From an optimization exercise on the open Yosys and OpenROAD flow, aimed at small area; shortcuts taken in it are not production practice.
In this exercise RTL edits were held to simulation tests only and were not proved equivalent to the original.
Some runs may be left out. An edit can pass the tests and still lose a function that they never use.
Power and IR drop assume default switching activity.

$ cat design/flow/design.v
`timescale 1ns/1ps
module AXILiteS_s_axi_Reg_Interface
#(parameter
    C_S_AXI_ADDR_WIDTH = 8,
    C_S_AXI_DATA_WIDTH = 32
)(
    input  wire                          ACLK,
    input  wire                          ARESET,
    input  wire [C_S_AXI_ADDR_WIDTH-1:0] AWADDR,
    input  wire                          AWVALID,
    output wire                          AWREADY,
    input  wire [C_S_AXI_DATA_WIDTH-1:0] WDATA,
    input  wire [C_S_AXI_DATA_WIDTH/8-1:0] WSTRB,
    input  wire                          WVALID,
    output wire                          WREADY,
    output wire [1:0]                    BRESP,
    output wire                          BVALID,
    input  wire                          BREADY,
    input  wire [C_S_AXI_ADDR_WIDTH-1:0] ARADDR,
    input  wire                          ARVALID,
    output wire                          ARREADY,
    output wire [C_S_AXI_DATA_WIDTH-1:0] RDATA,
    output wire [1:0]                    RRESP,
    output wire                          RVALID,
    input  wire                          RREADY,
    output wire [31:0]                   reg0_out,
    output wire [31:0]                   reg1_out,
    output wire [31:0]                   reg2_out,
    output wire [31:0]                   reg3_out,
    output wire [31:0]                   reg4_out,
    output wire [31:0]                   reg5_out,
    output wire [31:0]                   reg6_out,
    output wire [31:0]                   reg7_out,
    output wire [31:0]                   reg8_out,
    output wire [31:0]                   reg9_out,
    output wire [31:0]                   reg10_out,
    output wire [31:0]                   reg11_out,
    output wire [31:0]                   reg12_out,
    output wire [31:0]                   reg13_out,
    output wire [31:0]                   reg14_out,
    output wire [31:0]                   reg15_out,
    output wire [31:0]                   reg16_out,
    output wire [31:0]                   reg17_out,
    output wire [31:0]                   reg18_out,
    output wire [31:0]                   reg19_out,
    output wire [31:0]                   reg20_out,
    output wire [31:0]                   reg21_out,
    output wire [31:0]                   reg22_out,
    output wire [31:0]                   reg23_out,
    output wire [31:0]                   reg24_out,
    output wire [31:0]                   reg25_out,
    output wire [31:0]                   reg26_out,
    output wire [31:0]                   reg27_out,
    output wire [31:0]                   reg28_out,
    output wire [31:0]                   reg29_out,
    output wire [31:0]                   reg30_out,
    output wire [31:0]                   reg31_out,        
    input wire [31:0]                   reg0_in,
    input wire [31:0]                   reg1_in,
    input wire [31:0]                   reg2_in,
    input wire [31:0]                   reg3_in,
    input wire [31:0]                   reg4_in,
    input wire [31:0]                   reg5_in,
    input wire [31:0]                   reg6_in,
    input wire [31:0]                   reg7_in,
    input wire [31:0]                   reg8_in,
    input wire [31:0]                   reg9_in,
    input wire [31:0]                   reg10_in,
    input wire [31:0]                   reg11_in,
    input wire [31:0]                   reg12_in,
    input wire [31:0]                   reg13_in,
    input wire [31:0]                   reg14_in,
    input wire [31:0]                   reg15_in,
    input wire [31:0]                   reg16_in,
    input wire [31:0]                   reg17_in,
    input wire [31:0]                   reg18_in,
    input wire [31:0]                   reg19_in,
    input wire [31:0]                   reg20_in,
    input wire [31:0]                   reg21_in,
    input wire [31:0]                   reg22_in,
    input wire [31:0]                   reg23_in,
    input wire [31:0]                   reg24_in,
    input wire [31:0]                   reg25_in,
    input wire [31:0]                   reg26_in,
    input wire [31:0]                   reg27_in,
    input wire [31:0]                   reg28_in,
    input wire [31:0]                   reg29_in,
    input wire [31:0]                   reg30_in,
    input wire [31:0]                   reg31_in        
);
localparam
    ADDR_OUT_REG0             = 8'h00,
    ADDR_OUT_REG1             = 8'h04,
    ADDR_OUT_REG2             = 8'h08,
    ADDR_OUT_REG3             = 8'h0C,
    ADDR_OUT_REG4             = 8'h10,
    ADDR_OUT_REG5             = 8'h14,
    ADDR_OUT_REG6             = 8'h18,
    ADDR_OUT_REG7             = 8'h1C,
    ADDR_OUT_REG8             = 8'h20,
    ADDR_OUT_REG9             = 8'h24,
    ADDR_OUT_REG10            = 8'h28,
    ADDR_OUT_REG11            = 8'h2C,
    ADDR_OUT_REG12            = 8'h30,
    ADDR_OUT_REG13            = 8'h34,
    ADDR_OUT_REG14            = 8'h38,
    ADDR_OUT_REG15            = 8'h3C,
    ADDR_OUT_REG16            = 8'h40,
    ADDR_OUT_REG17            = 8'h44,
    ADDR_OUT_REG18            = 8'h48,
    ADDR_OUT_REG19            = 8'h4C,
    ADDR_OUT_REG20            = 8'h50,
    ADDR_OUT_REG21            = 8'h54,
    ADDR_OUT_REG22            = 8'h58,
    ADDR_OUT_REG23            = 8'h5C,
    ADDR_OUT_REG24            = 8'h60,
    ADDR_OUT_REG25            = 8'h64,
    ADDR_OUT_REG26            = 8'h68,
    ADDR_OUT_REG27            = 8'h6C,
    ADDR_OUT_REG28            = 8'h70,
    ADDR_OUT_REG29            = 8'h74,
    ADDR_OUT_REG30            = 8'h78,
    ADDR_OUT_REG31            = 8'h7C,
    ADDR_IN_REG0             = 8'h80,
    ADDR_IN_REG1             = 8'h84,
    ADDR_IN_REG2             = 8'h88,
    ADDR_IN_REG3             = 8'h8C,
    ADDR_IN_REG4             = 8'h90,
    ADDR_IN_REG5             = 8'h94,
    ADDR_IN_REG6             = 8'h98,
    ADDR_IN_REG7             = 8'h9C,
    ADDR_IN_REG8             = 8'hA0,
    ADDR_IN_REG9             = 8'hA4,
    ADDR_IN_REG10            = 8'hA8,
    ADDR_IN_REG11            = 8'hAC,
    ADDR_IN_REG12            = 8'hB0,
    ADDR_IN_REG13            = 8'hB4,
    ADDR_IN_REG14            = 8'hB8,
    ADDR_IN_REG15            = 8'hBC,
    ADDR_IN_REG16            = 8'hC0,
    ADDR_IN_REG17            = 8'hC4,
    ADDR_IN_REG18            = 8'hC8,
    ADDR_IN_REG19            = 8'hCC,
    ADDR_IN_REG20            = 8'hD0,
    ADDR_IN_REG21            = 8'hD4,
    ADDR_IN_REG22            = 8'hD8,
    ADDR_IN_REG23            = 8'hDC,
    ADDR_IN_REG24            = 8'hE0,
    ADDR_IN_REG25            = 8'hE4,
    ADDR_IN_REG26            = 8'hE8,
    ADDR_IN_REG27            = 8'hEC,
    ADDR_IN_REG28            = 8'hF0,
    ADDR_IN_REG29            = 8'hF4,
    ADDR_IN_REG30            = 8'hF8,
    ADDR_IN_REG31            = 8'hFC,
    WRIDLE                  = 2'd0,
    WRDATA                  = 2'd1,
    WRRESP                  = 2'd2,
    WRRESET                 = 2'd3,
    RDIDLE                  = 2'd0,
    RDDATA                  = 2'd1,
    RDRESET                 = 2'd2,
    ADDR_BITS         = C_S_AXI_ADDR_WIDTH;
    wire                          ACLK_EN;
    assign ACLK_EN = 1'b1;
    reg  [1:0]                    wstate;
    reg  [1:0]                    wnext;
    reg  [ADDR_BITS-1:0]          waddr;
    wire [31:0]                   wmask;
    wire                          aw_hs;
    wire                          w_hs;
    reg  [1:0]                    rstate;
    reg  [1:0]                    rnext;
    reg  [31:0]                   rdata;
    wire                          ar_hs;
    wire [ADDR_BITS-1:0]          raddr;
    reg [31:0]                   reg0_out_r;
    reg [31:0]                   reg1_out_r;
    reg [31:0]                   reg2_out_r;
    reg [31:0]                   reg3_out_r;
    reg [31:0]                   reg4_out_r;
    reg [31:0]                   reg5_out_r;
    reg [31:0]                   reg6_out_r;
    reg [31:0]                   reg7_out_r;
    reg [31:0]                   reg8_out_r;
    reg [31:0]                   reg9_out_r;
    reg [31:0]                   reg10_out_r;
    reg [31:0]                   reg11_out_r;
    reg [31:0]                   reg12_out_r;
    reg [31:0]                   reg13_out_r;
    reg [31:0]                   reg14_out_r;
    reg [31:0]                   reg15_out_r;
    reg [31:0]                   reg16_out_r;
    reg [31:0]                   reg17_out_r;
    reg [31:0]                   reg18_out_r;
    reg [31:0]                   reg19_out_r;
    reg [31:0]                   reg20_out_r;
    reg [31:0]                   reg21_out_r;
    reg [31:0]                   reg22_out_r;
    reg [31:0]                   reg23_out_r;
    reg [31:0]                   reg24_out_r;
    reg [31:0]                   reg25_out_r;
    reg [31:0]                   reg26_out_r;
    reg [31:0]                   reg27_out_r;
    reg [31:0]                   reg28_out_r;
    reg [31:0]                   reg29_out_r;
    reg [31:0]                   reg30_out_r;
    reg [31:0]                   reg31_out_r;      
    assign AWREADY = (wstate == WRIDLE);
    assign WREADY  = (wstate == WRDATA);
    assign BRESP   = 2'b00;   
    assign BVALID  = (wstate == WRRESP);
    assign wmask   = { {8{WSTRB[3]}}, {8{WSTRB[2]}}, {8{WSTRB[1]}}, {8{WSTRB[0]}} };
    assign aw_hs   = AWVALID & AWREADY;
    assign w_hs    = WVALID & WREADY;
    always @(posedge ACLK) begin
        if (ARESET)
            wstate <= WRRESET;
        else if (ACLK_EN)
            wstate <= wnext;
    end
    always @(*) begin
        case (wstate)
            WRIDLE:
                if (AWVALID)
                    wnext = WRDATA;
                else
                    wnext = WRIDLE;
            WRDATA:
                if (WVALID)
                    wnext = WRRESP;
                else
                    wnext = WRDATA;
            WRRESP:
                if (BREADY)
                    wnext = WRIDLE;
                else
                    wnext = WRRESP;
            default:
                wnext = WRIDLE;
        endcase
    end
    always @(posedge ACLK) begin
        if (ACLK_EN) begin
            if (aw_hs)
                waddr <= AWADDR[ADDR_BITS-1:0];
        end
    end
    assign ARREADY = (rstate == RDIDLE);
    assign RDATA   = rdata;
    assign RRESP   = 2'b00;   
    assign RVALID  = (rstate == RDDATA);
    assign ar_hs   = ARVALID & ARREADY;
    assign raddr   = ARADDR[ADDR_BITS-1:0];
    always @(posedge ACLK) begin
        if (ARESET)
            rstate <= RDRESET;
        else if (ACLK_EN)
            rstate <= rnext;
    end
    always @(*) begin
        case (rstate)
            RDIDLE:
                if (ARVALID)
                    rnext = RDDATA;
                else
                    rnext = RDIDLE;
            RDDATA:
                if (RREADY & RVALID)
                    rnext = RDIDLE;
                else
                    rnext = RDDATA;
            default:
                rnext = RDIDLE;
        endcase
    end
    always @(posedge ACLK) begin
        if (ACLK_EN) begin
            if (ar_hs) begin
                rdata <= 32'b0;
                case (raddr)
                    ADDR_IN_REG0: begin
                        rdata <= reg0_in;
                    end
                    ADDR_IN_REG1: begin
                        rdata <= reg1_in;
                    end
                    ADDR_IN_REG2: begin
                        rdata <= reg2_in;
                    end
                    ADDR_IN_REG3: begin
                        rdata <= reg3_in;
                    end
                    ADDR_IN_REG4: begin
                        rdata <= reg4_in;
                    end
                    ADDR_IN_REG5: begin
                        rdata <= reg5_in;
                    end
                    ADDR_IN_REG6: begin
                        rdata <= reg6_in;
                    end
                    ADDR_IN_REG7: begin
                        rdata <= reg7_in;
                    end
                    ADDR_IN_REG8: begin
                        rdata <= reg8_in;
                    end
                    ADDR_IN_REG9: begin
                        rdata <= reg9_in;
                    end
                    ADDR_IN_REG10: begin
                        rdata <= reg10_in;
                    end
                    ADDR_IN_REG11: begin
                        rdata <= reg11_in;
                    end
                    ADDR_IN_REG12: begin
                        rdata <= reg12_in;
                    end
                    ADDR_IN_REG13: begin
                        rdata <= reg13_in;
                    end
                    ADDR_IN_REG14: begin
                        rdata <= reg14_in;
                    end
                    ADDR_IN_REG15: begin
                        rdata <= reg15_in;
                    end
                    ADDR_IN_REG16: begin
                        rdata <= reg16_in;
                    end
                    ADDR_IN_REG17: begin
                        rdata <= reg17_in;
                    end
                    ADDR_IN_REG18: begin
                        rdata <= reg18_in;
                    end
                    ADDR_IN_REG19: begin
                        rdata <= reg19_in;
                    end
                    ADDR_IN_REG20: begin
                        rdata <= reg20_in;
                    end
                    ADDR_IN_REG21: begin
                        rdata <= reg21_in;
                    end
                    ADDR_IN_REG22: begin
                        rdata <= reg22_in;
                    end
                    ADDR_IN_REG23: begin
                        rdata <= reg23_in;
                    end
                    ADDR_IN_REG24: begin
                        rdata <= reg24_in;
                    end
                    ADDR_IN_REG25: begin
                        rdata <= reg25_in;
                    end
                    ADDR_IN_REG26: begin
                        rdata <= reg26_in;
                    end
                    ADDR_IN_REG27: begin
                        rdata <= reg27_in;
                    end
                    ADDR_IN_REG28: begin
                        rdata <= reg28_in;
                    end
                    ADDR_IN_REG29: begin
                        rdata <= reg29_in;
                    end
                    ADDR_IN_REG30: begin
                        rdata <= reg30_in;
                    end
                    ADDR_IN_REG31: begin
                        rdata <= reg31_in;
                    end
                endcase
            end
        end
    end
    assign reg0_out   = reg0_out_r;
    assign reg1_out   = reg1_out_r;
    assign reg2_out   = reg2_out_r;
    assign reg3_out   = reg3_out_r;
    assign reg4_out   = reg4_out_r;
    assign reg5_out   = reg5_out_r;
    assign reg6_out   = reg6_out_r;
    assign reg7_out   = reg7_out_r;
    assign reg8_out   = reg8_out_r;
    assign reg9_out   = reg9_out_r;
    assign reg10_out   = reg10_out_r;
    assign reg11_out   = reg11_out_r;
    assign reg12_out   = reg12_out_r;
    assign reg13_out   = reg13_out_r;
    assign reg14_out   = reg14_out_r;
    assign reg15_out   = reg15_out_r;
    assign reg16_out   = reg16_out_r;
    assign reg17_out   = reg17_out_r;
    assign reg18_out   = reg18_out_r;
    assign reg19_out   = reg19_out_r;
    assign reg20_out   = reg20_out_r;
    assign reg21_out   = reg21_out_r;
    assign reg22_out   = reg22_out_r;
    assign reg23_out   = reg23_out_r;
    assign reg24_out   = reg24_out_r;
    assign reg25_out   = reg25_out_r;
    assign reg26_out   = reg26_out_r;
    assign reg27_out   = reg27_out_r;
    assign reg28_out   = reg28_out_r;
    assign reg29_out   = reg29_out_r;
    assign reg30_out   = reg30_out_r;
    assign reg31_out   = reg31_out_r;
    always @(posedge ACLK) begin
        if (ARESET) begin
            reg0_out_r <= 0;
            reg1_out_r <= 0;
            reg2_out_r <= 0;
            reg3_out_r <= 0;
            reg4_out_r <= 0;
            reg5_out_r <= 0;
            reg6_out_r <= 0;
            reg7_out_r <= 0;
            reg8_out_r <= 0;
            reg9_out_r <= 0;
            reg10_out_r <= 0;
            reg11_out_r <= 0;
            reg12_out_r <= 0;
            reg13_out_r <= 0;
            reg14_out_r <= 0;
            reg15_out_r <= 0;
            reg16_out_r <= 0;
            reg17_out_r <= 0;
            reg18_out_r <= 0;
            reg19_out_r <= 0;
            reg20_out_r <= 0;
            reg21_out_r <= 0;
            reg22_out_r <= 0;
            reg23_out_r <= 0;
            reg24_out_r <= 0;
            reg25_out_r <= 0;
            reg26_out_r <= 0;
            reg27_out_r <= 0;
            reg28_out_r <= 0;
            reg29_out_r <= 0;
            reg30_out_r <= 0;
            reg31_out_r <= 0;
        end else if (ACLK_EN) begin
            if (w_hs) begin
                case (waddr)
                    ADDR_OUT_REG0: reg0_out_r[31:0] <= (WDATA[31:0] & wmask) | (reg0_out_r[31:0] & ~wmask);
                    ADDR_OUT_REG1: reg1_out_r[31:0] <= (WDATA[31:0] & wmask) | (reg1_out_r[31:0] & ~wmask);
                    ADDR_OUT_REG2: reg2_out_r[31:0] <= (WDATA[31:0] & wmask) | (reg2_out_r[31:0] & ~wmask);
                    ADDR_OUT_REG3: reg3_out_r[31:0] <= (WDATA[31:0] & wmask) | (reg3_out_r[31:0] & ~wmask);
                    ADDR_OUT_REG4: reg4_out_r[31:0] <= (WDATA[31:0] & wmask) | (reg4_out_r[31:0] & ~wmask);
                    ADDR_OUT_REG5: reg5_out_r[31:0] <= (WDATA[31:0] & wmask) | (reg5_out_r[31:0] & ~wmask);
                    ADDR_OUT_REG6: reg6_out_r[31:0] <= (WDATA[31:0] & wmask) | (reg6_out_r[31:0] & ~wmask);
                    ADDR_OUT_REG7: reg7_out_r[31:0] <= (WDATA[31:0] & wmask) | (reg7_out_r[31:0] & ~wmask);
                    ADDR_OUT_REG8: reg8_out_r[31:0] <= (WDATA[31:0] & wmask) | (reg8_out_r[31:0] & ~wmask);
                    ADDR_OUT_REG9: reg9_out_r[31:0] <= (WDATA[31:0] & wmask) | (reg9_out_r[31:0] & ~wmask);
                    ADDR_OUT_REG10: reg10_out_r[31:0] <= (WDATA[31:0] & wmask) | (reg10_out_r[31:0] & ~wmask);
                    ADDR_OUT_REG11: reg11_out_r[31:0] <= (WDATA[31:0] & wmask) | (reg11_out_r[31:0] & ~wmask);
                    ADDR_OUT_REG12: reg12_out_r[31:0] <= (WDATA[31:0] & wmask) | (reg12_out_r[31:0] & ~wmask);
                    ADDR_OUT_REG13: reg13_out_r[31:0] <= (WDATA[31:0] & wmask) | (reg13_out_r[31:0] & ~wmask);
                    ADDR_OUT_REG14: reg14_out_r[31:0] <= (WDATA[31:0] & wmask) | (reg14_out_r[31:0] & ~wmask);
                    ADDR_OUT_REG15: reg15_out_r[31:0] <= (WDATA[31:0] & wmask) | (reg15_out_r[31:0] & ~wmask);
                    ADDR_OUT_REG16: reg16_out_r[31:0] <= (WDATA[31:0] & wmask) | (reg16_out_r[31:0] & ~wmask);
                    ADDR_OUT_REG17: reg17_out_r[31:0] <= (WDATA[31:0] & wmask) | (reg17_out_r[31:0] & ~wmask);
                    ADDR_OUT_REG18: reg18_out_r[31:0] <= (WDATA[31:0] & wmask) | (reg18_out_r[31:0] & ~wmask);
                    ADDR_OUT_REG19: reg19_out_r[31:0] <= (WDATA[31:0] & wmask) | (reg19_out_r[31:0] & ~wmask);
                    ADDR_OUT_REG20: reg20_out_r[31:0] <= (WDATA[31:0] & wmask) | (reg20_out_r[31:0] & ~wmask);
                    ADDR_OUT_REG21: reg21_out_r[31:0] <= (WDATA[31:0] & wmask) | (reg21_out_r[31:0] & ~wmask);
                    ADDR_OUT_REG22: reg22_out_r[31:0] <= (WDATA[31:0] & wmask) | (reg22_out_r[31:0] & ~wmask);
                    ADDR_OUT_REG23: reg23_out_r[31:0] <= (WDATA[31:0] & wmask) | (reg23_out_r[31:0] & ~wmask);
                    ADDR_OUT_REG24: reg24_out_r[31:0] <= (WDATA[31:0] & wmask) | (reg24_out_r[31:0] & ~wmask);
                    ADDR_OUT_REG25: reg25_out_r[31:0] <= (WDATA[31:0] & wmask) | (reg25_out_r[31:0] & ~wmask);
                    ADDR_OUT_REG26: reg26_out_r[31:0] <= (WDATA[31:0] & wmask) | (reg26_out_r[31:0] & ~wmask);
                    ADDR_OUT_REG27: reg27_out_r[31:0] <= (WDATA[31:0] & wmask) | (reg27_out_r[31:0] & ~wmask);
                    ADDR_OUT_REG28: reg28_out_r[31:0] <= (WDATA[31:0] & wmask) | (reg28_out_r[31:0] & ~wmask);
                    ADDR_OUT_REG29: reg29_out_r[31:0] <= (WDATA[31:0] & wmask) | (reg29_out_r[31:0] & ~wmask);
                    ADDR_OUT_REG30: reg30_out_r[31:0] <= (WDATA[31:0] & wmask) | (reg30_out_r[31:0] & ~wmask);
                    ADDR_OUT_REG31: reg31_out_r[31:0] <= (WDATA[31:0] & wmask) | (reg31_out_r[31:0] & ~wmask);
                endcase
            end  
        end
    end
endmodule
`timescale 1ns/1ps
module Quad_decoder #
(
    parameter integer COUNT_BITS = 16,    
    parameter         SATURATE   = 0      
)
(
    input  wire clk,
    input  wire rst,          
    input  wire A1,
    input  wire B1,
    input  wire A2,
    input  wire B2,
    output wire [31:0] count_out
);
    reg a1_ff1, a1_ff2, b1_ff1, b1_ff2;
    reg a2_ff1, a2_ff2, b2_ff1, b2_ff2;
    always @(posedge clk) begin
        a1_ff1 <= A1;  a1_ff2 <= a1_ff1;
        b1_ff1 <= B1;  b1_ff2 <= b1_ff1;
        a2_ff1 <= A2;  a2_ff2 <= a2_ff1;
        b2_ff1 <= B2;  b2_ff2 <= b2_ff1;
    end
    wire a1_s = a1_ff2, b1_s = b1_ff2;
    wire a2_s = a2_ff2, b2_s = b2_ff2;
    reg [1:0] st1, st2;               
    wire [1:0] now1 = {a1_s, b1_s};
    wire [1:0] now2 = {a2_s, b2_s};
    reg [COUNT_BITS-1:0] cnt1, cnt2;
    function [COUNT_BITS-1:0] inc;
        input [COUNT_BITS-1:0] x;
        begin
            if (SATURATE && &x) inc = x;             
            else                inc = x + {{(COUNT_BITS-1){1'b0}},1'b1};
        end
    endfunction
    function [COUNT_BITS-1:0] dec;
        input [COUNT_BITS-1:0] x;
        begin
            if (SATURATE && (x == {COUNT_BITS{1'b0}})) dec = x;  
            else                                       dec = x - {{(COUNT_BITS-1){1'b0}},1'b1};
        end
    endfunction
    function [1:0] quad_step;
        input [1:0] prev;
        input [1:0] curr;
        begin
            case ({prev,curr})
                4'b00_01, 4'b01_11, 4'b11_10, 4'b10_00: quad_step = 2'b01;  
                4'b00_10, 4'b10_11, 4'b11_01, 4'b01_00: quad_step = 2'b11;  
                default:                                   quad_step = 2'b00;  
            endcase
        end
    endfunction
    always @(posedge clk) begin
        if (rst) begin
            st1  <= 2'b00;
            st2  <= 2'b00;
            cnt1 <= {1'b1, {COUNT_BITS-1{1'b0}}};
            cnt2 <= {1'b1, {COUNT_BITS-1{1'b0}}};
        end else begin
            case (quad_step(st1, now1))
                2'b01: cnt1 <= inc(cnt1);
                2'b11: cnt1 <= dec(cnt1);
                default: ;  
            endcase
            st1 <= now1;
            case (quad_step(st2, now2))
                2'b01: cnt2 <= inc(cnt2);
                2'b11: cnt2 <= dec(cnt2);
                default: ;  
            endcase
            st2 <= now2;
        end
    end
    assign count_out = { cnt2[15:0], cnt1[15:0] };
endmodule
`timescale 1ns/1ps
module pwm_generator #(
    parameter integer MAX_COUNT = 10000   
)(
    input  wire                  clk,
    input  wire                  rst,           
    input  wire signed [31:0]    duty_in,       
    output reg                   Dir_A,         
    output reg                   Dir_B,         
    output reg                   PWM_Out        
);
    reg [31:0] cnt;
    reg [31:0] duty_mag_lat;
    wire [31:0] duty_abs = duty_in[31] ? (~duty_in + 32'd1) : duty_in;
    always @(posedge clk) begin
        if (rst) begin
            cnt          <= 32'd0;
            duty_mag_lat <= 32'd0;
            Dir_A        <= 1'b0;
            Dir_B        <= 1'b0;
            PWM_Out      <= 1'b0;
        end else begin
            if (cnt >= (MAX_COUNT-1))
                cnt <= 32'd0;
            else
                cnt <= cnt + 32'd1;
            if (cnt == 32'd0) begin
                if (duty_in > 0) begin
                    Dir_A <= 1'b1;
                    Dir_B <= 1'b0;
                end else if (duty_in < 0) begin
                    Dir_A <= 1'b0;
                    Dir_B <= 1'b1;
                end else begin
                    Dir_A <= 1'b0;
                    Dir_B <= 1'b0;
                end
                if (duty_abs >= MAX_COUNT[31:0])
                    duty_mag_lat <= MAX_COUNT[31:0];
                else
                    duty_mag_lat <= duty_abs;
            end
            PWM_Out <= (duty_mag_lat != 32'd0) && (cnt < duty_mag_lat);
        end
    end
endmodule
module custom_bram_controller #(
    parameter BASE_ADDR = 32'h4000_0000,   
    parameter NUM_LOC  = 4           
)(
    input A_CLK,
    input A_RESETN,
    input [32*NUM_LOC -1:0] write_data,   
    input [NUM_LOC-1:0]  read_strobe,     
    input [NUM_LOC-1:0] write_strobe,    
    output reg [32*NUM_LOC - 1:0] read_data,
    output reg [NUM_LOC-1:0]  read_done,     
    output reg [NUM_LOC-1:0] write_done,    
    output reg [31:0] addrb,
    output clkb,
    output reg [31:0] dinb,
    input [31:0] doutb,
    output reg enb,
    output rstb,
    output reg [3:0] web
);
    assign clkb = A_CLK;
    assign rstb = !A_RESETN;
    reg [$clog2(NUM_LOC)-1:0] reg_counter;
    reg [$clog2(NUM_LOC)-1:0] last_reg_counter;
    localparam  ST_CHECK_READ   = 2'b00,
                ST_READ_VAL     = 2'b01,
                ST_CHECK_WRITE  = 2'b10,
                ST_WRITE_VAL    = 2'b11;
    reg [1:0] state;
    always @(posedge A_CLK) begin
        if (!A_RESETN) begin
            state <= ST_CHECK_READ;
            reg_counter <= 0;
        end else begin
            case (state)
                ST_CHECK_READ: begin
                    if (read_strobe[reg_counter]) begin
                        state <= ST_READ_VAL;
                    end else begin
                        state <= ST_CHECK_WRITE;
                    end
                end
                ST_READ_VAL: begin
                    state <= ST_CHECK_WRITE;
                end
                ST_CHECK_WRITE: begin
                    if (write_strobe[reg_counter]) begin
                        state <= ST_WRITE_VAL;
                    end else begin
                        state <= ST_CHECK_READ;
                        if (reg_counter == NUM_LOC - 1) begin
                            reg_counter <= 0;
                        end else begin
                            reg_counter <= reg_counter + 1;
                        end
                        last_reg_counter <= reg_counter;
                    end
                end
                ST_WRITE_VAL: begin
                    state <= ST_CHECK_READ;
                    if (reg_counter == NUM_LOC - 1) begin
                        reg_counter <= 0;
                    end else begin
                        reg_counter <= reg_counter + 1;
                    end
                    last_reg_counter <= reg_counter;
                end
                default: begin
                    state <= ST_CHECK_READ;
                    reg_counter <= 0;
                end
            endcase
        end
    end
    always @(posedge A_CLK) begin
        if (!A_RESETN) begin
            enb        <= 1'b0;
            web        <= 4'b0000;
            addrb      <= 32'b0;
            dinb       <= 32'd0;
            write_done <= 'd0;
            read_done  <= 'd0;
            read_data  <= 'd0;
        end else begin
            enb        <= 1'b0;
            web        <= 4'b0000;
            dinb       <= 32'd0;
            case (state)
                ST_WRITE_VAL: begin
                    enb   <= 1'b1;
                    web   <= 4'b1111;
                    addrb <= BASE_ADDR + (reg_counter << 2);
                    dinb  <= write_data[reg_counter*32 +: 32];  
                    write_done[reg_counter] <= 1'b1;
                end
                ST_READ_VAL: begin
                    enb   <= 1'b1;
                    web   <= 4'b0000;
                    addrb <= BASE_ADDR + (reg_counter << 2);
                    read_data[reg_counter*32 +: 32] <= doutb;
                    read_done[reg_counter] <= 1'b1;
                end
                default: begin
                    write_done[last_reg_counter] <= 1'b0;
                    read_done[last_reg_counter]  <= 1'b0;
                end
            endcase
        end
    end
endmodule
module slot0_reader #(
    parameter integer NUM_LOC  = 4,
    parameter integer WORD_W   = 32
)(
    input  wire                      clk,
    input  wire                      rstn,          
    input  wire [WORD_W*NUM_LOC-1:0] read_data,
    input  wire [NUM_LOC-1:0]        read_done,
    output wire [NUM_LOC-1:0]        read_strobe,
    output reg  [WORD_W-1:0]         slot0_value
);
    assign read_strobe = { {(NUM_LOC-1){1'b0}}, 1'b1 };
    always @(posedge clk) begin
        if (!rstn) begin
            slot0_value <= {WORD_W{1'b0}};
        end else if (read_done[0]) begin
            slot0_value <= read_data[0*WORD_W +: WORD_W];
        end
    end
endmodule
`timescale 1ns/1ps
module split32 (
    input  wire [31:0] data_in,
    output wire out16,
    output wire out15, output wire out14, output wire out13, output wire out12,
    output wire out11, output wire out10, output wire out9,  output wire out8,
    output wire out7,  output wire out6,  output wire out5,  output wire out4,
    output wire out3,  output wire out2,  output wire out1,  output wire out0
);
    assign {out16,
            out15, out14, out13, out12,
            out11, out10, out9,  out8,
            out7,  out6,  out5,  out4,
            out3,  out2,  out1,  out0} = data_in[16:0];
endmodule
module led_driver (
    input  wire [31:0] data_in,               
    output wire [15:0] led_16bits_tri_o       
);
    assign led_16bits_tri_o = data_in[31:16];
endmodule
`timescale 1ns/1ps
module pid_periph (
    input  wire        clk,
    input  wire        rst,             
    input  wire [7:0]  AWADDR,
    input  wire        AWVALID,
    output wire        AWREADY,
    input  wire [31:0] WDATA,
    input  wire [3:0]  WSTRB,
    input  wire        WVALID,
    output wire        WREADY,
    output wire [1:0]  BRESP,
    output wire        BVALID,
    input  wire        BREADY,
    input  wire [7:0]  ARADDR,
    input  wire        ARVALID,
    output wire        ARREADY,
    output wire [31:0] RDATA,
    output wire [1:0]  RRESP,
    output wire        RVALID,
    input  wire        RREADY,
    output wire [31:0] mac_sub_a,
    output wire [31:0] mac_sub_b,
    output wire [31:0] mac_sub_c,
    output wire [31:0] mac_add_a,
    output wire [31:0] mac_add_b,
    output wire [31:0] mac_add_c,
    output wire [31:0] mul_a,
    output wire [31:0] mul_b,
    output wire [31:0] add_a,
    output wire [31:0] add_b,
    output wire [31:0] sub_a,
    output wire [31:0] sub_b,
    output wire [16:0] fpu_ctrl,
    input  wire [31:0] mac_sub_r,
    input  wire [31:0] mac_add_r,
    input  wire [31:0] mul_r,
    input  wire [31:0] add_r,
    input  wire [31:0] sub_r,
    input  wire [16:0] fpu_status,
    input  wire        A1,
    input  wire        B1,
    input  wire        A2,
    input  wire        B2,
    output wire        Dir_A,
    output wire        Dir_B,
    output wire        PWM_Out,
    output wire [31:0] addrb,
    output wire [31:0] dinb,
    input  wire [31:0] doutb,
    output wire        enb,
    output wire        rstb,
    output wire [3:0]  web,
    output wire [15:0] led
);
    wire        rstn = ~rst;
    wire [31:0] reg13_out;
    wire [31:0] reg14_out;
    wire [31:0] quad_count;
    wire [31:0] unused_out0, unused_out15, unused_out16, unused_out17, unused_out18,
                unused_out19, unused_out20, unused_out21, unused_out22, unused_out23,
                unused_out24, unused_out25, unused_out26, unused_out27, unused_out28,
                unused_out29, unused_out30, unused_out31;
    AXILiteS_s_axi_Reg_Interface #(
        .C_S_AXI_ADDR_WIDTH (8),
        .C_S_AXI_DATA_WIDTH (32)
    ) u_regs (
        .ACLK      (clk),
        .ARESET    (rst),
        .AWADDR    (AWADDR),
        .AWVALID   (AWVALID),
        .AWREADY   (AWREADY),
        .WDATA     (WDATA),
        .WSTRB     (WSTRB),
        .WVALID    (WVALID),
        .WREADY    (WREADY),
        .BRESP     (BRESP),
        .BVALID    (BVALID),
        .BREADY    (BREADY),
        .ARADDR    (ARADDR),
        .ARVALID   (ARVALID),
        .ARREADY   (ARREADY),
        .RDATA     (RDATA),
        .RRESP     (RRESP),
        .RVALID    (RVALID),
        .RREADY    (RREADY),
        .reg0_out  (unused_out0),
        .reg1_out  (mac_sub_a),
        .reg2_out  (mac_sub_b),
        .reg3_out  (mac_sub_c),
        .reg4_out  (mac_add_a),
        .reg5_out  (mac_add_b),
        .reg6_out  (mac_add_c),
        .reg7_out  (mul_a),
        .reg8_out  (mul_b),
        .reg9_out  (add_a),
        .reg10_out (add_b),
        .reg11_out (sub_a),
        .reg12_out (sub_b),
        .reg13_out (reg13_out),
        .reg14_out (reg14_out),
        .reg15_out (unused_out15),
        .reg16_out (unused_out16),
        .reg17_out (unused_out17),
        .reg18_out (unused_out18),
        .reg19_out (unused_out19),
        .reg20_out (unused_out20),
        .reg21_out (unused_out21),
        .reg22_out (unused_out22),
        .reg23_out (unused_out23),
        .reg24_out (unused_out24),
        .reg25_out (unused_out25),
        .reg26_out (unused_out26),
        .reg27_out (unused_out27),
        .reg28_out (unused_out28),
        .reg29_out (unused_out29),
        .reg30_out (unused_out30),
        .reg31_out (unused_out31),
        .reg0_in   (32'hBEEFBABE),
        .reg1_in   (mac_sub_r),
        .reg2_in   (mac_add_r),
        .reg3_in   (mul_r),
        .reg4_in   (add_r),
        .reg5_in   (sub_r),
        .reg6_in   ({15'd0, fpu_status}),
        .reg7_in   (quad_count),
        .reg8_in   (32'd0),
        .reg9_in   (32'd0),
        .reg10_in  (32'd0),
        .reg11_in  (32'd0),
        .reg12_in  (32'd0),
        .reg13_in  (32'd0),
        .reg14_in  (32'd0),
        .reg15_in  (32'd0),
        .reg16_in  (32'd0),
        .reg17_in  (32'd0),
        .reg18_in  (32'd0),
        .reg19_in  (32'd0),
        .reg20_in  (32'd0),
        .reg21_in  (32'd0),
        .reg22_in  (32'd0),
        .reg23_in  (32'd0),
        .reg24_in  (32'd0),
        .reg25_in  (32'd0),
        .reg26_in  (32'd0),
        .reg27_in  (32'd0),
        .reg28_in  (32'd0),
        .reg29_in  (32'd0),
        .reg30_in  (32'd0),
        .reg31_in  (32'd0)
    );
    split32 u_split (
        .data_in (reg13_out),
        .out16 (fpu_ctrl[16]),
        .out15 (fpu_ctrl[15]), .out14 (fpu_ctrl[14]), .out13 (fpu_ctrl[13]), .out12 (fpu_ctrl[12]),
        .out11 (fpu_ctrl[11]), .out10 (fpu_ctrl[10]), .out9  (fpu_ctrl[9]),  .out8  (fpu_ctrl[8]),
        .out7  (fpu_ctrl[7]),  .out6  (fpu_ctrl[6]),  .out5  (fpu_ctrl[5]),  .out4  (fpu_ctrl[4]),
        .out3  (fpu_ctrl[3]),  .out2  (fpu_ctrl[2]),  .out1  (fpu_ctrl[1]),  .out0  (fpu_ctrl[0])
    );
    Quad_decoder #(
        .COUNT_BITS (16),
        .SATURATE   (0)
    ) u_quad (
        .clk       (clk),
        .rst       (rst),
        .A1        (A1),
        .B1        (B1),
        .A2        (A2),
        .B2        (B2),
        .count_out (quad_count)
    );
    pwm_generator #(
        .MAX_COUNT (4096)
    ) u_pwm (
        .clk     (clk),
        .rst     (rst),
        .duty_in (reg14_out),
        .Dir_A   (Dir_A),
        .Dir_B   (Dir_B),
        .PWM_Out (PWM_Out)
    );
    wire [127:0] bram_read_data;
    wire [3:0]   bram_read_done;
    wire [3:0]   bram_read_strobe;
    wire [3:0]   bram_write_done;
    wire         bram_clkb;
    wire [31:0]  slot0_value;
    custom_bram_controller #(
        .BASE_ADDR (32'h0000_0000),
        .NUM_LOC   (4)
    ) u_bram (
        .A_CLK        (clk),
        .A_RESETN     (rstn),
        .write_data   (128'd0),
        .read_strobe  (bram_read_strobe),
        .write_strobe (4'd0),
        .read_data    (bram_read_data),
        .read_done    (bram_read_done),
        .write_done   (bram_write_done),
        .addrb        (addrb),
        .clkb         (bram_clkb),
        .dinb         (dinb),
        .doutb        (doutb),
        .enb          (enb),
        .rstb         (rstb),
        .web          (web)
    );
    slot0_reader #(
        .NUM_LOC (4),
        .WORD_W  (32)
    ) u_slot0 (
        .clk         (clk),
        .rstn        (rstn),
        .read_data   (bram_read_data),
        .read_done   (bram_read_done),
        .read_strobe (bram_read_strobe),
        .slot0_value (slot0_value)
    );
    led_driver u_led (
        .data_in          (slot0_value),
        .led_16bits_tri_o (led)
    );
endmodule
$ cat design/flow/run.sh
#!/bin/bash
# synth_recipe.tcl (not shown) runs the flow's synth.tcl, then flattens the netlist and writes it again
# the make line also repeats each setting of config.mk as NAME=value (left out here)
make -C /OpenROAD-flow-scripts/flow DESIGN_CONFIG=/design/flow/config.mk WORK_HOME=/design/flow/orfs CLKGATE_MAP_FILE= SYNTH_SCRIPT=/design/flow/synth_recipe.tcl finish
$ cat design/flow/config.mk
export PLATFORM = sky130hd
export DESIGN_NAME = pid_periph
export DESIGN_NICKNAME = pid_periph
export VERILOG_FILES = /design/flow/design.v
export SDC_FILE = /design/flow/constraint.sdc
export NUM_CORES = 4
export LEC_CHECK = 0
export CAP_MARGIN = 20
export CORE_MARGIN = 2
export CORE_UTILIZATION = 40
export SLEW_MARGIN = 20
$ cat design/flow/constraint.sdc
create_clock -name core_clock -period 10.0 [get_ports {clk}]
set_input_delay 2.0000 -clock core_clock [delete_from_list [all_inputs] [get_ports {clk}]]
set_output_delay 2.0000 -clock core_clock [all_outputs]
set_load 0.01 [all_outputs]
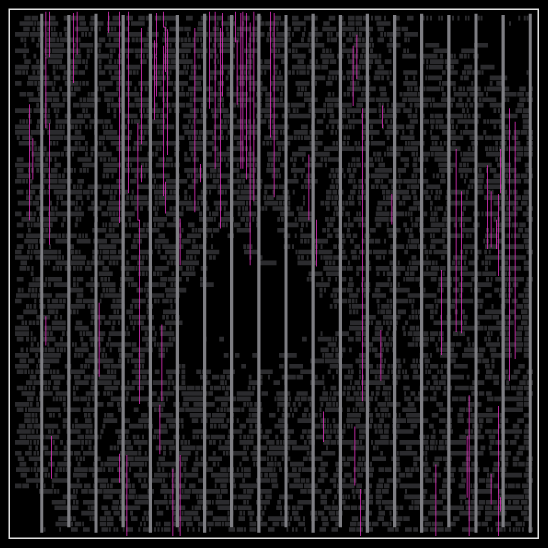
run_1/met4.png
Scale: 2 px per um. Supply wires on this layer in grey. Cells faint in the background.
The layer holds 3.2% of the routed length. 57 nets have wire on it. The longest straight run is 146 um.
routed vias: 26100
WL final: 107000 um

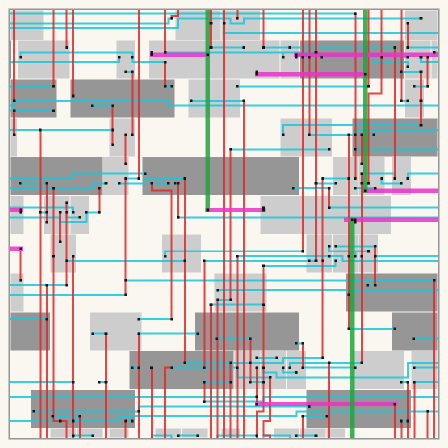
run_1/zoom.png
Region (51, 51) to (81, 81) um. Cells in grey, sequential cells in the stronger grey; small squares are vias.
met2: marked red. met1: marked cyan. met4: marked green. met3: marked magenta.
41 logic cells have their middle in the window. Most frequent: dfxtp_1 (9), nand2_1 (7), clkdlybuf4s50_1 (7). Sequential cells in the window: 10. Netlist names of flops here include `u_quad.a2_ff1` (1), `u_regs.waddr` (1).

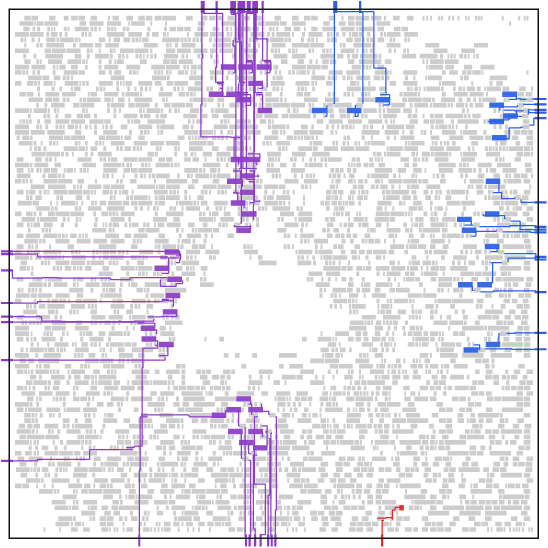
run_1/port_nets.png
Scale: 2 px per um.
`RVALID`: marked red, bits 1, direction output, end cells 1, buffers 1, wire 29.1 um. `mac_sub_c`: marked purple, bits 32, direction output, end cells 32, buffers 32, wire 2560 um. `fpu_ctrl`: marked blue, bits 17, direction output, end cells 17, buffers 17, wire 560 um.
input/output buffers: 720
number of I/O pins: 803

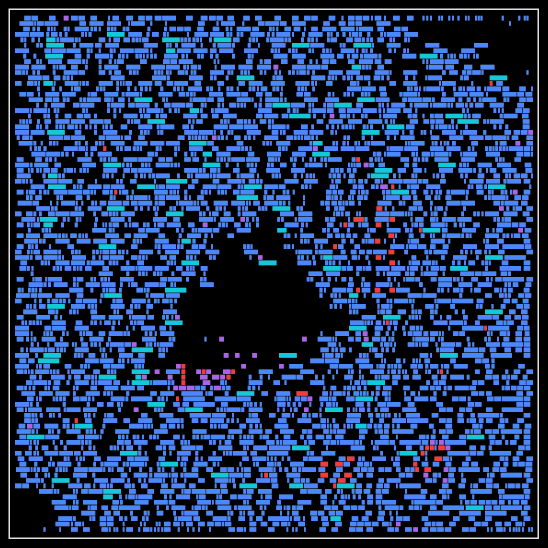
run_1/drive_strength.png
Scale: 2 px per um.
drive 1 or less: marked blue, cells 3728, share 95%. drive 3 to 4: marked purple, cells 53, share 1.3%. drive 6 and up: marked cyan, cells 99, share 2.5%. drive 2: marked red, cells 49, share 1.2%.
Layout area overhead: 36.7%
post-route cell area: 36900 um^2
Signal buffers: 759
Setup WS post-layout: 4.93 ns

==> qor.txt, run 1 <==
Largest net degree at the start of global routing: 211
Crit path launch type: primary input
Area leader, netlist: dfxtp_1
Area after DPL: 34500 um^2
Final hold violations: 0
Rel. slew slack: 22.7%
Post-route minimum period: 5.07 ns
CP arrival: 3.07 ns
Max Root-Sink Buffers: 3
Crit path to: rstb
Syn Area/Cell: 8.23 um^2
Post-synth ARST share: 0%
Post-synth EDFFs: 42
DPL Wire Length: 76500 um
Status: complete, no violations
Post-CTS Hold Fix Bufs: 0
Crit path buf inv count: 2
Antenna violations before repair: 7
Core region area: 67000 um^2
HP Class: flop to flop
H-tree lvl count: 3
Share of cells above drive strength 1: 5.12%
Fin. max-slew vios: 0
Antenna Nets Post-Route: 0
Fillers: 6329
Final period utilization: 50.7%
Unrepaired setup endpoints after global routing: no
CP max stage delay: 0.66 ns
Drt drc: 0
P_leak: 12.7 nW
Setup Skew: 0.0202 ns
Fin Setup TNS: 0 ns
Drt initial violations: 2098
Slowest-stage cell, CP: clkdlybuf4s50_1
Routed len/inst: 22.3 um
Top_reg_cell synth: dfxtp_1
Global route overflow: 0
Reg2reg start: u_quad.b2_ff2
Total GRT Usage: 29.6%
Vias in the first global route: 24500
Register clock-pin slew on the reported worst setup and hold paths: 0.06 ns
CTS tree: yes
Crit path launch: rst
Ys Warns: 5
Flop and latch count out of synthesis: 631
CP Cell Sequence: buf_8 -> clkdlybuf4s50_1
Sequential share of the synthesized area: 48.3%
Via-to-Cell Ratio: 5.42
Nets: 4222
Total die area: 69600 um^2
R2R cell count: 15
Share of the synthesized area in the top cell type: 43.7%
Clock Latency Late Sink: 0.61 ns
[run 1: report_power, final]
| part | total (mW) | internal [mW] | switching (mW) |
|---|---|---|---|
| Sequential | 2.67 | 2.60 | 0.0643 |
| Combinational | 0.606 | 0.252 | 0.354 |
| Clock | 2.71 | 1.63 | 1.09 |
[run 1: worst reg2reg max path, stage by stage, from the launching register on]
cell and delay [ns]:
dfxtp_1 0.36, inv_1 0.09, ha_1 0.40, nand2_1 0.09, o22ai_1 0.07, o21ai_0 0.41
inv_1 0.42, ha_1 0.42, a211oi_1 0.32, o21ai_0 0.20, a2111oi_0 0.74, a21oi_1 0.27
a41oi_1 0.38, mux2i_1 0.13, or3_1 0.35, a21o_1 0.16
[run 1: layout by cell type (no fill, tap or decap), types with 23 or more instances in the layout]
| master | Yosys | final |
|---|---|---|
| a21o_1 | 23 | 23 |
| a21oi_1 | 511 | 511 |
| a221oi_1 | 26 | 26 |
| a22oi_1 | 43 | 43 |
| buf_4 | 87 | 42 |
| clkbuf_16 | 0 | 73 |
| clkdlybuf4s50_1 | 0 | 715 |
| conb_1 | 1 | 86 |
| dfxtp_1 | 589 | 589 |
| edfxtp_1 | 42 | 42 |
| ha_1 | 72 | 72 |
| inv_1 | 57 | 57 |
| mux2i_1 | 30 | 30 |
| nand2_1 | 599 | 599 |
| nand3_1 | 496 | 496 |
| nor2_1 | 119 | 99 |
| nor3_1 | 44 | 42 |
| nor4_1 | 27 | 27 |
| o21ai_0 | 40 | 40 |
| xnor2_1 | 34 | 33 |
[run 1: cells by family after synthesis]
kind of cell / after synthesis / share of synthesized area [%]
buffers and inverters: 378 / 6.50
adder cells (fa/ha/maj): 74 / 3.48
AND/OR/NAND/NOR: 1368 / 22.7
multiplexers: 37 / 1.40
AO/OA/AOI/OAI: 741 / 16.0
flip-flops: 631 / 48.3
other: 1 / 0.0139
XOR/XNOR: 50 / 1.62
[run 1: worst min path at each step]
| stage | start | end |
|---|---|---|
| finish | u_quad.b1_ff1 | u_quad.b1_ff2 |
| global route | u_quad.b2_ff1 | u_quad.b2_ff2 |
| CTS | u_quad.b1_ff1 | u_quad.b1_ff2 |
| detailed placement | u_quad.b2_ff1 | u_quad.b2_ff2 |
| global placement | u_quad.b2_ff1 | u_quad.b2_ff2 |
| floorplan | u_quad.a1_ff1 | u_quad.a1_ff2 |
[run 1: metrics by stage]
step	util, %	instances	hold slack (ns)	setup WS, ns	power [mW]
floorplan	-	3365	0.310	5.84	3.08
global route	55.0	4809	0.350	4.77	6.19
global placement	51.4	4676	0.312	4.56	3.32
detailed placement	51.4	4676	0.316	4.58	3.32
finish	55.0	4809	0.331	4.93	5.99
CTS	55.0	4802	0.332	4.88	6.03
[run 1: layout make-up]
class / count / area [um^2] / area share, %
diodes: 7 / 17.5 / 0.0475
clock buffers: 102 / 2080 / 5.62
clock inverters: 24 / 330 / 0.895
inverters: 57 / 214 / 0.580
multi-input cells: 2356 / 12600 / 34.2
flip-flops and latches: 631 / 13100 / 35.4
well taps: 873 / 1090 / 2.96
repair buffers: 759 / 7510 / 20.3
[run 1: per-layer routing]
metal	global-route usage [%]	part of all wire (%)
met1	36.8	41
met2	48.7	47
met3	8.56	8.9
met4	10.5	3.2
met5	0	0
[run 1: Yosys cell counts, drive strengths merged, types with 6 or more instances]
cell type / count
edfxtp: 42
ha: 72
or3: 9
nand4: 13
clkbuf: 225
mux2i: 30
a221oi: 26
nand3b: 6
a21oi: 511
xnor2: 34
xor2: 16
a211oi: 12
nor4: 27
and3: 8
nand2b: 9
inv: 57
nor3: 44
nand2: 599
buf: 96
a22o: 21
nand3: 496
and2: 9
dfxtp: 589
or4: 10
a21o: 23
mux2: 7
o41ai: 7
o21ai: 52
a22oi: 43
nor2b: 9
nor2: 119
## Run 2: files that changed since run 1, shown whole
removed: design/flow/run.sh
==> design/flow/design.v <==
`timescale 1ns/1ps
module AXILiteS_s_axi_Reg_Interface (
    input  wire         ACLK,
    input  wire         ARESET,
    input  wire [7:0]   AWADDR,
    input  wire         AWVALID,
    output wire         AWREADY,
    input  wire [31:0]  WDATA,
    input  wire [3:0]   WSTRB,
    input  wire         WVALID,
    output wire         WREADY,
    output wire [1:0]   BRESP,
    output wire         BVALID,
    input  wire         BREADY,
    input  wire [7:0]   ARADDR,
    input  wire         ARVALID,
    output wire         ARREADY,
    output wire [31:0]  RDATA,
    output wire [1:0]   RRESP,
    output wire         RVALID,
    input  wire         RREADY,
    output reg  [383:0] regs_out,      
    output reg  [16:0]  reg13_out,
    output reg  [11:0]  duty_lo,       
    output reg          duty_z1,       
    output reg          duty_o1,       
    output reg          duty_z2,       
    output reg          duty_o2,       
    output reg          duty_z3,       
    output reg          duty_o3,       
    output reg          duty_s,        
    input  wire [31:0]  reg0_in,
    input  wire [31:0]  reg1_in,
    input  wire [31:0]  reg2_in,
    input  wire [31:0]  reg3_in,
    input  wire [31:0]  reg4_in,
    input  wire [31:0]  reg5_in,
    input  wire [31:0]  reg6_in,
    input  wire [31:0]  reg7_in
);
    reg aw_rdy, w_rdy, b_vld;
    reg ar_rdy, r_vld;
    reg [3:0]  waddr;    
    reg [31:0] rdata;
    assign AWREADY = aw_rdy;
    assign WREADY  = w_rdy;
    assign BVALID  = b_vld;
    assign BRESP   = 2'b00;
    assign ARREADY = ar_rdy;
    assign RVALID  = r_vld;
    assign RRESP   = 2'b00;
    assign RDATA   = rdata;
    always @(posedge ACLK) begin
        if (ARESET) begin
            aw_rdy <= 1'b0;
            w_rdy  <= 1'b0;
            b_vld  <= 1'b0;
            ar_rdy <= 1'b0;
            r_vld  <= 1'b0;
        end else begin
            aw_rdy <= (~aw_rdy & ~w_rdy & ~b_vld) | (aw_rdy & ~AWVALID) | (b_vld & BREADY);
            w_rdy  <= (aw_rdy & AWVALID) | (w_rdy & ~WVALID);
            b_vld  <= (w_rdy & WVALID) | (b_vld & ~BREADY);
            ar_rdy <= (~ar_rdy & ~r_vld) | (ar_rdy & ~ARVALID) | (r_vld & RREADY);
            r_vld  <= (ar_rdy & ARVALID) | (r_vld & ~RREADY);
        end
    end
    always @(posedge ACLK)
        if (aw_rdy)
            waddr <= (AWADDR[7:6] == 2'b00 && AWADDR[1:0] == 2'b00) ? AWADDR[5:2] : 4'd0;
    always @(posedge ACLK)
        if (~r_vld) begin
            if (ARADDR[7:5] == 3'b100 && ARADDR[1:0] == 2'b00)
                case (ARADDR[4:2])
                    3'd0: rdata <= reg0_in;
                    3'd1: rdata <= reg1_in;
                    3'd2: rdata <= reg2_in;
                    3'd3: rdata <= reg3_in;
                    3'd4: rdata <= reg4_in;
                    3'd5: rdata <= reg5_in;
                    3'd6: rdata <= reg6_in;
                    default: rdata <= reg7_in;
                endcase
            else
                rdata <= 32'd0;
        end
    wire        we = w_rdy & WVALID;
    wire [31:0] wd = WDATA & {32{~ARESET}};
    wire [3:0]  wb = WSTRB & {4{we}};
    genvar r, b;
    generate
        for (r = 1; r <= 12; r = r + 1) begin : g_reg
            for (b = 0; b < 4; b = b + 1) begin : g_byte
                always @(posedge ACLK)
                    if (ARESET | (wb[b] & (waddr == r)))
                        regs_out[(r-1)*32 + b*8 +: 8] <= wd[b*8 +: 8];
            end
        end
    endgenerate
    wire sel13 = (waddr == 4'd13);
    always @(posedge ACLK) if (ARESET | (wb[0] & sel13)) reg13_out[7:0]  <= wd[7:0];
    always @(posedge ACLK) if (ARESET | (wb[1] & sel13)) reg13_out[15:8] <= wd[15:8];
    always @(posedge ACLK) if (ARESET | (wb[2] & sel13)) reg13_out[16]   <= wd[16];
    wire sel14 = (waddr == 4'd14);
    always @(posedge ACLK) if (ARESET | (wb[0] & sel14)) duty_lo[7:0] <= wd[7:0];
    always @(posedge ACLK)
        if (ARESET | (wb[1] & sel14)) begin
            duty_lo[11:8] <= wd[11:8];
            duty_z1 <= ~|wd[15:12];
            duty_o1 <= &wd[15:12];
        end
    always @(posedge ACLK)
        if (ARESET | (wb[2] & sel14)) begin
            duty_z2 <= ~|wd[23:16];
            duty_o2 <= &wd[23:16];
        end
    always @(posedge ACLK)
        if (ARESET | (wb[3] & sel14)) begin
            duty_s  <= wd[31];
            duty_z3 <= ~|wd[30:24];
            duty_o3 <= &wd[30:24];
        end
endmodule
`timescale 1ns/1ps
module Quad_decoder (
    input  wire        clk,
    input  wire        rst,
    input  wire        A1,
    input  wire        B1,
    input  wire        A2,
    input  wire        B2,
    output wire [31:0] count_out
);
    reg a1_ff1, a1_ff2, b1_ff1, b1_ff2;
    reg a2_ff1, a2_ff2, b2_ff1, b2_ff2;
    always @(posedge clk) begin
        a1_ff1 <= A1;  a1_ff2 <= a1_ff1;
        b1_ff1 <= B1;  b1_ff2 <= b1_ff1;
        a2_ff1 <= A2;  a2_ff2 <= a2_ff1;
        b2_ff1 <= B2;  b2_ff2 <= b2_ff1;
    end
    reg [1:0]  st1, st2;
    reg [15:0] cnt1, cnt2;
    wire step1 = a1_ff2 ^ b1_ff2 ^ st1[1] ^ st1[0];
    wire down1 = a1_ff2 ^ st1[0];
    wire step2 = a2_ff2 ^ b2_ff2 ^ st2[1] ^ st2[0];
    wire down2 = a2_ff2 ^ st2[0];
    always @(posedge clk) begin
        if (rst) begin
            st1 <= 2'b00;
            st2 <= 2'b00;
        end else begin
            st1 <= {a1_ff2, b1_ff2};
            st2 <= {a2_ff2, b2_ff2};
        end
    end
    always @(posedge clk) begin
        if (rst)
            cnt1 <= 16'h8000;
        else if (step1)
            cnt1 <= cnt1 + {{15{down1}}, 1'b1};
    end
    always @(posedge clk) begin
        if (rst)
            cnt2 <= 16'h8000;
        else if (step2)
            cnt2 <= cnt2 + {{15{down2}}, 1'b1};
    end
    assign count_out = {cnt2, cnt1};
endmodule
`timescale 1ns/1ps
module pwm_generator (
    input  wire        clk,
    input  wire        rst,
    input  wire [11:0] duty_lo,
    input  wire        duty_z1, duty_o1, duty_z2, duty_o2, duty_z3, duty_o3,
    input  wire        duty_s,
    output reg         Dir_A,
    output reg         Dir_B,
    output reg         PWM_Out
);
    reg [11:0] cnt;
    reg [11:0] lim;
    reg        le;
    wire small_pos = duty_z1 & duty_z2 & duty_z3;    
    wire small_neg = duty_o1 & duty_o2 & duty_o3;    
    always @(posedge clk) begin
        if (rst) begin
            cnt     <= 12'd0;
            lim     <= 12'd0;
            le      <= 1'b0;
            Dir_A   <= 1'b0;
            Dir_B   <= 1'b0;
            PWM_Out <= 1'b0;
        end else begin
            cnt <= cnt + 12'd1;
            if (cnt == 12'd0) begin
                Dir_A <= ~duty_s & ~(small_pos & (duty_lo == 12'd0));
                Dir_B <= duty_s;
                if (duty_s) begin
                    lim <= small_neg ? ~duty_lo : 12'hFFF;
                    le  <= 1'b1;
                end else begin
                    lim <= small_pos ? duty_lo : 12'hFFF;
                    le  <= ~small_pos;
                end
            end
            PWM_Out <= le ? (cnt <= lim) : (cnt < lim);
        end
    end
endmodule
`timescale 1ns/1ps
module custom_bram_controller (
    input  wire        clk,
    input  wire        rst,
    output wire        enb,
    output wire        capture,     
    output wire [31:0] addrb,
    output wire [31:0] dinb,
    output wire [3:0]  web,
    output wire        rstb
);
    reg [3:0] phase;
    always @(posedge clk) begin
        if (rst || phase == 4'd8)
            phase <= 4'd0;
        else
            phase <= phase + 4'd1;
    end
    assign enb     = (phase == 4'd2);
    assign capture = (phase == 4'd2);
    assign addrb   = 32'd0;
    assign dinb    = 32'd0;
    assign web     = 4'd0;
    assign rstb    = rst;
endmodule
`timescale 1ns/1ps
module slot0_reader (
    input  wire        clk,
    input  wire        rst,
    input  wire [15:0] doutb_hi,
    input  wire        capture,
    output reg  [15:0] slot0_hi
);
    reg [15:0] sample;
    always @(posedge clk)
        sample <= doutb_hi;
    always @(posedge clk) begin
        if (rst)
            slot0_hi <= 16'd0;
        else if (capture)
            slot0_hi <= sample;
    end
endmodule
`timescale 1ns/1ps
module split32 (
    input  wire [16:0] data_in,
    output wire [16:0] data_out
);
    assign data_out = data_in;
endmodule
module led_driver (
    input  wire [15:0] data_in,
    output wire [15:0] led_16bits_tri_o
);
    assign led_16bits_tri_o = data_in;
endmodule
`timescale 1ns/1ps
module pid_periph (
    input  wire        clk,
    input  wire        rst,             
    input  wire [7:0]  AWADDR,
    input  wire        AWVALID,
    output wire        AWREADY,
    input  wire [31:0] WDATA,
    input  wire [3:0]  WSTRB,
    input  wire        WVALID,
    output wire        WREADY,
    output wire [1:0]  BRESP,
    output wire        BVALID,
    input  wire        BREADY,
    input  wire [7:0]  ARADDR,
    input  wire        ARVALID,
    output wire        ARREADY,
    output wire [31:0] RDATA,
    output wire [1:0]  RRESP,
    output wire        RVALID,
    input  wire        RREADY,
    output wire [31:0] mac_sub_a,
    output wire [31:0] mac_sub_b,
    output wire [31:0] mac_sub_c,
    output wire [31:0] mac_add_a,
    output wire [31:0] mac_add_b,
    output wire [31:0] mac_add_c,
    output wire [31:0] mul_a,
    output wire [31:0] mul_b,
    output wire [31:0] add_a,
    output wire [31:0] add_b,
    output wire [31:0] sub_a,
    output wire [31:0] sub_b,
    output wire [16:0] fpu_ctrl,
    input  wire [31:0] mac_sub_r,
    input  wire [31:0] mac_add_r,
    input  wire [31:0] mul_r,
    input  wire [31:0] add_r,
    input  wire [31:0] sub_r,
    input  wire [16:0] fpu_status,
    input  wire        A1,
    input  wire        B1,
    input  wire        A2,
    input  wire        B2,
    output wire        Dir_A,
    output wire        Dir_B,
    output wire        PWM_Out,
    output wire [31:0] addrb,
    output wire [31:0] dinb,
    input  wire [31:0] doutb,
    output wire        enb,
    output wire        rstb,
    output wire [3:0]  web,
    output wire [15:0] led
);
    wire [383:0] regs_out;
    wire [16:0]  reg13_out;
    wire [11:0]  duty_lo;
    wire         duty_z1, duty_o1, duty_z2, duty_o2, duty_z3, duty_o3, duty_s;
    wire [31:0]  quad_count;
    AXILiteS_s_axi_Reg_Interface u_regs (
        .ACLK      (clk),
        .ARESET    (rst),
        .AWADDR    (AWADDR),
        .AWVALID   (AWVALID),
        .AWREADY   (AWREADY),
        .WDATA     (WDATA),
        .WSTRB     (WSTRB),
        .WVALID    (WVALID),
        .WREADY    (WREADY),
        .BRESP     (BRESP),
        .BVALID    (BVALID),
        .BREADY    (BREADY),
        .ARADDR    (ARADDR),
        .ARVALID   (ARVALID),
        .ARREADY   (ARREADY),
        .RDATA     (RDATA),
        .RRESP     (RRESP),
        .RVALID    (RVALID),
        .RREADY    (RREADY),
        .regs_out  (regs_out),
        .reg13_out (reg13_out),
        .duty_lo   (duty_lo),
        .duty_z1   (duty_z1),
        .duty_o1   (duty_o1),
        .duty_z2   (duty_z2),
        .duty_o2   (duty_o2),
        .duty_z3   (duty_z3),
        .duty_o3   (duty_o3),
        .duty_s    (duty_s),
        .reg0_in   (32'hBEEFBABE),
        .reg1_in   (mac_sub_r),
        .reg2_in   (mac_add_r),
        .reg3_in   (mul_r),
        .reg4_in   (add_r),
        .reg5_in   (sub_r),
        .reg6_in   ({15'd0, fpu_status}),
        .reg7_in   (quad_count)
    );
    assign {sub_b, sub_a, add_b, add_a, mul_b, mul_a,
            mac_add_c, mac_add_b, mac_add_a, mac_sub_c, mac_sub_b, mac_sub_a} = regs_out;
    split32 u_split (
        .data_in  (reg13_out),
        .data_out (fpu_ctrl)
    );
    Quad_decoder u_quad (
        .clk       (clk),
        .rst       (rst),
        .A1        (A1),
        .B1        (B1),
        .A2        (A2),
        .B2        (B2),
        .count_out (quad_count)
    );
    pwm_generator u_pwm (
        .clk     (clk),
        .rst     (rst),
        .duty_lo (duty_lo),
        .duty_z1 (duty_z1),
        .duty_o1 (duty_o1),
        .duty_z2 (duty_z2),
        .duty_o2 (duty_o2),
        .duty_z3 (duty_z3),
        .duty_o3 (duty_o3),
        .duty_s  (duty_s),
        .Dir_A   (Dir_A),
        .Dir_B   (Dir_B),
        .PWM_Out (PWM_Out)
    );
    wire        capture;
    wire [15:0] slot0_hi;
    custom_bram_controller u_bram (
        .clk     (clk),
        .rst     (rst),
        .enb     (enb),
        .capture (capture),
        .addrb   (addrb),
        .dinb    (dinb),
        .web     (web),
        .rstb    (rstb)
    );
    slot0_reader u_slot0 (
        .clk      (clk),
        .rst      (rst),
        .doutb_hi (doutb[31:16]),
        .capture  (capture),
        .slot0_hi (slot0_hi)
    );
    led_driver u_led (
        .data_in          (slot0_hi),
        .led_16bits_tri_o (led)
    );
endmodule
==> design/flow/flow/run.sh <==
#!/bin/bash
# The standard layout, with the smallest buffer on every port and a clock tree
# without dummy loads.
set -euo pipefail
export BUFFER_PORTS_ARGS="-buffer_cell sky130_fd_sc_hd__buf_1"
export CTS_ARGS="-sink_clustering_enable -repair_clock_nets -dont_use_dummy_load"
bash standard.sh > standard.log 2>&1
==> design/flow/standard.sh <==
#!/bin/bash
# synth_recipe.tcl (not shown) runs the flow's synth.tcl, then flattens the netlist and writes it again
# the make line also repeats each setting of config.mk as NAME=value (left out here)
make -C /OpenROAD-flow-scripts/flow DESIGN_CONFIG=/design/flow/config.mk WORK_HOME=/design/flow/orfs CLKGATE_MAP_FILE= SYNTH_SCRIPT=/design/flow/synth_recipe.tcl "${@:-finish}"
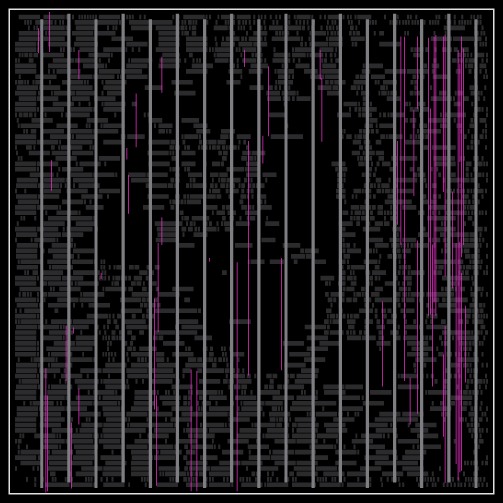
run_2/met4.png
Scale: 2 px per um. Supply wires on this layer in grey. Cells faint in the background.
38 nets have wire on it. The longest straight run is 215 um. The wires run mostly vertical.
routed vias: 16300
WL final: 77900 um

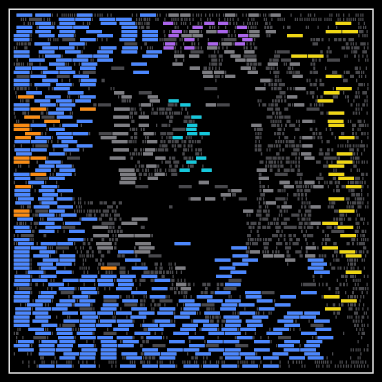
run_2/registers.png
Scale: 1.5 px per um. Other sequential cells in the stronger grey, the rest of the logic in the fainter grey.
`u_pwm.cnt`: marked cyan, placed flops 12. `u_regs.rdata`: marked yellow, placed flops 32, where a column on the right. `u_regs.reg13_out`: marked orange, placed flops 17. `u_regs.regs_out`: marked blue, placed flops 384, where all over the die. `u_slot0.sample`: marked purple, placed flops 16, where top middle.
sequential cell area share: 58.0%
post-layout util: 49.0%

==> qor.txt, run 2 <==
Input/output buffers: 714 (was 720)
Fin Setup TNS: 0 ns (unchanged)
Setup Skew: 0.0619 ns (was 0.0202 ns)
Routed len/inst: 24.5 um (was 22.3 um)
Most frequent cell after synthesis: edfxtp_1 (was nand2_1)
CP max stage delay: 0.60 ns (was 0.66 ns)
Top_reg_cell synth: edfxtp_1 (was dfxtp_1)
Clock Latency Late Sink: 0.62 ns (was 0.61 ns)
Via-to-Cell Ratio: 5.12 (was 5.42)
Nets: 2748 (was 4222)
R2R cell count: 10 (was 15)
ANT cells: 0 (was 7)
Unrepaired setup endpoints after global routing: no (unchanged)
Number of I/O pins: 803 (unchanged)
Share of the synthesized area in the top cell type: 60.7% (was 43.7%)
Core region area: 56100 um^2 (was 67000 um^2)
Flop and latch count out of synthesis: 569 (was 631)
Hold Path Origin: u_quad.a2_ff1 (was u_quad.b1_ff1)
Hold endpoint: u_quad.a2_ff2 (was u_quad.b1_ff2)
Synth cell count leaders: edfxtp_1, nand2_1, nor2_1 (was nand2_1, dfxtp_1, a21oi_1)
Area after DPL: 26000 um^2 (was 34500 um^2)
Fillers: 5065 (was 6329)
Slowest-stage cell, CP: clkinv_1 (was clkdlybuf4s50_1)
DPL Wire Length: 58600 um (was 76500 um)
Final hold violations: 0 (unchanged)
Status: complete, no violations (unchanged)
Tot Pwr: 5.41 mW (was 5.99 mW)
Antenna Nets Post-Route: 0 (unchanged)
P_leak: 10.0 nW (was 12.7 nW)
Final period utilization: 45.4% (was 50.7%)
Post-route minimum period: 4.54 ns (was 5.07 ns)
Share of cells above drive strength 1: 6.19% (was 5.12%)
CP Cell Sequence: inv_1 -> ha_1 -> nand2_1 -> clkinv_1 -> buf_1 (was buf_8 -> clkdlybuf4s50_1)
Most frequent cells in the layout: buf_1, edfxtp_1, nand2_1 (was clkdlybuf4s50_1, nand2_1, dfxtp_1)
Post-synth ARST share: 0% (unchanged)
Sequential share of the synthesized area: 70.7% (was 48.3%)
Pre-CTS setup slack: 5.25 ns (was 4.58 ns)
Vias in the first global route: 15800 (was 24500)
Commonest non-fill, non-tap cell in the layout: buf_1 (was clkdlybuf4s50_1)
Ys Warns: 5 (unchanged)
Setup WS post-layout: 5.46 ns (was 4.93 ns)
Max Root-Sink Buffers: 3 (unchanged)
Crit path launch type: flop (was primary input)
Register clock-pin slew on the reported worst setup and hold paths: 0.05 ns (was 0.06 ns)
Rel. slew slack: 25.8% (was 22.7%)
H-tree lvl count: 2 (was 3)
Total GRT Usage: 25.4% (was 29.6%)
Area leader, netlist: edfxtp_1 (was dfxtp_1)
Total die area: 58300 um^2 (was 69600 um^2)
GP Congestion: 0.912 (was 0.890)
Syn Area/Cell: 13.4 um^2 (was 8.23 um^2)
Post-synth EDFFs: 456 (was 42)
HP Class: flop to flop (unchanged)
Antenna violations before repair: 4 (was 7)
==> run 2: cell count changes after synthesis, sizes merged, moves of 174 or more <==
| cell | before | now |
|---|---|---|
| a21oi | 511 | 105 |
| edfxtp | 42 | 456 |
| dfxtp | 589 | 113 |
| nand2 | 599 | 171 |
| clkbuf | 225 | 51 |
| nand3 | 496 | 23 |
==> run 2: how the worst max path moves through the flow <==
stage	cells after the start	to	from
after floorplan	1	rstb	rst
after global placement	7	u_regs.rdata[12]	ARADDR[3]
after detailed placement	7	u_regs.rdata[12]	ARADDR[3]
after global routing	5	enb	u_bram.phase[0]
after CTS	5	enb	u_bram.phase[0]
final	5	enb	u_bram.phase[0]
==> run 2: power breakdown <==
| part | total, mW | internal, mW | leakage [nW] | switching, mW |
|---|---|---|---|---|
| clock network | 1.80 | 0.992 | 0.702 | 0.813 |
| logic | 0.793 | 0.272 | 3.62 | 0.521 |
| registers | 2.82 | 2.73 | 5.69 | 0.0871 |
==> run 2: final cells by class <==
cell class	count	area, um^2	share of cell area [%]
Multi-Input combinational cell	1003	5990	21.8
Clock buffer	57	1430	5.19
Timing Repair Buffer	763	3060	11.1
Sequential cell	569	16000	58.0
Tap cell	756	946	3.44
Inverter	31	116	0.423
==> run 2: kinds of logic (layout without fill, tap and decap cells) <==
group,after synthesis,after routing,share of synthesized area [%]
AO/OA/AOI/OAI,357,357,10.0
buffers and inverters,177,851,4.20
AND/OR/NAND/NOR,457,457,9.33
adder cells (fa/ha/maj),51,51,2.90
flip-flops,569,569,70.7
other,1,72,0.0166
multiplexers,33,33,1.54
XOR/XNOR,33,33,1.28
==> run 2: worst max-delay path, delay by kind of cell, from the launching register on <==
kind                     cells  cell delay, ns
buffers and inverters        3            0.94
flip-flops                   1            0.37
adder cells (fa/ha/maj)      1            0.19
AND/OR/NAND/NOR              1            0.47
==> run 2: metrics by stage <==
stage | instances | hold slack, ns
after detailed placement | 3119 | 0.316
after floorplan | 1749 | 0.310
final | 3179 | 0.329
after global placement | 3119 | 0.315
after global routing | 3179 | 0.336
after CTS | 3176 | 0.327
==> run 2: metal layers <==
layer | vias to the layer above | wire length, um | GRT usage [%] | part of all wire (%)
met2 | 785 | 40600 | 46.2 | 52
met4 | 6 | 3320 | 11.0 | 4.3
met3 | 123 | 6940 | 7.32 | 8.9
li1 | 7532 | - | - | -
met1 | 7835 | 27000 | 27.5 | 35
met5 | - | 43 | 0 | 0.055
==> inputs of run 3 (changes only) <==
==> design/flow/run.sh (new file) <==
#!/bin/bash
# synth_recipe.tcl (not shown) runs the flow's synth.tcl, then flattens the netlist and writes it again
# the make line also repeats each setting of config.mk as NAME=value (left out here)
make -C /OpenROAD-flow-scripts/flow DESIGN_CONFIG=/design/flow/config.mk WORK_HOME=/design/flow/orfs CLKGATE_MAP_FILE= SYNTH_SCRIPT=/design/flow/synth_recipe.tcl finish
removed: design/flow/flow/run.sh
removed: design/flow/standard.sh
==> qor.txt, run 3 <==
H-tree lvl count: 2 (unchanged)
Antenna violations before repair: 7 (was 4)
Post-CTS Hold Fix Bufs: 0 (unchanged)
CP Cell Sequence: inv_1 -> ha_1 -> nand2_1 -> clkinv_1 -> clkdlybuf4s50_1 (was inv_1 -> ha_1 -> nand2_1 -> clkinv_1 -> buf_1)
CTS tree: yes (unchanged)
Total die area: 58300 um^2 (unchanged)
Nets: 2751 (was 2748)
CP arrival: 2.94 ns (was 2.54 ns)
HP Class: flop to flop (unchanged)
Final hold violations: 0 (unchanged)
Synth cell count leaders: edfxtp_1, nand2_1, nor2_1 (unchanged)
Vias in the first global route: 16300 (was 15800)
Most frequent cells in the layout: clkdlybuf4s50_1, edfxtp_1, nand2_1 (was buf_1, edfxtp_1, nand2_1)
Top_reg_cell synth: edfxtp_1 (unchanged)
WL final: 82900 um (was 77900 um)
Most frequent cell after synthesis: edfxtp_1 (unchanged)
Reg2reg start: u_quad.a1_ff2 (was u_quad.a2_ff2)
Total GRT Usage: 27.4% (was 25.4%)
Antenna Nets Post-Route: 0 (unchanged)
Syn Area/Cell: 13.4 um^2 (unchanged)
Post-synth ARST share: 0% (unchanged)
Crit path to: enb (unchanged)
Clock Latency Late Sink: 0.62 ns (about the same)
Crit path depth: 5 (unchanged)
Input/output buffers: 714 (unchanged)
Share of cells above drive strength 1: 7.04% (was 6.19%)
Register clock-pin slew on the reported worst setup and hold paths: 0.06 ns (was 0.05 ns)
Unrepaired setup endpoints after global routing: no (unchanged)
Fillers: 4639 (was 5065)
Drt drc: 0 (unchanged)
Post-route minimum period: 4.94 ns (was 4.54 ns)
Commonest non-fill, non-tap cell in the layout: clkdlybuf4s50_1 (was buf_1)
Layout area overhead: 43.2% (was 21.9%)
Fin Setup TNS: 0 ns (unchanged)
WHS: 0.326 ns (was 0.329 ns)
Busiest metal layer after global routing: met2 (unchanged)
Largest net degree at the start of global routing: 67 (was 66)
Global route overflow: 0 (unchanged)
Post-synth EDFFs: 456 (unchanged)
R2R cell count: 11 (was 10)
Placed Cells incl. Taps: 3122 (was 3119)
Crit path max-delay family: buffers and inverters (unchanged)
Status: complete, no violations (unchanged)
Setup Skew: 0.0183 ns (was 0.0619 ns)
CP max stage delay: 0.64 ns (was 0.60 ns)
Crit path launch: u_bram.phase[0] (unchanged)
Core region area: 56100 um^2 (unchanged)
Max Root-Sink Buffers: 3 (unchanged)
Met1 usage: 28.9% (was 27.5%)
## run 3: worst min path at each step
stage                             start       endpoint  slack, ns  cells after the start
after floorplan           u_quad.a1_ff1  u_quad.a1_ff2       0.31                      0
after global placement    u_quad.a1_ff1  u_quad.a1_ff2       0.31                      0
after detailed placement  u_quad.a2_ff1  u_quad.a2_ff2       0.31                      0
after CTS                 u_quad.a2_ff1  u_quad.a2_ff2       0.33                      0
after global routing      u_quad.a2_ff1  u_quad.a2_ff2       0.33                      0
final                     u_quad.a2_ff1  u_quad.a2_ff2       0.33                      0
## run 3: stage by stage
step | cell area, um^2 | setup slack (ns)
floorplan | 22800 | 5.88
CTS | 32300 | 4.96
finish | 32300 | 5.06
global route | 32300 | 4.85
global placement | 30500 | 5.12
detailed placement | 30500 | 5.10
## run 3: layer usage
| layer | wire, um | share of wire (%) | up-vias |
|---|---|---|---|
| li1 | - | - | 7580 |
| met4 | 4150 | 5.0 | 4 |
| met1 | 28500 | 34 | 8084 |
| met3 | 7910 | 9.5 | 143 |
| met2 | 42400 | 51 | 698 |
| met5 | 27 | 0.033 | - |
## run 3: area by class of cell
type,instances,area (um^2),area share (%)
repair buffers,765,7510,23.3
clock buffers,71,1520,4.71
diodes,4,10.0,0.0310
flip-flops and latches,569,16000,49.4
multi-input cells,1003,5980,18.5
inverters,31,116,0.360
well taps,756,946,2.93
clock inverters,33,265,0.821
## run 3: cells by family after synthesis
logic type	synth area share, %
AO/OA/AOI/OAI	10.0
XOR/XNOR	1.28
adder cells (fa/ha/maj)	2.90
other	0.0166
buffers and inverters	4.20
flip-flops	70.7
multiplexers	1.54
AND/OR/NAND/NOR	9.33
## run 3: power by group
part	total (mW)	internal (mW)	switching, mW
clock network	2.06	1.15	0.907
logic	0.988	0.459	0.530
registers	2.81	2.73	0.0863
total	5.86	4.34	1.52
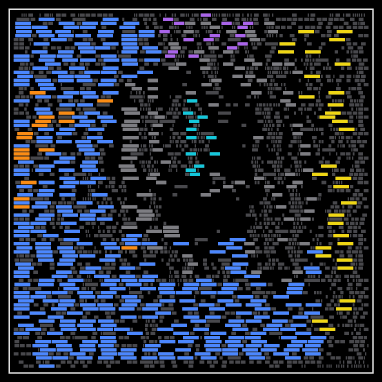
run_3/registers.png
Scale: 1.5 px per um. Other sequential cells in the stronger grey, the rest of the logic in the fainter grey.
`u_pwm.cnt`: marked cyan, placed flops 12. `u_regs.regs_out`: marked blue, placed flops 384, where all over the die. `u_regs.rdata`: marked yellow, placed flops 32, where a column on the right. `u_regs.reg13_out`: marked orange, placed flops 17. `u_slot0.sample`: marked purple, placed flops 16, where top middle.
Another 108 sequential cells are not coloured.
sequential cell area share: 49.4%
Seq group: 2.81 mW
post-layout util: 57.6%
Reg area: 16000 um^2

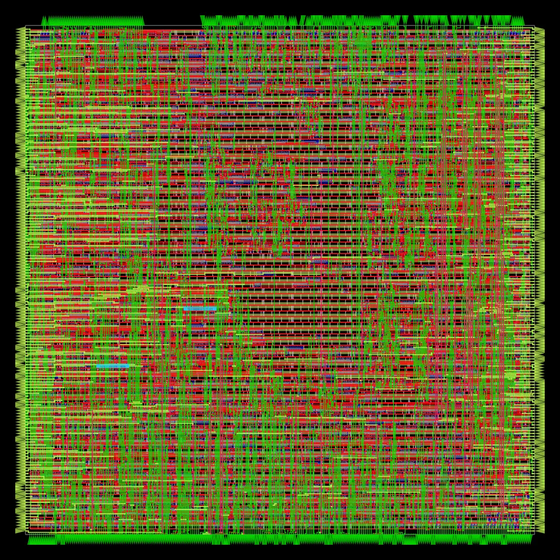
run_3/final_routing.png
WL met3: 7910 um
met2 WL: 42400 um
Metal-1 WL: 28500 um

==> inputs of run 4 (changes only) <==
==> design/flow/flow/run.sh (new file) <==
#!/bin/bash
# The standard layout, with the smallest buffer on every port and a smaller
# clock tree (clkbuf_8 leaves, no dummy loads).
set -euo pipefail
export BUFFER_PORTS_ARGS="-buffer_cell sky130_fd_sc_hd__buf_1"
export CTS_ARGS="-sink_clustering_enable -repair_clock_nets -dont_use_dummy_load -buf_list sky130_fd_sc_hd__clkbuf_8 -sink_clustering_size 15 -sink_clustering_max_diameter 60"
bash standard.sh > standard.log 2>&1
==> design/flow/standard.sh (new file) <==
#!/bin/bash
# synth_recipe.tcl (not shown) runs the flow's synth.tcl, then flattens the netlist and writes it again
# the make line also repeats each setting of config.mk as NAME=value (left out here)
make -C /OpenROAD-flow-scripts/flow DESIGN_CONFIG=/design/flow/config.mk WORK_HOME=/design/flow/orfs CLKGATE_MAP_FILE= SYNTH_SCRIPT=/design/flow/synth_recipe.tcl "${@:-finish}"
--- a/design/flow/config.mk
+++ b/design/flow/config.mk
@@ -7,5 +7,5 @@
 export LEC_CHECK = 0
 export CAP_MARGIN = 20
 export CORE_MARGIN = 2
-export CORE_UTILIZATION = 40
+export CORE_UTILIZATION = 60
 export SLEW_MARGIN = 20
removed: design/flow/run.sh
==> qor.txt, run 4 <==
Post-Syn Area: 22600 um^2 (unchanged)
Rows: 71 (was 87)
Syn Area/Cell: 13.4 um^2 (unchanged)
Post-synth EDFFs: 456 (unchanged)
Synth area leaders: edfxtp_1, dfxtp_1, nand2_1, ha_1, buf_4 (unchanged)
Cell count after synthesis: 1678 (unchanged)
Width of the die: 198 um (was 241 um)
Die height: 198 um (was 241 um)
Sequential share of the synthesized area: 70.7% (unchanged)
Share of the synthesized area in the top cell type: 60.7% (unchanged)
Tool Error: [ERROR PPL-0024] Number of IO pins (803) exceeds maximum number of available positions (710). Increase the die perimeter from 791.62um to 1092.08um.
Initial core utilization: 60.5% (was 40.2%)
Failing step: I/O pin placement
Flop and latch count out of synthesis: 569 (unchanged)
Top_reg_cell synth: edfxtp_1 (unchanged)
Ys Warns: 5 (unchanged)
Most frequent cell after synthesis: edfxtp_1 (unchanged)
Area leader, netlist: edfxtp_1 (unchanged)
Post-synth ARST share: 0% (unchanged)
Synth cell count leaders: edfxtp_1, nand2_1, nor2_1 (unchanged)
Status: did not finish (was complete, no violations)
Yosys cell types: 68 (unchanged)
-- run 4: cell counts after synthesis --
Identical to the previous run, type by type.
-- run 4: kinds of logic after synthesis --
logic type | after synthesis | share of synthesized area [%]
muxes | 33 | 1.54
DFF | 569 | 70.7
AOI/OAI and AO/OA | 357 | 10.0
xor gates and xnor gates | 33 | 1.28
other | 1 | 0.0166
and+or+nand+nor | 457 | 9.33
adders and majority gates | 51 | 2.90
buffers and inverters | 177 | 4.20
==> inputs of run 5 (changes only) <==
--- a/design/flow/flow/run.sh
+++ b/design/flow/flow/run.sh
@@ -4,4 +4,5 @@
 set -euo pipefail
 export BUFFER_PORTS_ARGS="-buffer_cell sky130_fd_sc_hd__buf_1"
 export CTS_ARGS="-sink_clustering_enable -repair_clock_nets -dont_use_dummy_load -buf_list sky130_fd_sc_hd__clkbuf_8 -sink_clustering_size 15 -sink_clustering_max_diameter 60"
+export PLACE_PINS_ARGS="-min_distance 1 -min_distance_in_tracks"
 bash standard.sh > standard.log 2>&1
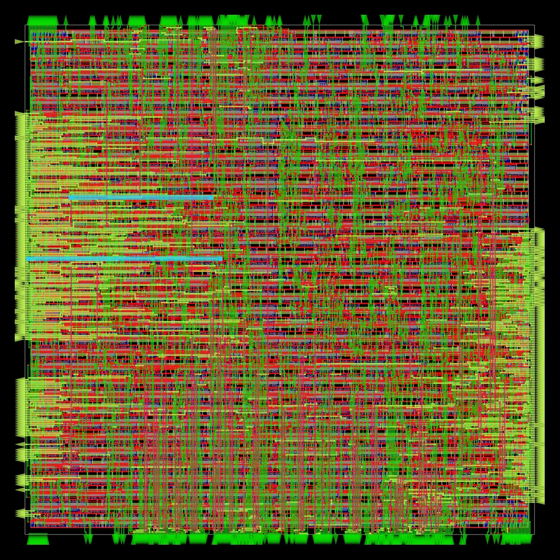
run_5/final_routing.png
met2 WL: 30300 um
Metal-1 WL: 23100 um

==> qor.txt, run 5 <==
Width of the die: 198 um (unchanged)
Largest net degree at the start of global routing: 88
Status: complete, no violations (was did not finish)
Fin Setup TNS: 0 ns
Reg power frac: 60.2%
Fillers: 2773
Antenna violations before repair: 5
Via-to-Cell Ratio: 5.74
Number of I/O pins: 803
Ys Warns: 5 (unchanged)
Core region area: 37300 um^2
Unrepaired setup endpoints after global routing: no
Layout area overhead: 16.3%
Area leader, netlist: edfxtp_1 (unchanged)
Drt initial violations: 1054
WL final: 65300 um
CP max stage delay: 0.50 ns
Clock Latency Late Sink: 0.64 ns
Drt drc: 0
Slowest-stage cell, CP: clkbuf_4
Setup Skew: 0.0712 ns
Routed vias: 16500
Commonest non-fill, non-tap cell in the layout: buf_1
CTS tree: yes
P_leak: 9.56 nW
Post-synth EDFFs: 456 (unchanged)
Top_reg_cell synth: edfxtp_1 (unchanged)
CP Cell Sequence: clkbuf_4 -> buf_1
Final hold violations: 0
Rows: 71 (unchanged)
Register clock-pin slew on the reported worst setup and hold paths: 0.09 ns
Input/output buffers: 714
Crit path buf inv count: 2
Psw: 1.27 mW
CP arrival: 2.73 ns
Post-synth ARST share: 0% (unchanged)
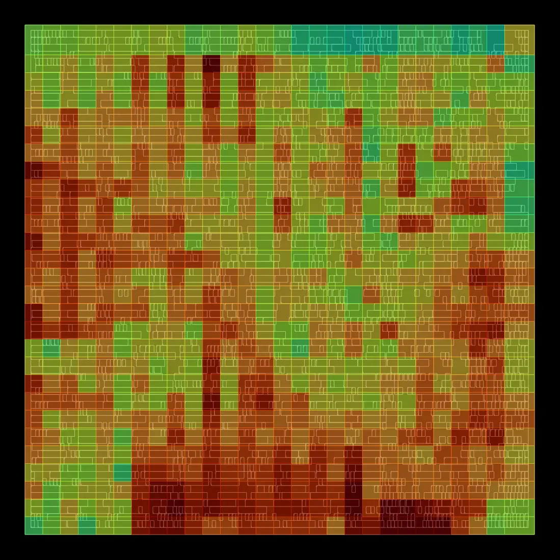
run_5/final_congestion.png
GR Layer Usage met3: 12.9%
Total GRT Usage: 32.4%
post-layout util: 70.3%

## run 5: worst paths after layout
path / startpoint / to / slack [ns] / depth (start not counted)
max: rst / rstb / 5.27 / 2
min: u_quad.b2_ff1 / u_quad.b2_ff2 / 0.33 / 0
max reg2reg: u_quad.a2_ff2 / u_quad.cnt2[12] / 7.24 / 11
min reg2reg: u_quad.b2_ff1 / u_quad.b2_ff2 / 0.33 / 0
## run 5: cell type report
class                           count  area share, %
Multi-Input combinational cell   1003           22.8
Tap cell                          474           2.26
Inverter                           31          0.444
Antenna cell                        6         0.0572
Clock buffer                       45           2.36
Sequential cell                   569           60.8
Timing Repair Buffer              750           11.3
## run 5: power groups by stage
stage	Sequential, mW	Clock, mW	Combinational (mW)
after floorplan	2.89	0	0.460
after global placement	2.86	0	0.737
after detailed placement	2.86	0	0.755
after CTS	2.81	1.11	0.759
after global routing	2.82	1.19	0.844
final	2.81	1.08	0.770
## run 5: metrics by stage
stage	setup slack, ns	util, %	hold slack (ns)	total power, mW	cell area (um^2)
floorplan	5.88	-	0.310	3.35	22800
global placement	5.20	68.5	0.313	3.59	25500
detailed placement	5.15	68.5	0.315	3.62	25600
CTS	5.30	70.2	0.336	4.68	26200
global route	5.21	70.3	0.349	4.85	26200
finish	5.27	70.3	0.334	4.66	26200
## run 5: logic make-up (layout without fill, tap and decap cells)
family / after synthesis / count (layout) / synth area share, %
muxes: 33 / 33 / 1.54
xor gates and xnor gates: 33 / 33 / 1.28
adders and majority gates: 51 / 51 / 2.90
AOI/OAI and AO/OA: 357 / 357 / 10.0
and+or+nand+nor: 457 / 457 / 9.33
DFF: 569 / 569 / 70.7
buffers and inverters: 177 / 826 / 4.20
other: 1 / 78 / 0.0166
## run 5: layer usage
metal	up-vias	share of wire (%)	track usage [%]
met5	-	0.20	2.43
met1	7909	35	37.3
met4	4	6.2	19.7
li1	7459	-	-
met3	204	12	12.9
met2	945	46	50.8
==> inputs of run 6 (changes only) <==
==> design/flow/flow/run.sh (replaced) <==
#!/bin/bash
# The standard layout, with the smallest buffer on every port and a smaller
# clock tree (clkbuf_8 leaves, no dummy loads); placement is not timing
# driven, so synthesis buffers are removed by a hook before placement.
set -euo pipefail
export BUFFER_PORTS_ARGS="-buffer_cell sky130_fd_sc_hd__buf_1"
export CTS_ARGS="-sink_clustering_enable -repair_clock_nets -dont_use_dummy_load -buf_list sky130_fd_sc_hd__clkbuf_8 -sink_clustering_size 15 -sink_clustering_max_diameter 60"
export PRE_GLOBAL_PLACE_TCL="$PWD/flow/pre_gpl.tcl"
bash standard.sh > standard.log 2>&1
==> design/flow/flow/pre_gpl.tcl (new file) <==
remove_buffers
--- a/design/flow/config.mk
+++ b/design/flow/config.mk
@@ -7,5 +7,6 @@
 export LEC_CHECK = 0
 export CAP_MARGIN = 20
 export CORE_MARGIN = 2
-export CORE_UTILIZATION = 60
+export CORE_UTILIZATION = 70
+export GPL_TIMING_DRIVEN = 0
 export SLEW_MARGIN = 20
==> qor.txt, run 6 <==
Top_reg_cell synth: edfxtp_1 (unchanged)
Flop and latch count out of synthesis: 569 (unchanged)
Adder-cell share of the synthesized area: 2.90% (unchanged)
Post-synthesis mux area share: 1.54% (unchanged)
Sequential share of the synthesized area: 70.7% (unchanged)
Synth Area in Compound Gates: 10.0% (unchanged)
Most frequent cell after synthesis: edfxtp_1 (unchanged)
Initial core utilization: 71.3% (was 60.5%)
Die height: 184 um (was 198 um)
Post-Syn Area: 22600 um^2 (unchanged)
Share of the synthesized area in the top cell type: 60.7% (unchanged)
Largest family of logic cells by synthesized area: compound AO/OA/AOI/OAI gates (unchanged)
Post-synth EDFFs: 456 (unchanged)
Rows: 65 (was 71)
Ys Warns: 5 (unchanged)
Simple-Gate Fraction of Synth Area: 9.33% (unchanged)
Cell count after synthesis: 1678 (unchanged)
Yosys cell types: 68 (unchanged)
Area leader, netlist: edfxtp_1 (unchanged)
Width of the die: 184 um (was 198 um)
Synth area leaders: edfxtp_1, dfxtp_1, nand2_1, ha_1, buf_4 (unchanged)
XOR/XNOR Fraction of Synth Area: 1.28% (unchanged)
Tool Error: [ERROR PPL-0024] Number of IO pins (803) exceeds maximum number of available positions (658). Increase the die perimeter from 734.08um to 1092.08um.
Status: did not finish (was complete, no violations)
Synth cell count leaders: edfxtp_1, nand2_1, nor2_1 (unchanged)
Syn Area/Cell: 13.4 um^2 (unchanged)
Failing step: I/O pin placement
Post-synth ARST share: 0% (unchanged)
==> run 6: cell counts after synthesis <==
Identical to the previous run, type by type.
==> run 6: logic make-up after synthesis <==
| kind of cell | count (synthesis) |
|---|---|
| mux | 33 |
| buf+inv | 177 |
| simple gates | 457 |
| other cells | 1 |
| compound gates | 357 |
| flops | 569 |
| xor+xnor | 33 |
| fa+ha+maj | 51 |
==> inputs of run 7 (changes only) <==
--- a/design/flow/flow/run.sh
+++ b/design/flow/flow/run.sh
@@ -6,4 +6,5 @@
 export BUFFER_PORTS_ARGS="-buffer_cell sky130_fd_sc_hd__buf_1"
 export CTS_ARGS="-sink_clustering_enable -repair_clock_nets -dont_use_dummy_load -buf_list sky130_fd_sc_hd__clkbuf_8 -sink_clustering_size 15 -sink_clustering_max_diameter 60"
 export PRE_GLOBAL_PLACE_TCL="$PWD/flow/pre_gpl.tcl"
+export PLACE_PINS_ARGS="-min_distance 1 -min_distance_in_tracks"
 bash standard.sh > standard.log 2>&1
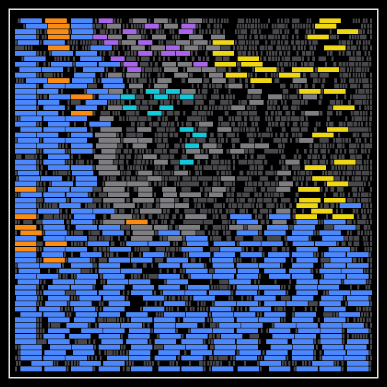
run_7/registers.png
Scale: 2 px per um. Other sequential cells in the stronger grey, the rest of the logic in the fainter grey.
`u_pwm.cnt`: marked cyan, placed flops 12, where top middle. `u_slot0.sample`: marked purple, placed flops 16. `u_regs.reg13_out`: marked orange, placed flops 17. `u_regs.regs_out`: marked blue, placed flops 384, where all over the die. `u_regs.rdata`: marked yellow, placed flops 32.
Another 108 sequential cells are not coloured.
post-layout util: 82.7%
Seq group: 2.80 mW
sequential cell area share: 61.0%

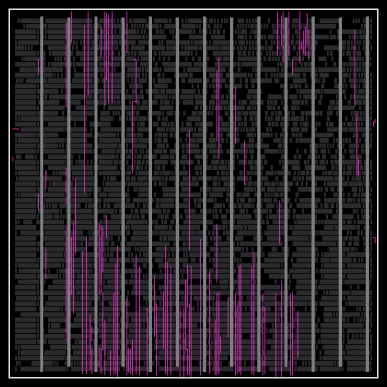
run_7/met4.png
Scale: 2 px per um. Supply wires on this layer in grey. Cells faint in the background.
90 nets have wire on it. The wires run mostly vertical.
routed vias: 16900
WL final: 64400 um

==> qor.txt, run 7 <==
Top_reg_cell synth: edfxtp_1 (unchanged)
Global route overflow: 0
CP arrival: 2.85 ns
Ys Warns: 5 (unchanged)
Layout area overhead: 15.9%
Crit path launch type: primary input
Core region area: 31600 um^2
Largest family of logic cells by synthesized area: compound AO/OA/AOI/OAI gates (unchanged)
Drt drc: 0
Share of the synthesized area in the top cell type: 60.7% (unchanged)
XOR/XNOR Fraction of Synth Area: 1.28% (unchanged)
HP Class: flop to flop
Synth cell count leaders: edfxtp_1, nand2_1, nor2_1 (unchanged)
Adder-cell share of the synthesized area: 2.90% (unchanged)
Commonest non-fill, non-tap cell in the layout: buf_1
Post-synthesis mux area share: 1.54% (unchanged)
Fin Setup TNS: 0 ns
Area leader, netlist: edfxtp_1 (unchanged)
Crit path max-delay family: buffers and inverters
Initial core utilization: 71.3% (unchanged)
Flop and latch count out of synthesis: 569 (unchanged)
Sequential share of the synthesized area: 70.7% (unchanged)
Cell count after synthesis: 1678 (unchanged)
Share of cells above drive strength 1: 5.01%
Crit path buf inv count: 2
Post-synth ARST share: 0% (unchanged)
Max Root-Sink Buffers: 3
Antenna Nets Post-Route: 0
P_leak: 9.50 nW
Total die area: 33700 um^2
Slowest-stage cell, CP: buf_2
Drt initial violations: 1909
Post-Syn Area: 22600 um^2 (unchanged)
Clock Latency Late Sink: 0.59 ns
Post-route minimum period: 4.85 ns
Total GRT Usage: 36.1%
Setup Skew: 0.0579 ns
Number of I/O pins: 803
Post-CTS Hold Fix Bufs: 0
Via-to-Cell Ratio: 6.08
Rows: 65 (unchanged)
CP Cell Sequence: buf_2 -> buf_1
Final period utilization: 48.5%
Input/output buffers: 714
Post-synth EDFFs: 456 (unchanged)
Synth area leaders: edfxtp_1, dfxtp_1, nand2_1, ha_1, buf_4 (unchanged)
CP max stage delay: 0.62 ns
Most frequent cell after synthesis: edfxtp_1 (unchanged)
Syn Area/Cell: 13.4 um^2 (unchanged)
Register clock-pin slew on the reported worst setup and hold paths: 0.09 ns
Vias in the first global route: 15800
H-tree lvl count: 2
Status: complete, no violations (was did not finish)
Fin. max-slew vios: 0
Final hold violations: 0
-- run 7: path summary, 6_finish.rpt --
check,to,cells past startpoint,startpoint,slack (ns)
min reg2reg,u_quad.b1_ff2,0,u_quad.b1_ff1,0.33
max,rstb,2,rst,5.15
max reg2reg,u_quad.cnt2[14],9,u_quad.st2[0],6.80
min,u_quad.b1_ff2,0,u_quad.b1_ff1,0.33
-- run 7: cell families after synthesis --
logic type / after synthesis
mux: 33
other cells: 1
compound gates: 357
simple gates: 457
flops: 569
xor+xnor: 33
buf+inv: 177
fa+ha+maj: 51
-- run 7: routing by layer --
layer	share of wire [%]	routed length, um	vias up	track usage [%]
met5	0.020	13	-	1.19
met4	5.1	3260	2	17.1
met3	12	7550	215	9.98
met2	50	32000	1225	61.0
met1	34	21600	8055	43.3
li1	-	-	7420	-
-- run 7: area by class of cell --
| type | count | area (um^2) |
|---|---|---|
| Antenna cell | 5 | 12.5 |
| Clock buffer | 46 | 633 |
| Fill cell | 1814 | 5490 |
| Inverter | 31 | 116 |
| Multi-Input combinational cell | 1003 | 6060 |
| Sequential cell | 569 | 16000 |
| Tap cell | 402 | 503 |
| Timing Repair Buffer | 725 | 2870 |
-- run 7: per-stage QoR --
step	cell area [um^2]	cells	total power [mW]	worst slack [ns]	hold WS [ns]
2_1_floorplan	22800	1749	3.35	5.88	0.310
3_3_place_gp	25200	2719	3.56	-0.728	0.312
3_5_place_dp	25400	2730	3.60	5.20	0.315
4_1_cts	26100	2776	4.65	5.20	0.332
5_1_grt	26200	2781	4.84	5.10	0.346
6_report	26200	2781	4.68	5.15	0.327
-- run 7: where the power goes --
group / switching [mW] / leakage, nW / internal, mW
Clock: 0.684 / 0.331 / 0.412
Sequential: 0.0782 / 5.69 / 2.72
Combinational: 0.510 / 3.49 / 0.267
Total: 1.27 / 9.50 / 3.40
run_7/final_routing.png
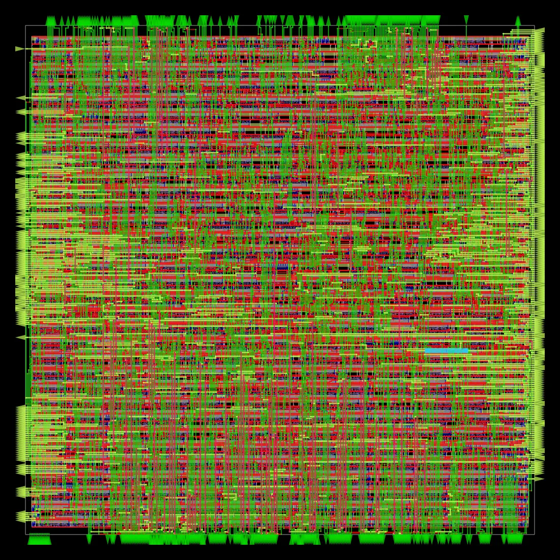

==> inputs of run 8 (changes only) <==
--- a/design/flow/design.v
+++ b/design/flow/design.v
@@ -68,54 +68,57 @@
     always @(posedge ACLK)
         if (aw_rdy)
             waddr <= (AWADDR[7:6] == 2'b00 && AWADDR[1:0] == 2'b00) ? AWADDR[5:2] : 4'd0;
-    always @(posedge ACLK)
-        if (~r_vld) begin
-            if (ARADDR[7:5] == 3'b100 && ARADDR[1:0] == 2'b00)
-                case (ARADDR[4:2])
-                    3'd0: rdata <= reg0_in;
-                    3'd1: rdata <= reg1_in;
-                    3'd2: rdata <= reg2_in;
-                    3'd3: rdata <= reg3_in;
-                    3'd4: rdata <= reg4_in;
-                    3'd5: rdata <= reg5_in;
-                    3'd6: rdata <= reg6_in;
-                    default: rdata <= reg7_in;
-                endcase
-            else
-                rdata <= 32'd0;
+    wire       rvalid_addr = (ARADDR[7:5] == 3'b100) && (ARADDR[1:0] == 2'b00);
+    wire [7:0] rsel;
+    genvar k;
+    generate
+        for (k = 0; k < 8; k = k + 1) begin : g_rsel
+            assign rsel[k] = rvalid_addr & (ARADDR[4:2] == k);
         end
+    endgenerate
+    wire [31:0] rmux = ({32{rsel[0]}} & reg0_in) | ({32{rsel[1]}} & reg1_in) |
+                       ({32{rsel[2]}} & reg2_in) | ({32{rsel[3]}} & reg3_in) |
+                       ({32{rsel[4]}} & reg4_in) | ({32{rsel[5]}} & reg5_in) |
+                       ({32{rsel[6]}} & reg6_in) | ({32{rsel[7]}} & reg7_in);
+    always @(posedge ACLK)
+        if (~r_vld)
+            rdata <= rmux;
     wire        we = w_rdy & WVALID;
     wire [31:0] wd = WDATA & {32{~ARESET}};
-    wire [3:0]  wb = WSTRB & {4{we}};
+    wire [3:0]  wb = (WSTRB & {4{we}}) | {4{ARESET}};
+    wire [15:0] sel;
     genvar r, b;
     generate
+        for (r = 0; r < 16; r = r + 1) begin : g_sel
+            assign sel[r] = (waddr == r) | ARESET;
+        end
         for (r = 1; r <= 12; r = r + 1) begin : g_reg
             for (b = 0; b < 4; b = b + 1) begin : g_byte
                 always @(posedge ACLK)
-                    if (ARESET | (wb[b] & (waddr == r)))
+                    if (sel[r] & wb[b])
                         regs_out[(r-1)*32 + b*8 +: 8] <= wd[b*8 +: 8];
             end
         end
     endgenerate
-    wire sel13 = (waddr == 4'd13);
-    always @(posedge ACLK) if (ARESET | (wb[0] & sel13)) reg13_out[7:0]  <= wd[7:0];
-    always @(posedge ACLK) if (ARESET | (wb[1] & sel13)) reg13_out[15:8] <= wd[15:8];
-    always @(posedge ACLK) if (ARESET | (wb[2] & sel13)) reg13_out[16]   <= wd[16];
-    wire sel14 = (waddr == 4'd14);
-    always @(posedge ACLK) if (ARESET | (wb[0] & sel14)) duty_lo[7:0] <= wd[7:0];
+    wire sel13 = sel[13];
+    always @(posedge ACLK) if (wb[0] & sel13) reg13_out[7:0]  <= wd[7:0];
+    always @(posedge ACLK) if (wb[1] & sel13) reg13_out[15:8] <= wd[15:8];
+    always @(posedge ACLK) if (wb[2] & sel13) reg13_out[16]   <= wd[16];
+    wire sel14 = sel[14];
+    always @(posedge ACLK) if (wb[0] & sel14) duty_lo[7:0] <= wd[7:0];
     always @(posedge ACLK)
-        if (ARESET | (wb[1] & sel14)) begin
+        if (wb[1] & sel14) begin
             duty_lo[11:8] <= wd[11:8];
             duty_z1 <= ~|wd[15:12];
             duty_o1 <= &wd[15:12];
         end
     always @(posedge ACLK)
-        if (ARESET | (wb[2] & sel14)) begin
+        if (wb[2] & sel14) begin
             duty_z2 <= ~|wd[23:16];
             duty_o2 <= &wd[23:16];
         end
     always @(posedge ACLK)
-        if (ARESET | (wb[3] & sel14)) begin
+        if (wb[3] & sel14) begin
             duty_s  <= wd[31];
             duty_z3 <= ~|wd[30:24];
             duty_o3 <= &wd[30:24];
@@ -123,12 +126,7 @@
 endmodule
 `timescale 1ns/1ps
 module Quad_decoder (
-    input  wire        clk,
-    input  wire        rst,
-    input  wire        A1,
-    input  wire        B1,
-    input  wire        A2,
-    input  wire        B2,
+    input  wire        clk, rst, A1, B1, A2, B2,
     output wire [31:0] count_out
 );
     reg a1_ff1, a1_ff2, b1_ff1, b1_ff2;
@@ -146,25 +144,21 @@
     wire step2 = a2_ff2 ^ b2_ff2 ^ st2[1] ^ st2[0];
     wire down2 = a2_ff2 ^ st2[0];
     always @(posedge clk) begin
-        if (rst) begin
-            st1 <= 2'b00;
-            st2 <= 2'b00;
-        end else begin
-            st1 <= {a1_ff2, b1_ff2};
-            st2 <= {a2_ff2, b2_ff2};
-        end
-    end
-    always @(posedge clk) begin
-        if (rst)
-            cnt1 <= 16'h8000;
-        else if (step1)
-            cnt1 <= cnt1 + {{15{down1}}, 1'b1};
+        if (rst) begin st1 <= 2'b00; st2 <= 2'b00; end
+        else begin st1 <= {a1_ff2, b1_ff2}; st2 <= {a2_ff2, b2_ff2}; end
     end
+    wire [15:0] x1 = cnt1 ^ {16{down1}};
+    wire [15:0] x2 = cnt2 ^ {16{down2}};
+    wire [15:0] t1, t2;
+    assign t1[0] = step1; assign t2[0] = step2;
+    genvar i;
+    generate for (i = 1; i < 16; i = i + 1) begin : g
+        assign t1[i] = t1[i-1] & x1[i-1];
+        assign t2[i] = t2[i-1] & x2[i-1];
+    end endgenerate
     always @(posedge clk) begin
-        if (rst)
-            cnt2 <= 16'h8000;
-        else if (step2)
-            cnt2 <= cnt2 + {{15{down2}}, 1'b1};
+        if (rst) begin cnt1 <= 16'h8000; cnt2 <= 16'h8000; end
+        else begin cnt1 <= cnt1 ^ t1; cnt2 <= cnt2 ^ t2; end
     end
     assign count_out = {cnt2, cnt1};
 endmodule
@@ -184,6 +178,20 @@
     reg        le;
     wire small_pos = duty_z1 & duty_z2 & duty_z3;    
     wire small_neg = duty_o1 & duty_o2 & duty_o3;    
+    wire is_small  = duty_s ? small_neg : small_pos;
+    wire [11:0] tog;
+    wire [12:0] c;
+    assign tog[0] = 1'b1;
+    assign c[0]   = le;
+    genvar i;
+    generate
+        for (i = 0; i < 12; i = i + 1) begin : g_bit
+            if (i > 0) begin : g_tog
+                assign tog[i] = tog[i-1] & cnt[i-1];
+            end
+            assign c[i+1] = (lim[i] & ~cnt[i]) | (c[i] & (lim[i] | ~cnt[i]));
+        end
+    endgenerate
     always @(posedge clk) begin
         if (rst) begin
             cnt     <= 12'd0;
@@ -193,19 +201,14 @@
             Dir_B   <= 1'b0;
             PWM_Out <= 1'b0;
         end else begin
-            cnt <= cnt + 12'd1;
+            cnt <= cnt ^ tog;
             if (cnt == 12'd0) begin
                 Dir_A <= ~duty_s & ~(small_pos & (duty_lo == 12'd0));
                 Dir_B <= duty_s;
-                if (duty_s) begin
-                    lim <= small_neg ? ~duty_lo : 12'hFFF;
-                    le  <= 1'b1;
-                end else begin
-                    lim <= small_pos ? duty_lo : 12'hFFF;
-                    le  <= ~small_pos;
-                end
+                lim   <= (duty_lo ^ {12{duty_s}}) | {12{~is_small}};
+                le    <= duty_s | ~small_pos;
             end
-            PWM_Out <= le ? (cnt <= lim) : (cnt < lim);
+            PWM_Out <= c[12];
         end
     end
 endmodule
==> design/flow/flow/run.sh (replaced) <==
#!/bin/bash
# The standard layout, with the smallest buffer on every port and a smaller
# clock tree (clkbuf_8 leaves, no dummy loads).
set -euo pipefail
export BUFFER_PORTS_ARGS="-buffer_cell sky130_fd_sc_hd__buf_1"
export CTS_ARGS="-sink_clustering_enable -repair_clock_nets -dont_use_dummy_load -buf_list sky130_fd_sc_hd__clkbuf_8 -sink_clustering_size 15 -sink_clustering_max_diameter 60"
export PLACE_PINS_ARGS="-min_distance 1 -min_distance_in_tracks"
bash standard.sh > standard.log 2>&1
--- a/design/flow/config.mk
+++ b/design/flow/config.mk
@@ -7,6 +7,5 @@
 export LEC_CHECK = 0
 export CAP_MARGIN = 20
 export CORE_MARGIN = 2
-export CORE_UTILIZATION = 70
-export GPL_TIMING_DRIVEN = 0
+export CORE_UTILIZATION = 60
 export SLEW_MARGIN = 20
removed: design/flow/flow/pre_gpl.tcl
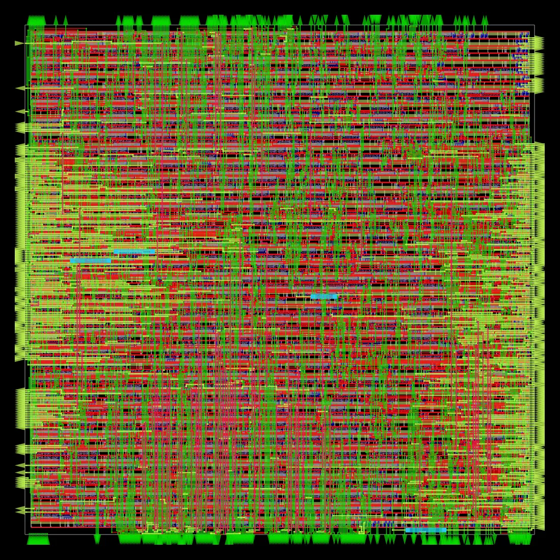
run_8/final_routing.png
Max Used Layer: met5
routed len/inst: 23.3 um

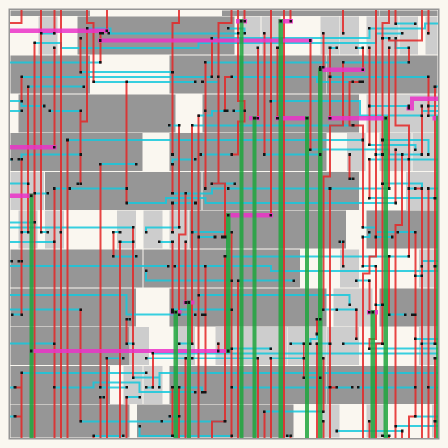
run_8/zoom.png
Region (33, 33) to (63, 63) um. Cells in grey, sequential cells in the stronger grey; small squares are vias.
met1: marked cyan. met3: marked magenta. met4: marked green. met2: marked red.
Netlist names of flops here include `u_regs.regs_out` (21). Sequential cells in the window: 21. Most frequent: buf_1 (21), edfxtp_1 (21), nor2_1 (3). 53 logic cells have their middle in the window.

==> qor.txt, run 8 <==
Status: complete, no violations (unchanged)
Via-to-Cell Ratio: 5.63 (was 6.08)
Number of I/O pins: 803 (unchanged)
Initial core utilization: 60.5% (was 71.3%)
Hold Path Origin: u_quad.a2_ff1 (was u_quad.b1_ff1)
Most frequent cell after synthesis: edfxtp_1 (unchanged)
Hold Path Stages: 0 (unchanged)
Fin Setup TNS: 0 ns (unchanged)
Most frequent cells in the layout: buf_1, edfxtp_1, nor2_1 (was buf_1, edfxtp_1, nand2_1)
Global route overflow: 0 (unchanged)
Slowest-stage cell, CP: buf_1 (was buf_2)
Post-route minimum period: 4.53 ns (was 4.85 ns)
Vias in the first global route: 14000 (was 15800)
CTS tree: yes (unchanged)
Die height: 193 um (was 184 um)
Largest net degree at the start of global routing: 82 (was 42)
Register clock-pin slew on the reported worst setup and hold paths: 0.10 ns (was 0.09 ns)
GP Congestion: 0.963 (was 0.930)
Hold endpoint: u_quad.a2_ff2 (was u_quad.b1_ff2)
Post-CTS Hold Fix Bufs: 0 (unchanged)
Unrepaired setup endpoints after global routing: no (unchanged)
P_leak: 8.60 nW (was 9.50 nW)
WL final: 61800 um (was 64400 um)
CP arrival: 4.96 ns (was 2.85 ns)
Final period utilization: 45.3% (was 48.5%)
Crit path launch type: primary input (unchanged)
Setup WS post-layout: 5.47 ns (was 5.15 ns)
Simple-Gate Fraction of Synth Area: 8.68% (was 9.33%)
Synth cell count leaders: edfxtp_1, nor2_1, dfxtp_1 (was edfxtp_1, nand2_1, nor2_1)
Post-synthesis mux area share: 1.57% (was 1.54%)
Rel. slew slack: 25.1% (was 22.9%)
CP Cell Sequence: buf_1 -> inv_1 -> nor3_4 -> buf_4 -> nand2_1 -> o211ai_1 -> o21ai_0 -> nand3_1 (was buf_2 -> buf_1)
[run 8: cell count changes after synthesis, sizes merged, moves of 12 or more]
cell | previous run | this run
a221oi | 12 | 32
a311oi | 2 | 20
a211oi | 34 | 22
ha | 49 | 14
o21ai | 88 | 33
nand2 | 171 | 76
xnor2 | 20 | 34
a21oi | 105 | 62
nor2 | 121 | 136
[run 8: where the power goes]
part	switching [mW]	internal, mW	leakage (nW)
Clock	0.683	0.404	0.324
Sequential	0.0737	2.71	5.39
Combinational	0.356	0.159	2.88
[run 8: metrics by stage]
stage | power, mW | hold WS [ns] | cells | instance area (um^2)
CTS | 4.40 | 0.340 | 2646 | 25000
global route | 4.54 | 0.343 | 2651 | 25000
floorplan | 3.14 | 0.310 | 1532 | 21700
detailed placement | 3.35 | 0.317 | 2601 | 24400
global placement | 3.33 | 0.312 | 2601 | 24400
finish | 4.39 | 0.333 | 2653 | 25000
[run 8: layout make-up]
cell class,instances,area (um^2)
Sequential cell,569,16000
Tap cell,461,577
Timing Repair Buffer,751,2960
Antenna cell,7,17.5
Clock buffer,45,619
Fill cell,2567,10300
Multi-Input combinational cell,785,4780
Inverter,35,131
[run 8: kinds of logic after synthesis]
family,after synthesis
compound gates,238
xor+xnor,51
fa+ha+maj,16
buf+inv,178
flops,569
mux,31
other cells,1
simple gates,377
[run 8: worst max-delay path by stage]
| stage | slack, ns | endpoint | from | cells past startpoint |
|---|---|---|---|---|
| after detailed placement | 4.80 | u_regs.rdata[27] | ARADDR[4] | 8 |
| after floorplan | 5.88 | rstb | rst | 1 |
| after global placement | 4.88 | u_regs.rdata[27] | ARADDR[4] | 8 |
| after global routing | 5.26 | enb | u_bram.phase[0] | 5 |
| final | 5.47 | u_regs.rdata[27] | ARADDR[4] | 8 |
| after CTS | 5.40 | u_regs.rdata[27] | ARADDR[4] | 8 |
[run 8: critical path: cells and delay by family]
kind,cells,cell delay [ns]
AO/OA/AOI/OAI,2,0.53
AND/OR/NAND/NOR,3,0.92
buffers and inverters,3,1.47
[run 8: per-layer routing]
layer / vias to the layer above / share of wire (%) / track usage, %
met5: - / 0.079 / 0
met4: 8 / 5.5 / 16.8
met3: 162 / 13 / 12.8
met2: 937 / 46 / 49.1
met1: 7147 / 35 / 38.0
li1: 6683 / - / -
==> inputs of run 9 (changes only) <==
==> design/flow/flow/run.sh (replaced) <==
#!/bin/bash
# The standard layout with these changes:
# - synthesis maps logic with an area-oriented ABC script (flow/abc.script)
#   instead of ORFS's delay-oriented one; everything else in synthesis,
#   including flip-flop mapping and naming, is ORFS's own script unchanged;
# - the smallest buffer (buf_1) on every port;
# - a smaller clock tree (clkbuf_8, small sink clusters, no dummy loads);
# - pins may sit one track apart.
set -euo pipefail
WORK="$PWD"
rm -rf "$WORK/scripts"
cp -r "$FLOW_HOME/scripts" "$WORK/scripts"
cp "$WORK/flow/abc.script" "$WORK/scripts/abc_speed.script"
export SCRIPTS_DIR="$WORK/scripts"
export BUFFER_PORTS_ARGS="-buffer_cell sky130_fd_sc_hd__buf_1"
export CTS_ARGS="-sink_clustering_enable -repair_clock_nets -dont_use_dummy_load -buf_list sky130_fd_sc_hd__clkbuf_8 -sink_clustering_size 15 -sink_clustering_max_diameter 60"
export PLACE_PINS_ARGS="-min_distance 1 -min_distance_in_tracks"
bash standard.sh > standard.log 2>&1
==> design/flow/flow/abc.script (new file) <==
&get -n
&st
&dc2
&dch
&nf -a -p
&put
--- a/design/flow/config.mk
+++ b/design/flow/config.mk
@@ -5,7 +5,7 @@
 export SDC_FILE = /design/flow/constraint.sdc
 export NUM_CORES = 4
 export LEC_CHECK = 0
-export CAP_MARGIN = 20
+export CAP_MARGIN = 0
 export CORE_MARGIN = 2
 export CORE_UTILIZATION = 60
-export SLEW_MARGIN = 20
+export SLEW_MARGIN = 0
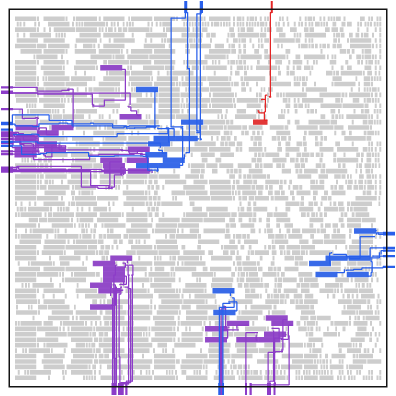
run_9/port_nets.png
Scale: 2 px per um.
`RVALID`: marked red, bits 1, direction output, end cells 1, buffers 1, wire 66.7 um. `mac_sub_c`: marked purple, bits 32, direction output, end cells 32, buffers 32, wire 1680 um. `fpu_ctrl`: marked blue, bits 17, direction output, end cells 17, buffers 17, wire 1010 um.
input/output buffers: 714

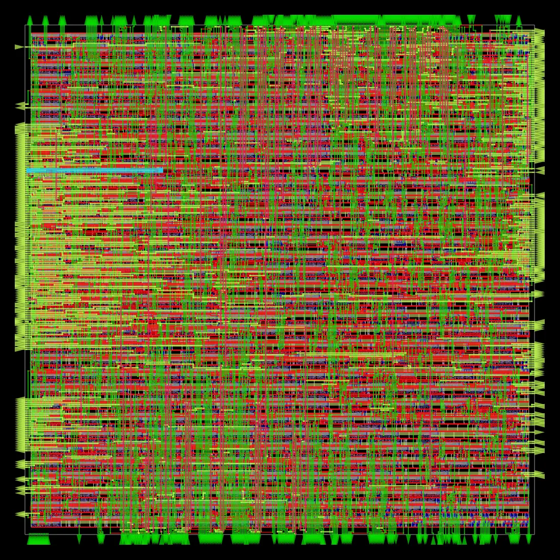
run_9/final_routing.png
Metal-1 WL: 21000 um
routed len/inst: 24.0 um
WL met3: 7210 um
routed vias: 14600
Total GRT Usage: 33.2%

==> qor.txt, run 9 <==
Global route overflow: 0 (unchanged)
Most frequent cell after synthesis: edfxtp_1 (unchanged)
Post-synth ARST share: 0% (unchanged)
Drt drc: 0 (unchanged)
Post-route cell area: 24200 um^2 (was 25000 um^2)
Reg power frac: 64.4% (was 63.5%)
Status: complete, no violations (unchanged)
Reg2reg start: u_quad.a1_ff2 (was u_pwm.cnt[0])
Max Root-Sink Buffers: 3 (unchanged)
Share of the synthesized area in the top cell type: 67.4% (was 64.0%)
Synth area leaders: edfxtp_1, dfxtp_1, buf_4, a22oi_1, nor2_1 (was edfxtp_1, dfxtp_1, buf_4, nor2_1, nor2b_1)
Most frequent cells in the layout: buf_1, edfxtp_1, dfxtp_1 (was buf_1, edfxtp_1, nor2_1)
Hold Path Stages: 0 (unchanged)
Sequential share of the synthesized area: 78.6% (was 74.5%)
Final hold violations: 0 (unchanged)
GP Congestion: 0.986 (was 0.963)
Area leader, netlist: edfxtp_1 (unchanged)
Rel. slew slack: 11.5% (was 25.1%)
Flop and latch count out of synthesis: 569 (unchanged)
Psw: 1.05 mW (was 1.11 mW)
Setup slack, reg-to-reg: 6.40 ns (was 7.37 ns)
Cell Int Power: 3.24 mW (was 3.28 mW)
Vias in the first global route: 13800 (was 14000)
Syn Area/Cell: 15.9 um^2 (was 14.7 um^2)
Slowest-stage cell, CP: clkbuf_4 (was buf_1)
CP Cell Sequence: clkbuf_4 -> buf_1 (was buf_1 -> inv_1 -> nor3_4 -> buf_4 -> nand2_1 -> o211ai_1 -> o21ai_0 -> nand3_1)
Post-synth EDFFs: 456 (unchanged)
Yosys cell types: 41 (was 69)
Setup Skew: 0.107 ns (was 0.0755 ns)
Antenna violations before repair: 5 (was 10)
Layout area overhead: 19.2% (was 17.0%)
Area after DPL: 23600 um^2 (was 24400 um^2)
Synth cell count leaders: edfxtp_1, nor2_1, dfxtp_1 (unchanged)
Initial core utilization: 60.7% (was 60.5%)
Die height: 188 um (was 193 um)
CP max stage delay: 0.59 ns (was 0.72 ns)
CP arrival: 2.95 ns (was 4.96 ns)
WL final: 60500 um (was 61800 um)
Via-to-Cell Ratio: 5.78 (was 5.63)
Top_reg_cell synth: edfxtp_1 (unchanged)
Hold Path Origin: u_quad.a1_ff1 (was u_quad.a2_ff1)
Fin. max-slew vios: 0 (unchanged)
XOR/XNOR Fraction of Synth Area: 1.34% (was 2.12%)
Post-synthesis mux area share: 0.0554% (was 1.57%)
Width of the die: 188 um (was 193 um)
Nets: 2354 (was 2473)
Crit path depth: 2 (was 8)
Clock network fraction of total power: 25.6% (was 24.8%)
Clock Latency Late Sink: 0.63 ns (about the same)
CTS tree: yes (unchanged)
Drt initial violations: 1412 (was 1178)
DPL Wire Length: 43000 um (was 44500 um)
Comb power frac: 10.0% (was 11.7%)
Synth Area in Compound Gates: 8.50% (was 7.53%)
Largest family of logic cells by synthesized area: compound AO/OA/AOI/OAI gates (was simple AND/OR/NAND/NOR gates)
R2R cell count: 9 (was 11)
H-tree lvl count: 2 (unchanged)
HP Class: flop to flop (unchanged)
P_leak: 8.35 nW (was 8.60 nW)
Final period utilization: 49.5% (was 45.3%)
[run 9: cell count changes in the layout (fill, tap and decap cells not counted), moves of 19 or more]
cell      change
a221oi_1     -32
a222oi_1     +24
a22oi_1      +57
a311oi_1     -20
inv_1        -34
mux2i_1      -19
nand2_1      -61
nor2_1       -23
o22ai_1      -19
[run 9: area by class of cell]
class | instances | area, um^2
inverters | 19 | 71.3
repair buffers | 746 | 2920
diodes | 4 | 10.0
clock buffers | 46 | 633
well taps | 448 | 561
fillers | 2358 | 9250
multi-input cells | 686 | 4050
flip-flops and latches | 569 | 16000
[run 9: metrics by stage]
stage	utilization (%)	hold WS, ns	power, mW	instances	setup slack, ns
floorplan	-	0.310	3.04	1347	5.32
global placement	70.4	0.312	3.22	2468	5.13
detailed placement	70.4	0.315	3.24	2468	5.12
CTS	72.3	0.337	4.30	2514	5.12
global route	72.4	0.350	4.42	2518	5.04
finish	72.4	0.340	4.29	2518	5.05
[run 9: cells by family after synthesis]
group	after synthesis
AOI/OAI and AO/OA	262
xor gates and xnor gates	31
adders and majority gates	14
buffers and inverters	92
DFF	569
muxes	1
other	1
and+or+nand+nor	306
[run 9: metal layers]
layer / vias to the layer above / GRT usage, % / part of all wire, %
li1: 6325 / - / -
met1: 6989 / 40.0 / 35
met2: 1008 / 52.0 / 47
met3: 233 / 11.9 / 12
met4: 2 / 19.2 / 6.5
met5: - / 0.962 / 0.079
[run 9: worst paths after layout]
check	to
max	rstb
min	u_quad.a1_ff2
max reg2reg	u_quad.cnt1[15]
min reg2reg	u_quad.a1_ff2
[run 9: power groups by stage]
stage | combinational (mW) | clock [mW] | sequential, mW
finish | 0.429 | 1.10 | 2.76
CTS | 0.422 | 1.11 | 2.76
floorplan | 0.176 | 0 | 2.86
detailed placement | 0.421 | 0 | 2.82
global route | 0.461 | 1.19 | 2.78
global placement | 0.412 | 0 | 2.81
==> inputs of run 10 (changes only) <==
--- a/design/flow/config.mk
+++ b/design/flow/config.mk
@@ -5,7 +5,7 @@
 export SDC_FILE = /design/flow/constraint.sdc
 export NUM_CORES = 4
 export LEC_CHECK = 0
-export CAP_MARGIN = 0
+export CAP_MARGIN = 20
 export CORE_MARGIN = 2
 export CORE_UTILIZATION = 60
-export SLEW_MARGIN = 0
+export SLEW_MARGIN = 20
==> qor.txt, run 10 <==
Slowest-stage cell, CP: clkbuf_4 (unchanged)
Drt initial violations: 1380 (was 1412)
Register clock-pin slew on the reported worst setup and hold paths: 0.09 ns (was 0.08 ns)
Simple-Gate Fraction of Synth Area: 7.62% (unchanged)
Clock Latency Late Sink: 0.61 ns (was 0.63 ns)
Width of the die: 188 um (unchanged)
CP Cell Sequence: clkbuf_4 -> buf_1 (unchanged)
Post-layout util: 72.4% (about the same)
DPL Wire Length: 42800 um (was 43000 um)
Fin. max-slew vios: 0 (unchanged)
CTS tree: yes (unchanged)
HP Class: flop to flop (unchanged)
Total GRT Usage: 33.1% (was 33.2%)
Rows: 67 (unchanged)
Placed Cells incl. Taps: 2468 (unchanged)
Synth cell count leaders: edfxtp_1, nor2_1, dfxtp_1 (unchanged)
Drt drc: 0 (unchanged)
Max Root-Sink Buffers: 3 (unchanged)
Yosys cell types: 41 (unchanged)
CP max stage delay: 0.63 ns (was 0.59 ns)
Adder-cell share of the synthesized area: 0.863% (unchanged)
Die height: 188 um (unchanged)
Post-CTS Hold Fix Bufs: 0 (unchanged)
Rel. slew slack: 24.4% (was 11.5%)
Crit path launch type: primary input (unchanged)
Post-route minimum period: 4.90 ns (was 4.95 ns)
Core region area: 33400 um^2 (unchanged)
Final hold violations: 0 (unchanged)
Cell count after synthesis: 1276 (unchanged)
H-tree lvl count: 2 (unchanged)
Most frequent cells in the layout: buf_1, edfxtp_1, dfxtp_1 (unchanged)
Antenna Nets Post-Route: 0 (unchanged)
CP arrival: 2.90 ns (was 2.95 ns)
Ys Warns: 5 (unchanged)
Largest family of logic cells by synthesized area: compound AO/OA/AOI/OAI gates (unchanged)
P_leak: 8.35 nW (about the same)
Final period utilization: 49.0% (was 49.5%)
Crit path max-delay family: buffers and inverters (unchanged)
Crit path buf inv count: 2 (unchanged)
Most frequent cell after synthesis: edfxtp_1 (unchanged)
Fin Setup TNS: 0 ns (unchanged)
Unrepaired setup endpoints after global routing: no (unchanged)
Post-synth EDFFs: 456 (unchanged)
Setup Skew: 0.0342 ns (was 0.107 ns)
Initial core utilization: 60.7% (unchanged)
Largest net degree at the start of global routing: 60 (unchanged)
Sequential share of the synthesized area: 78.6% (unchanged)
Layout Cells excl Fill: 2518 (unchanged)
Flop and latch count out of synthesis: 569 (unchanged)
Post-synth ARST share: 0% (unchanged)
Vias in the first global route: 13700 (was 13800)
Area leader, netlist: edfxtp_1 (unchanged)
Top_reg_cell synth: edfxtp_1 (unchanged)
Status: complete, no violations (unchanged)
Total die area: 35300 um^2 (unchanged)
## run 10: cells by family (layout without fill, tap and decap cells)
family          count (synthesis)  after routing
flops                         569            569
simple gates                  306            306
compound gates                262            262
buf+inv                        92            811
xor+xnor                       31             31
fa+ha+maj                      14             14
other cells                     1             76
mux                             1              1
## run 10: path summary, 6_finish.rpt
| path | startpoint | endpoint | slack (ns) | depth (start not counted) |
|---|---|---|---|---|
| setup / recovery | rst | rstb | 5.10 | 2 |
| hold / removal | u_quad.a2_ff1 | u_quad.a2_ff2 | 0.34 | 0 |
| setup reg to reg | u_quad.a1_ff2 | u_quad.cnt1[15] | 6.37 | 9 |
| hold reg to reg | u_quad.a2_ff1 | u_quad.a2_ff2 | 0.34 | 0 |
## run 10: cell type report
cell class,instances,area (um^2),share of cell area (%)
diodes,4,10.0,0.0413
flip-flops and latches,569,16000,65.9
multi-input cells,686,4060,16.8
clock buffers,46,633,2.61
repair buffers,746,2920,12.1
well taps,448,561,2.32
inverters,19,72.6,0.300
## run 10: where the power goes
part / leakage, nW / switching, mW / internal (mW) / total [mW]
clock network: 0.331 / 0.689 / 0.412 / 1.10
logic: 2.62 / 0.310 / 0.119 / 0.429
registers: 5.41 / 0.0581 / 2.71 / 2.76
total: 8.35 / 1.06 / 3.24 / 4.29
## run 10: layer usage
| layer | vias up | share of wire, % | track usage [%] | wire length, um |
|---|---|---|---|---|
| met1 | 7008 | 35 | 39.9 | 21200 |
| met2 | 969 | 47 | 51.9 | 28200 |
| met5 | - | 0 | 0.275 | 0 |
| met3 | 237 | 12 | 12.5 | 7360 |
| li1 | 6315 | - | - | - |
| met4 | 0 | 6.1 | 18.1 | 3700 |
## run 10: through the flow
| step | total power [mW] | cell area, um^2 | worst slack (ns) |
|---|---|---|---|
| after floorplan | 3.04 | 20600 | 5.32 |
| after global placement | 3.22 | 23600 | 5.13 |
| after detailed placement | 3.24 | 23600 | 5.11 |
| after CTS | 4.30 | 24200 | 5.12 |
| after global routing | 4.43 | 24200 | 5.06 |
| final | 4.29 | 24200 | 5.10 |
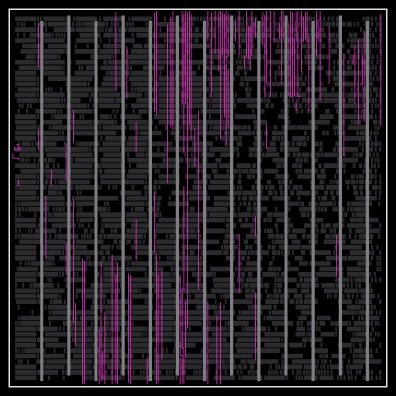
run_10/met4.png
Scale: 2 px per um. Supply wires on this layer in grey. Cells faint in the background.
The layer holds 6.1% of the routed length. The layer carries 3700 um of wire. The wires run mostly vertical. The longest straight run is 114 um. 97 nets have wire on it.
routed vias: 14500
WL final: 60400 um

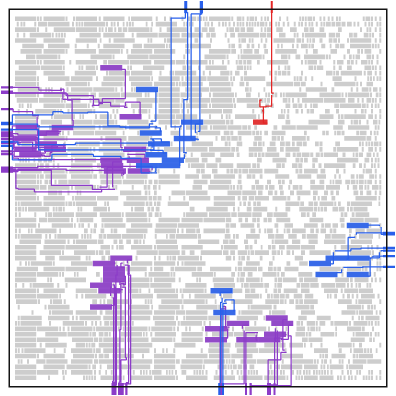
run_10/port_nets.png
Scale: 2 px per um.
`RVALID`: marked red, bits 1, direction output, end cells 1, buffers 1, wire 69.0 um. `fpu_ctrl`: marked blue, bits 17, direction output, end cells 17, buffers 17, wire 1010 um. `mac_sub_c`: marked purple, bits 32, direction output, end cells 32, buffers 32, wire 1690 um.

==> inputs of run 11 (changes only) <==
--- a/design/flow/flow/run.sh
+++ b/design/flow/flow/run.sh
@@ -5,7 +5,8 @@
 #   including flip-flop mapping and naming, is ORFS's own script unchanged;
 # - the smallest buffer (buf_1) on every port;
 # - a smaller clock tree (clkbuf_8, small sink clusters, no dummy loads);
-# - pins may sit one track apart.
+# - pins may sit one track apart;
+# - constant outputs share their tie cells.
 set -euo pipefail
 WORK="$PWD"
 rm -rf "$WORK/scripts"
@@ -15,4 +16,5 @@
 export BUFFER_PORTS_ARGS="-buffer_cell sky130_fd_sc_hd__buf_1"
 export CTS_ARGS="-sink_clustering_enable -repair_clock_nets -dont_use_dummy_load -buf_list sky130_fd_sc_hd__clkbuf_8 -sink_clustering_size 15 -sink_clustering_max_diameter 60"
 export PLACE_PINS_ARGS="-min_distance 1 -min_distance_in_tracks"
+export SKIP_REPAIR_TIE_FANOUT=1
 bash standard.sh > standard.log 2>&1
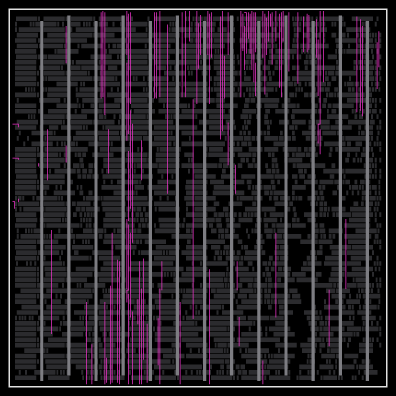
run_11/met4.png
Scale: 2 px per um. Supply wires on this layer in grey. Cells faint in the background.
The longest straight run is 110 um. The layer carries 3420 um of wire. The layer holds 5.9% of the routed length.
routed vias: 14300
WL final: 58300 um

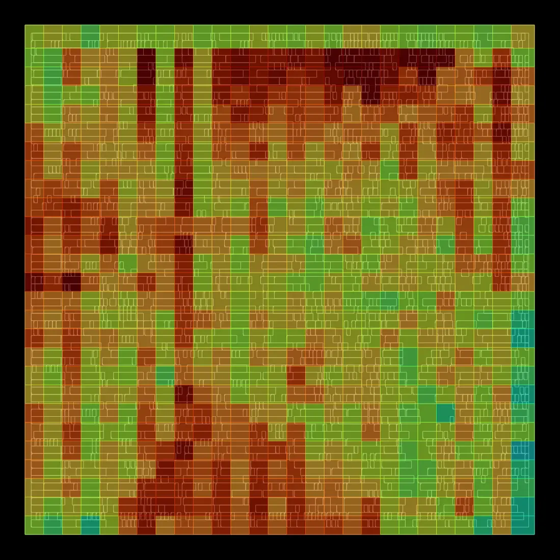
run_11/final_congestion.png
GR Layer Usage met3: 11.6%
post-layout util: 71.7%
routed len/inst: 23.7 um
GR met2 Demand/Resource: 52.0%
met1 usage: 37.8%

==> qor.txt, run 11 <==
Share of the synthesized area in the top cell type: 67.4% (unchanged)
Ys Warns: 5 (unchanged)
Post-Syn Area: 20300 um^2 (unchanged)
Status: complete, no violations (unchanged)
Setup Skew: 0.0800 ns (was 0.0342 ns)
Tot Pwr: 4.26 mW (was 4.29 mW)
R2R cell count: 9 (unchanged)
Setup slack, reg-to-reg: 6.78 ns (was 6.37 ns)
Max Root-Sink Buffers: 3 (unchanged)
Commonest non-fill, non-tap cell in the layout: buf_1 (unchanged)
Slowest-stage cell, CP: clkbuf_4 (unchanged)
Via-to-Cell Ratio: 5.81 (was 5.77)
Antenna violations before repair: 4 (was 3)
Synth cell count leaders: edfxtp_1, nor2_1, dfxtp_1 (unchanged)
CP arrival: 2.79 ns (was 2.90 ns)
Final hold violations: 0 (unchanged)
Die height: 188 um (unchanged)
Drt initial violations: 1405 (was 1380)
Sequential share of the synthesized area: 78.6% (unchanged)
Post-synth ARST share: 0% (unchanged)
Syn Area/Cell: 15.9 um^2 (unchanged)
GP Congestion: 0.955 (was 0.986)
Register clock-pin slew on the reported worst setup and hold paths: 0.09 ns (about the same)
Fin. max-slew vios: 0 (unchanged)
Post-synth EDFFs: 456 (unchanged)
Synth area leaders: edfxtp_1, dfxtp_1, buf_4, a22oi_1, nor2_1 (unchanged)
Cell count after synthesis: 1276 (unchanged)
Pre-CTS setup slack: 5.19 ns (was 5.11 ns)
Core region area: 33400 um^2 (unchanged)
Layout Cells excl Fill: 2454 (was 2518)
Area after DPL: 23300 um^2 (was 23600 um^2)
Top_reg_cell synth: edfxtp_1 (unchanged)
Post-CTS Hold Fix Bufs: 0 (unchanged)
Nets: 2290 (was 2354)
Input/output buffers: 714 (unchanged)
Post-route cell area: 24000 um^2 (was 24200 um^2)
Setup WS post-layout: 5.21 ns (was 5.10 ns)
Share of cells above drive strength 1: 4.90% (was 4.60%)
Fin Setup TNS: 0 ns (unchanged)
Global route overflow: 0 (unchanged)
Crit path launch type: primary input (unchanged)
Rel. slew slack: 21.4% (was 24.4%)
Antenna Nets Post-Route: 0 (unchanged)
Unrepaired setup endpoints after global routing: no (unchanged)
Number of I/O pins: 803 (unchanged)
CP Cell Sequence: clkbuf_4 -> buf_1 (unchanged)
Drt drc: 0 (unchanged)
Final period utilization: 47.9% (was 49.0%)
Placed Cells incl. Taps: 2406 (was 2468)
Total GRT Usage: 32.1% (was 33.1%)
Largest net degree at the start of global routing: 73 (was 60)
P_leak: 8.15 nW (was 8.35 nW)
Flop and latch count out of synthesis: 569 (unchanged)
Hold endpoint: u_quad.a2_ff2 (unchanged)
Reg2reg start: u_quad.a1_ff2 (unchanged)
Hold Path Stages: 0 (unchanged)
WHS: 0.343 ns (was 0.337 ns)
run 11: kinds of logic after synthesis:
logic type	after synthesis	share of synthesized area, %
adder cells (fa/ha/maj)	14	0.863
AO/OA/AOI/OAI	262	8.50
other	1	0.0185
XOR/XNOR	31	1.34
multiplexers	1	0.0554
AND/OR/NAND/NOR	306	7.62
flip-flops	569	78.6
buffers and inverters	92	3.05
run 11: cell type report:
| cell class | instances | area, um^2 |
|---|---|---|
| inverters | 19 | 72.6 |
| repair buffers | 755 | 2990 |
| clock buffers | 44 | 606 |
| multi-input cells | 615 | 3790 |
| fillers | 2370 | 9470 |
| flip-flops and latches | 569 | 16000 |
| diodes | 4 | 10.0 |
| well taps | 448 | 561 |
run 11: worst reg2reg max path, stage by stage, from the launching register on:
cell and delay [ns]:
dfxtp_1 0.40, xnor2_4 0.57, xor2_1 0.20, a211oi_1 0.44, nor3b_1 0.53, and2_0 0.30, o221a_1 0.29, o21ai_0 0.14
a21oi_1 0.14, o21ai_0 0.09
run 11: how the worst max path moves through the flow:
stage | from | endpoint | slack, ns | depth (start not counted)
after floorplan | ARADDR[6] | u_regs.rdata[0] | 5.32 | 6
after global placement | rst | u_bram.phase[3] | 5.21 | 5
after detailed placement | rst | rstb | 5.19 | 2
after CTS | rst | rstb | 5.19 | 2
after global routing | rst | rstb | 5.16 | 2
final | rst | rstb | 5.21 | 2
run 11: layer usage:
metal	wire (um)	GRT usage, %	share of wire, %	vias to the layer above
met5	71	1.51	0.12	-
met1	20300	37.8	35	6862
met3	6660	11.6	11	221
li1	-	-	-	6268
met4	3420	17.1	5.9	2
met2	27800	52.0	48	902
run 11: report_power, final:
| group | internal (mW) | switching [mW] | leakage [nW] |
|---|---|---|---|
| clock | 0.395 | 0.677 | 0.316 |
| combinational | 0.122 | 0.306 | 2.43 |
| sequential | 2.70 | 0.0575 | 5.41 |
==> inputs of run 12 (changes only) <==
--- a/design/flow/design.v
+++ b/design/flow/design.v
@@ -169,7 +169,7 @@
     input  wire [11:0] duty_lo,
     input  wire        duty_z1, duty_o1, duty_z2, duty_o2, duty_z3, duty_o3,
     input  wire        duty_s,
-    output reg         Dir_A,
+    output wire        Dir_A,
     output reg         Dir_B,
     output reg         PWM_Out
 );
@@ -192,18 +192,17 @@
             assign c[i+1] = (lim[i] & ~cnt[i]) | (c[i] & (lim[i] | ~cnt[i]));
         end
     endgenerate
+    assign Dir_A = ~Dir_B & (le | (|lim));
     always @(posedge clk) begin
         if (rst) begin
             cnt     <= 12'd0;
             lim     <= 12'd0;
             le      <= 1'b0;
-            Dir_A   <= 1'b0;
             Dir_B   <= 1'b0;
             PWM_Out <= 1'b0;
         end else begin
             cnt <= cnt ^ tog;
             if (cnt == 12'd0) begin
-                Dir_A <= ~duty_s & ~(small_pos & (duty_lo == 12'd0));
                 Dir_B <= duty_s;
                 lim   <= (duty_lo ^ {12{duty_s}}) | {12{~is_small}};
                 le    <= duty_s | ~small_pos;
==> design/flow/flow/abc.script (replaced) <==
&get -n
&st
&dc2
&dch -f
&nf -a -p -R 1000
&put
==> qor.txt, run 12 <==
Drt initial violations: 1069 (was 1405)
Crit path launch type: flop (was primary input)
P_leak: 8.02 nW (was 8.15 nW)
Initial core utilization: 60.6% (was 60.7%)
Ys Warns: 5 (unchanged)
Final hold violations: 0 (unchanged)
Hold Path Origin: u_quad.a2_ff1 (unchanged)
Sequential share of the synthesized area: 78.8% (was 78.6%)
Fillers: 2392 (was 2370)
Largest net degree at the start of global routing: 73 (unchanged)
R2R cell count: 13 (was 9)
CTS tree: yes (unchanged)
Yosys cell types: 36 (was 41)
Post-synth EDFFs: 456 (unchanged)
Layout Cells excl Fill: 2432 (was 2454)
Synth area leaders: edfxtp_1, dfxtp_1, buf_4, a21oi_1, a22oi_1 (was edfxtp_1, dfxtp_1, buf_4, a22oi_1, nor2_1)
Cell count after synthesis: 1267 (was 1276)
Post-Syn Area: 20200 um^2 (was 20300 um^2)
Area after DPL: 23200 um^2 (was 23300 um^2)
Setup slack, reg-to-reg: 6.02 ns (was 6.78 ns)
R2R Path End: u_quad.cnt1[15] (unchanged)
Synth cell count leaders: edfxtp_1, dfxtp_1, nor2_1 (was edfxtp_1, nor2_1, dfxtp_1)
Hold endpoint: u_quad.a2_ff2 (unchanged)
Share of cells above drive strength 1: 4.84% (was 4.90%)
WL final: 55500 um (was 58300 um)
CP arrival: 2.63 ns (was 2.79 ns)
Area leader, netlist: edfxtp_1 (unchanged)
Vias in the first global route: 13300 (was 13700)
Input/output buffers: 714 (unchanged)
Rel. slew slack: 19.1% (was 21.4%)
H-tree lvl count: 2 (unchanged)
Post-route minimum period: 4.63 ns (was 4.79 ns)
Core region area: 33400 um^2 (about the same)
Final period utilization: 46.3% (was 47.9%)
Clock Latency Late Sink: 0.59 ns (was 0.62 ns)
Max Used Layer: met4 (was met5)
Routed vias: 13700 (was 14300)
Met2 WL: 26800 um (was 27800 um)
DPL Wire Length: 39500 um (was 41700 um)
Fin. max-slew vios: 0 (unchanged)
Antenna violations before repair: 2 (was 4)
Nets: 2270 (was 2290)
Register clock-pin slew on the reported worst setup and hold paths: 0.09 ns (about the same)
Global route overflow: 0 (unchanged)
Rows: 67 (unchanged)
Fin Setup TNS: 0 ns (unchanged)
Width of the die: 188 um (about the same)
Metal-1 WL: 19800 um (was 20300 um)
Flop and latch count out of synthesis: 568 (was 569)
Routed len/inst: 22.8 um (was 23.7 um)
Max Root-Sink Buffers: 3 (unchanged)
Layout area overhead: 17.9% (was 18.1%)
GP Congestion: 0.913 (was 0.955)
Reg2reg start: u_quad.a1_ff2 (unchanged)
Post-CTS Hold Fix Bufs: 0 (unchanged)
Total die area: 35200 um^2 (was 35300 um^2)
Number of I/O pins: 803 (unchanged)
Most frequent cells in the layout: buf_1, edfxtp_1, dfxtp_1 (unchanged)
Share of the synthesized area in the top cell type: 67.8% (was 67.4%)
Status: complete, no violations (unchanged)
-- run 12: logic make-up after synthesis --
| group | synth area share (%) |
|---|---|
| other cells | 0.0186 |
| buf+inv | 3.03 |
| fa+ha+maj | 1.02 |
| xor+xnor | 2.25 |
| simple gates | 7.78 |
| flops | 78.8 |
| compound gates | 7.06 |
-- run 12: how the worst max path moves through the flow --
| stage | cells past startpoint | end | slack (ns) | start |
|---|---|---|---|---|
| 6_report | 5 | enb | 5.37 | u_bram.phase[0] |
| 2_1_floorplan | 6 | u_regs.rdata[19] | 5.41 | ARADDR[6] |
| 4_1_cts | 5 | enb | 5.34 | u_bram.phase[0] |
| 5_1_grt | 5 | enb | 5.12 | u_bram.phase[0] |
| 3_3_place_gp | 6 | u_bram.phase[3] | 5.39 | rst |
| 3_5_place_dp | 6 | u_bram.phase[2] | 5.31 | rst |
-- run 12: routing by layer --
metal  global-route usage, %  vias up
met2                    50.3      810
li1                        -     6165
met4                    16.7        0
met3                    9.11      161
met5                       0        -
met1                    35.9     6607
-- run 12: through the flow --
stage / hold slack, ns / worst slack [ns] / power (mW)
after floorplan: 0.310 / 5.41 / 3.03
after global placement: 0.314 / 5.39 / 3.21
after detailed placement: 0.317 / 5.31 / 3.22
after CTS: 0.339 / 5.34 / 4.26
after global routing: 0.350 / 5.12 / 4.38
final: 0.342 / 5.37 / 4.24
-- run 12: area by class of cell --
class / instances / area share [%]
multi-input combinational: 609 / 15.7
antenna: 2 / 0.0210
tap: 448 / 2.35
clock buffer: 45 / 2.60
inverter: 17 / 0.268
sequential: 568 / 66.9
timing repair buffer: 743 / 12.3
-- run 12: report_power, final --
group          switching (mW)  leakage, nW  internal (mW)  total, mW
Sequential             0.0577         5.40           2.70       2.76
Clock                   0.662        0.324          0.403       1.07
Combinational           0.296         2.30          0.121      0.417
-- run 12: critical path: stages (launching register included) --
cell and delay [ns]:
dfxtp_1 0.39, clkinv_1 0.11, ha_1 0.21, nand2_1 0.46, clkinv_1 0.62, buf_1 0.27
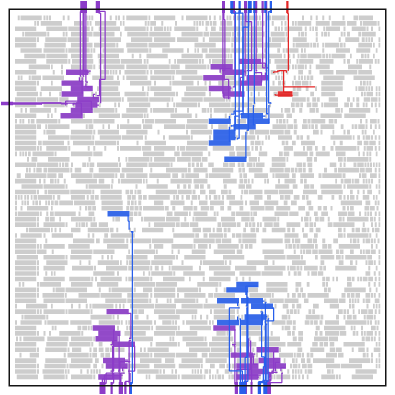
run_12/port_nets.png
Scale: 2 px per um.
`mac_sub_c`: marked purple, bits 32, direction output, end cells 32, buffers 32, wire 1050 um. `RVALID`: marked red, bits 1, direction output, end cells 1, buffers 1, wire 79.0 um. `fpu_ctrl`: marked blue, bits 17, direction output, end cells 17, buffers 17, wire 957 um.

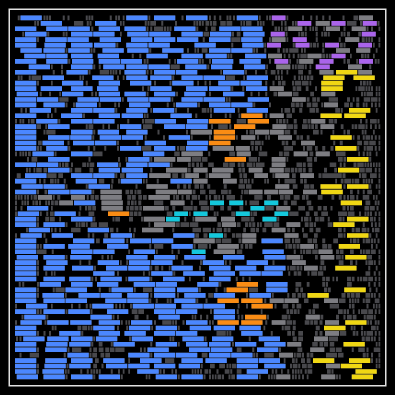
run_12/registers.png
Scale: 2 px per um. Other sequential cells in the stronger grey, the rest of the logic in the fainter grey.
`u_regs.regs_out`: marked blue, placed flops 384. `u_slot0.sample`: marked purple, placed flops 16, where top right. `u_regs.rdata`: marked yellow, placed flops 32, where a column on the right. `u_pwm.cnt`: marked cyan, placed flops 12, where middle. `u_regs.reg13_out`: marked orange, placed flops 17.
Another 107 sequential cells are not coloured.
Seq group: 2.76 mW
Reg area: 15900 um^2

run_12/zoom.png
Region (32, 32) to (62, 62) um. Cells in grey, sequential cells in the stronger grey; small squares are vias.
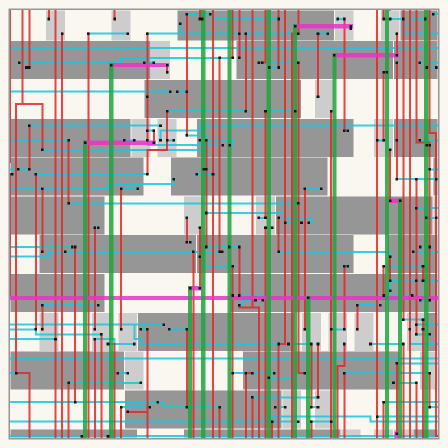

==> inputs of run 13 (changes only) <==
--- a/design/flow/flow/run.sh
+++ b/design/flow/flow/run.sh
@@ -6,7 +6,10 @@
 # - the smallest buffer (buf_1) on every port;
 # - a smaller clock tree (clkbuf_8, small sink clusters, no dummy loads);
 # - pins may sit one track apart;
-# - constant outputs share their tie cells.
+# - constant outputs share their tie cells;
+# - placement is not timing driven, so synthesis buffers are removed by a
+#   hook (flow/pre_gpl.tcl) before global placement, as timing-driven
+#   placement would.
 set -euo pipefail
 WORK="$PWD"
 rm -rf "$WORK/scripts"
@@ -17,4 +20,5 @@
 export CTS_ARGS="-sink_clustering_enable -repair_clock_nets -dont_use_dummy_load -buf_list sky130_fd_sc_hd__clkbuf_8 -sink_clustering_size 15 -sink_clustering_max_diameter 60"
 export PLACE_PINS_ARGS="-min_distance 1 -min_distance_in_tracks"
 export SKIP_REPAIR_TIE_FANOUT=1
+export PRE_GLOBAL_PLACE_TCL="$WORK/flow/pre_gpl.tcl"
 bash standard.sh > standard.log 2>&1
==> design/flow/flow/pre_gpl.tcl (new file) <==
remove_buffers
--- a/design/flow/config.mk
+++ b/design/flow/config.mk
@@ -7,5 +7,6 @@
 export LEC_CHECK = 0
 export CAP_MARGIN = 20
 export CORE_MARGIN = 2
-export CORE_UTILIZATION = 60
+export CORE_UTILIZATION = 80
+export GPL_TIMING_DRIVEN = 0
 export SLEW_MARGIN = 20
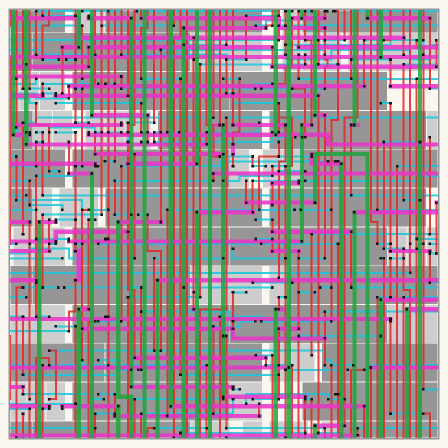
run_13/zoom.png
Region (26, 26) to (56, 56) um. Cells in grey, sequential cells in the stronger grey; small squares are vias.
met1: marked cyan. met4: marked green. met3: marked magenta. met2: marked red.
Netlist names of flops here include `u_regs.regs_out` (21), `u_regs.b_vld` (1). 56 logic cells have their middle in the window. Most frequent: edfxtp_1 (21), buf_1 (17), nor2_1 (6). Sequential cells in the window: 22.

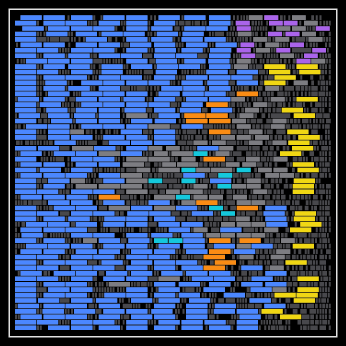
run_13/registers.png
Scale: 2 px per um. Other sequential cells in the stronger grey, the rest of the logic in the fainter grey.
`u_regs.regs_out`: marked blue, placed flops 384. `u_regs.rdata`: marked yellow, placed flops 32, where a column on the right. `u_pwm.cnt`: marked cyan, placed flops 12, where middle. `u_regs.reg13_out`: marked orange, placed flops 17. `u_slot0.sample`: marked purple, placed flops 16, where top right.
Another 107 sequential cells are not coloured.
sequential cell area share: 67.5%
post-layout util: 94.6%
Seq group: 2.78 mW

==> qor.txt, run 13 <==
CTS tree: yes (unchanged)
Total GRT Usage: 53.2% (was 30.4%)
Setup slack, reg-to-reg: 5.55 ns (was 6.02 ns)
Synth cell count leaders: edfxtp_1, dfxtp_1, nor2_1 (unchanged)
Flop and latch count out of synthesis: 568 (unchanged)
Syn Area/Cell: 16.0 um^2 (unchanged)
Status: complete, no violations (unchanged)
Fin Setup TNS: 0 ns (unchanged)
Share of the synthesized area in the top cell type: 67.8% (unchanged)
Cell count after synthesis: 1267 (unchanged)
Most frequent cell after synthesis: edfxtp_1 (unchanged)
Rel. slew slack: 11.6% (was 19.1%)
Yosys cell types: 36 (unchanged)
Global route overflow: 0 (unchanged)
Routed vias: 16500 (was 13700)
Area after DPL: 23000 um^2 (was 23200 um^2)
Crit path max-delay family: buffers and inverters (unchanged)
Crit path launch: u_bram.phase[0] (unchanged)
R2R Path End: u_quad.cnt1[15] (unchanged)
Unrepaired setup endpoints after global routing: no (unchanged)
CP Cell Sequence: clkinv_1 -> ha_1 -> nand2_1 -> clkinv_1 -> buf_1 (unchanged)
Slowest-stage cell, CP: clkinv_1 (unchanged)
CP max stage delay: 0.63 ns (was 0.62 ns)
WL final: 72500 um (was 55500 um)
Post-synth ARST share: 0% (unchanged)
HP Class: flop to flop (unchanged)
Layout area overhead: 16.9% (was 17.9%)
Sequential share of the synthesized area: 78.8% (unchanged)
Crit path launch type: flop (unchanged)
Drt drc: 0 (unchanged)
Reg2reg start: u_quad.a1_ff2 (unchanged)
P_leak: 7.92 nW (was 8.02 nW)
Core region area: 25000 um^2 (was 33400 um^2)
CP dominant cell by count: clkinv_1 (unchanged)
Fin. max-slew vios: 0 (unchanged)
run 13: metrics by stage:
stage,hold slack (ns),instances,util [%],setup slack (ns),power [mW]
finish,0.343,2295,94.6,5.23,4.36
global route,0.345,2292,94.6,5.13,4.41
global placement,0.313,2238,91.2,1.61,3.19
detailed placement,0.321,2247,92.1,5.32,3.24
CTS,0.340,2290,94.4,5.25,4.29
floorplan,0.310,1267,-,5.41,3.03
run 13: power breakdown:
| group | switching, mW | total [mW] | internal [mW] | leakage, nW |
|---|---|---|---|---|
| Combinational | 0.346 | 0.466 | 0.120 | 2.22 |
| Clock | 0.723 | 1.11 | 0.389 | 0.309 |
| Sequential | 0.0829 | 2.78 | 2.70 | 5.40 |
| Total | 1.15 | 4.36 | 3.21 | 7.92 |
run 13: kinds of logic after synthesis:
logic type      synth area share [%]
simple gates                    7.78
flops                           78.8
other cells                   0.0186
xor+xnor                        2.25
fa+ha+maj                       1.02
compound gates                  7.06
buf+inv                         3.03
run 13: routing by layer:
| layer | GRT usage, % | routed length, um | vias to the layer above |
|---|---|---|---|
| met5 | 1.14 | 35 | - |
| met4 | 43.8 | 8280 | 2 |
| met3 | 20.5 | 11800 | 665 |
| met2 | 82.3 | 32600 | 2195 |
| met1 | 58.6 | 19800 | 7493 |
| li1 | - | - | 6131 |
run 13: worst min path at each step:
stage	start	to	slack, ns	depth (start not counted)
CTS	u_quad.a1_ff1	u_quad.a1_ff2	0.34	0
finish	u_quad.a2_ff1	u_quad.a2_ff2	0.34	0
global placement	u_quad.b1_ff1	u_quad.b1_ff2	0.31	0
global route	u_quad.a2_ff1	u_quad.a2_ff2	0.35	0
detailed placement	u_quad.a1_ff1	u_quad.a1_ff2	0.32	0
floorplan	u_quad.a1_ff1	u_quad.a1_ff2	0.31	0
run 13: layout make-up:
type	instances	area (um^2)	area share, %
diodes	5	12.5	0.0530
clock buffers	43	592	2.51
inverters	17	63.8	0.270
multi-input cells	609	3790	16.1
flip-flops and latches	568	15900	67.5
well taps	330	413	1.75
repair buffers	723	2810	11.9
==> inputs of run 14 (changes only) <==
--- a/design/flow/config.mk
+++ b/design/flow/config.mk
@@ -7,6 +7,6 @@
 export LEC_CHECK = 0
 export CAP_MARGIN = 20
 export CORE_MARGIN = 2
-export CORE_UTILIZATION = 80
+export CORE_UTILIZATION = 70
 export GPL_TIMING_DRIVEN = 0
 export SLEW_MARGIN = 20
==> qor.txt, run 14 <==
Status: complete, no violations (unchanged)
Core region area: 28500 um^2 (was 25000 um^2)
Cell count after synthesis: 1267 (unchanged)
Rows: 62 (was 58)
Layout area overhead: 17.3% (was 16.9%)
Commonest non-fill, non-tap cell in the layout: buf_1 (unchanged)
GP Congestion: 0.918 (was 0.951)
Initial core utilization: 70.8% (was 81.0%)
Die height: 174 um (was 163 um)
HP Class: flop to flop (unchanged)
Width of the die: 174 um (was 163 um)
Most frequent cells in the layout: buf_1, edfxtp_1, dfxtp_1 (unchanged)
P_leak: 7.94 nW (was 7.92 nW)
Crit path launch: rst (was u_bram.phase[0])
Final period utilization: 47.8% (was 47.7%)
Antenna Nets Post-Route: 0 (unchanged)
CP arrival: 2.78 ns (was 2.77 ns)
Fin Setup TNS: 0 ns (unchanged)
Layout Cells excl Fill: 2348 (was 2295)
Register clock-pin slew on the reported worst setup and hold paths: 0.09 ns (about the same)
Drt drc: 0 (unchanged)
Crit path launch type: primary input (was flop)
Total GRT Usage: 36.1% (was 53.2%)
Synth cell count leaders: edfxtp_1, dfxtp_1, nor2_1 (unchanged)
Input/output buffers: 714 (unchanged)
Switching part of the total: 24.1% (was 26.4%)
Reg power frac: 65.3% (was 63.8%)
Via-to-Cell Ratio: 6.02 (was 7.18)
Ys Warns: 5 (unchanged)
Global route overflow: 0 (unchanged)
Final hold violations: 0 (unchanged)
Crit path to: rstb (was enb)
WL final: 56200 um (was 72500 um)
Nets: 2251 (was 2248)
Share of cells above drive strength 1: 4.33% (was 4.29%)
Largest net degree at the start of global routing: 73 (unchanged)
Placed Cells incl. Taps: 2304 (was 2247)
Post-synth ARST share: 0% (unchanged)
Syn Area/Cell: 16.0 um^2 (unchanged)
Post-Syn Area: 20200 um^2 (unchanged)
Setup Skew: 0.0399 ns (was 0.0320 ns)
Flop and latch count out of synthesis: 568 (unchanged)
R2R cell count: 13 (unchanged)
DPL Wire Length: 39900 um (was 43400 um)
Most frequent cell after synthesis: edfxtp_1 (unchanged)
Top_reg_cell synth: edfxtp_1 (unchanged)
Post-route minimum period: 4.78 ns (was 4.77 ns)
Sequential share of the synthesized area: 78.8% (unchanged)
WHS: 0.336 ns (was 0.343 ns)
Total die area: 30200 um^2 (was 26600 um^2)
Yosys cell types: 36 (unchanged)
Number of I/O pins: 803 (unchanged)
Clock Latency Late Sink: 0.58 ns (was 0.59 ns)
## run 14: area by class of cell
cell class	count	area [um^2]	share of cell area (%)
antenna	1	2.50	0.0106
clock buffer	43	592	2.50
inverter	17	63.8	0.269
multi-input combinational	609	3790	16.0
sequential	568	15900	67.2
tap	384	480	2.03
timing repair buffer	726	2850	12.0
## run 14: metal layers
metal | vias up | GRT usage (%) | share of wire, %
li1 | 6117 | - | -
met1 | 6750 | 40.7 | 33
met2 | 1016 | 59.1 | 48
met3 | 240 | 12.0 | 12
met4 | 6 | 23.5 | 7.4
met5 | - | 2.56 | 0.22
## run 14: cell families after synthesis
| logic type | after synthesis | share of synthesized area, % |
|---|---|---|
| simple gates | 315 | 7.78 |
| buf+inv | 90 | 3.03 |
| compound gates | 224 | 7.06 |
| xor+xnor | 52 | 2.25 |
| other cells | 1 | 0.0186 |
| flops | 568 | 78.8 |
| fa+ha+maj | 17 | 1.02 |
## run 14: worst max-delay path: stages
cell and delay, ns:
buf_2 0.36, buf_16 0.23, buf_1 0.17
## run 14: worst min-delay path by stage
stage | depth (start not counted) | from | end | slack, ns
after detailed placement | 0 | u_quad.a1_ff1 | u_quad.a1_ff2 | 0.31
after floorplan | 0 | u_quad.a1_ff1 | u_quad.a1_ff2 | 0.31
after global routing | 0 | u_quad.a1_ff1 | u_quad.a1_ff2 | 0.35
final | 0 | u_quad.a1_ff1 | u_quad.a1_ff2 | 0.34
after CTS | 0 | u_quad.a1_ff1 | u_quad.a1_ff2 | 0.34
after global placement | 0 | u_quad.b1_ff1 | u_quad.b1_ff2 | 0.31
## run 14: power by group through the flow
stage | Clock [mW] | Sequential [mW] | Combinational [mW]
after floorplan | 0 | 2.85 | 0.174
after global placement | 0 | 2.81 | 0.390
after detailed placement | 0 | 2.81 | 0.412
after CTS | 1.05 | 2.76 | 0.415
after global routing | 1.13 | 2.77 | 0.449
final | 1.04 | 2.76 | 0.422
## run 14: through the flow
stage               total power [mW]  area [um^2]  setup WS, ns  util [%]
CTS                             4.23        23700          5.22      83.0
detailed placement              3.22        23100          5.24      80.9
floorplan                       3.03        20200          5.41         -
finish                          4.23        23700          5.22      83.1
global route                    4.35        23700          5.18      83.1
global placement                3.20        22800          1.39      79.9
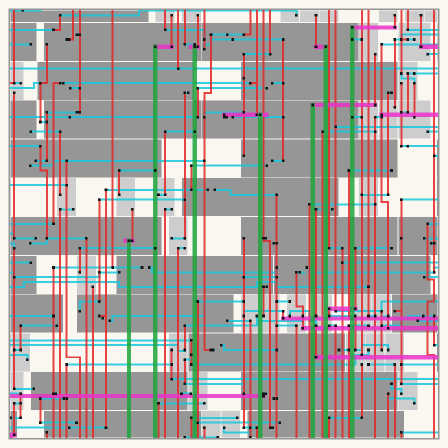
run_14/zoom.png
Region (28, 28) to (58, 58) um. Cells in grey, sequential cells in the stronger grey; small squares are vias.
met4: marked green. met2: marked red. met1: marked cyan. met3: marked magenta.
48 logic cells have their middle in the window. Most frequent: buf_1 (21), edfxtp_1 (19), nor2_1 (6). Sequential cells in the window: 19. Netlist names of flops here include `u_regs.regs_out` (19).

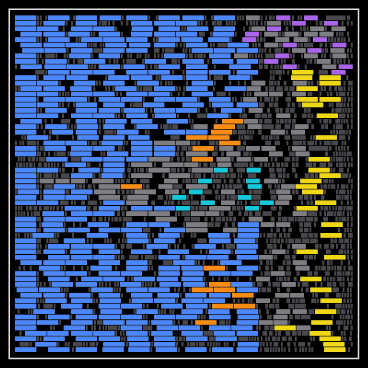
run_14/registers.png
Scale: 2 px per um. Other sequential cells in the stronger grey, the rest of the logic in the fainter grey.
`u_slot0.sample`: marked purple, placed flops 16, where top right. `u_pwm.cnt`: marked cyan, placed flops 12. `u_regs.regs_out`: marked blue, placed flops 384. `u_regs.reg13_out`: marked orange, placed flops 17. `u_regs.rdata`: marked yellow, placed flops 32, where a column on the right.
Another 107 sequential cells are not coloured.
post-layout util: 83.1%
sequential cell area share: 67.2%

==> inputs of run 15 (changes only) <==
--- a/design/flow/design.v
+++ b/design/flow/design.v
@@ -222,15 +222,15 @@
     output wire [3:0]  web,
     output wire        rstb
 );
-    reg [3:0] phase;
+    reg [4:0] ring;
     always @(posedge clk) begin
-        if (rst || phase == 4'd8)
-            phase <= 4'd0;
+        if (rst)
+            ring <= 5'd0;
         else
-            phase <= phase + 4'd1;
+            ring <= {ring[3:0], ~(ring[4] | ring[3])};
     end
-    assign enb     = (phase == 4'd2);
-    assign capture = (phase == 4'd2);
+    assign enb     = ring[1] & ~ring[2];
+    assign capture = ring[1] & ~ring[2];
     assign addrb   = 32'd0;
     assign dinb    = 32'd0;
     assign web     = 4'd0;
--- a/design/flow/config.mk
+++ b/design/flow/config.mk
@@ -9,4 +9,5 @@
 export CORE_MARGIN = 2
 export CORE_UTILIZATION = 70
 export GPL_TIMING_DRIVEN = 0
+export PLACE_DENSITY = 0.9
 export SLEW_MARGIN = 20
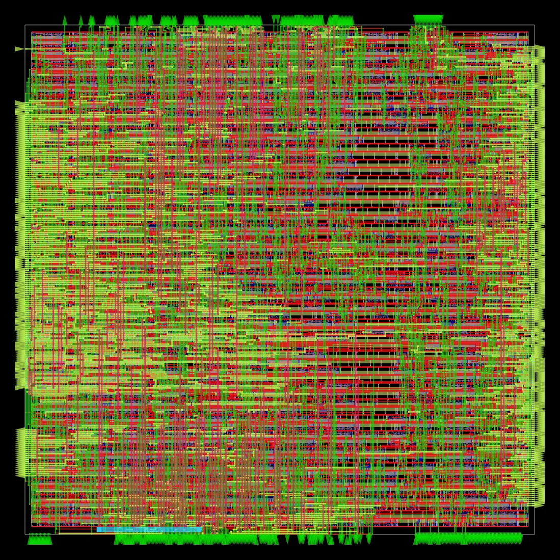
run_15/final_routing.png
Metal-1 WL: 19700 um
met2 WL: 28900 um
Total GRT Usage: 41.6%
WL final: 64100 um

==> qor.txt, run 15 <==
Status: complete, no violations (unchanged)
Cell count after synthesis: 1260 (was 1267)
DPL Wire Length: 42400 um (was 39900 um)
Drt initial violations: 1998 (was 1409)
Die height: 174 um (about the same)
Largest net degree at the start of global routing: 73 (unchanged)
Final hold violations: 0 (unchanged)
Commonest non-fill, non-tap cell in the layout: buf_1 (unchanged)
Rel. slew slack: 20.2% (was 19.5%)
Hold Path Stages: 0 (unchanged)
Crit path launch: rst (unchanged)
Total die area: 30200 um^2 (about the same)
Post-route minimum period: 4.80 ns (was 4.78 ns)
Synth cell count leaders: edfxtp_1, dfxtp_1, nor2_1 (unchanged)
CP max stage delay: 0.34 ns (was 0.36 ns)
CP Cell Sequence: buf_2 -> buf_16 -> buf_1 (unchanged)
Crit path buf inv count: 3 (unchanged)
Antenna violations before repair: 2 (was 1)
Final period utilization: 48.0% (was 47.8%)
Flop and latch count out of synthesis: 569 (was 568)
Via-to-Cell Ratio: 6.43 (was 6.02)
Slowest-stage cell, CP: buf_2 (unchanged)
Crit path depth: 3 (unchanged)
Share of cells above drive strength 1: 4.50% (was 4.33%)
Clock Latency Late Sink: 0.61 ns (was 0.58 ns)
Rows: 62 (unchanged)
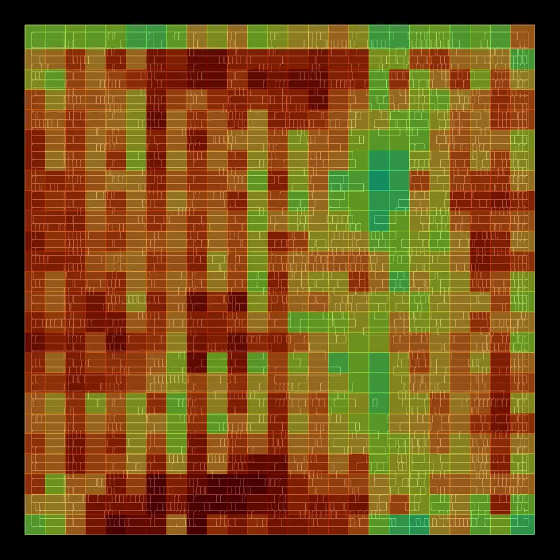
run_15/final_congestion.png
busiest metal layer after global routing: met2
met1 usage: 47.7%

## run 15: changes by cell type in the layout (fill, tap and decap cells not counted), moves of 3 or more
cell,change
ha_1,-3
clkinv_1,-3
maj3_1,-3
a21oi_1,-25
a221oi_1,+12
nand3_1,-12
nor2b_2,+4
nand2_1,+21
xnor2_1,-5
buf_4,-4
nand4_1,+12
a22oi_1,-20
a22o_1,+12
## run 15: final cells by class
class,instances,area [um^2]
tap,384,480
fill,1317,4860
multi-input combinational,603,3740
antenna,2,5.00
clock buffer,44,606
timing repair buffer,724,2840
inverter,15,56.3
sequential,569,16000
## run 15: logic make-up after synthesis
group	after synthesis	synth area share, %
DFF	569	79.1
xor gates and xnor gates	48	2.08
AOI/OAI and AO/OA	205	6.82
other	1	0.0186
buffers and inverters	88	3.00
adders and majority gates	11	0.682
and+or+nand+nor	338	8.30
## run 15: routing by layer
metal  track usage [%]  share of wire (%)  vias to the layer above
li1                  -                  -                     6094
met1              47.7                 31                     7003
met2              65.1                 45                     1570
met3              17.8                 16                      378
met4              25.4                8.1                        2
met5             0.801              0.053                        -
## run 15: where the power goes
group	total [mW]	switching [mW]	internal, mW
clock	1.07	0.678	0.395
combinational	0.441	0.321	0.120
sequential	2.77	0.0670	2.70
total	4.29	1.07	3.22
## run 15: how the worst min path moves through the flow
stage,from,slack [ns],endpoint
5_1_grt,u_quad.b1_ff1,0.35,u_quad.b1_ff2
3_3_place_gp,u_quad.a2_ff1,0.31,u_quad.a2_ff2
4_1_cts,u_quad.a1_ff1,0.34,u_quad.a1_ff2
3_5_place_dp,u_quad.a1_ff1,0.32,u_quad.a1_ff2
6_report,u_quad.a1_ff1,0.34,u_quad.a1_ff2
2_1_floorplan,u_quad.a1_ff1,0.31,u_quad.a1_ff2
==> inputs of run 16 (changes only) <==
--- a/design/flow/config.mk
+++ b/design/flow/config.mk
@@ -9,5 +9,4 @@
 export CORE_MARGIN = 2
 export CORE_UTILIZATION = 70
 export GPL_TIMING_DRIVEN = 0
-export PLACE_DENSITY = 0.9
 export SLEW_MARGIN = 20
==> qor.txt, run 16 <==
Status: complete, no violations (unchanged)
Post-synth EDFFs: 456 (unchanged)
Fillers: 1584 (was 1317)
Via-to-Cell Ratio: 6.04 (was 6.43)
Crit path buf inv count: 4 (was 3)
Share of cells above drive strength 1: 4.15% (was 4.50%)
Area leader, netlist: edfxtp_1 (unchanged)
Synth cell count leaders: edfxtp_1, dfxtp_1, nor2_1 (unchanged)
Post-CTS Hold Fix Bufs: 0 (unchanged)
Largest net degree at the start of global routing: 73 (unchanged)
Nets: 2239 (was 2240)
CP max stage delay: 0.53 ns (was 0.34 ns)
Commonest non-fill, non-tap cell in the layout: buf_1 (unchanged)
Tot Pwr: 4.24 mW (was 4.29 mW)
Setup Skew: 0.0529 ns (was 0.0781 ns)
Rows: 62 (unchanged)
Fin Setup TNS: 0 ns (unchanged)
Drt initial violations: 1558 (was 1998)
CP arrival: 3.21 ns (was 2.80 ns)
Vias in the first global route: 13900 (was 14700)
Setup slack, reg-to-reg: 6.12 ns (was 6.03 ns)
Routed vias: 14100 (was 15000)
Slowest-stage cell, CP: buf_2 (unchanged)
DPL Wire Length: 40500 um (was 42400 um)
Routed len/inst: 24.1 um (was 27.4 um)
CP Cell Sequence: buf_2 -> buf_12 -> buf_16 -> buf_1 (was buf_2 -> buf_16 -> buf_1)
Antenna Nets Post-Route: 0 (unchanged)
Antenna violations before repair: 2 (unchanged)
Register clock-pin slew on the reported worst setup and hold paths: 0.09 ns (about the same)
Input/output buffers: 714 (unchanged)
Number of I/O pins: 803 (unchanged)
Post-Syn Area: 20200 um^2 (unchanged)
Synth area leaders: edfxtp_1, dfxtp_1, buf_4, nor2_1, nor2b_1 (unchanged)
[run 16: cell counts after synthesis]
No cell type changed its count.
[run 16: routing by layer]
layer | global-route usage [%] | routed length (um) | vias up
li1 | - | - | 6097
met1 | 41.9 | 18400 | 6740
met2 | 60.7 | 27400 | 1077
met3 | 12.3 | 7060 | 202
met4 | 19.6 | 3440 | 2
met5 | 1.92 | 79 | -
[run 16: worst register-to-register path: stages (launching register included)]
cell      delay, ns
dfxtp_1        0.33
xnor2_2        0.34
buf_6          0.24
nand2_1        0.09
a21oi_1        0.31
a21boi_0       0.44
o21ai_0        0.30
a21o_1         0.27
a21oi_1        0.35
o21ai_0        0.26
a21oi_1        0.37
o21ai_0        0.21
a21oi_1        0.18
o21ai_0        0.09
[run 16: worst min-delay path by stage]
stage	start	end	slack (ns)	cells past startpoint
6_report	u_quad.b1_ff1	u_quad.b1_ff2	0.34	0
4_1_cts	u_quad.a1_ff1	u_quad.a1_ff2	0.34	0
3_5_place_dp	u_quad.b1_ff1	u_quad.b1_ff2	0.32	0
2_1_floorplan	u_quad.a1_ff1	u_quad.a1_ff2	0.31	0
3_3_place_gp	u_quad.b2_ff1	u_quad.b2_ff2	0.31	0
5_1_grt	u_quad.b1_ff1	u_quad.b1_ff2	0.35	0
[run 16: kinds of logic (layout without fill, tap and decap cells)]
family,Yosys count,in the layout,synth area share (%)
DFF,569,569,79.1
buffers and inverters,88,782,3.00
xor gates and xnor gates,48,48,2.08
and+or+nand+nor,338,338,8.30
adders and majority gates,11,11,0.682
other,1,2,0.0186
AOI/OAI and AO/OA,205,205,6.82
[run 16: cell type report]
cell class	count	area share (%)
sequential	569	67.5
multi-input combinational	603	15.8
timing repair buffer	723	11.9
clock buffer	44	2.56
tap	384	2.03
inverter	15	0.238
antenna	1	0.0106
[run 16: report_power, final]
part / switching (mW) / internal, mW / total, mW
Clock: 0.658 / 0.395 / 1.05
Sequential: 0.0608 / 2.70 / 2.76
Combinational: 0.302 / 0.119 / 0.421
Total: 1.02 / 3.22 / 4.24
[run 16: per-stage QoR]
step	setup slack [ns]	instances	area [um^2]	hold slack, ns
detailed placement	4.82	2294	23000	0.318
finish	4.79	2339	23700	0.340
global route	4.75	2339	23700	0.350
global placement	1.25	2285	22800	0.310
floorplan	5.25	1260	20200	0.310
CTS	4.81	2338	23600	0.338
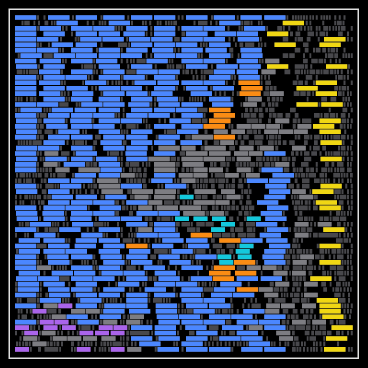
run_16/registers.png
Scale: 2 px per um. Other sequential cells in the stronger grey, the rest of the logic in the fainter grey.
`u_regs.regs_out`: marked blue, placed flops 384, where all over the die. `u_regs.rdata`: marked yellow, placed flops 32, where a column on the right. `u_pwm.cnt`: marked cyan, placed flops 12. `u_slot0.sample`: marked purple, placed flops 16, where bottom left. `u_regs.reg13_out`: marked orange, placed flops 17.
Another 108 sequential cells are not coloured.
Reg area: 16000 um^2
Seq group: 2.76 mW
post-layout util: 82.9%
sequential cell area share: 67.5%

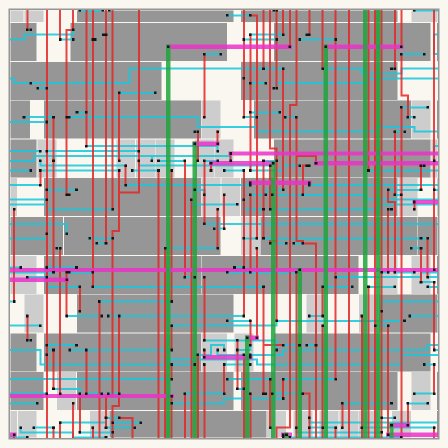
run_16/zoom.png
Region (28, 28) to (58, 58) um. Cells in grey, sequential cells in the stronger grey; small squares are vias.
met4: marked green. met3: marked magenta. met2: marked red. met1: marked cyan.
Netlist names of flops here include `u_regs.regs_out` (19). Most frequent: buf_1 (22), edfxtp_1 (19), nor2_1 (3). 48 logic cells have their middle in the window. Sequential cells in the window: 19.

==> inputs of run 17 (changes only) <==
--- a/design/flow/config.mk
+++ b/design/flow/config.mk
@@ -7,6 +7,6 @@
 export LEC_CHECK = 0
 export CAP_MARGIN = 20
 export CORE_MARGIN = 2
-export CORE_UTILIZATION = 70
+export CORE_UTILIZATION = 75
 export GPL_TIMING_DRIVEN = 0
 export SLEW_MARGIN = 20
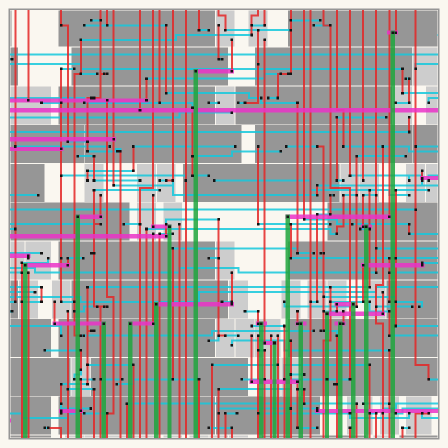
run_17/zoom.png
Region (27, 27) to (57, 57) um. Cells in grey, sequential cells in the stronger grey; small squares are vias.
met4: marked green. met2: marked red. met3: marked magenta. met1: marked cyan.
Sequential cells in the window: 21. Netlist names of flops here include `u_regs.regs_out` (19), `u_slot0.sample` (2). 55 logic cells have their middle in the window. Most frequent: buf_1 (23), edfxtp_1 (19), a21oi_1 (4).

==> qor.txt, run 17 <==
Final hold violations: 0 (unchanged)
Total die area: 28200 um^2 (was 30200 um^2)
Crit path max-delay family: buffers and inverters (unchanged)
Synth cell count leaders: edfxtp_1, dfxtp_1, nor2_1 (unchanged)
Comb power frac: 10.1% (was 9.9%)
Flop and latch count out of synthesis: 569 (unchanged)
Setup slack, reg-to-reg: 5.95 ns (was 6.12 ns)
Reg2reg start: u_quad.a1_ff2 (was u_quad.st2[0])
DPL Wire Length: 41700 um (was 40500 um)
Slowest-stage cell, CP: buf_2 (unchanged)
Commonest non-fill, non-tap cell in the layout: buf_1 (unchanged)
Crit path launch type: primary input (unchanged)
Nets: 2237 (was 2239)
Yosys cell types: 40 (unchanged)
Post-CTS Hold Fix Bufs: 0 (unchanged)
Most frequent cells in the layout: buf_1, edfxtp_1, dfxtp_1 (unchanged)
Crit path depth: 2 (was 4)
Switching part of the total: 24.6% (was 24.1%)
GR met2 Demand/Resource: 67.9% (was 60.7%)
Fin. max-slew vios: 0 (unchanged)
Unrepaired setup endpoints after global routing: no (unchanged)
Crit path buf inv count: 2 (was 4)
Antenna violations before repair: 1 (was 2)
Reg power frac: 65.1% (was 65.2%)
Layout area overhead: 16.8% (was 17.3%)
Width of the die: 168 um (was 174 um)
Rows: 60 (was 62)
Share of cells above drive strength 1: 4.25% (was 4.15%)
Drt initial violations: 1878 (was 1558)
Crit path launch: rst (unchanged)
Busiest metal layer after global routing: met2 (unchanged)
R2R cell count: 13 (unchanged)
CP Cell Sequence: buf_2 -> buf_1 (was buf_2 -> buf_12 -> buf_16 -> buf_1)
CP max stage delay: 0.45 ns (was 0.53 ns)
Drt drc: 0 (unchanged)
Share of the synthesized area in the top cell type: 67.9% (unchanged)
H-tree lvl count: 2 (unchanged)
Cell count after synthesis: 1260 (unchanged)
Reg area: 16000 um^2 (unchanged)
Status: complete, no violations (unchanged)
WL final: 60500 um (was 56400 um)
GR Layer Usage met3: 13.4% (was 12.3%)
Number of I/O pins: 803 (unchanged)
Initial core utilization: 75.7% (was 70.7%)
Final period utilization: 47.1% (was 52.1%)
Total GRT Usage: 41.8% (was 36.5%)
Ys Warns: 5 (unchanged)
Sequential share of the synthesized area: 79.1% (unchanged)
Post-Syn Area: 20200 um^2 (unchanged)
Most frequent cell after synthesis: edfxtp_1 (unchanged)
Routed len/inst: 26.4 um (was 24.1 um)
Vias in the first global route: 14100 (was 13900)
Post-synth EDFFs: 456 (unchanged)
Die height: 168 um (was 174 um)
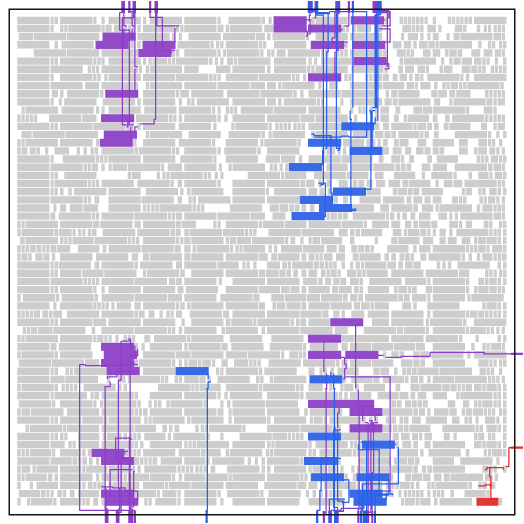
run_17/port_nets.png
Scale: 3 px per um.
`mac_sub_c`: marked purple, bits 32, direction output, end cells 32, buffers 32, wire 1180 um. `RVALID`: marked red, bits 1, direction output, end cells 1, buffers 1, wire 34.1 um. `fpu_ctrl`: marked blue, bits 17, direction output, end cells 17, buffers 17, wire 821 um.

-- run 17: cells by family (layout without fill, tap and decap cells) --
logic type | after synthesis | count (layout) | synth area share (%)
other | 1 | 2 | 0.0186
AO/OA/AOI/OAI | 205 | 205 | 6.82
XOR/XNOR | 48 | 48 | 2.08
buffers and inverters | 88 | 780 | 3.00
adder cells (fa/ha/maj) | 11 | 11 | 0.682
flip-flops | 569 | 569 | 79.1
AND/OR/NAND/NOR | 338 | 338 | 8.30
-- run 17: how the worst min path moves through the flow --
stage,from,end,depth (start not counted)
after floorplan,u_quad.a1_ff1,u_quad.a1_ff2,0
after global placement,u_quad.b2_ff1,u_quad.b2_ff2,0
after detailed placement,u_quad.b2_ff1,u_quad.b2_ff2,0
after CTS,u_quad.b2_ff1,u_quad.b2_ff2,0
after global routing,u_quad.b1_ff1,u_quad.b1_ff2,0
final,u_quad.b2_ff1,u_quad.b2_ff2,0
-- run 17: worst register-to-register path: cells and delay by family, from the launching register on --
kind | cells | cell delay [ns]
AND/OR/NAND/NOR | 1 | 0.24
XOR/XNOR | 2 | 0.49
AO/OA/AOI/OAI | 9 | 2.61
buffers and inverters | 1 | 0.24
flip-flops | 1 | 0.37
-- run 17: area by class of cell --
type | instances | share of cell area, %
Clock buffer | 43 | 2.51
Multi-Input combinational cell | 603 | 15.9
Antenna cell | 1 | 0.0106
Sequential cell | 569 | 67.7
Inverter | 15 | 0.239
Timing Repair Buffer | 722 | 11.9
Tap cell | 341 | 1.81
-- run 17: power groups by stage --
stage / registers [mW] / logic [mW] / clock network (mW)
2_1_floorplan: 2.86 / 0.172 / 0
3_3_place_gp: 2.81 / 0.387 / 0
5_1_grt: 2.78 / 0.451 / 1.12
4_1_cts: 2.77 / 0.416 / 1.05
3_5_place_dp: 2.82 / 0.412 / 0
6_report: 2.77 / 0.431 / 1.06
-- run 17: metrics by stage --
step / cell area [um^2] / cells / util [%] / hold slack, ns
after global placement: 22700 / 2242 / 85.3 / 0.312
after global routing: 23600 / 2294 / 88.4 / 0.334
final: 23600 / 2294 / 88.4 / 0.326
after detailed placement: 23000 / 2250 / 86.1 / 0.315
after floorplan: 20200 / 1260 / - / 0.310
after CTS: 23500 / 2293 / 88.3 / 0.325
-- run 17: metal layers --
metal	up-vias	routed length [um]	part of all wire (%)
met2	1433	28900	48
met1	6951	19000	31
met5	-	0	0
met4	0	4620	7.6
li1	6093	-	-
met3	346	8020	13

==> notes/layouts.md <==
Pictures saved along the way, in no particular order.

The routed nets.
panel A
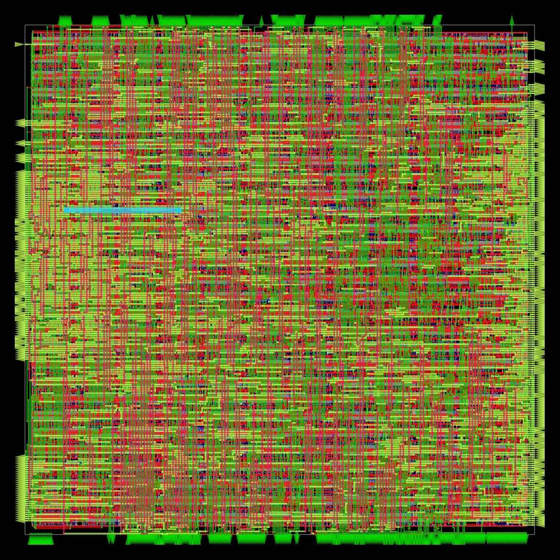
panel B
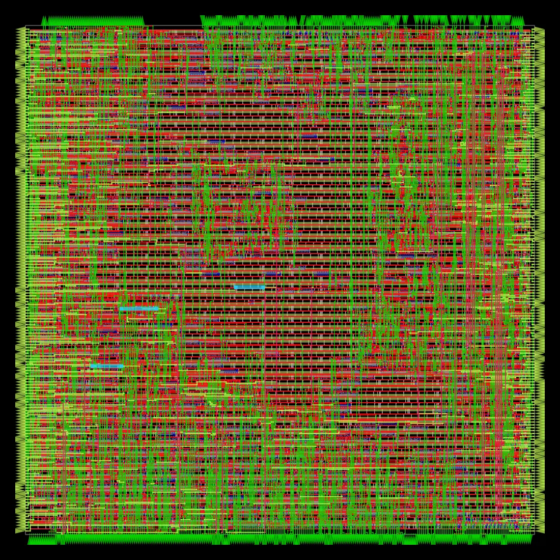
panel C
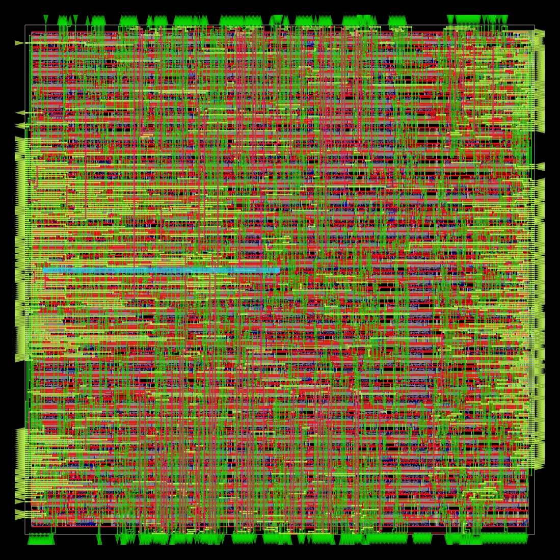
panel D
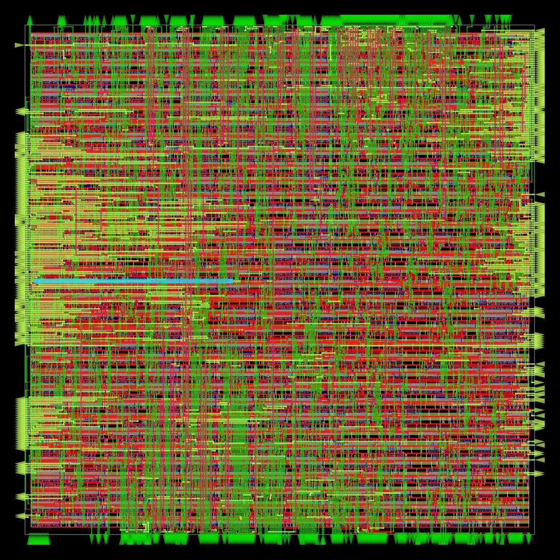
panel E
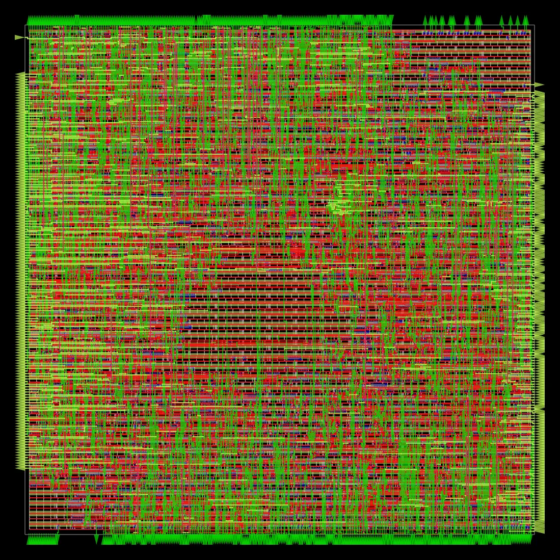
panel F
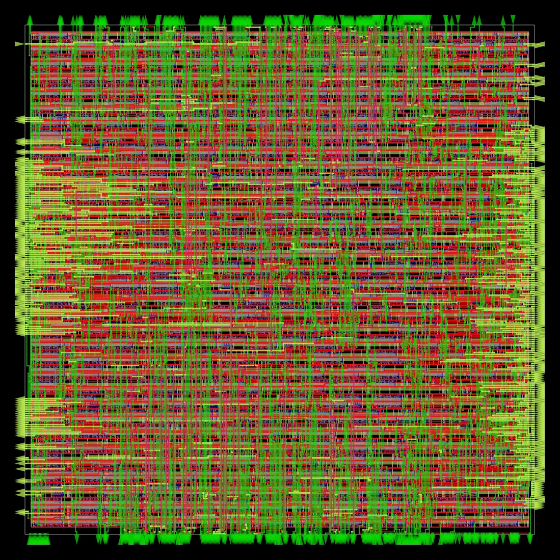
Of these, highest track usage: panel A
Of these, most wire: panel E
run 11 -> panel D
run 13 -> panel A
run 1 -> panel E
run 2 -> panel B
run 12 -> panel F
run 16 -> panel C

-- afterwards: timing with drivers on the ports --
The flow's constraints put no driver on any port. The routed layouts listed below were extracted and timed again, unchanged, in two steps.
Step 1, drivers: a clkbuf_16 drives clk and a buf_2 each remaining input, both assumed.
Step 2 adds t to the input delays and takes it off the output delays; t is the mean of the earliest and latest rising clock arrival at the registers after step 1. Input paths then give back, and output paths get back, about the clock's delay inside the block.
Slacks: no drivers / after step 1 / after step 2; pairs: no drivers / after step 1.
| run | t (ns) | setup slack, ns | worst slew at a driven data input, ns | cell pins on the clock port's net |
|---|---|---|---|---|
| run 1 | 0.663 | 4.933 / 4.880 / 4.562 | 0.11 | 1 |
| run 2 | 0.652 | 5.464 / 5.400 / 5.119 | 0.12 | 1 |
| run 3 | 0.671 | 5.056 / 4.992 / 5.013 | 0.16 | 1 |
| run 5 | 0.656 | 5.273 / 5.229 / 5.009 | 0.12 | 1 |
| run 7 | 0.609 | 5.151 / 5.121 / 5.082 | 0.11 | 1 |
| run 8 | 0.633 | 5.471 / 5.441 / 4.836 | 0.12 | 1 |
| run 9 | 0.635 | 5.054 / 5.028 / 5.028 | 0.09 | 1 |
| run 10 | 0.639 | 5.102 / 5.078 / 5.074 | 0.10 | 1 |
| run 11 | 0.631 | 5.207 / 5.178 / 5.178 | 0.10 | 1 |
| run 12 | 0.605 | 5.372 / 5.320 / 5.291 | 0.09 | 1 |
| run 13 | 0.628 | 5.231 / 5.179 / 5.220 | 0.11 | 1 |
| run 14 | 0.613 | 5.215 / 5.194 / 5.194 | 0.08 | 1 |
| run 15 | 0.624 | 5.202 / 5.180 / 5.180 | 0.18 | 1 |
| run 16 | 0.614 | 4.793 / 4.762 / 4.762 | 0.08 | 1 |
| run 17 | 0.619 | 5.293 / 5.268 / 5.268 | 0.09 | 1 |
After both steps setup and hold are still met in every run listed. For run 8, which loses most, drivers alone change the setup slack by -0.030 ns; drivers and shift together by -0.635 ns.
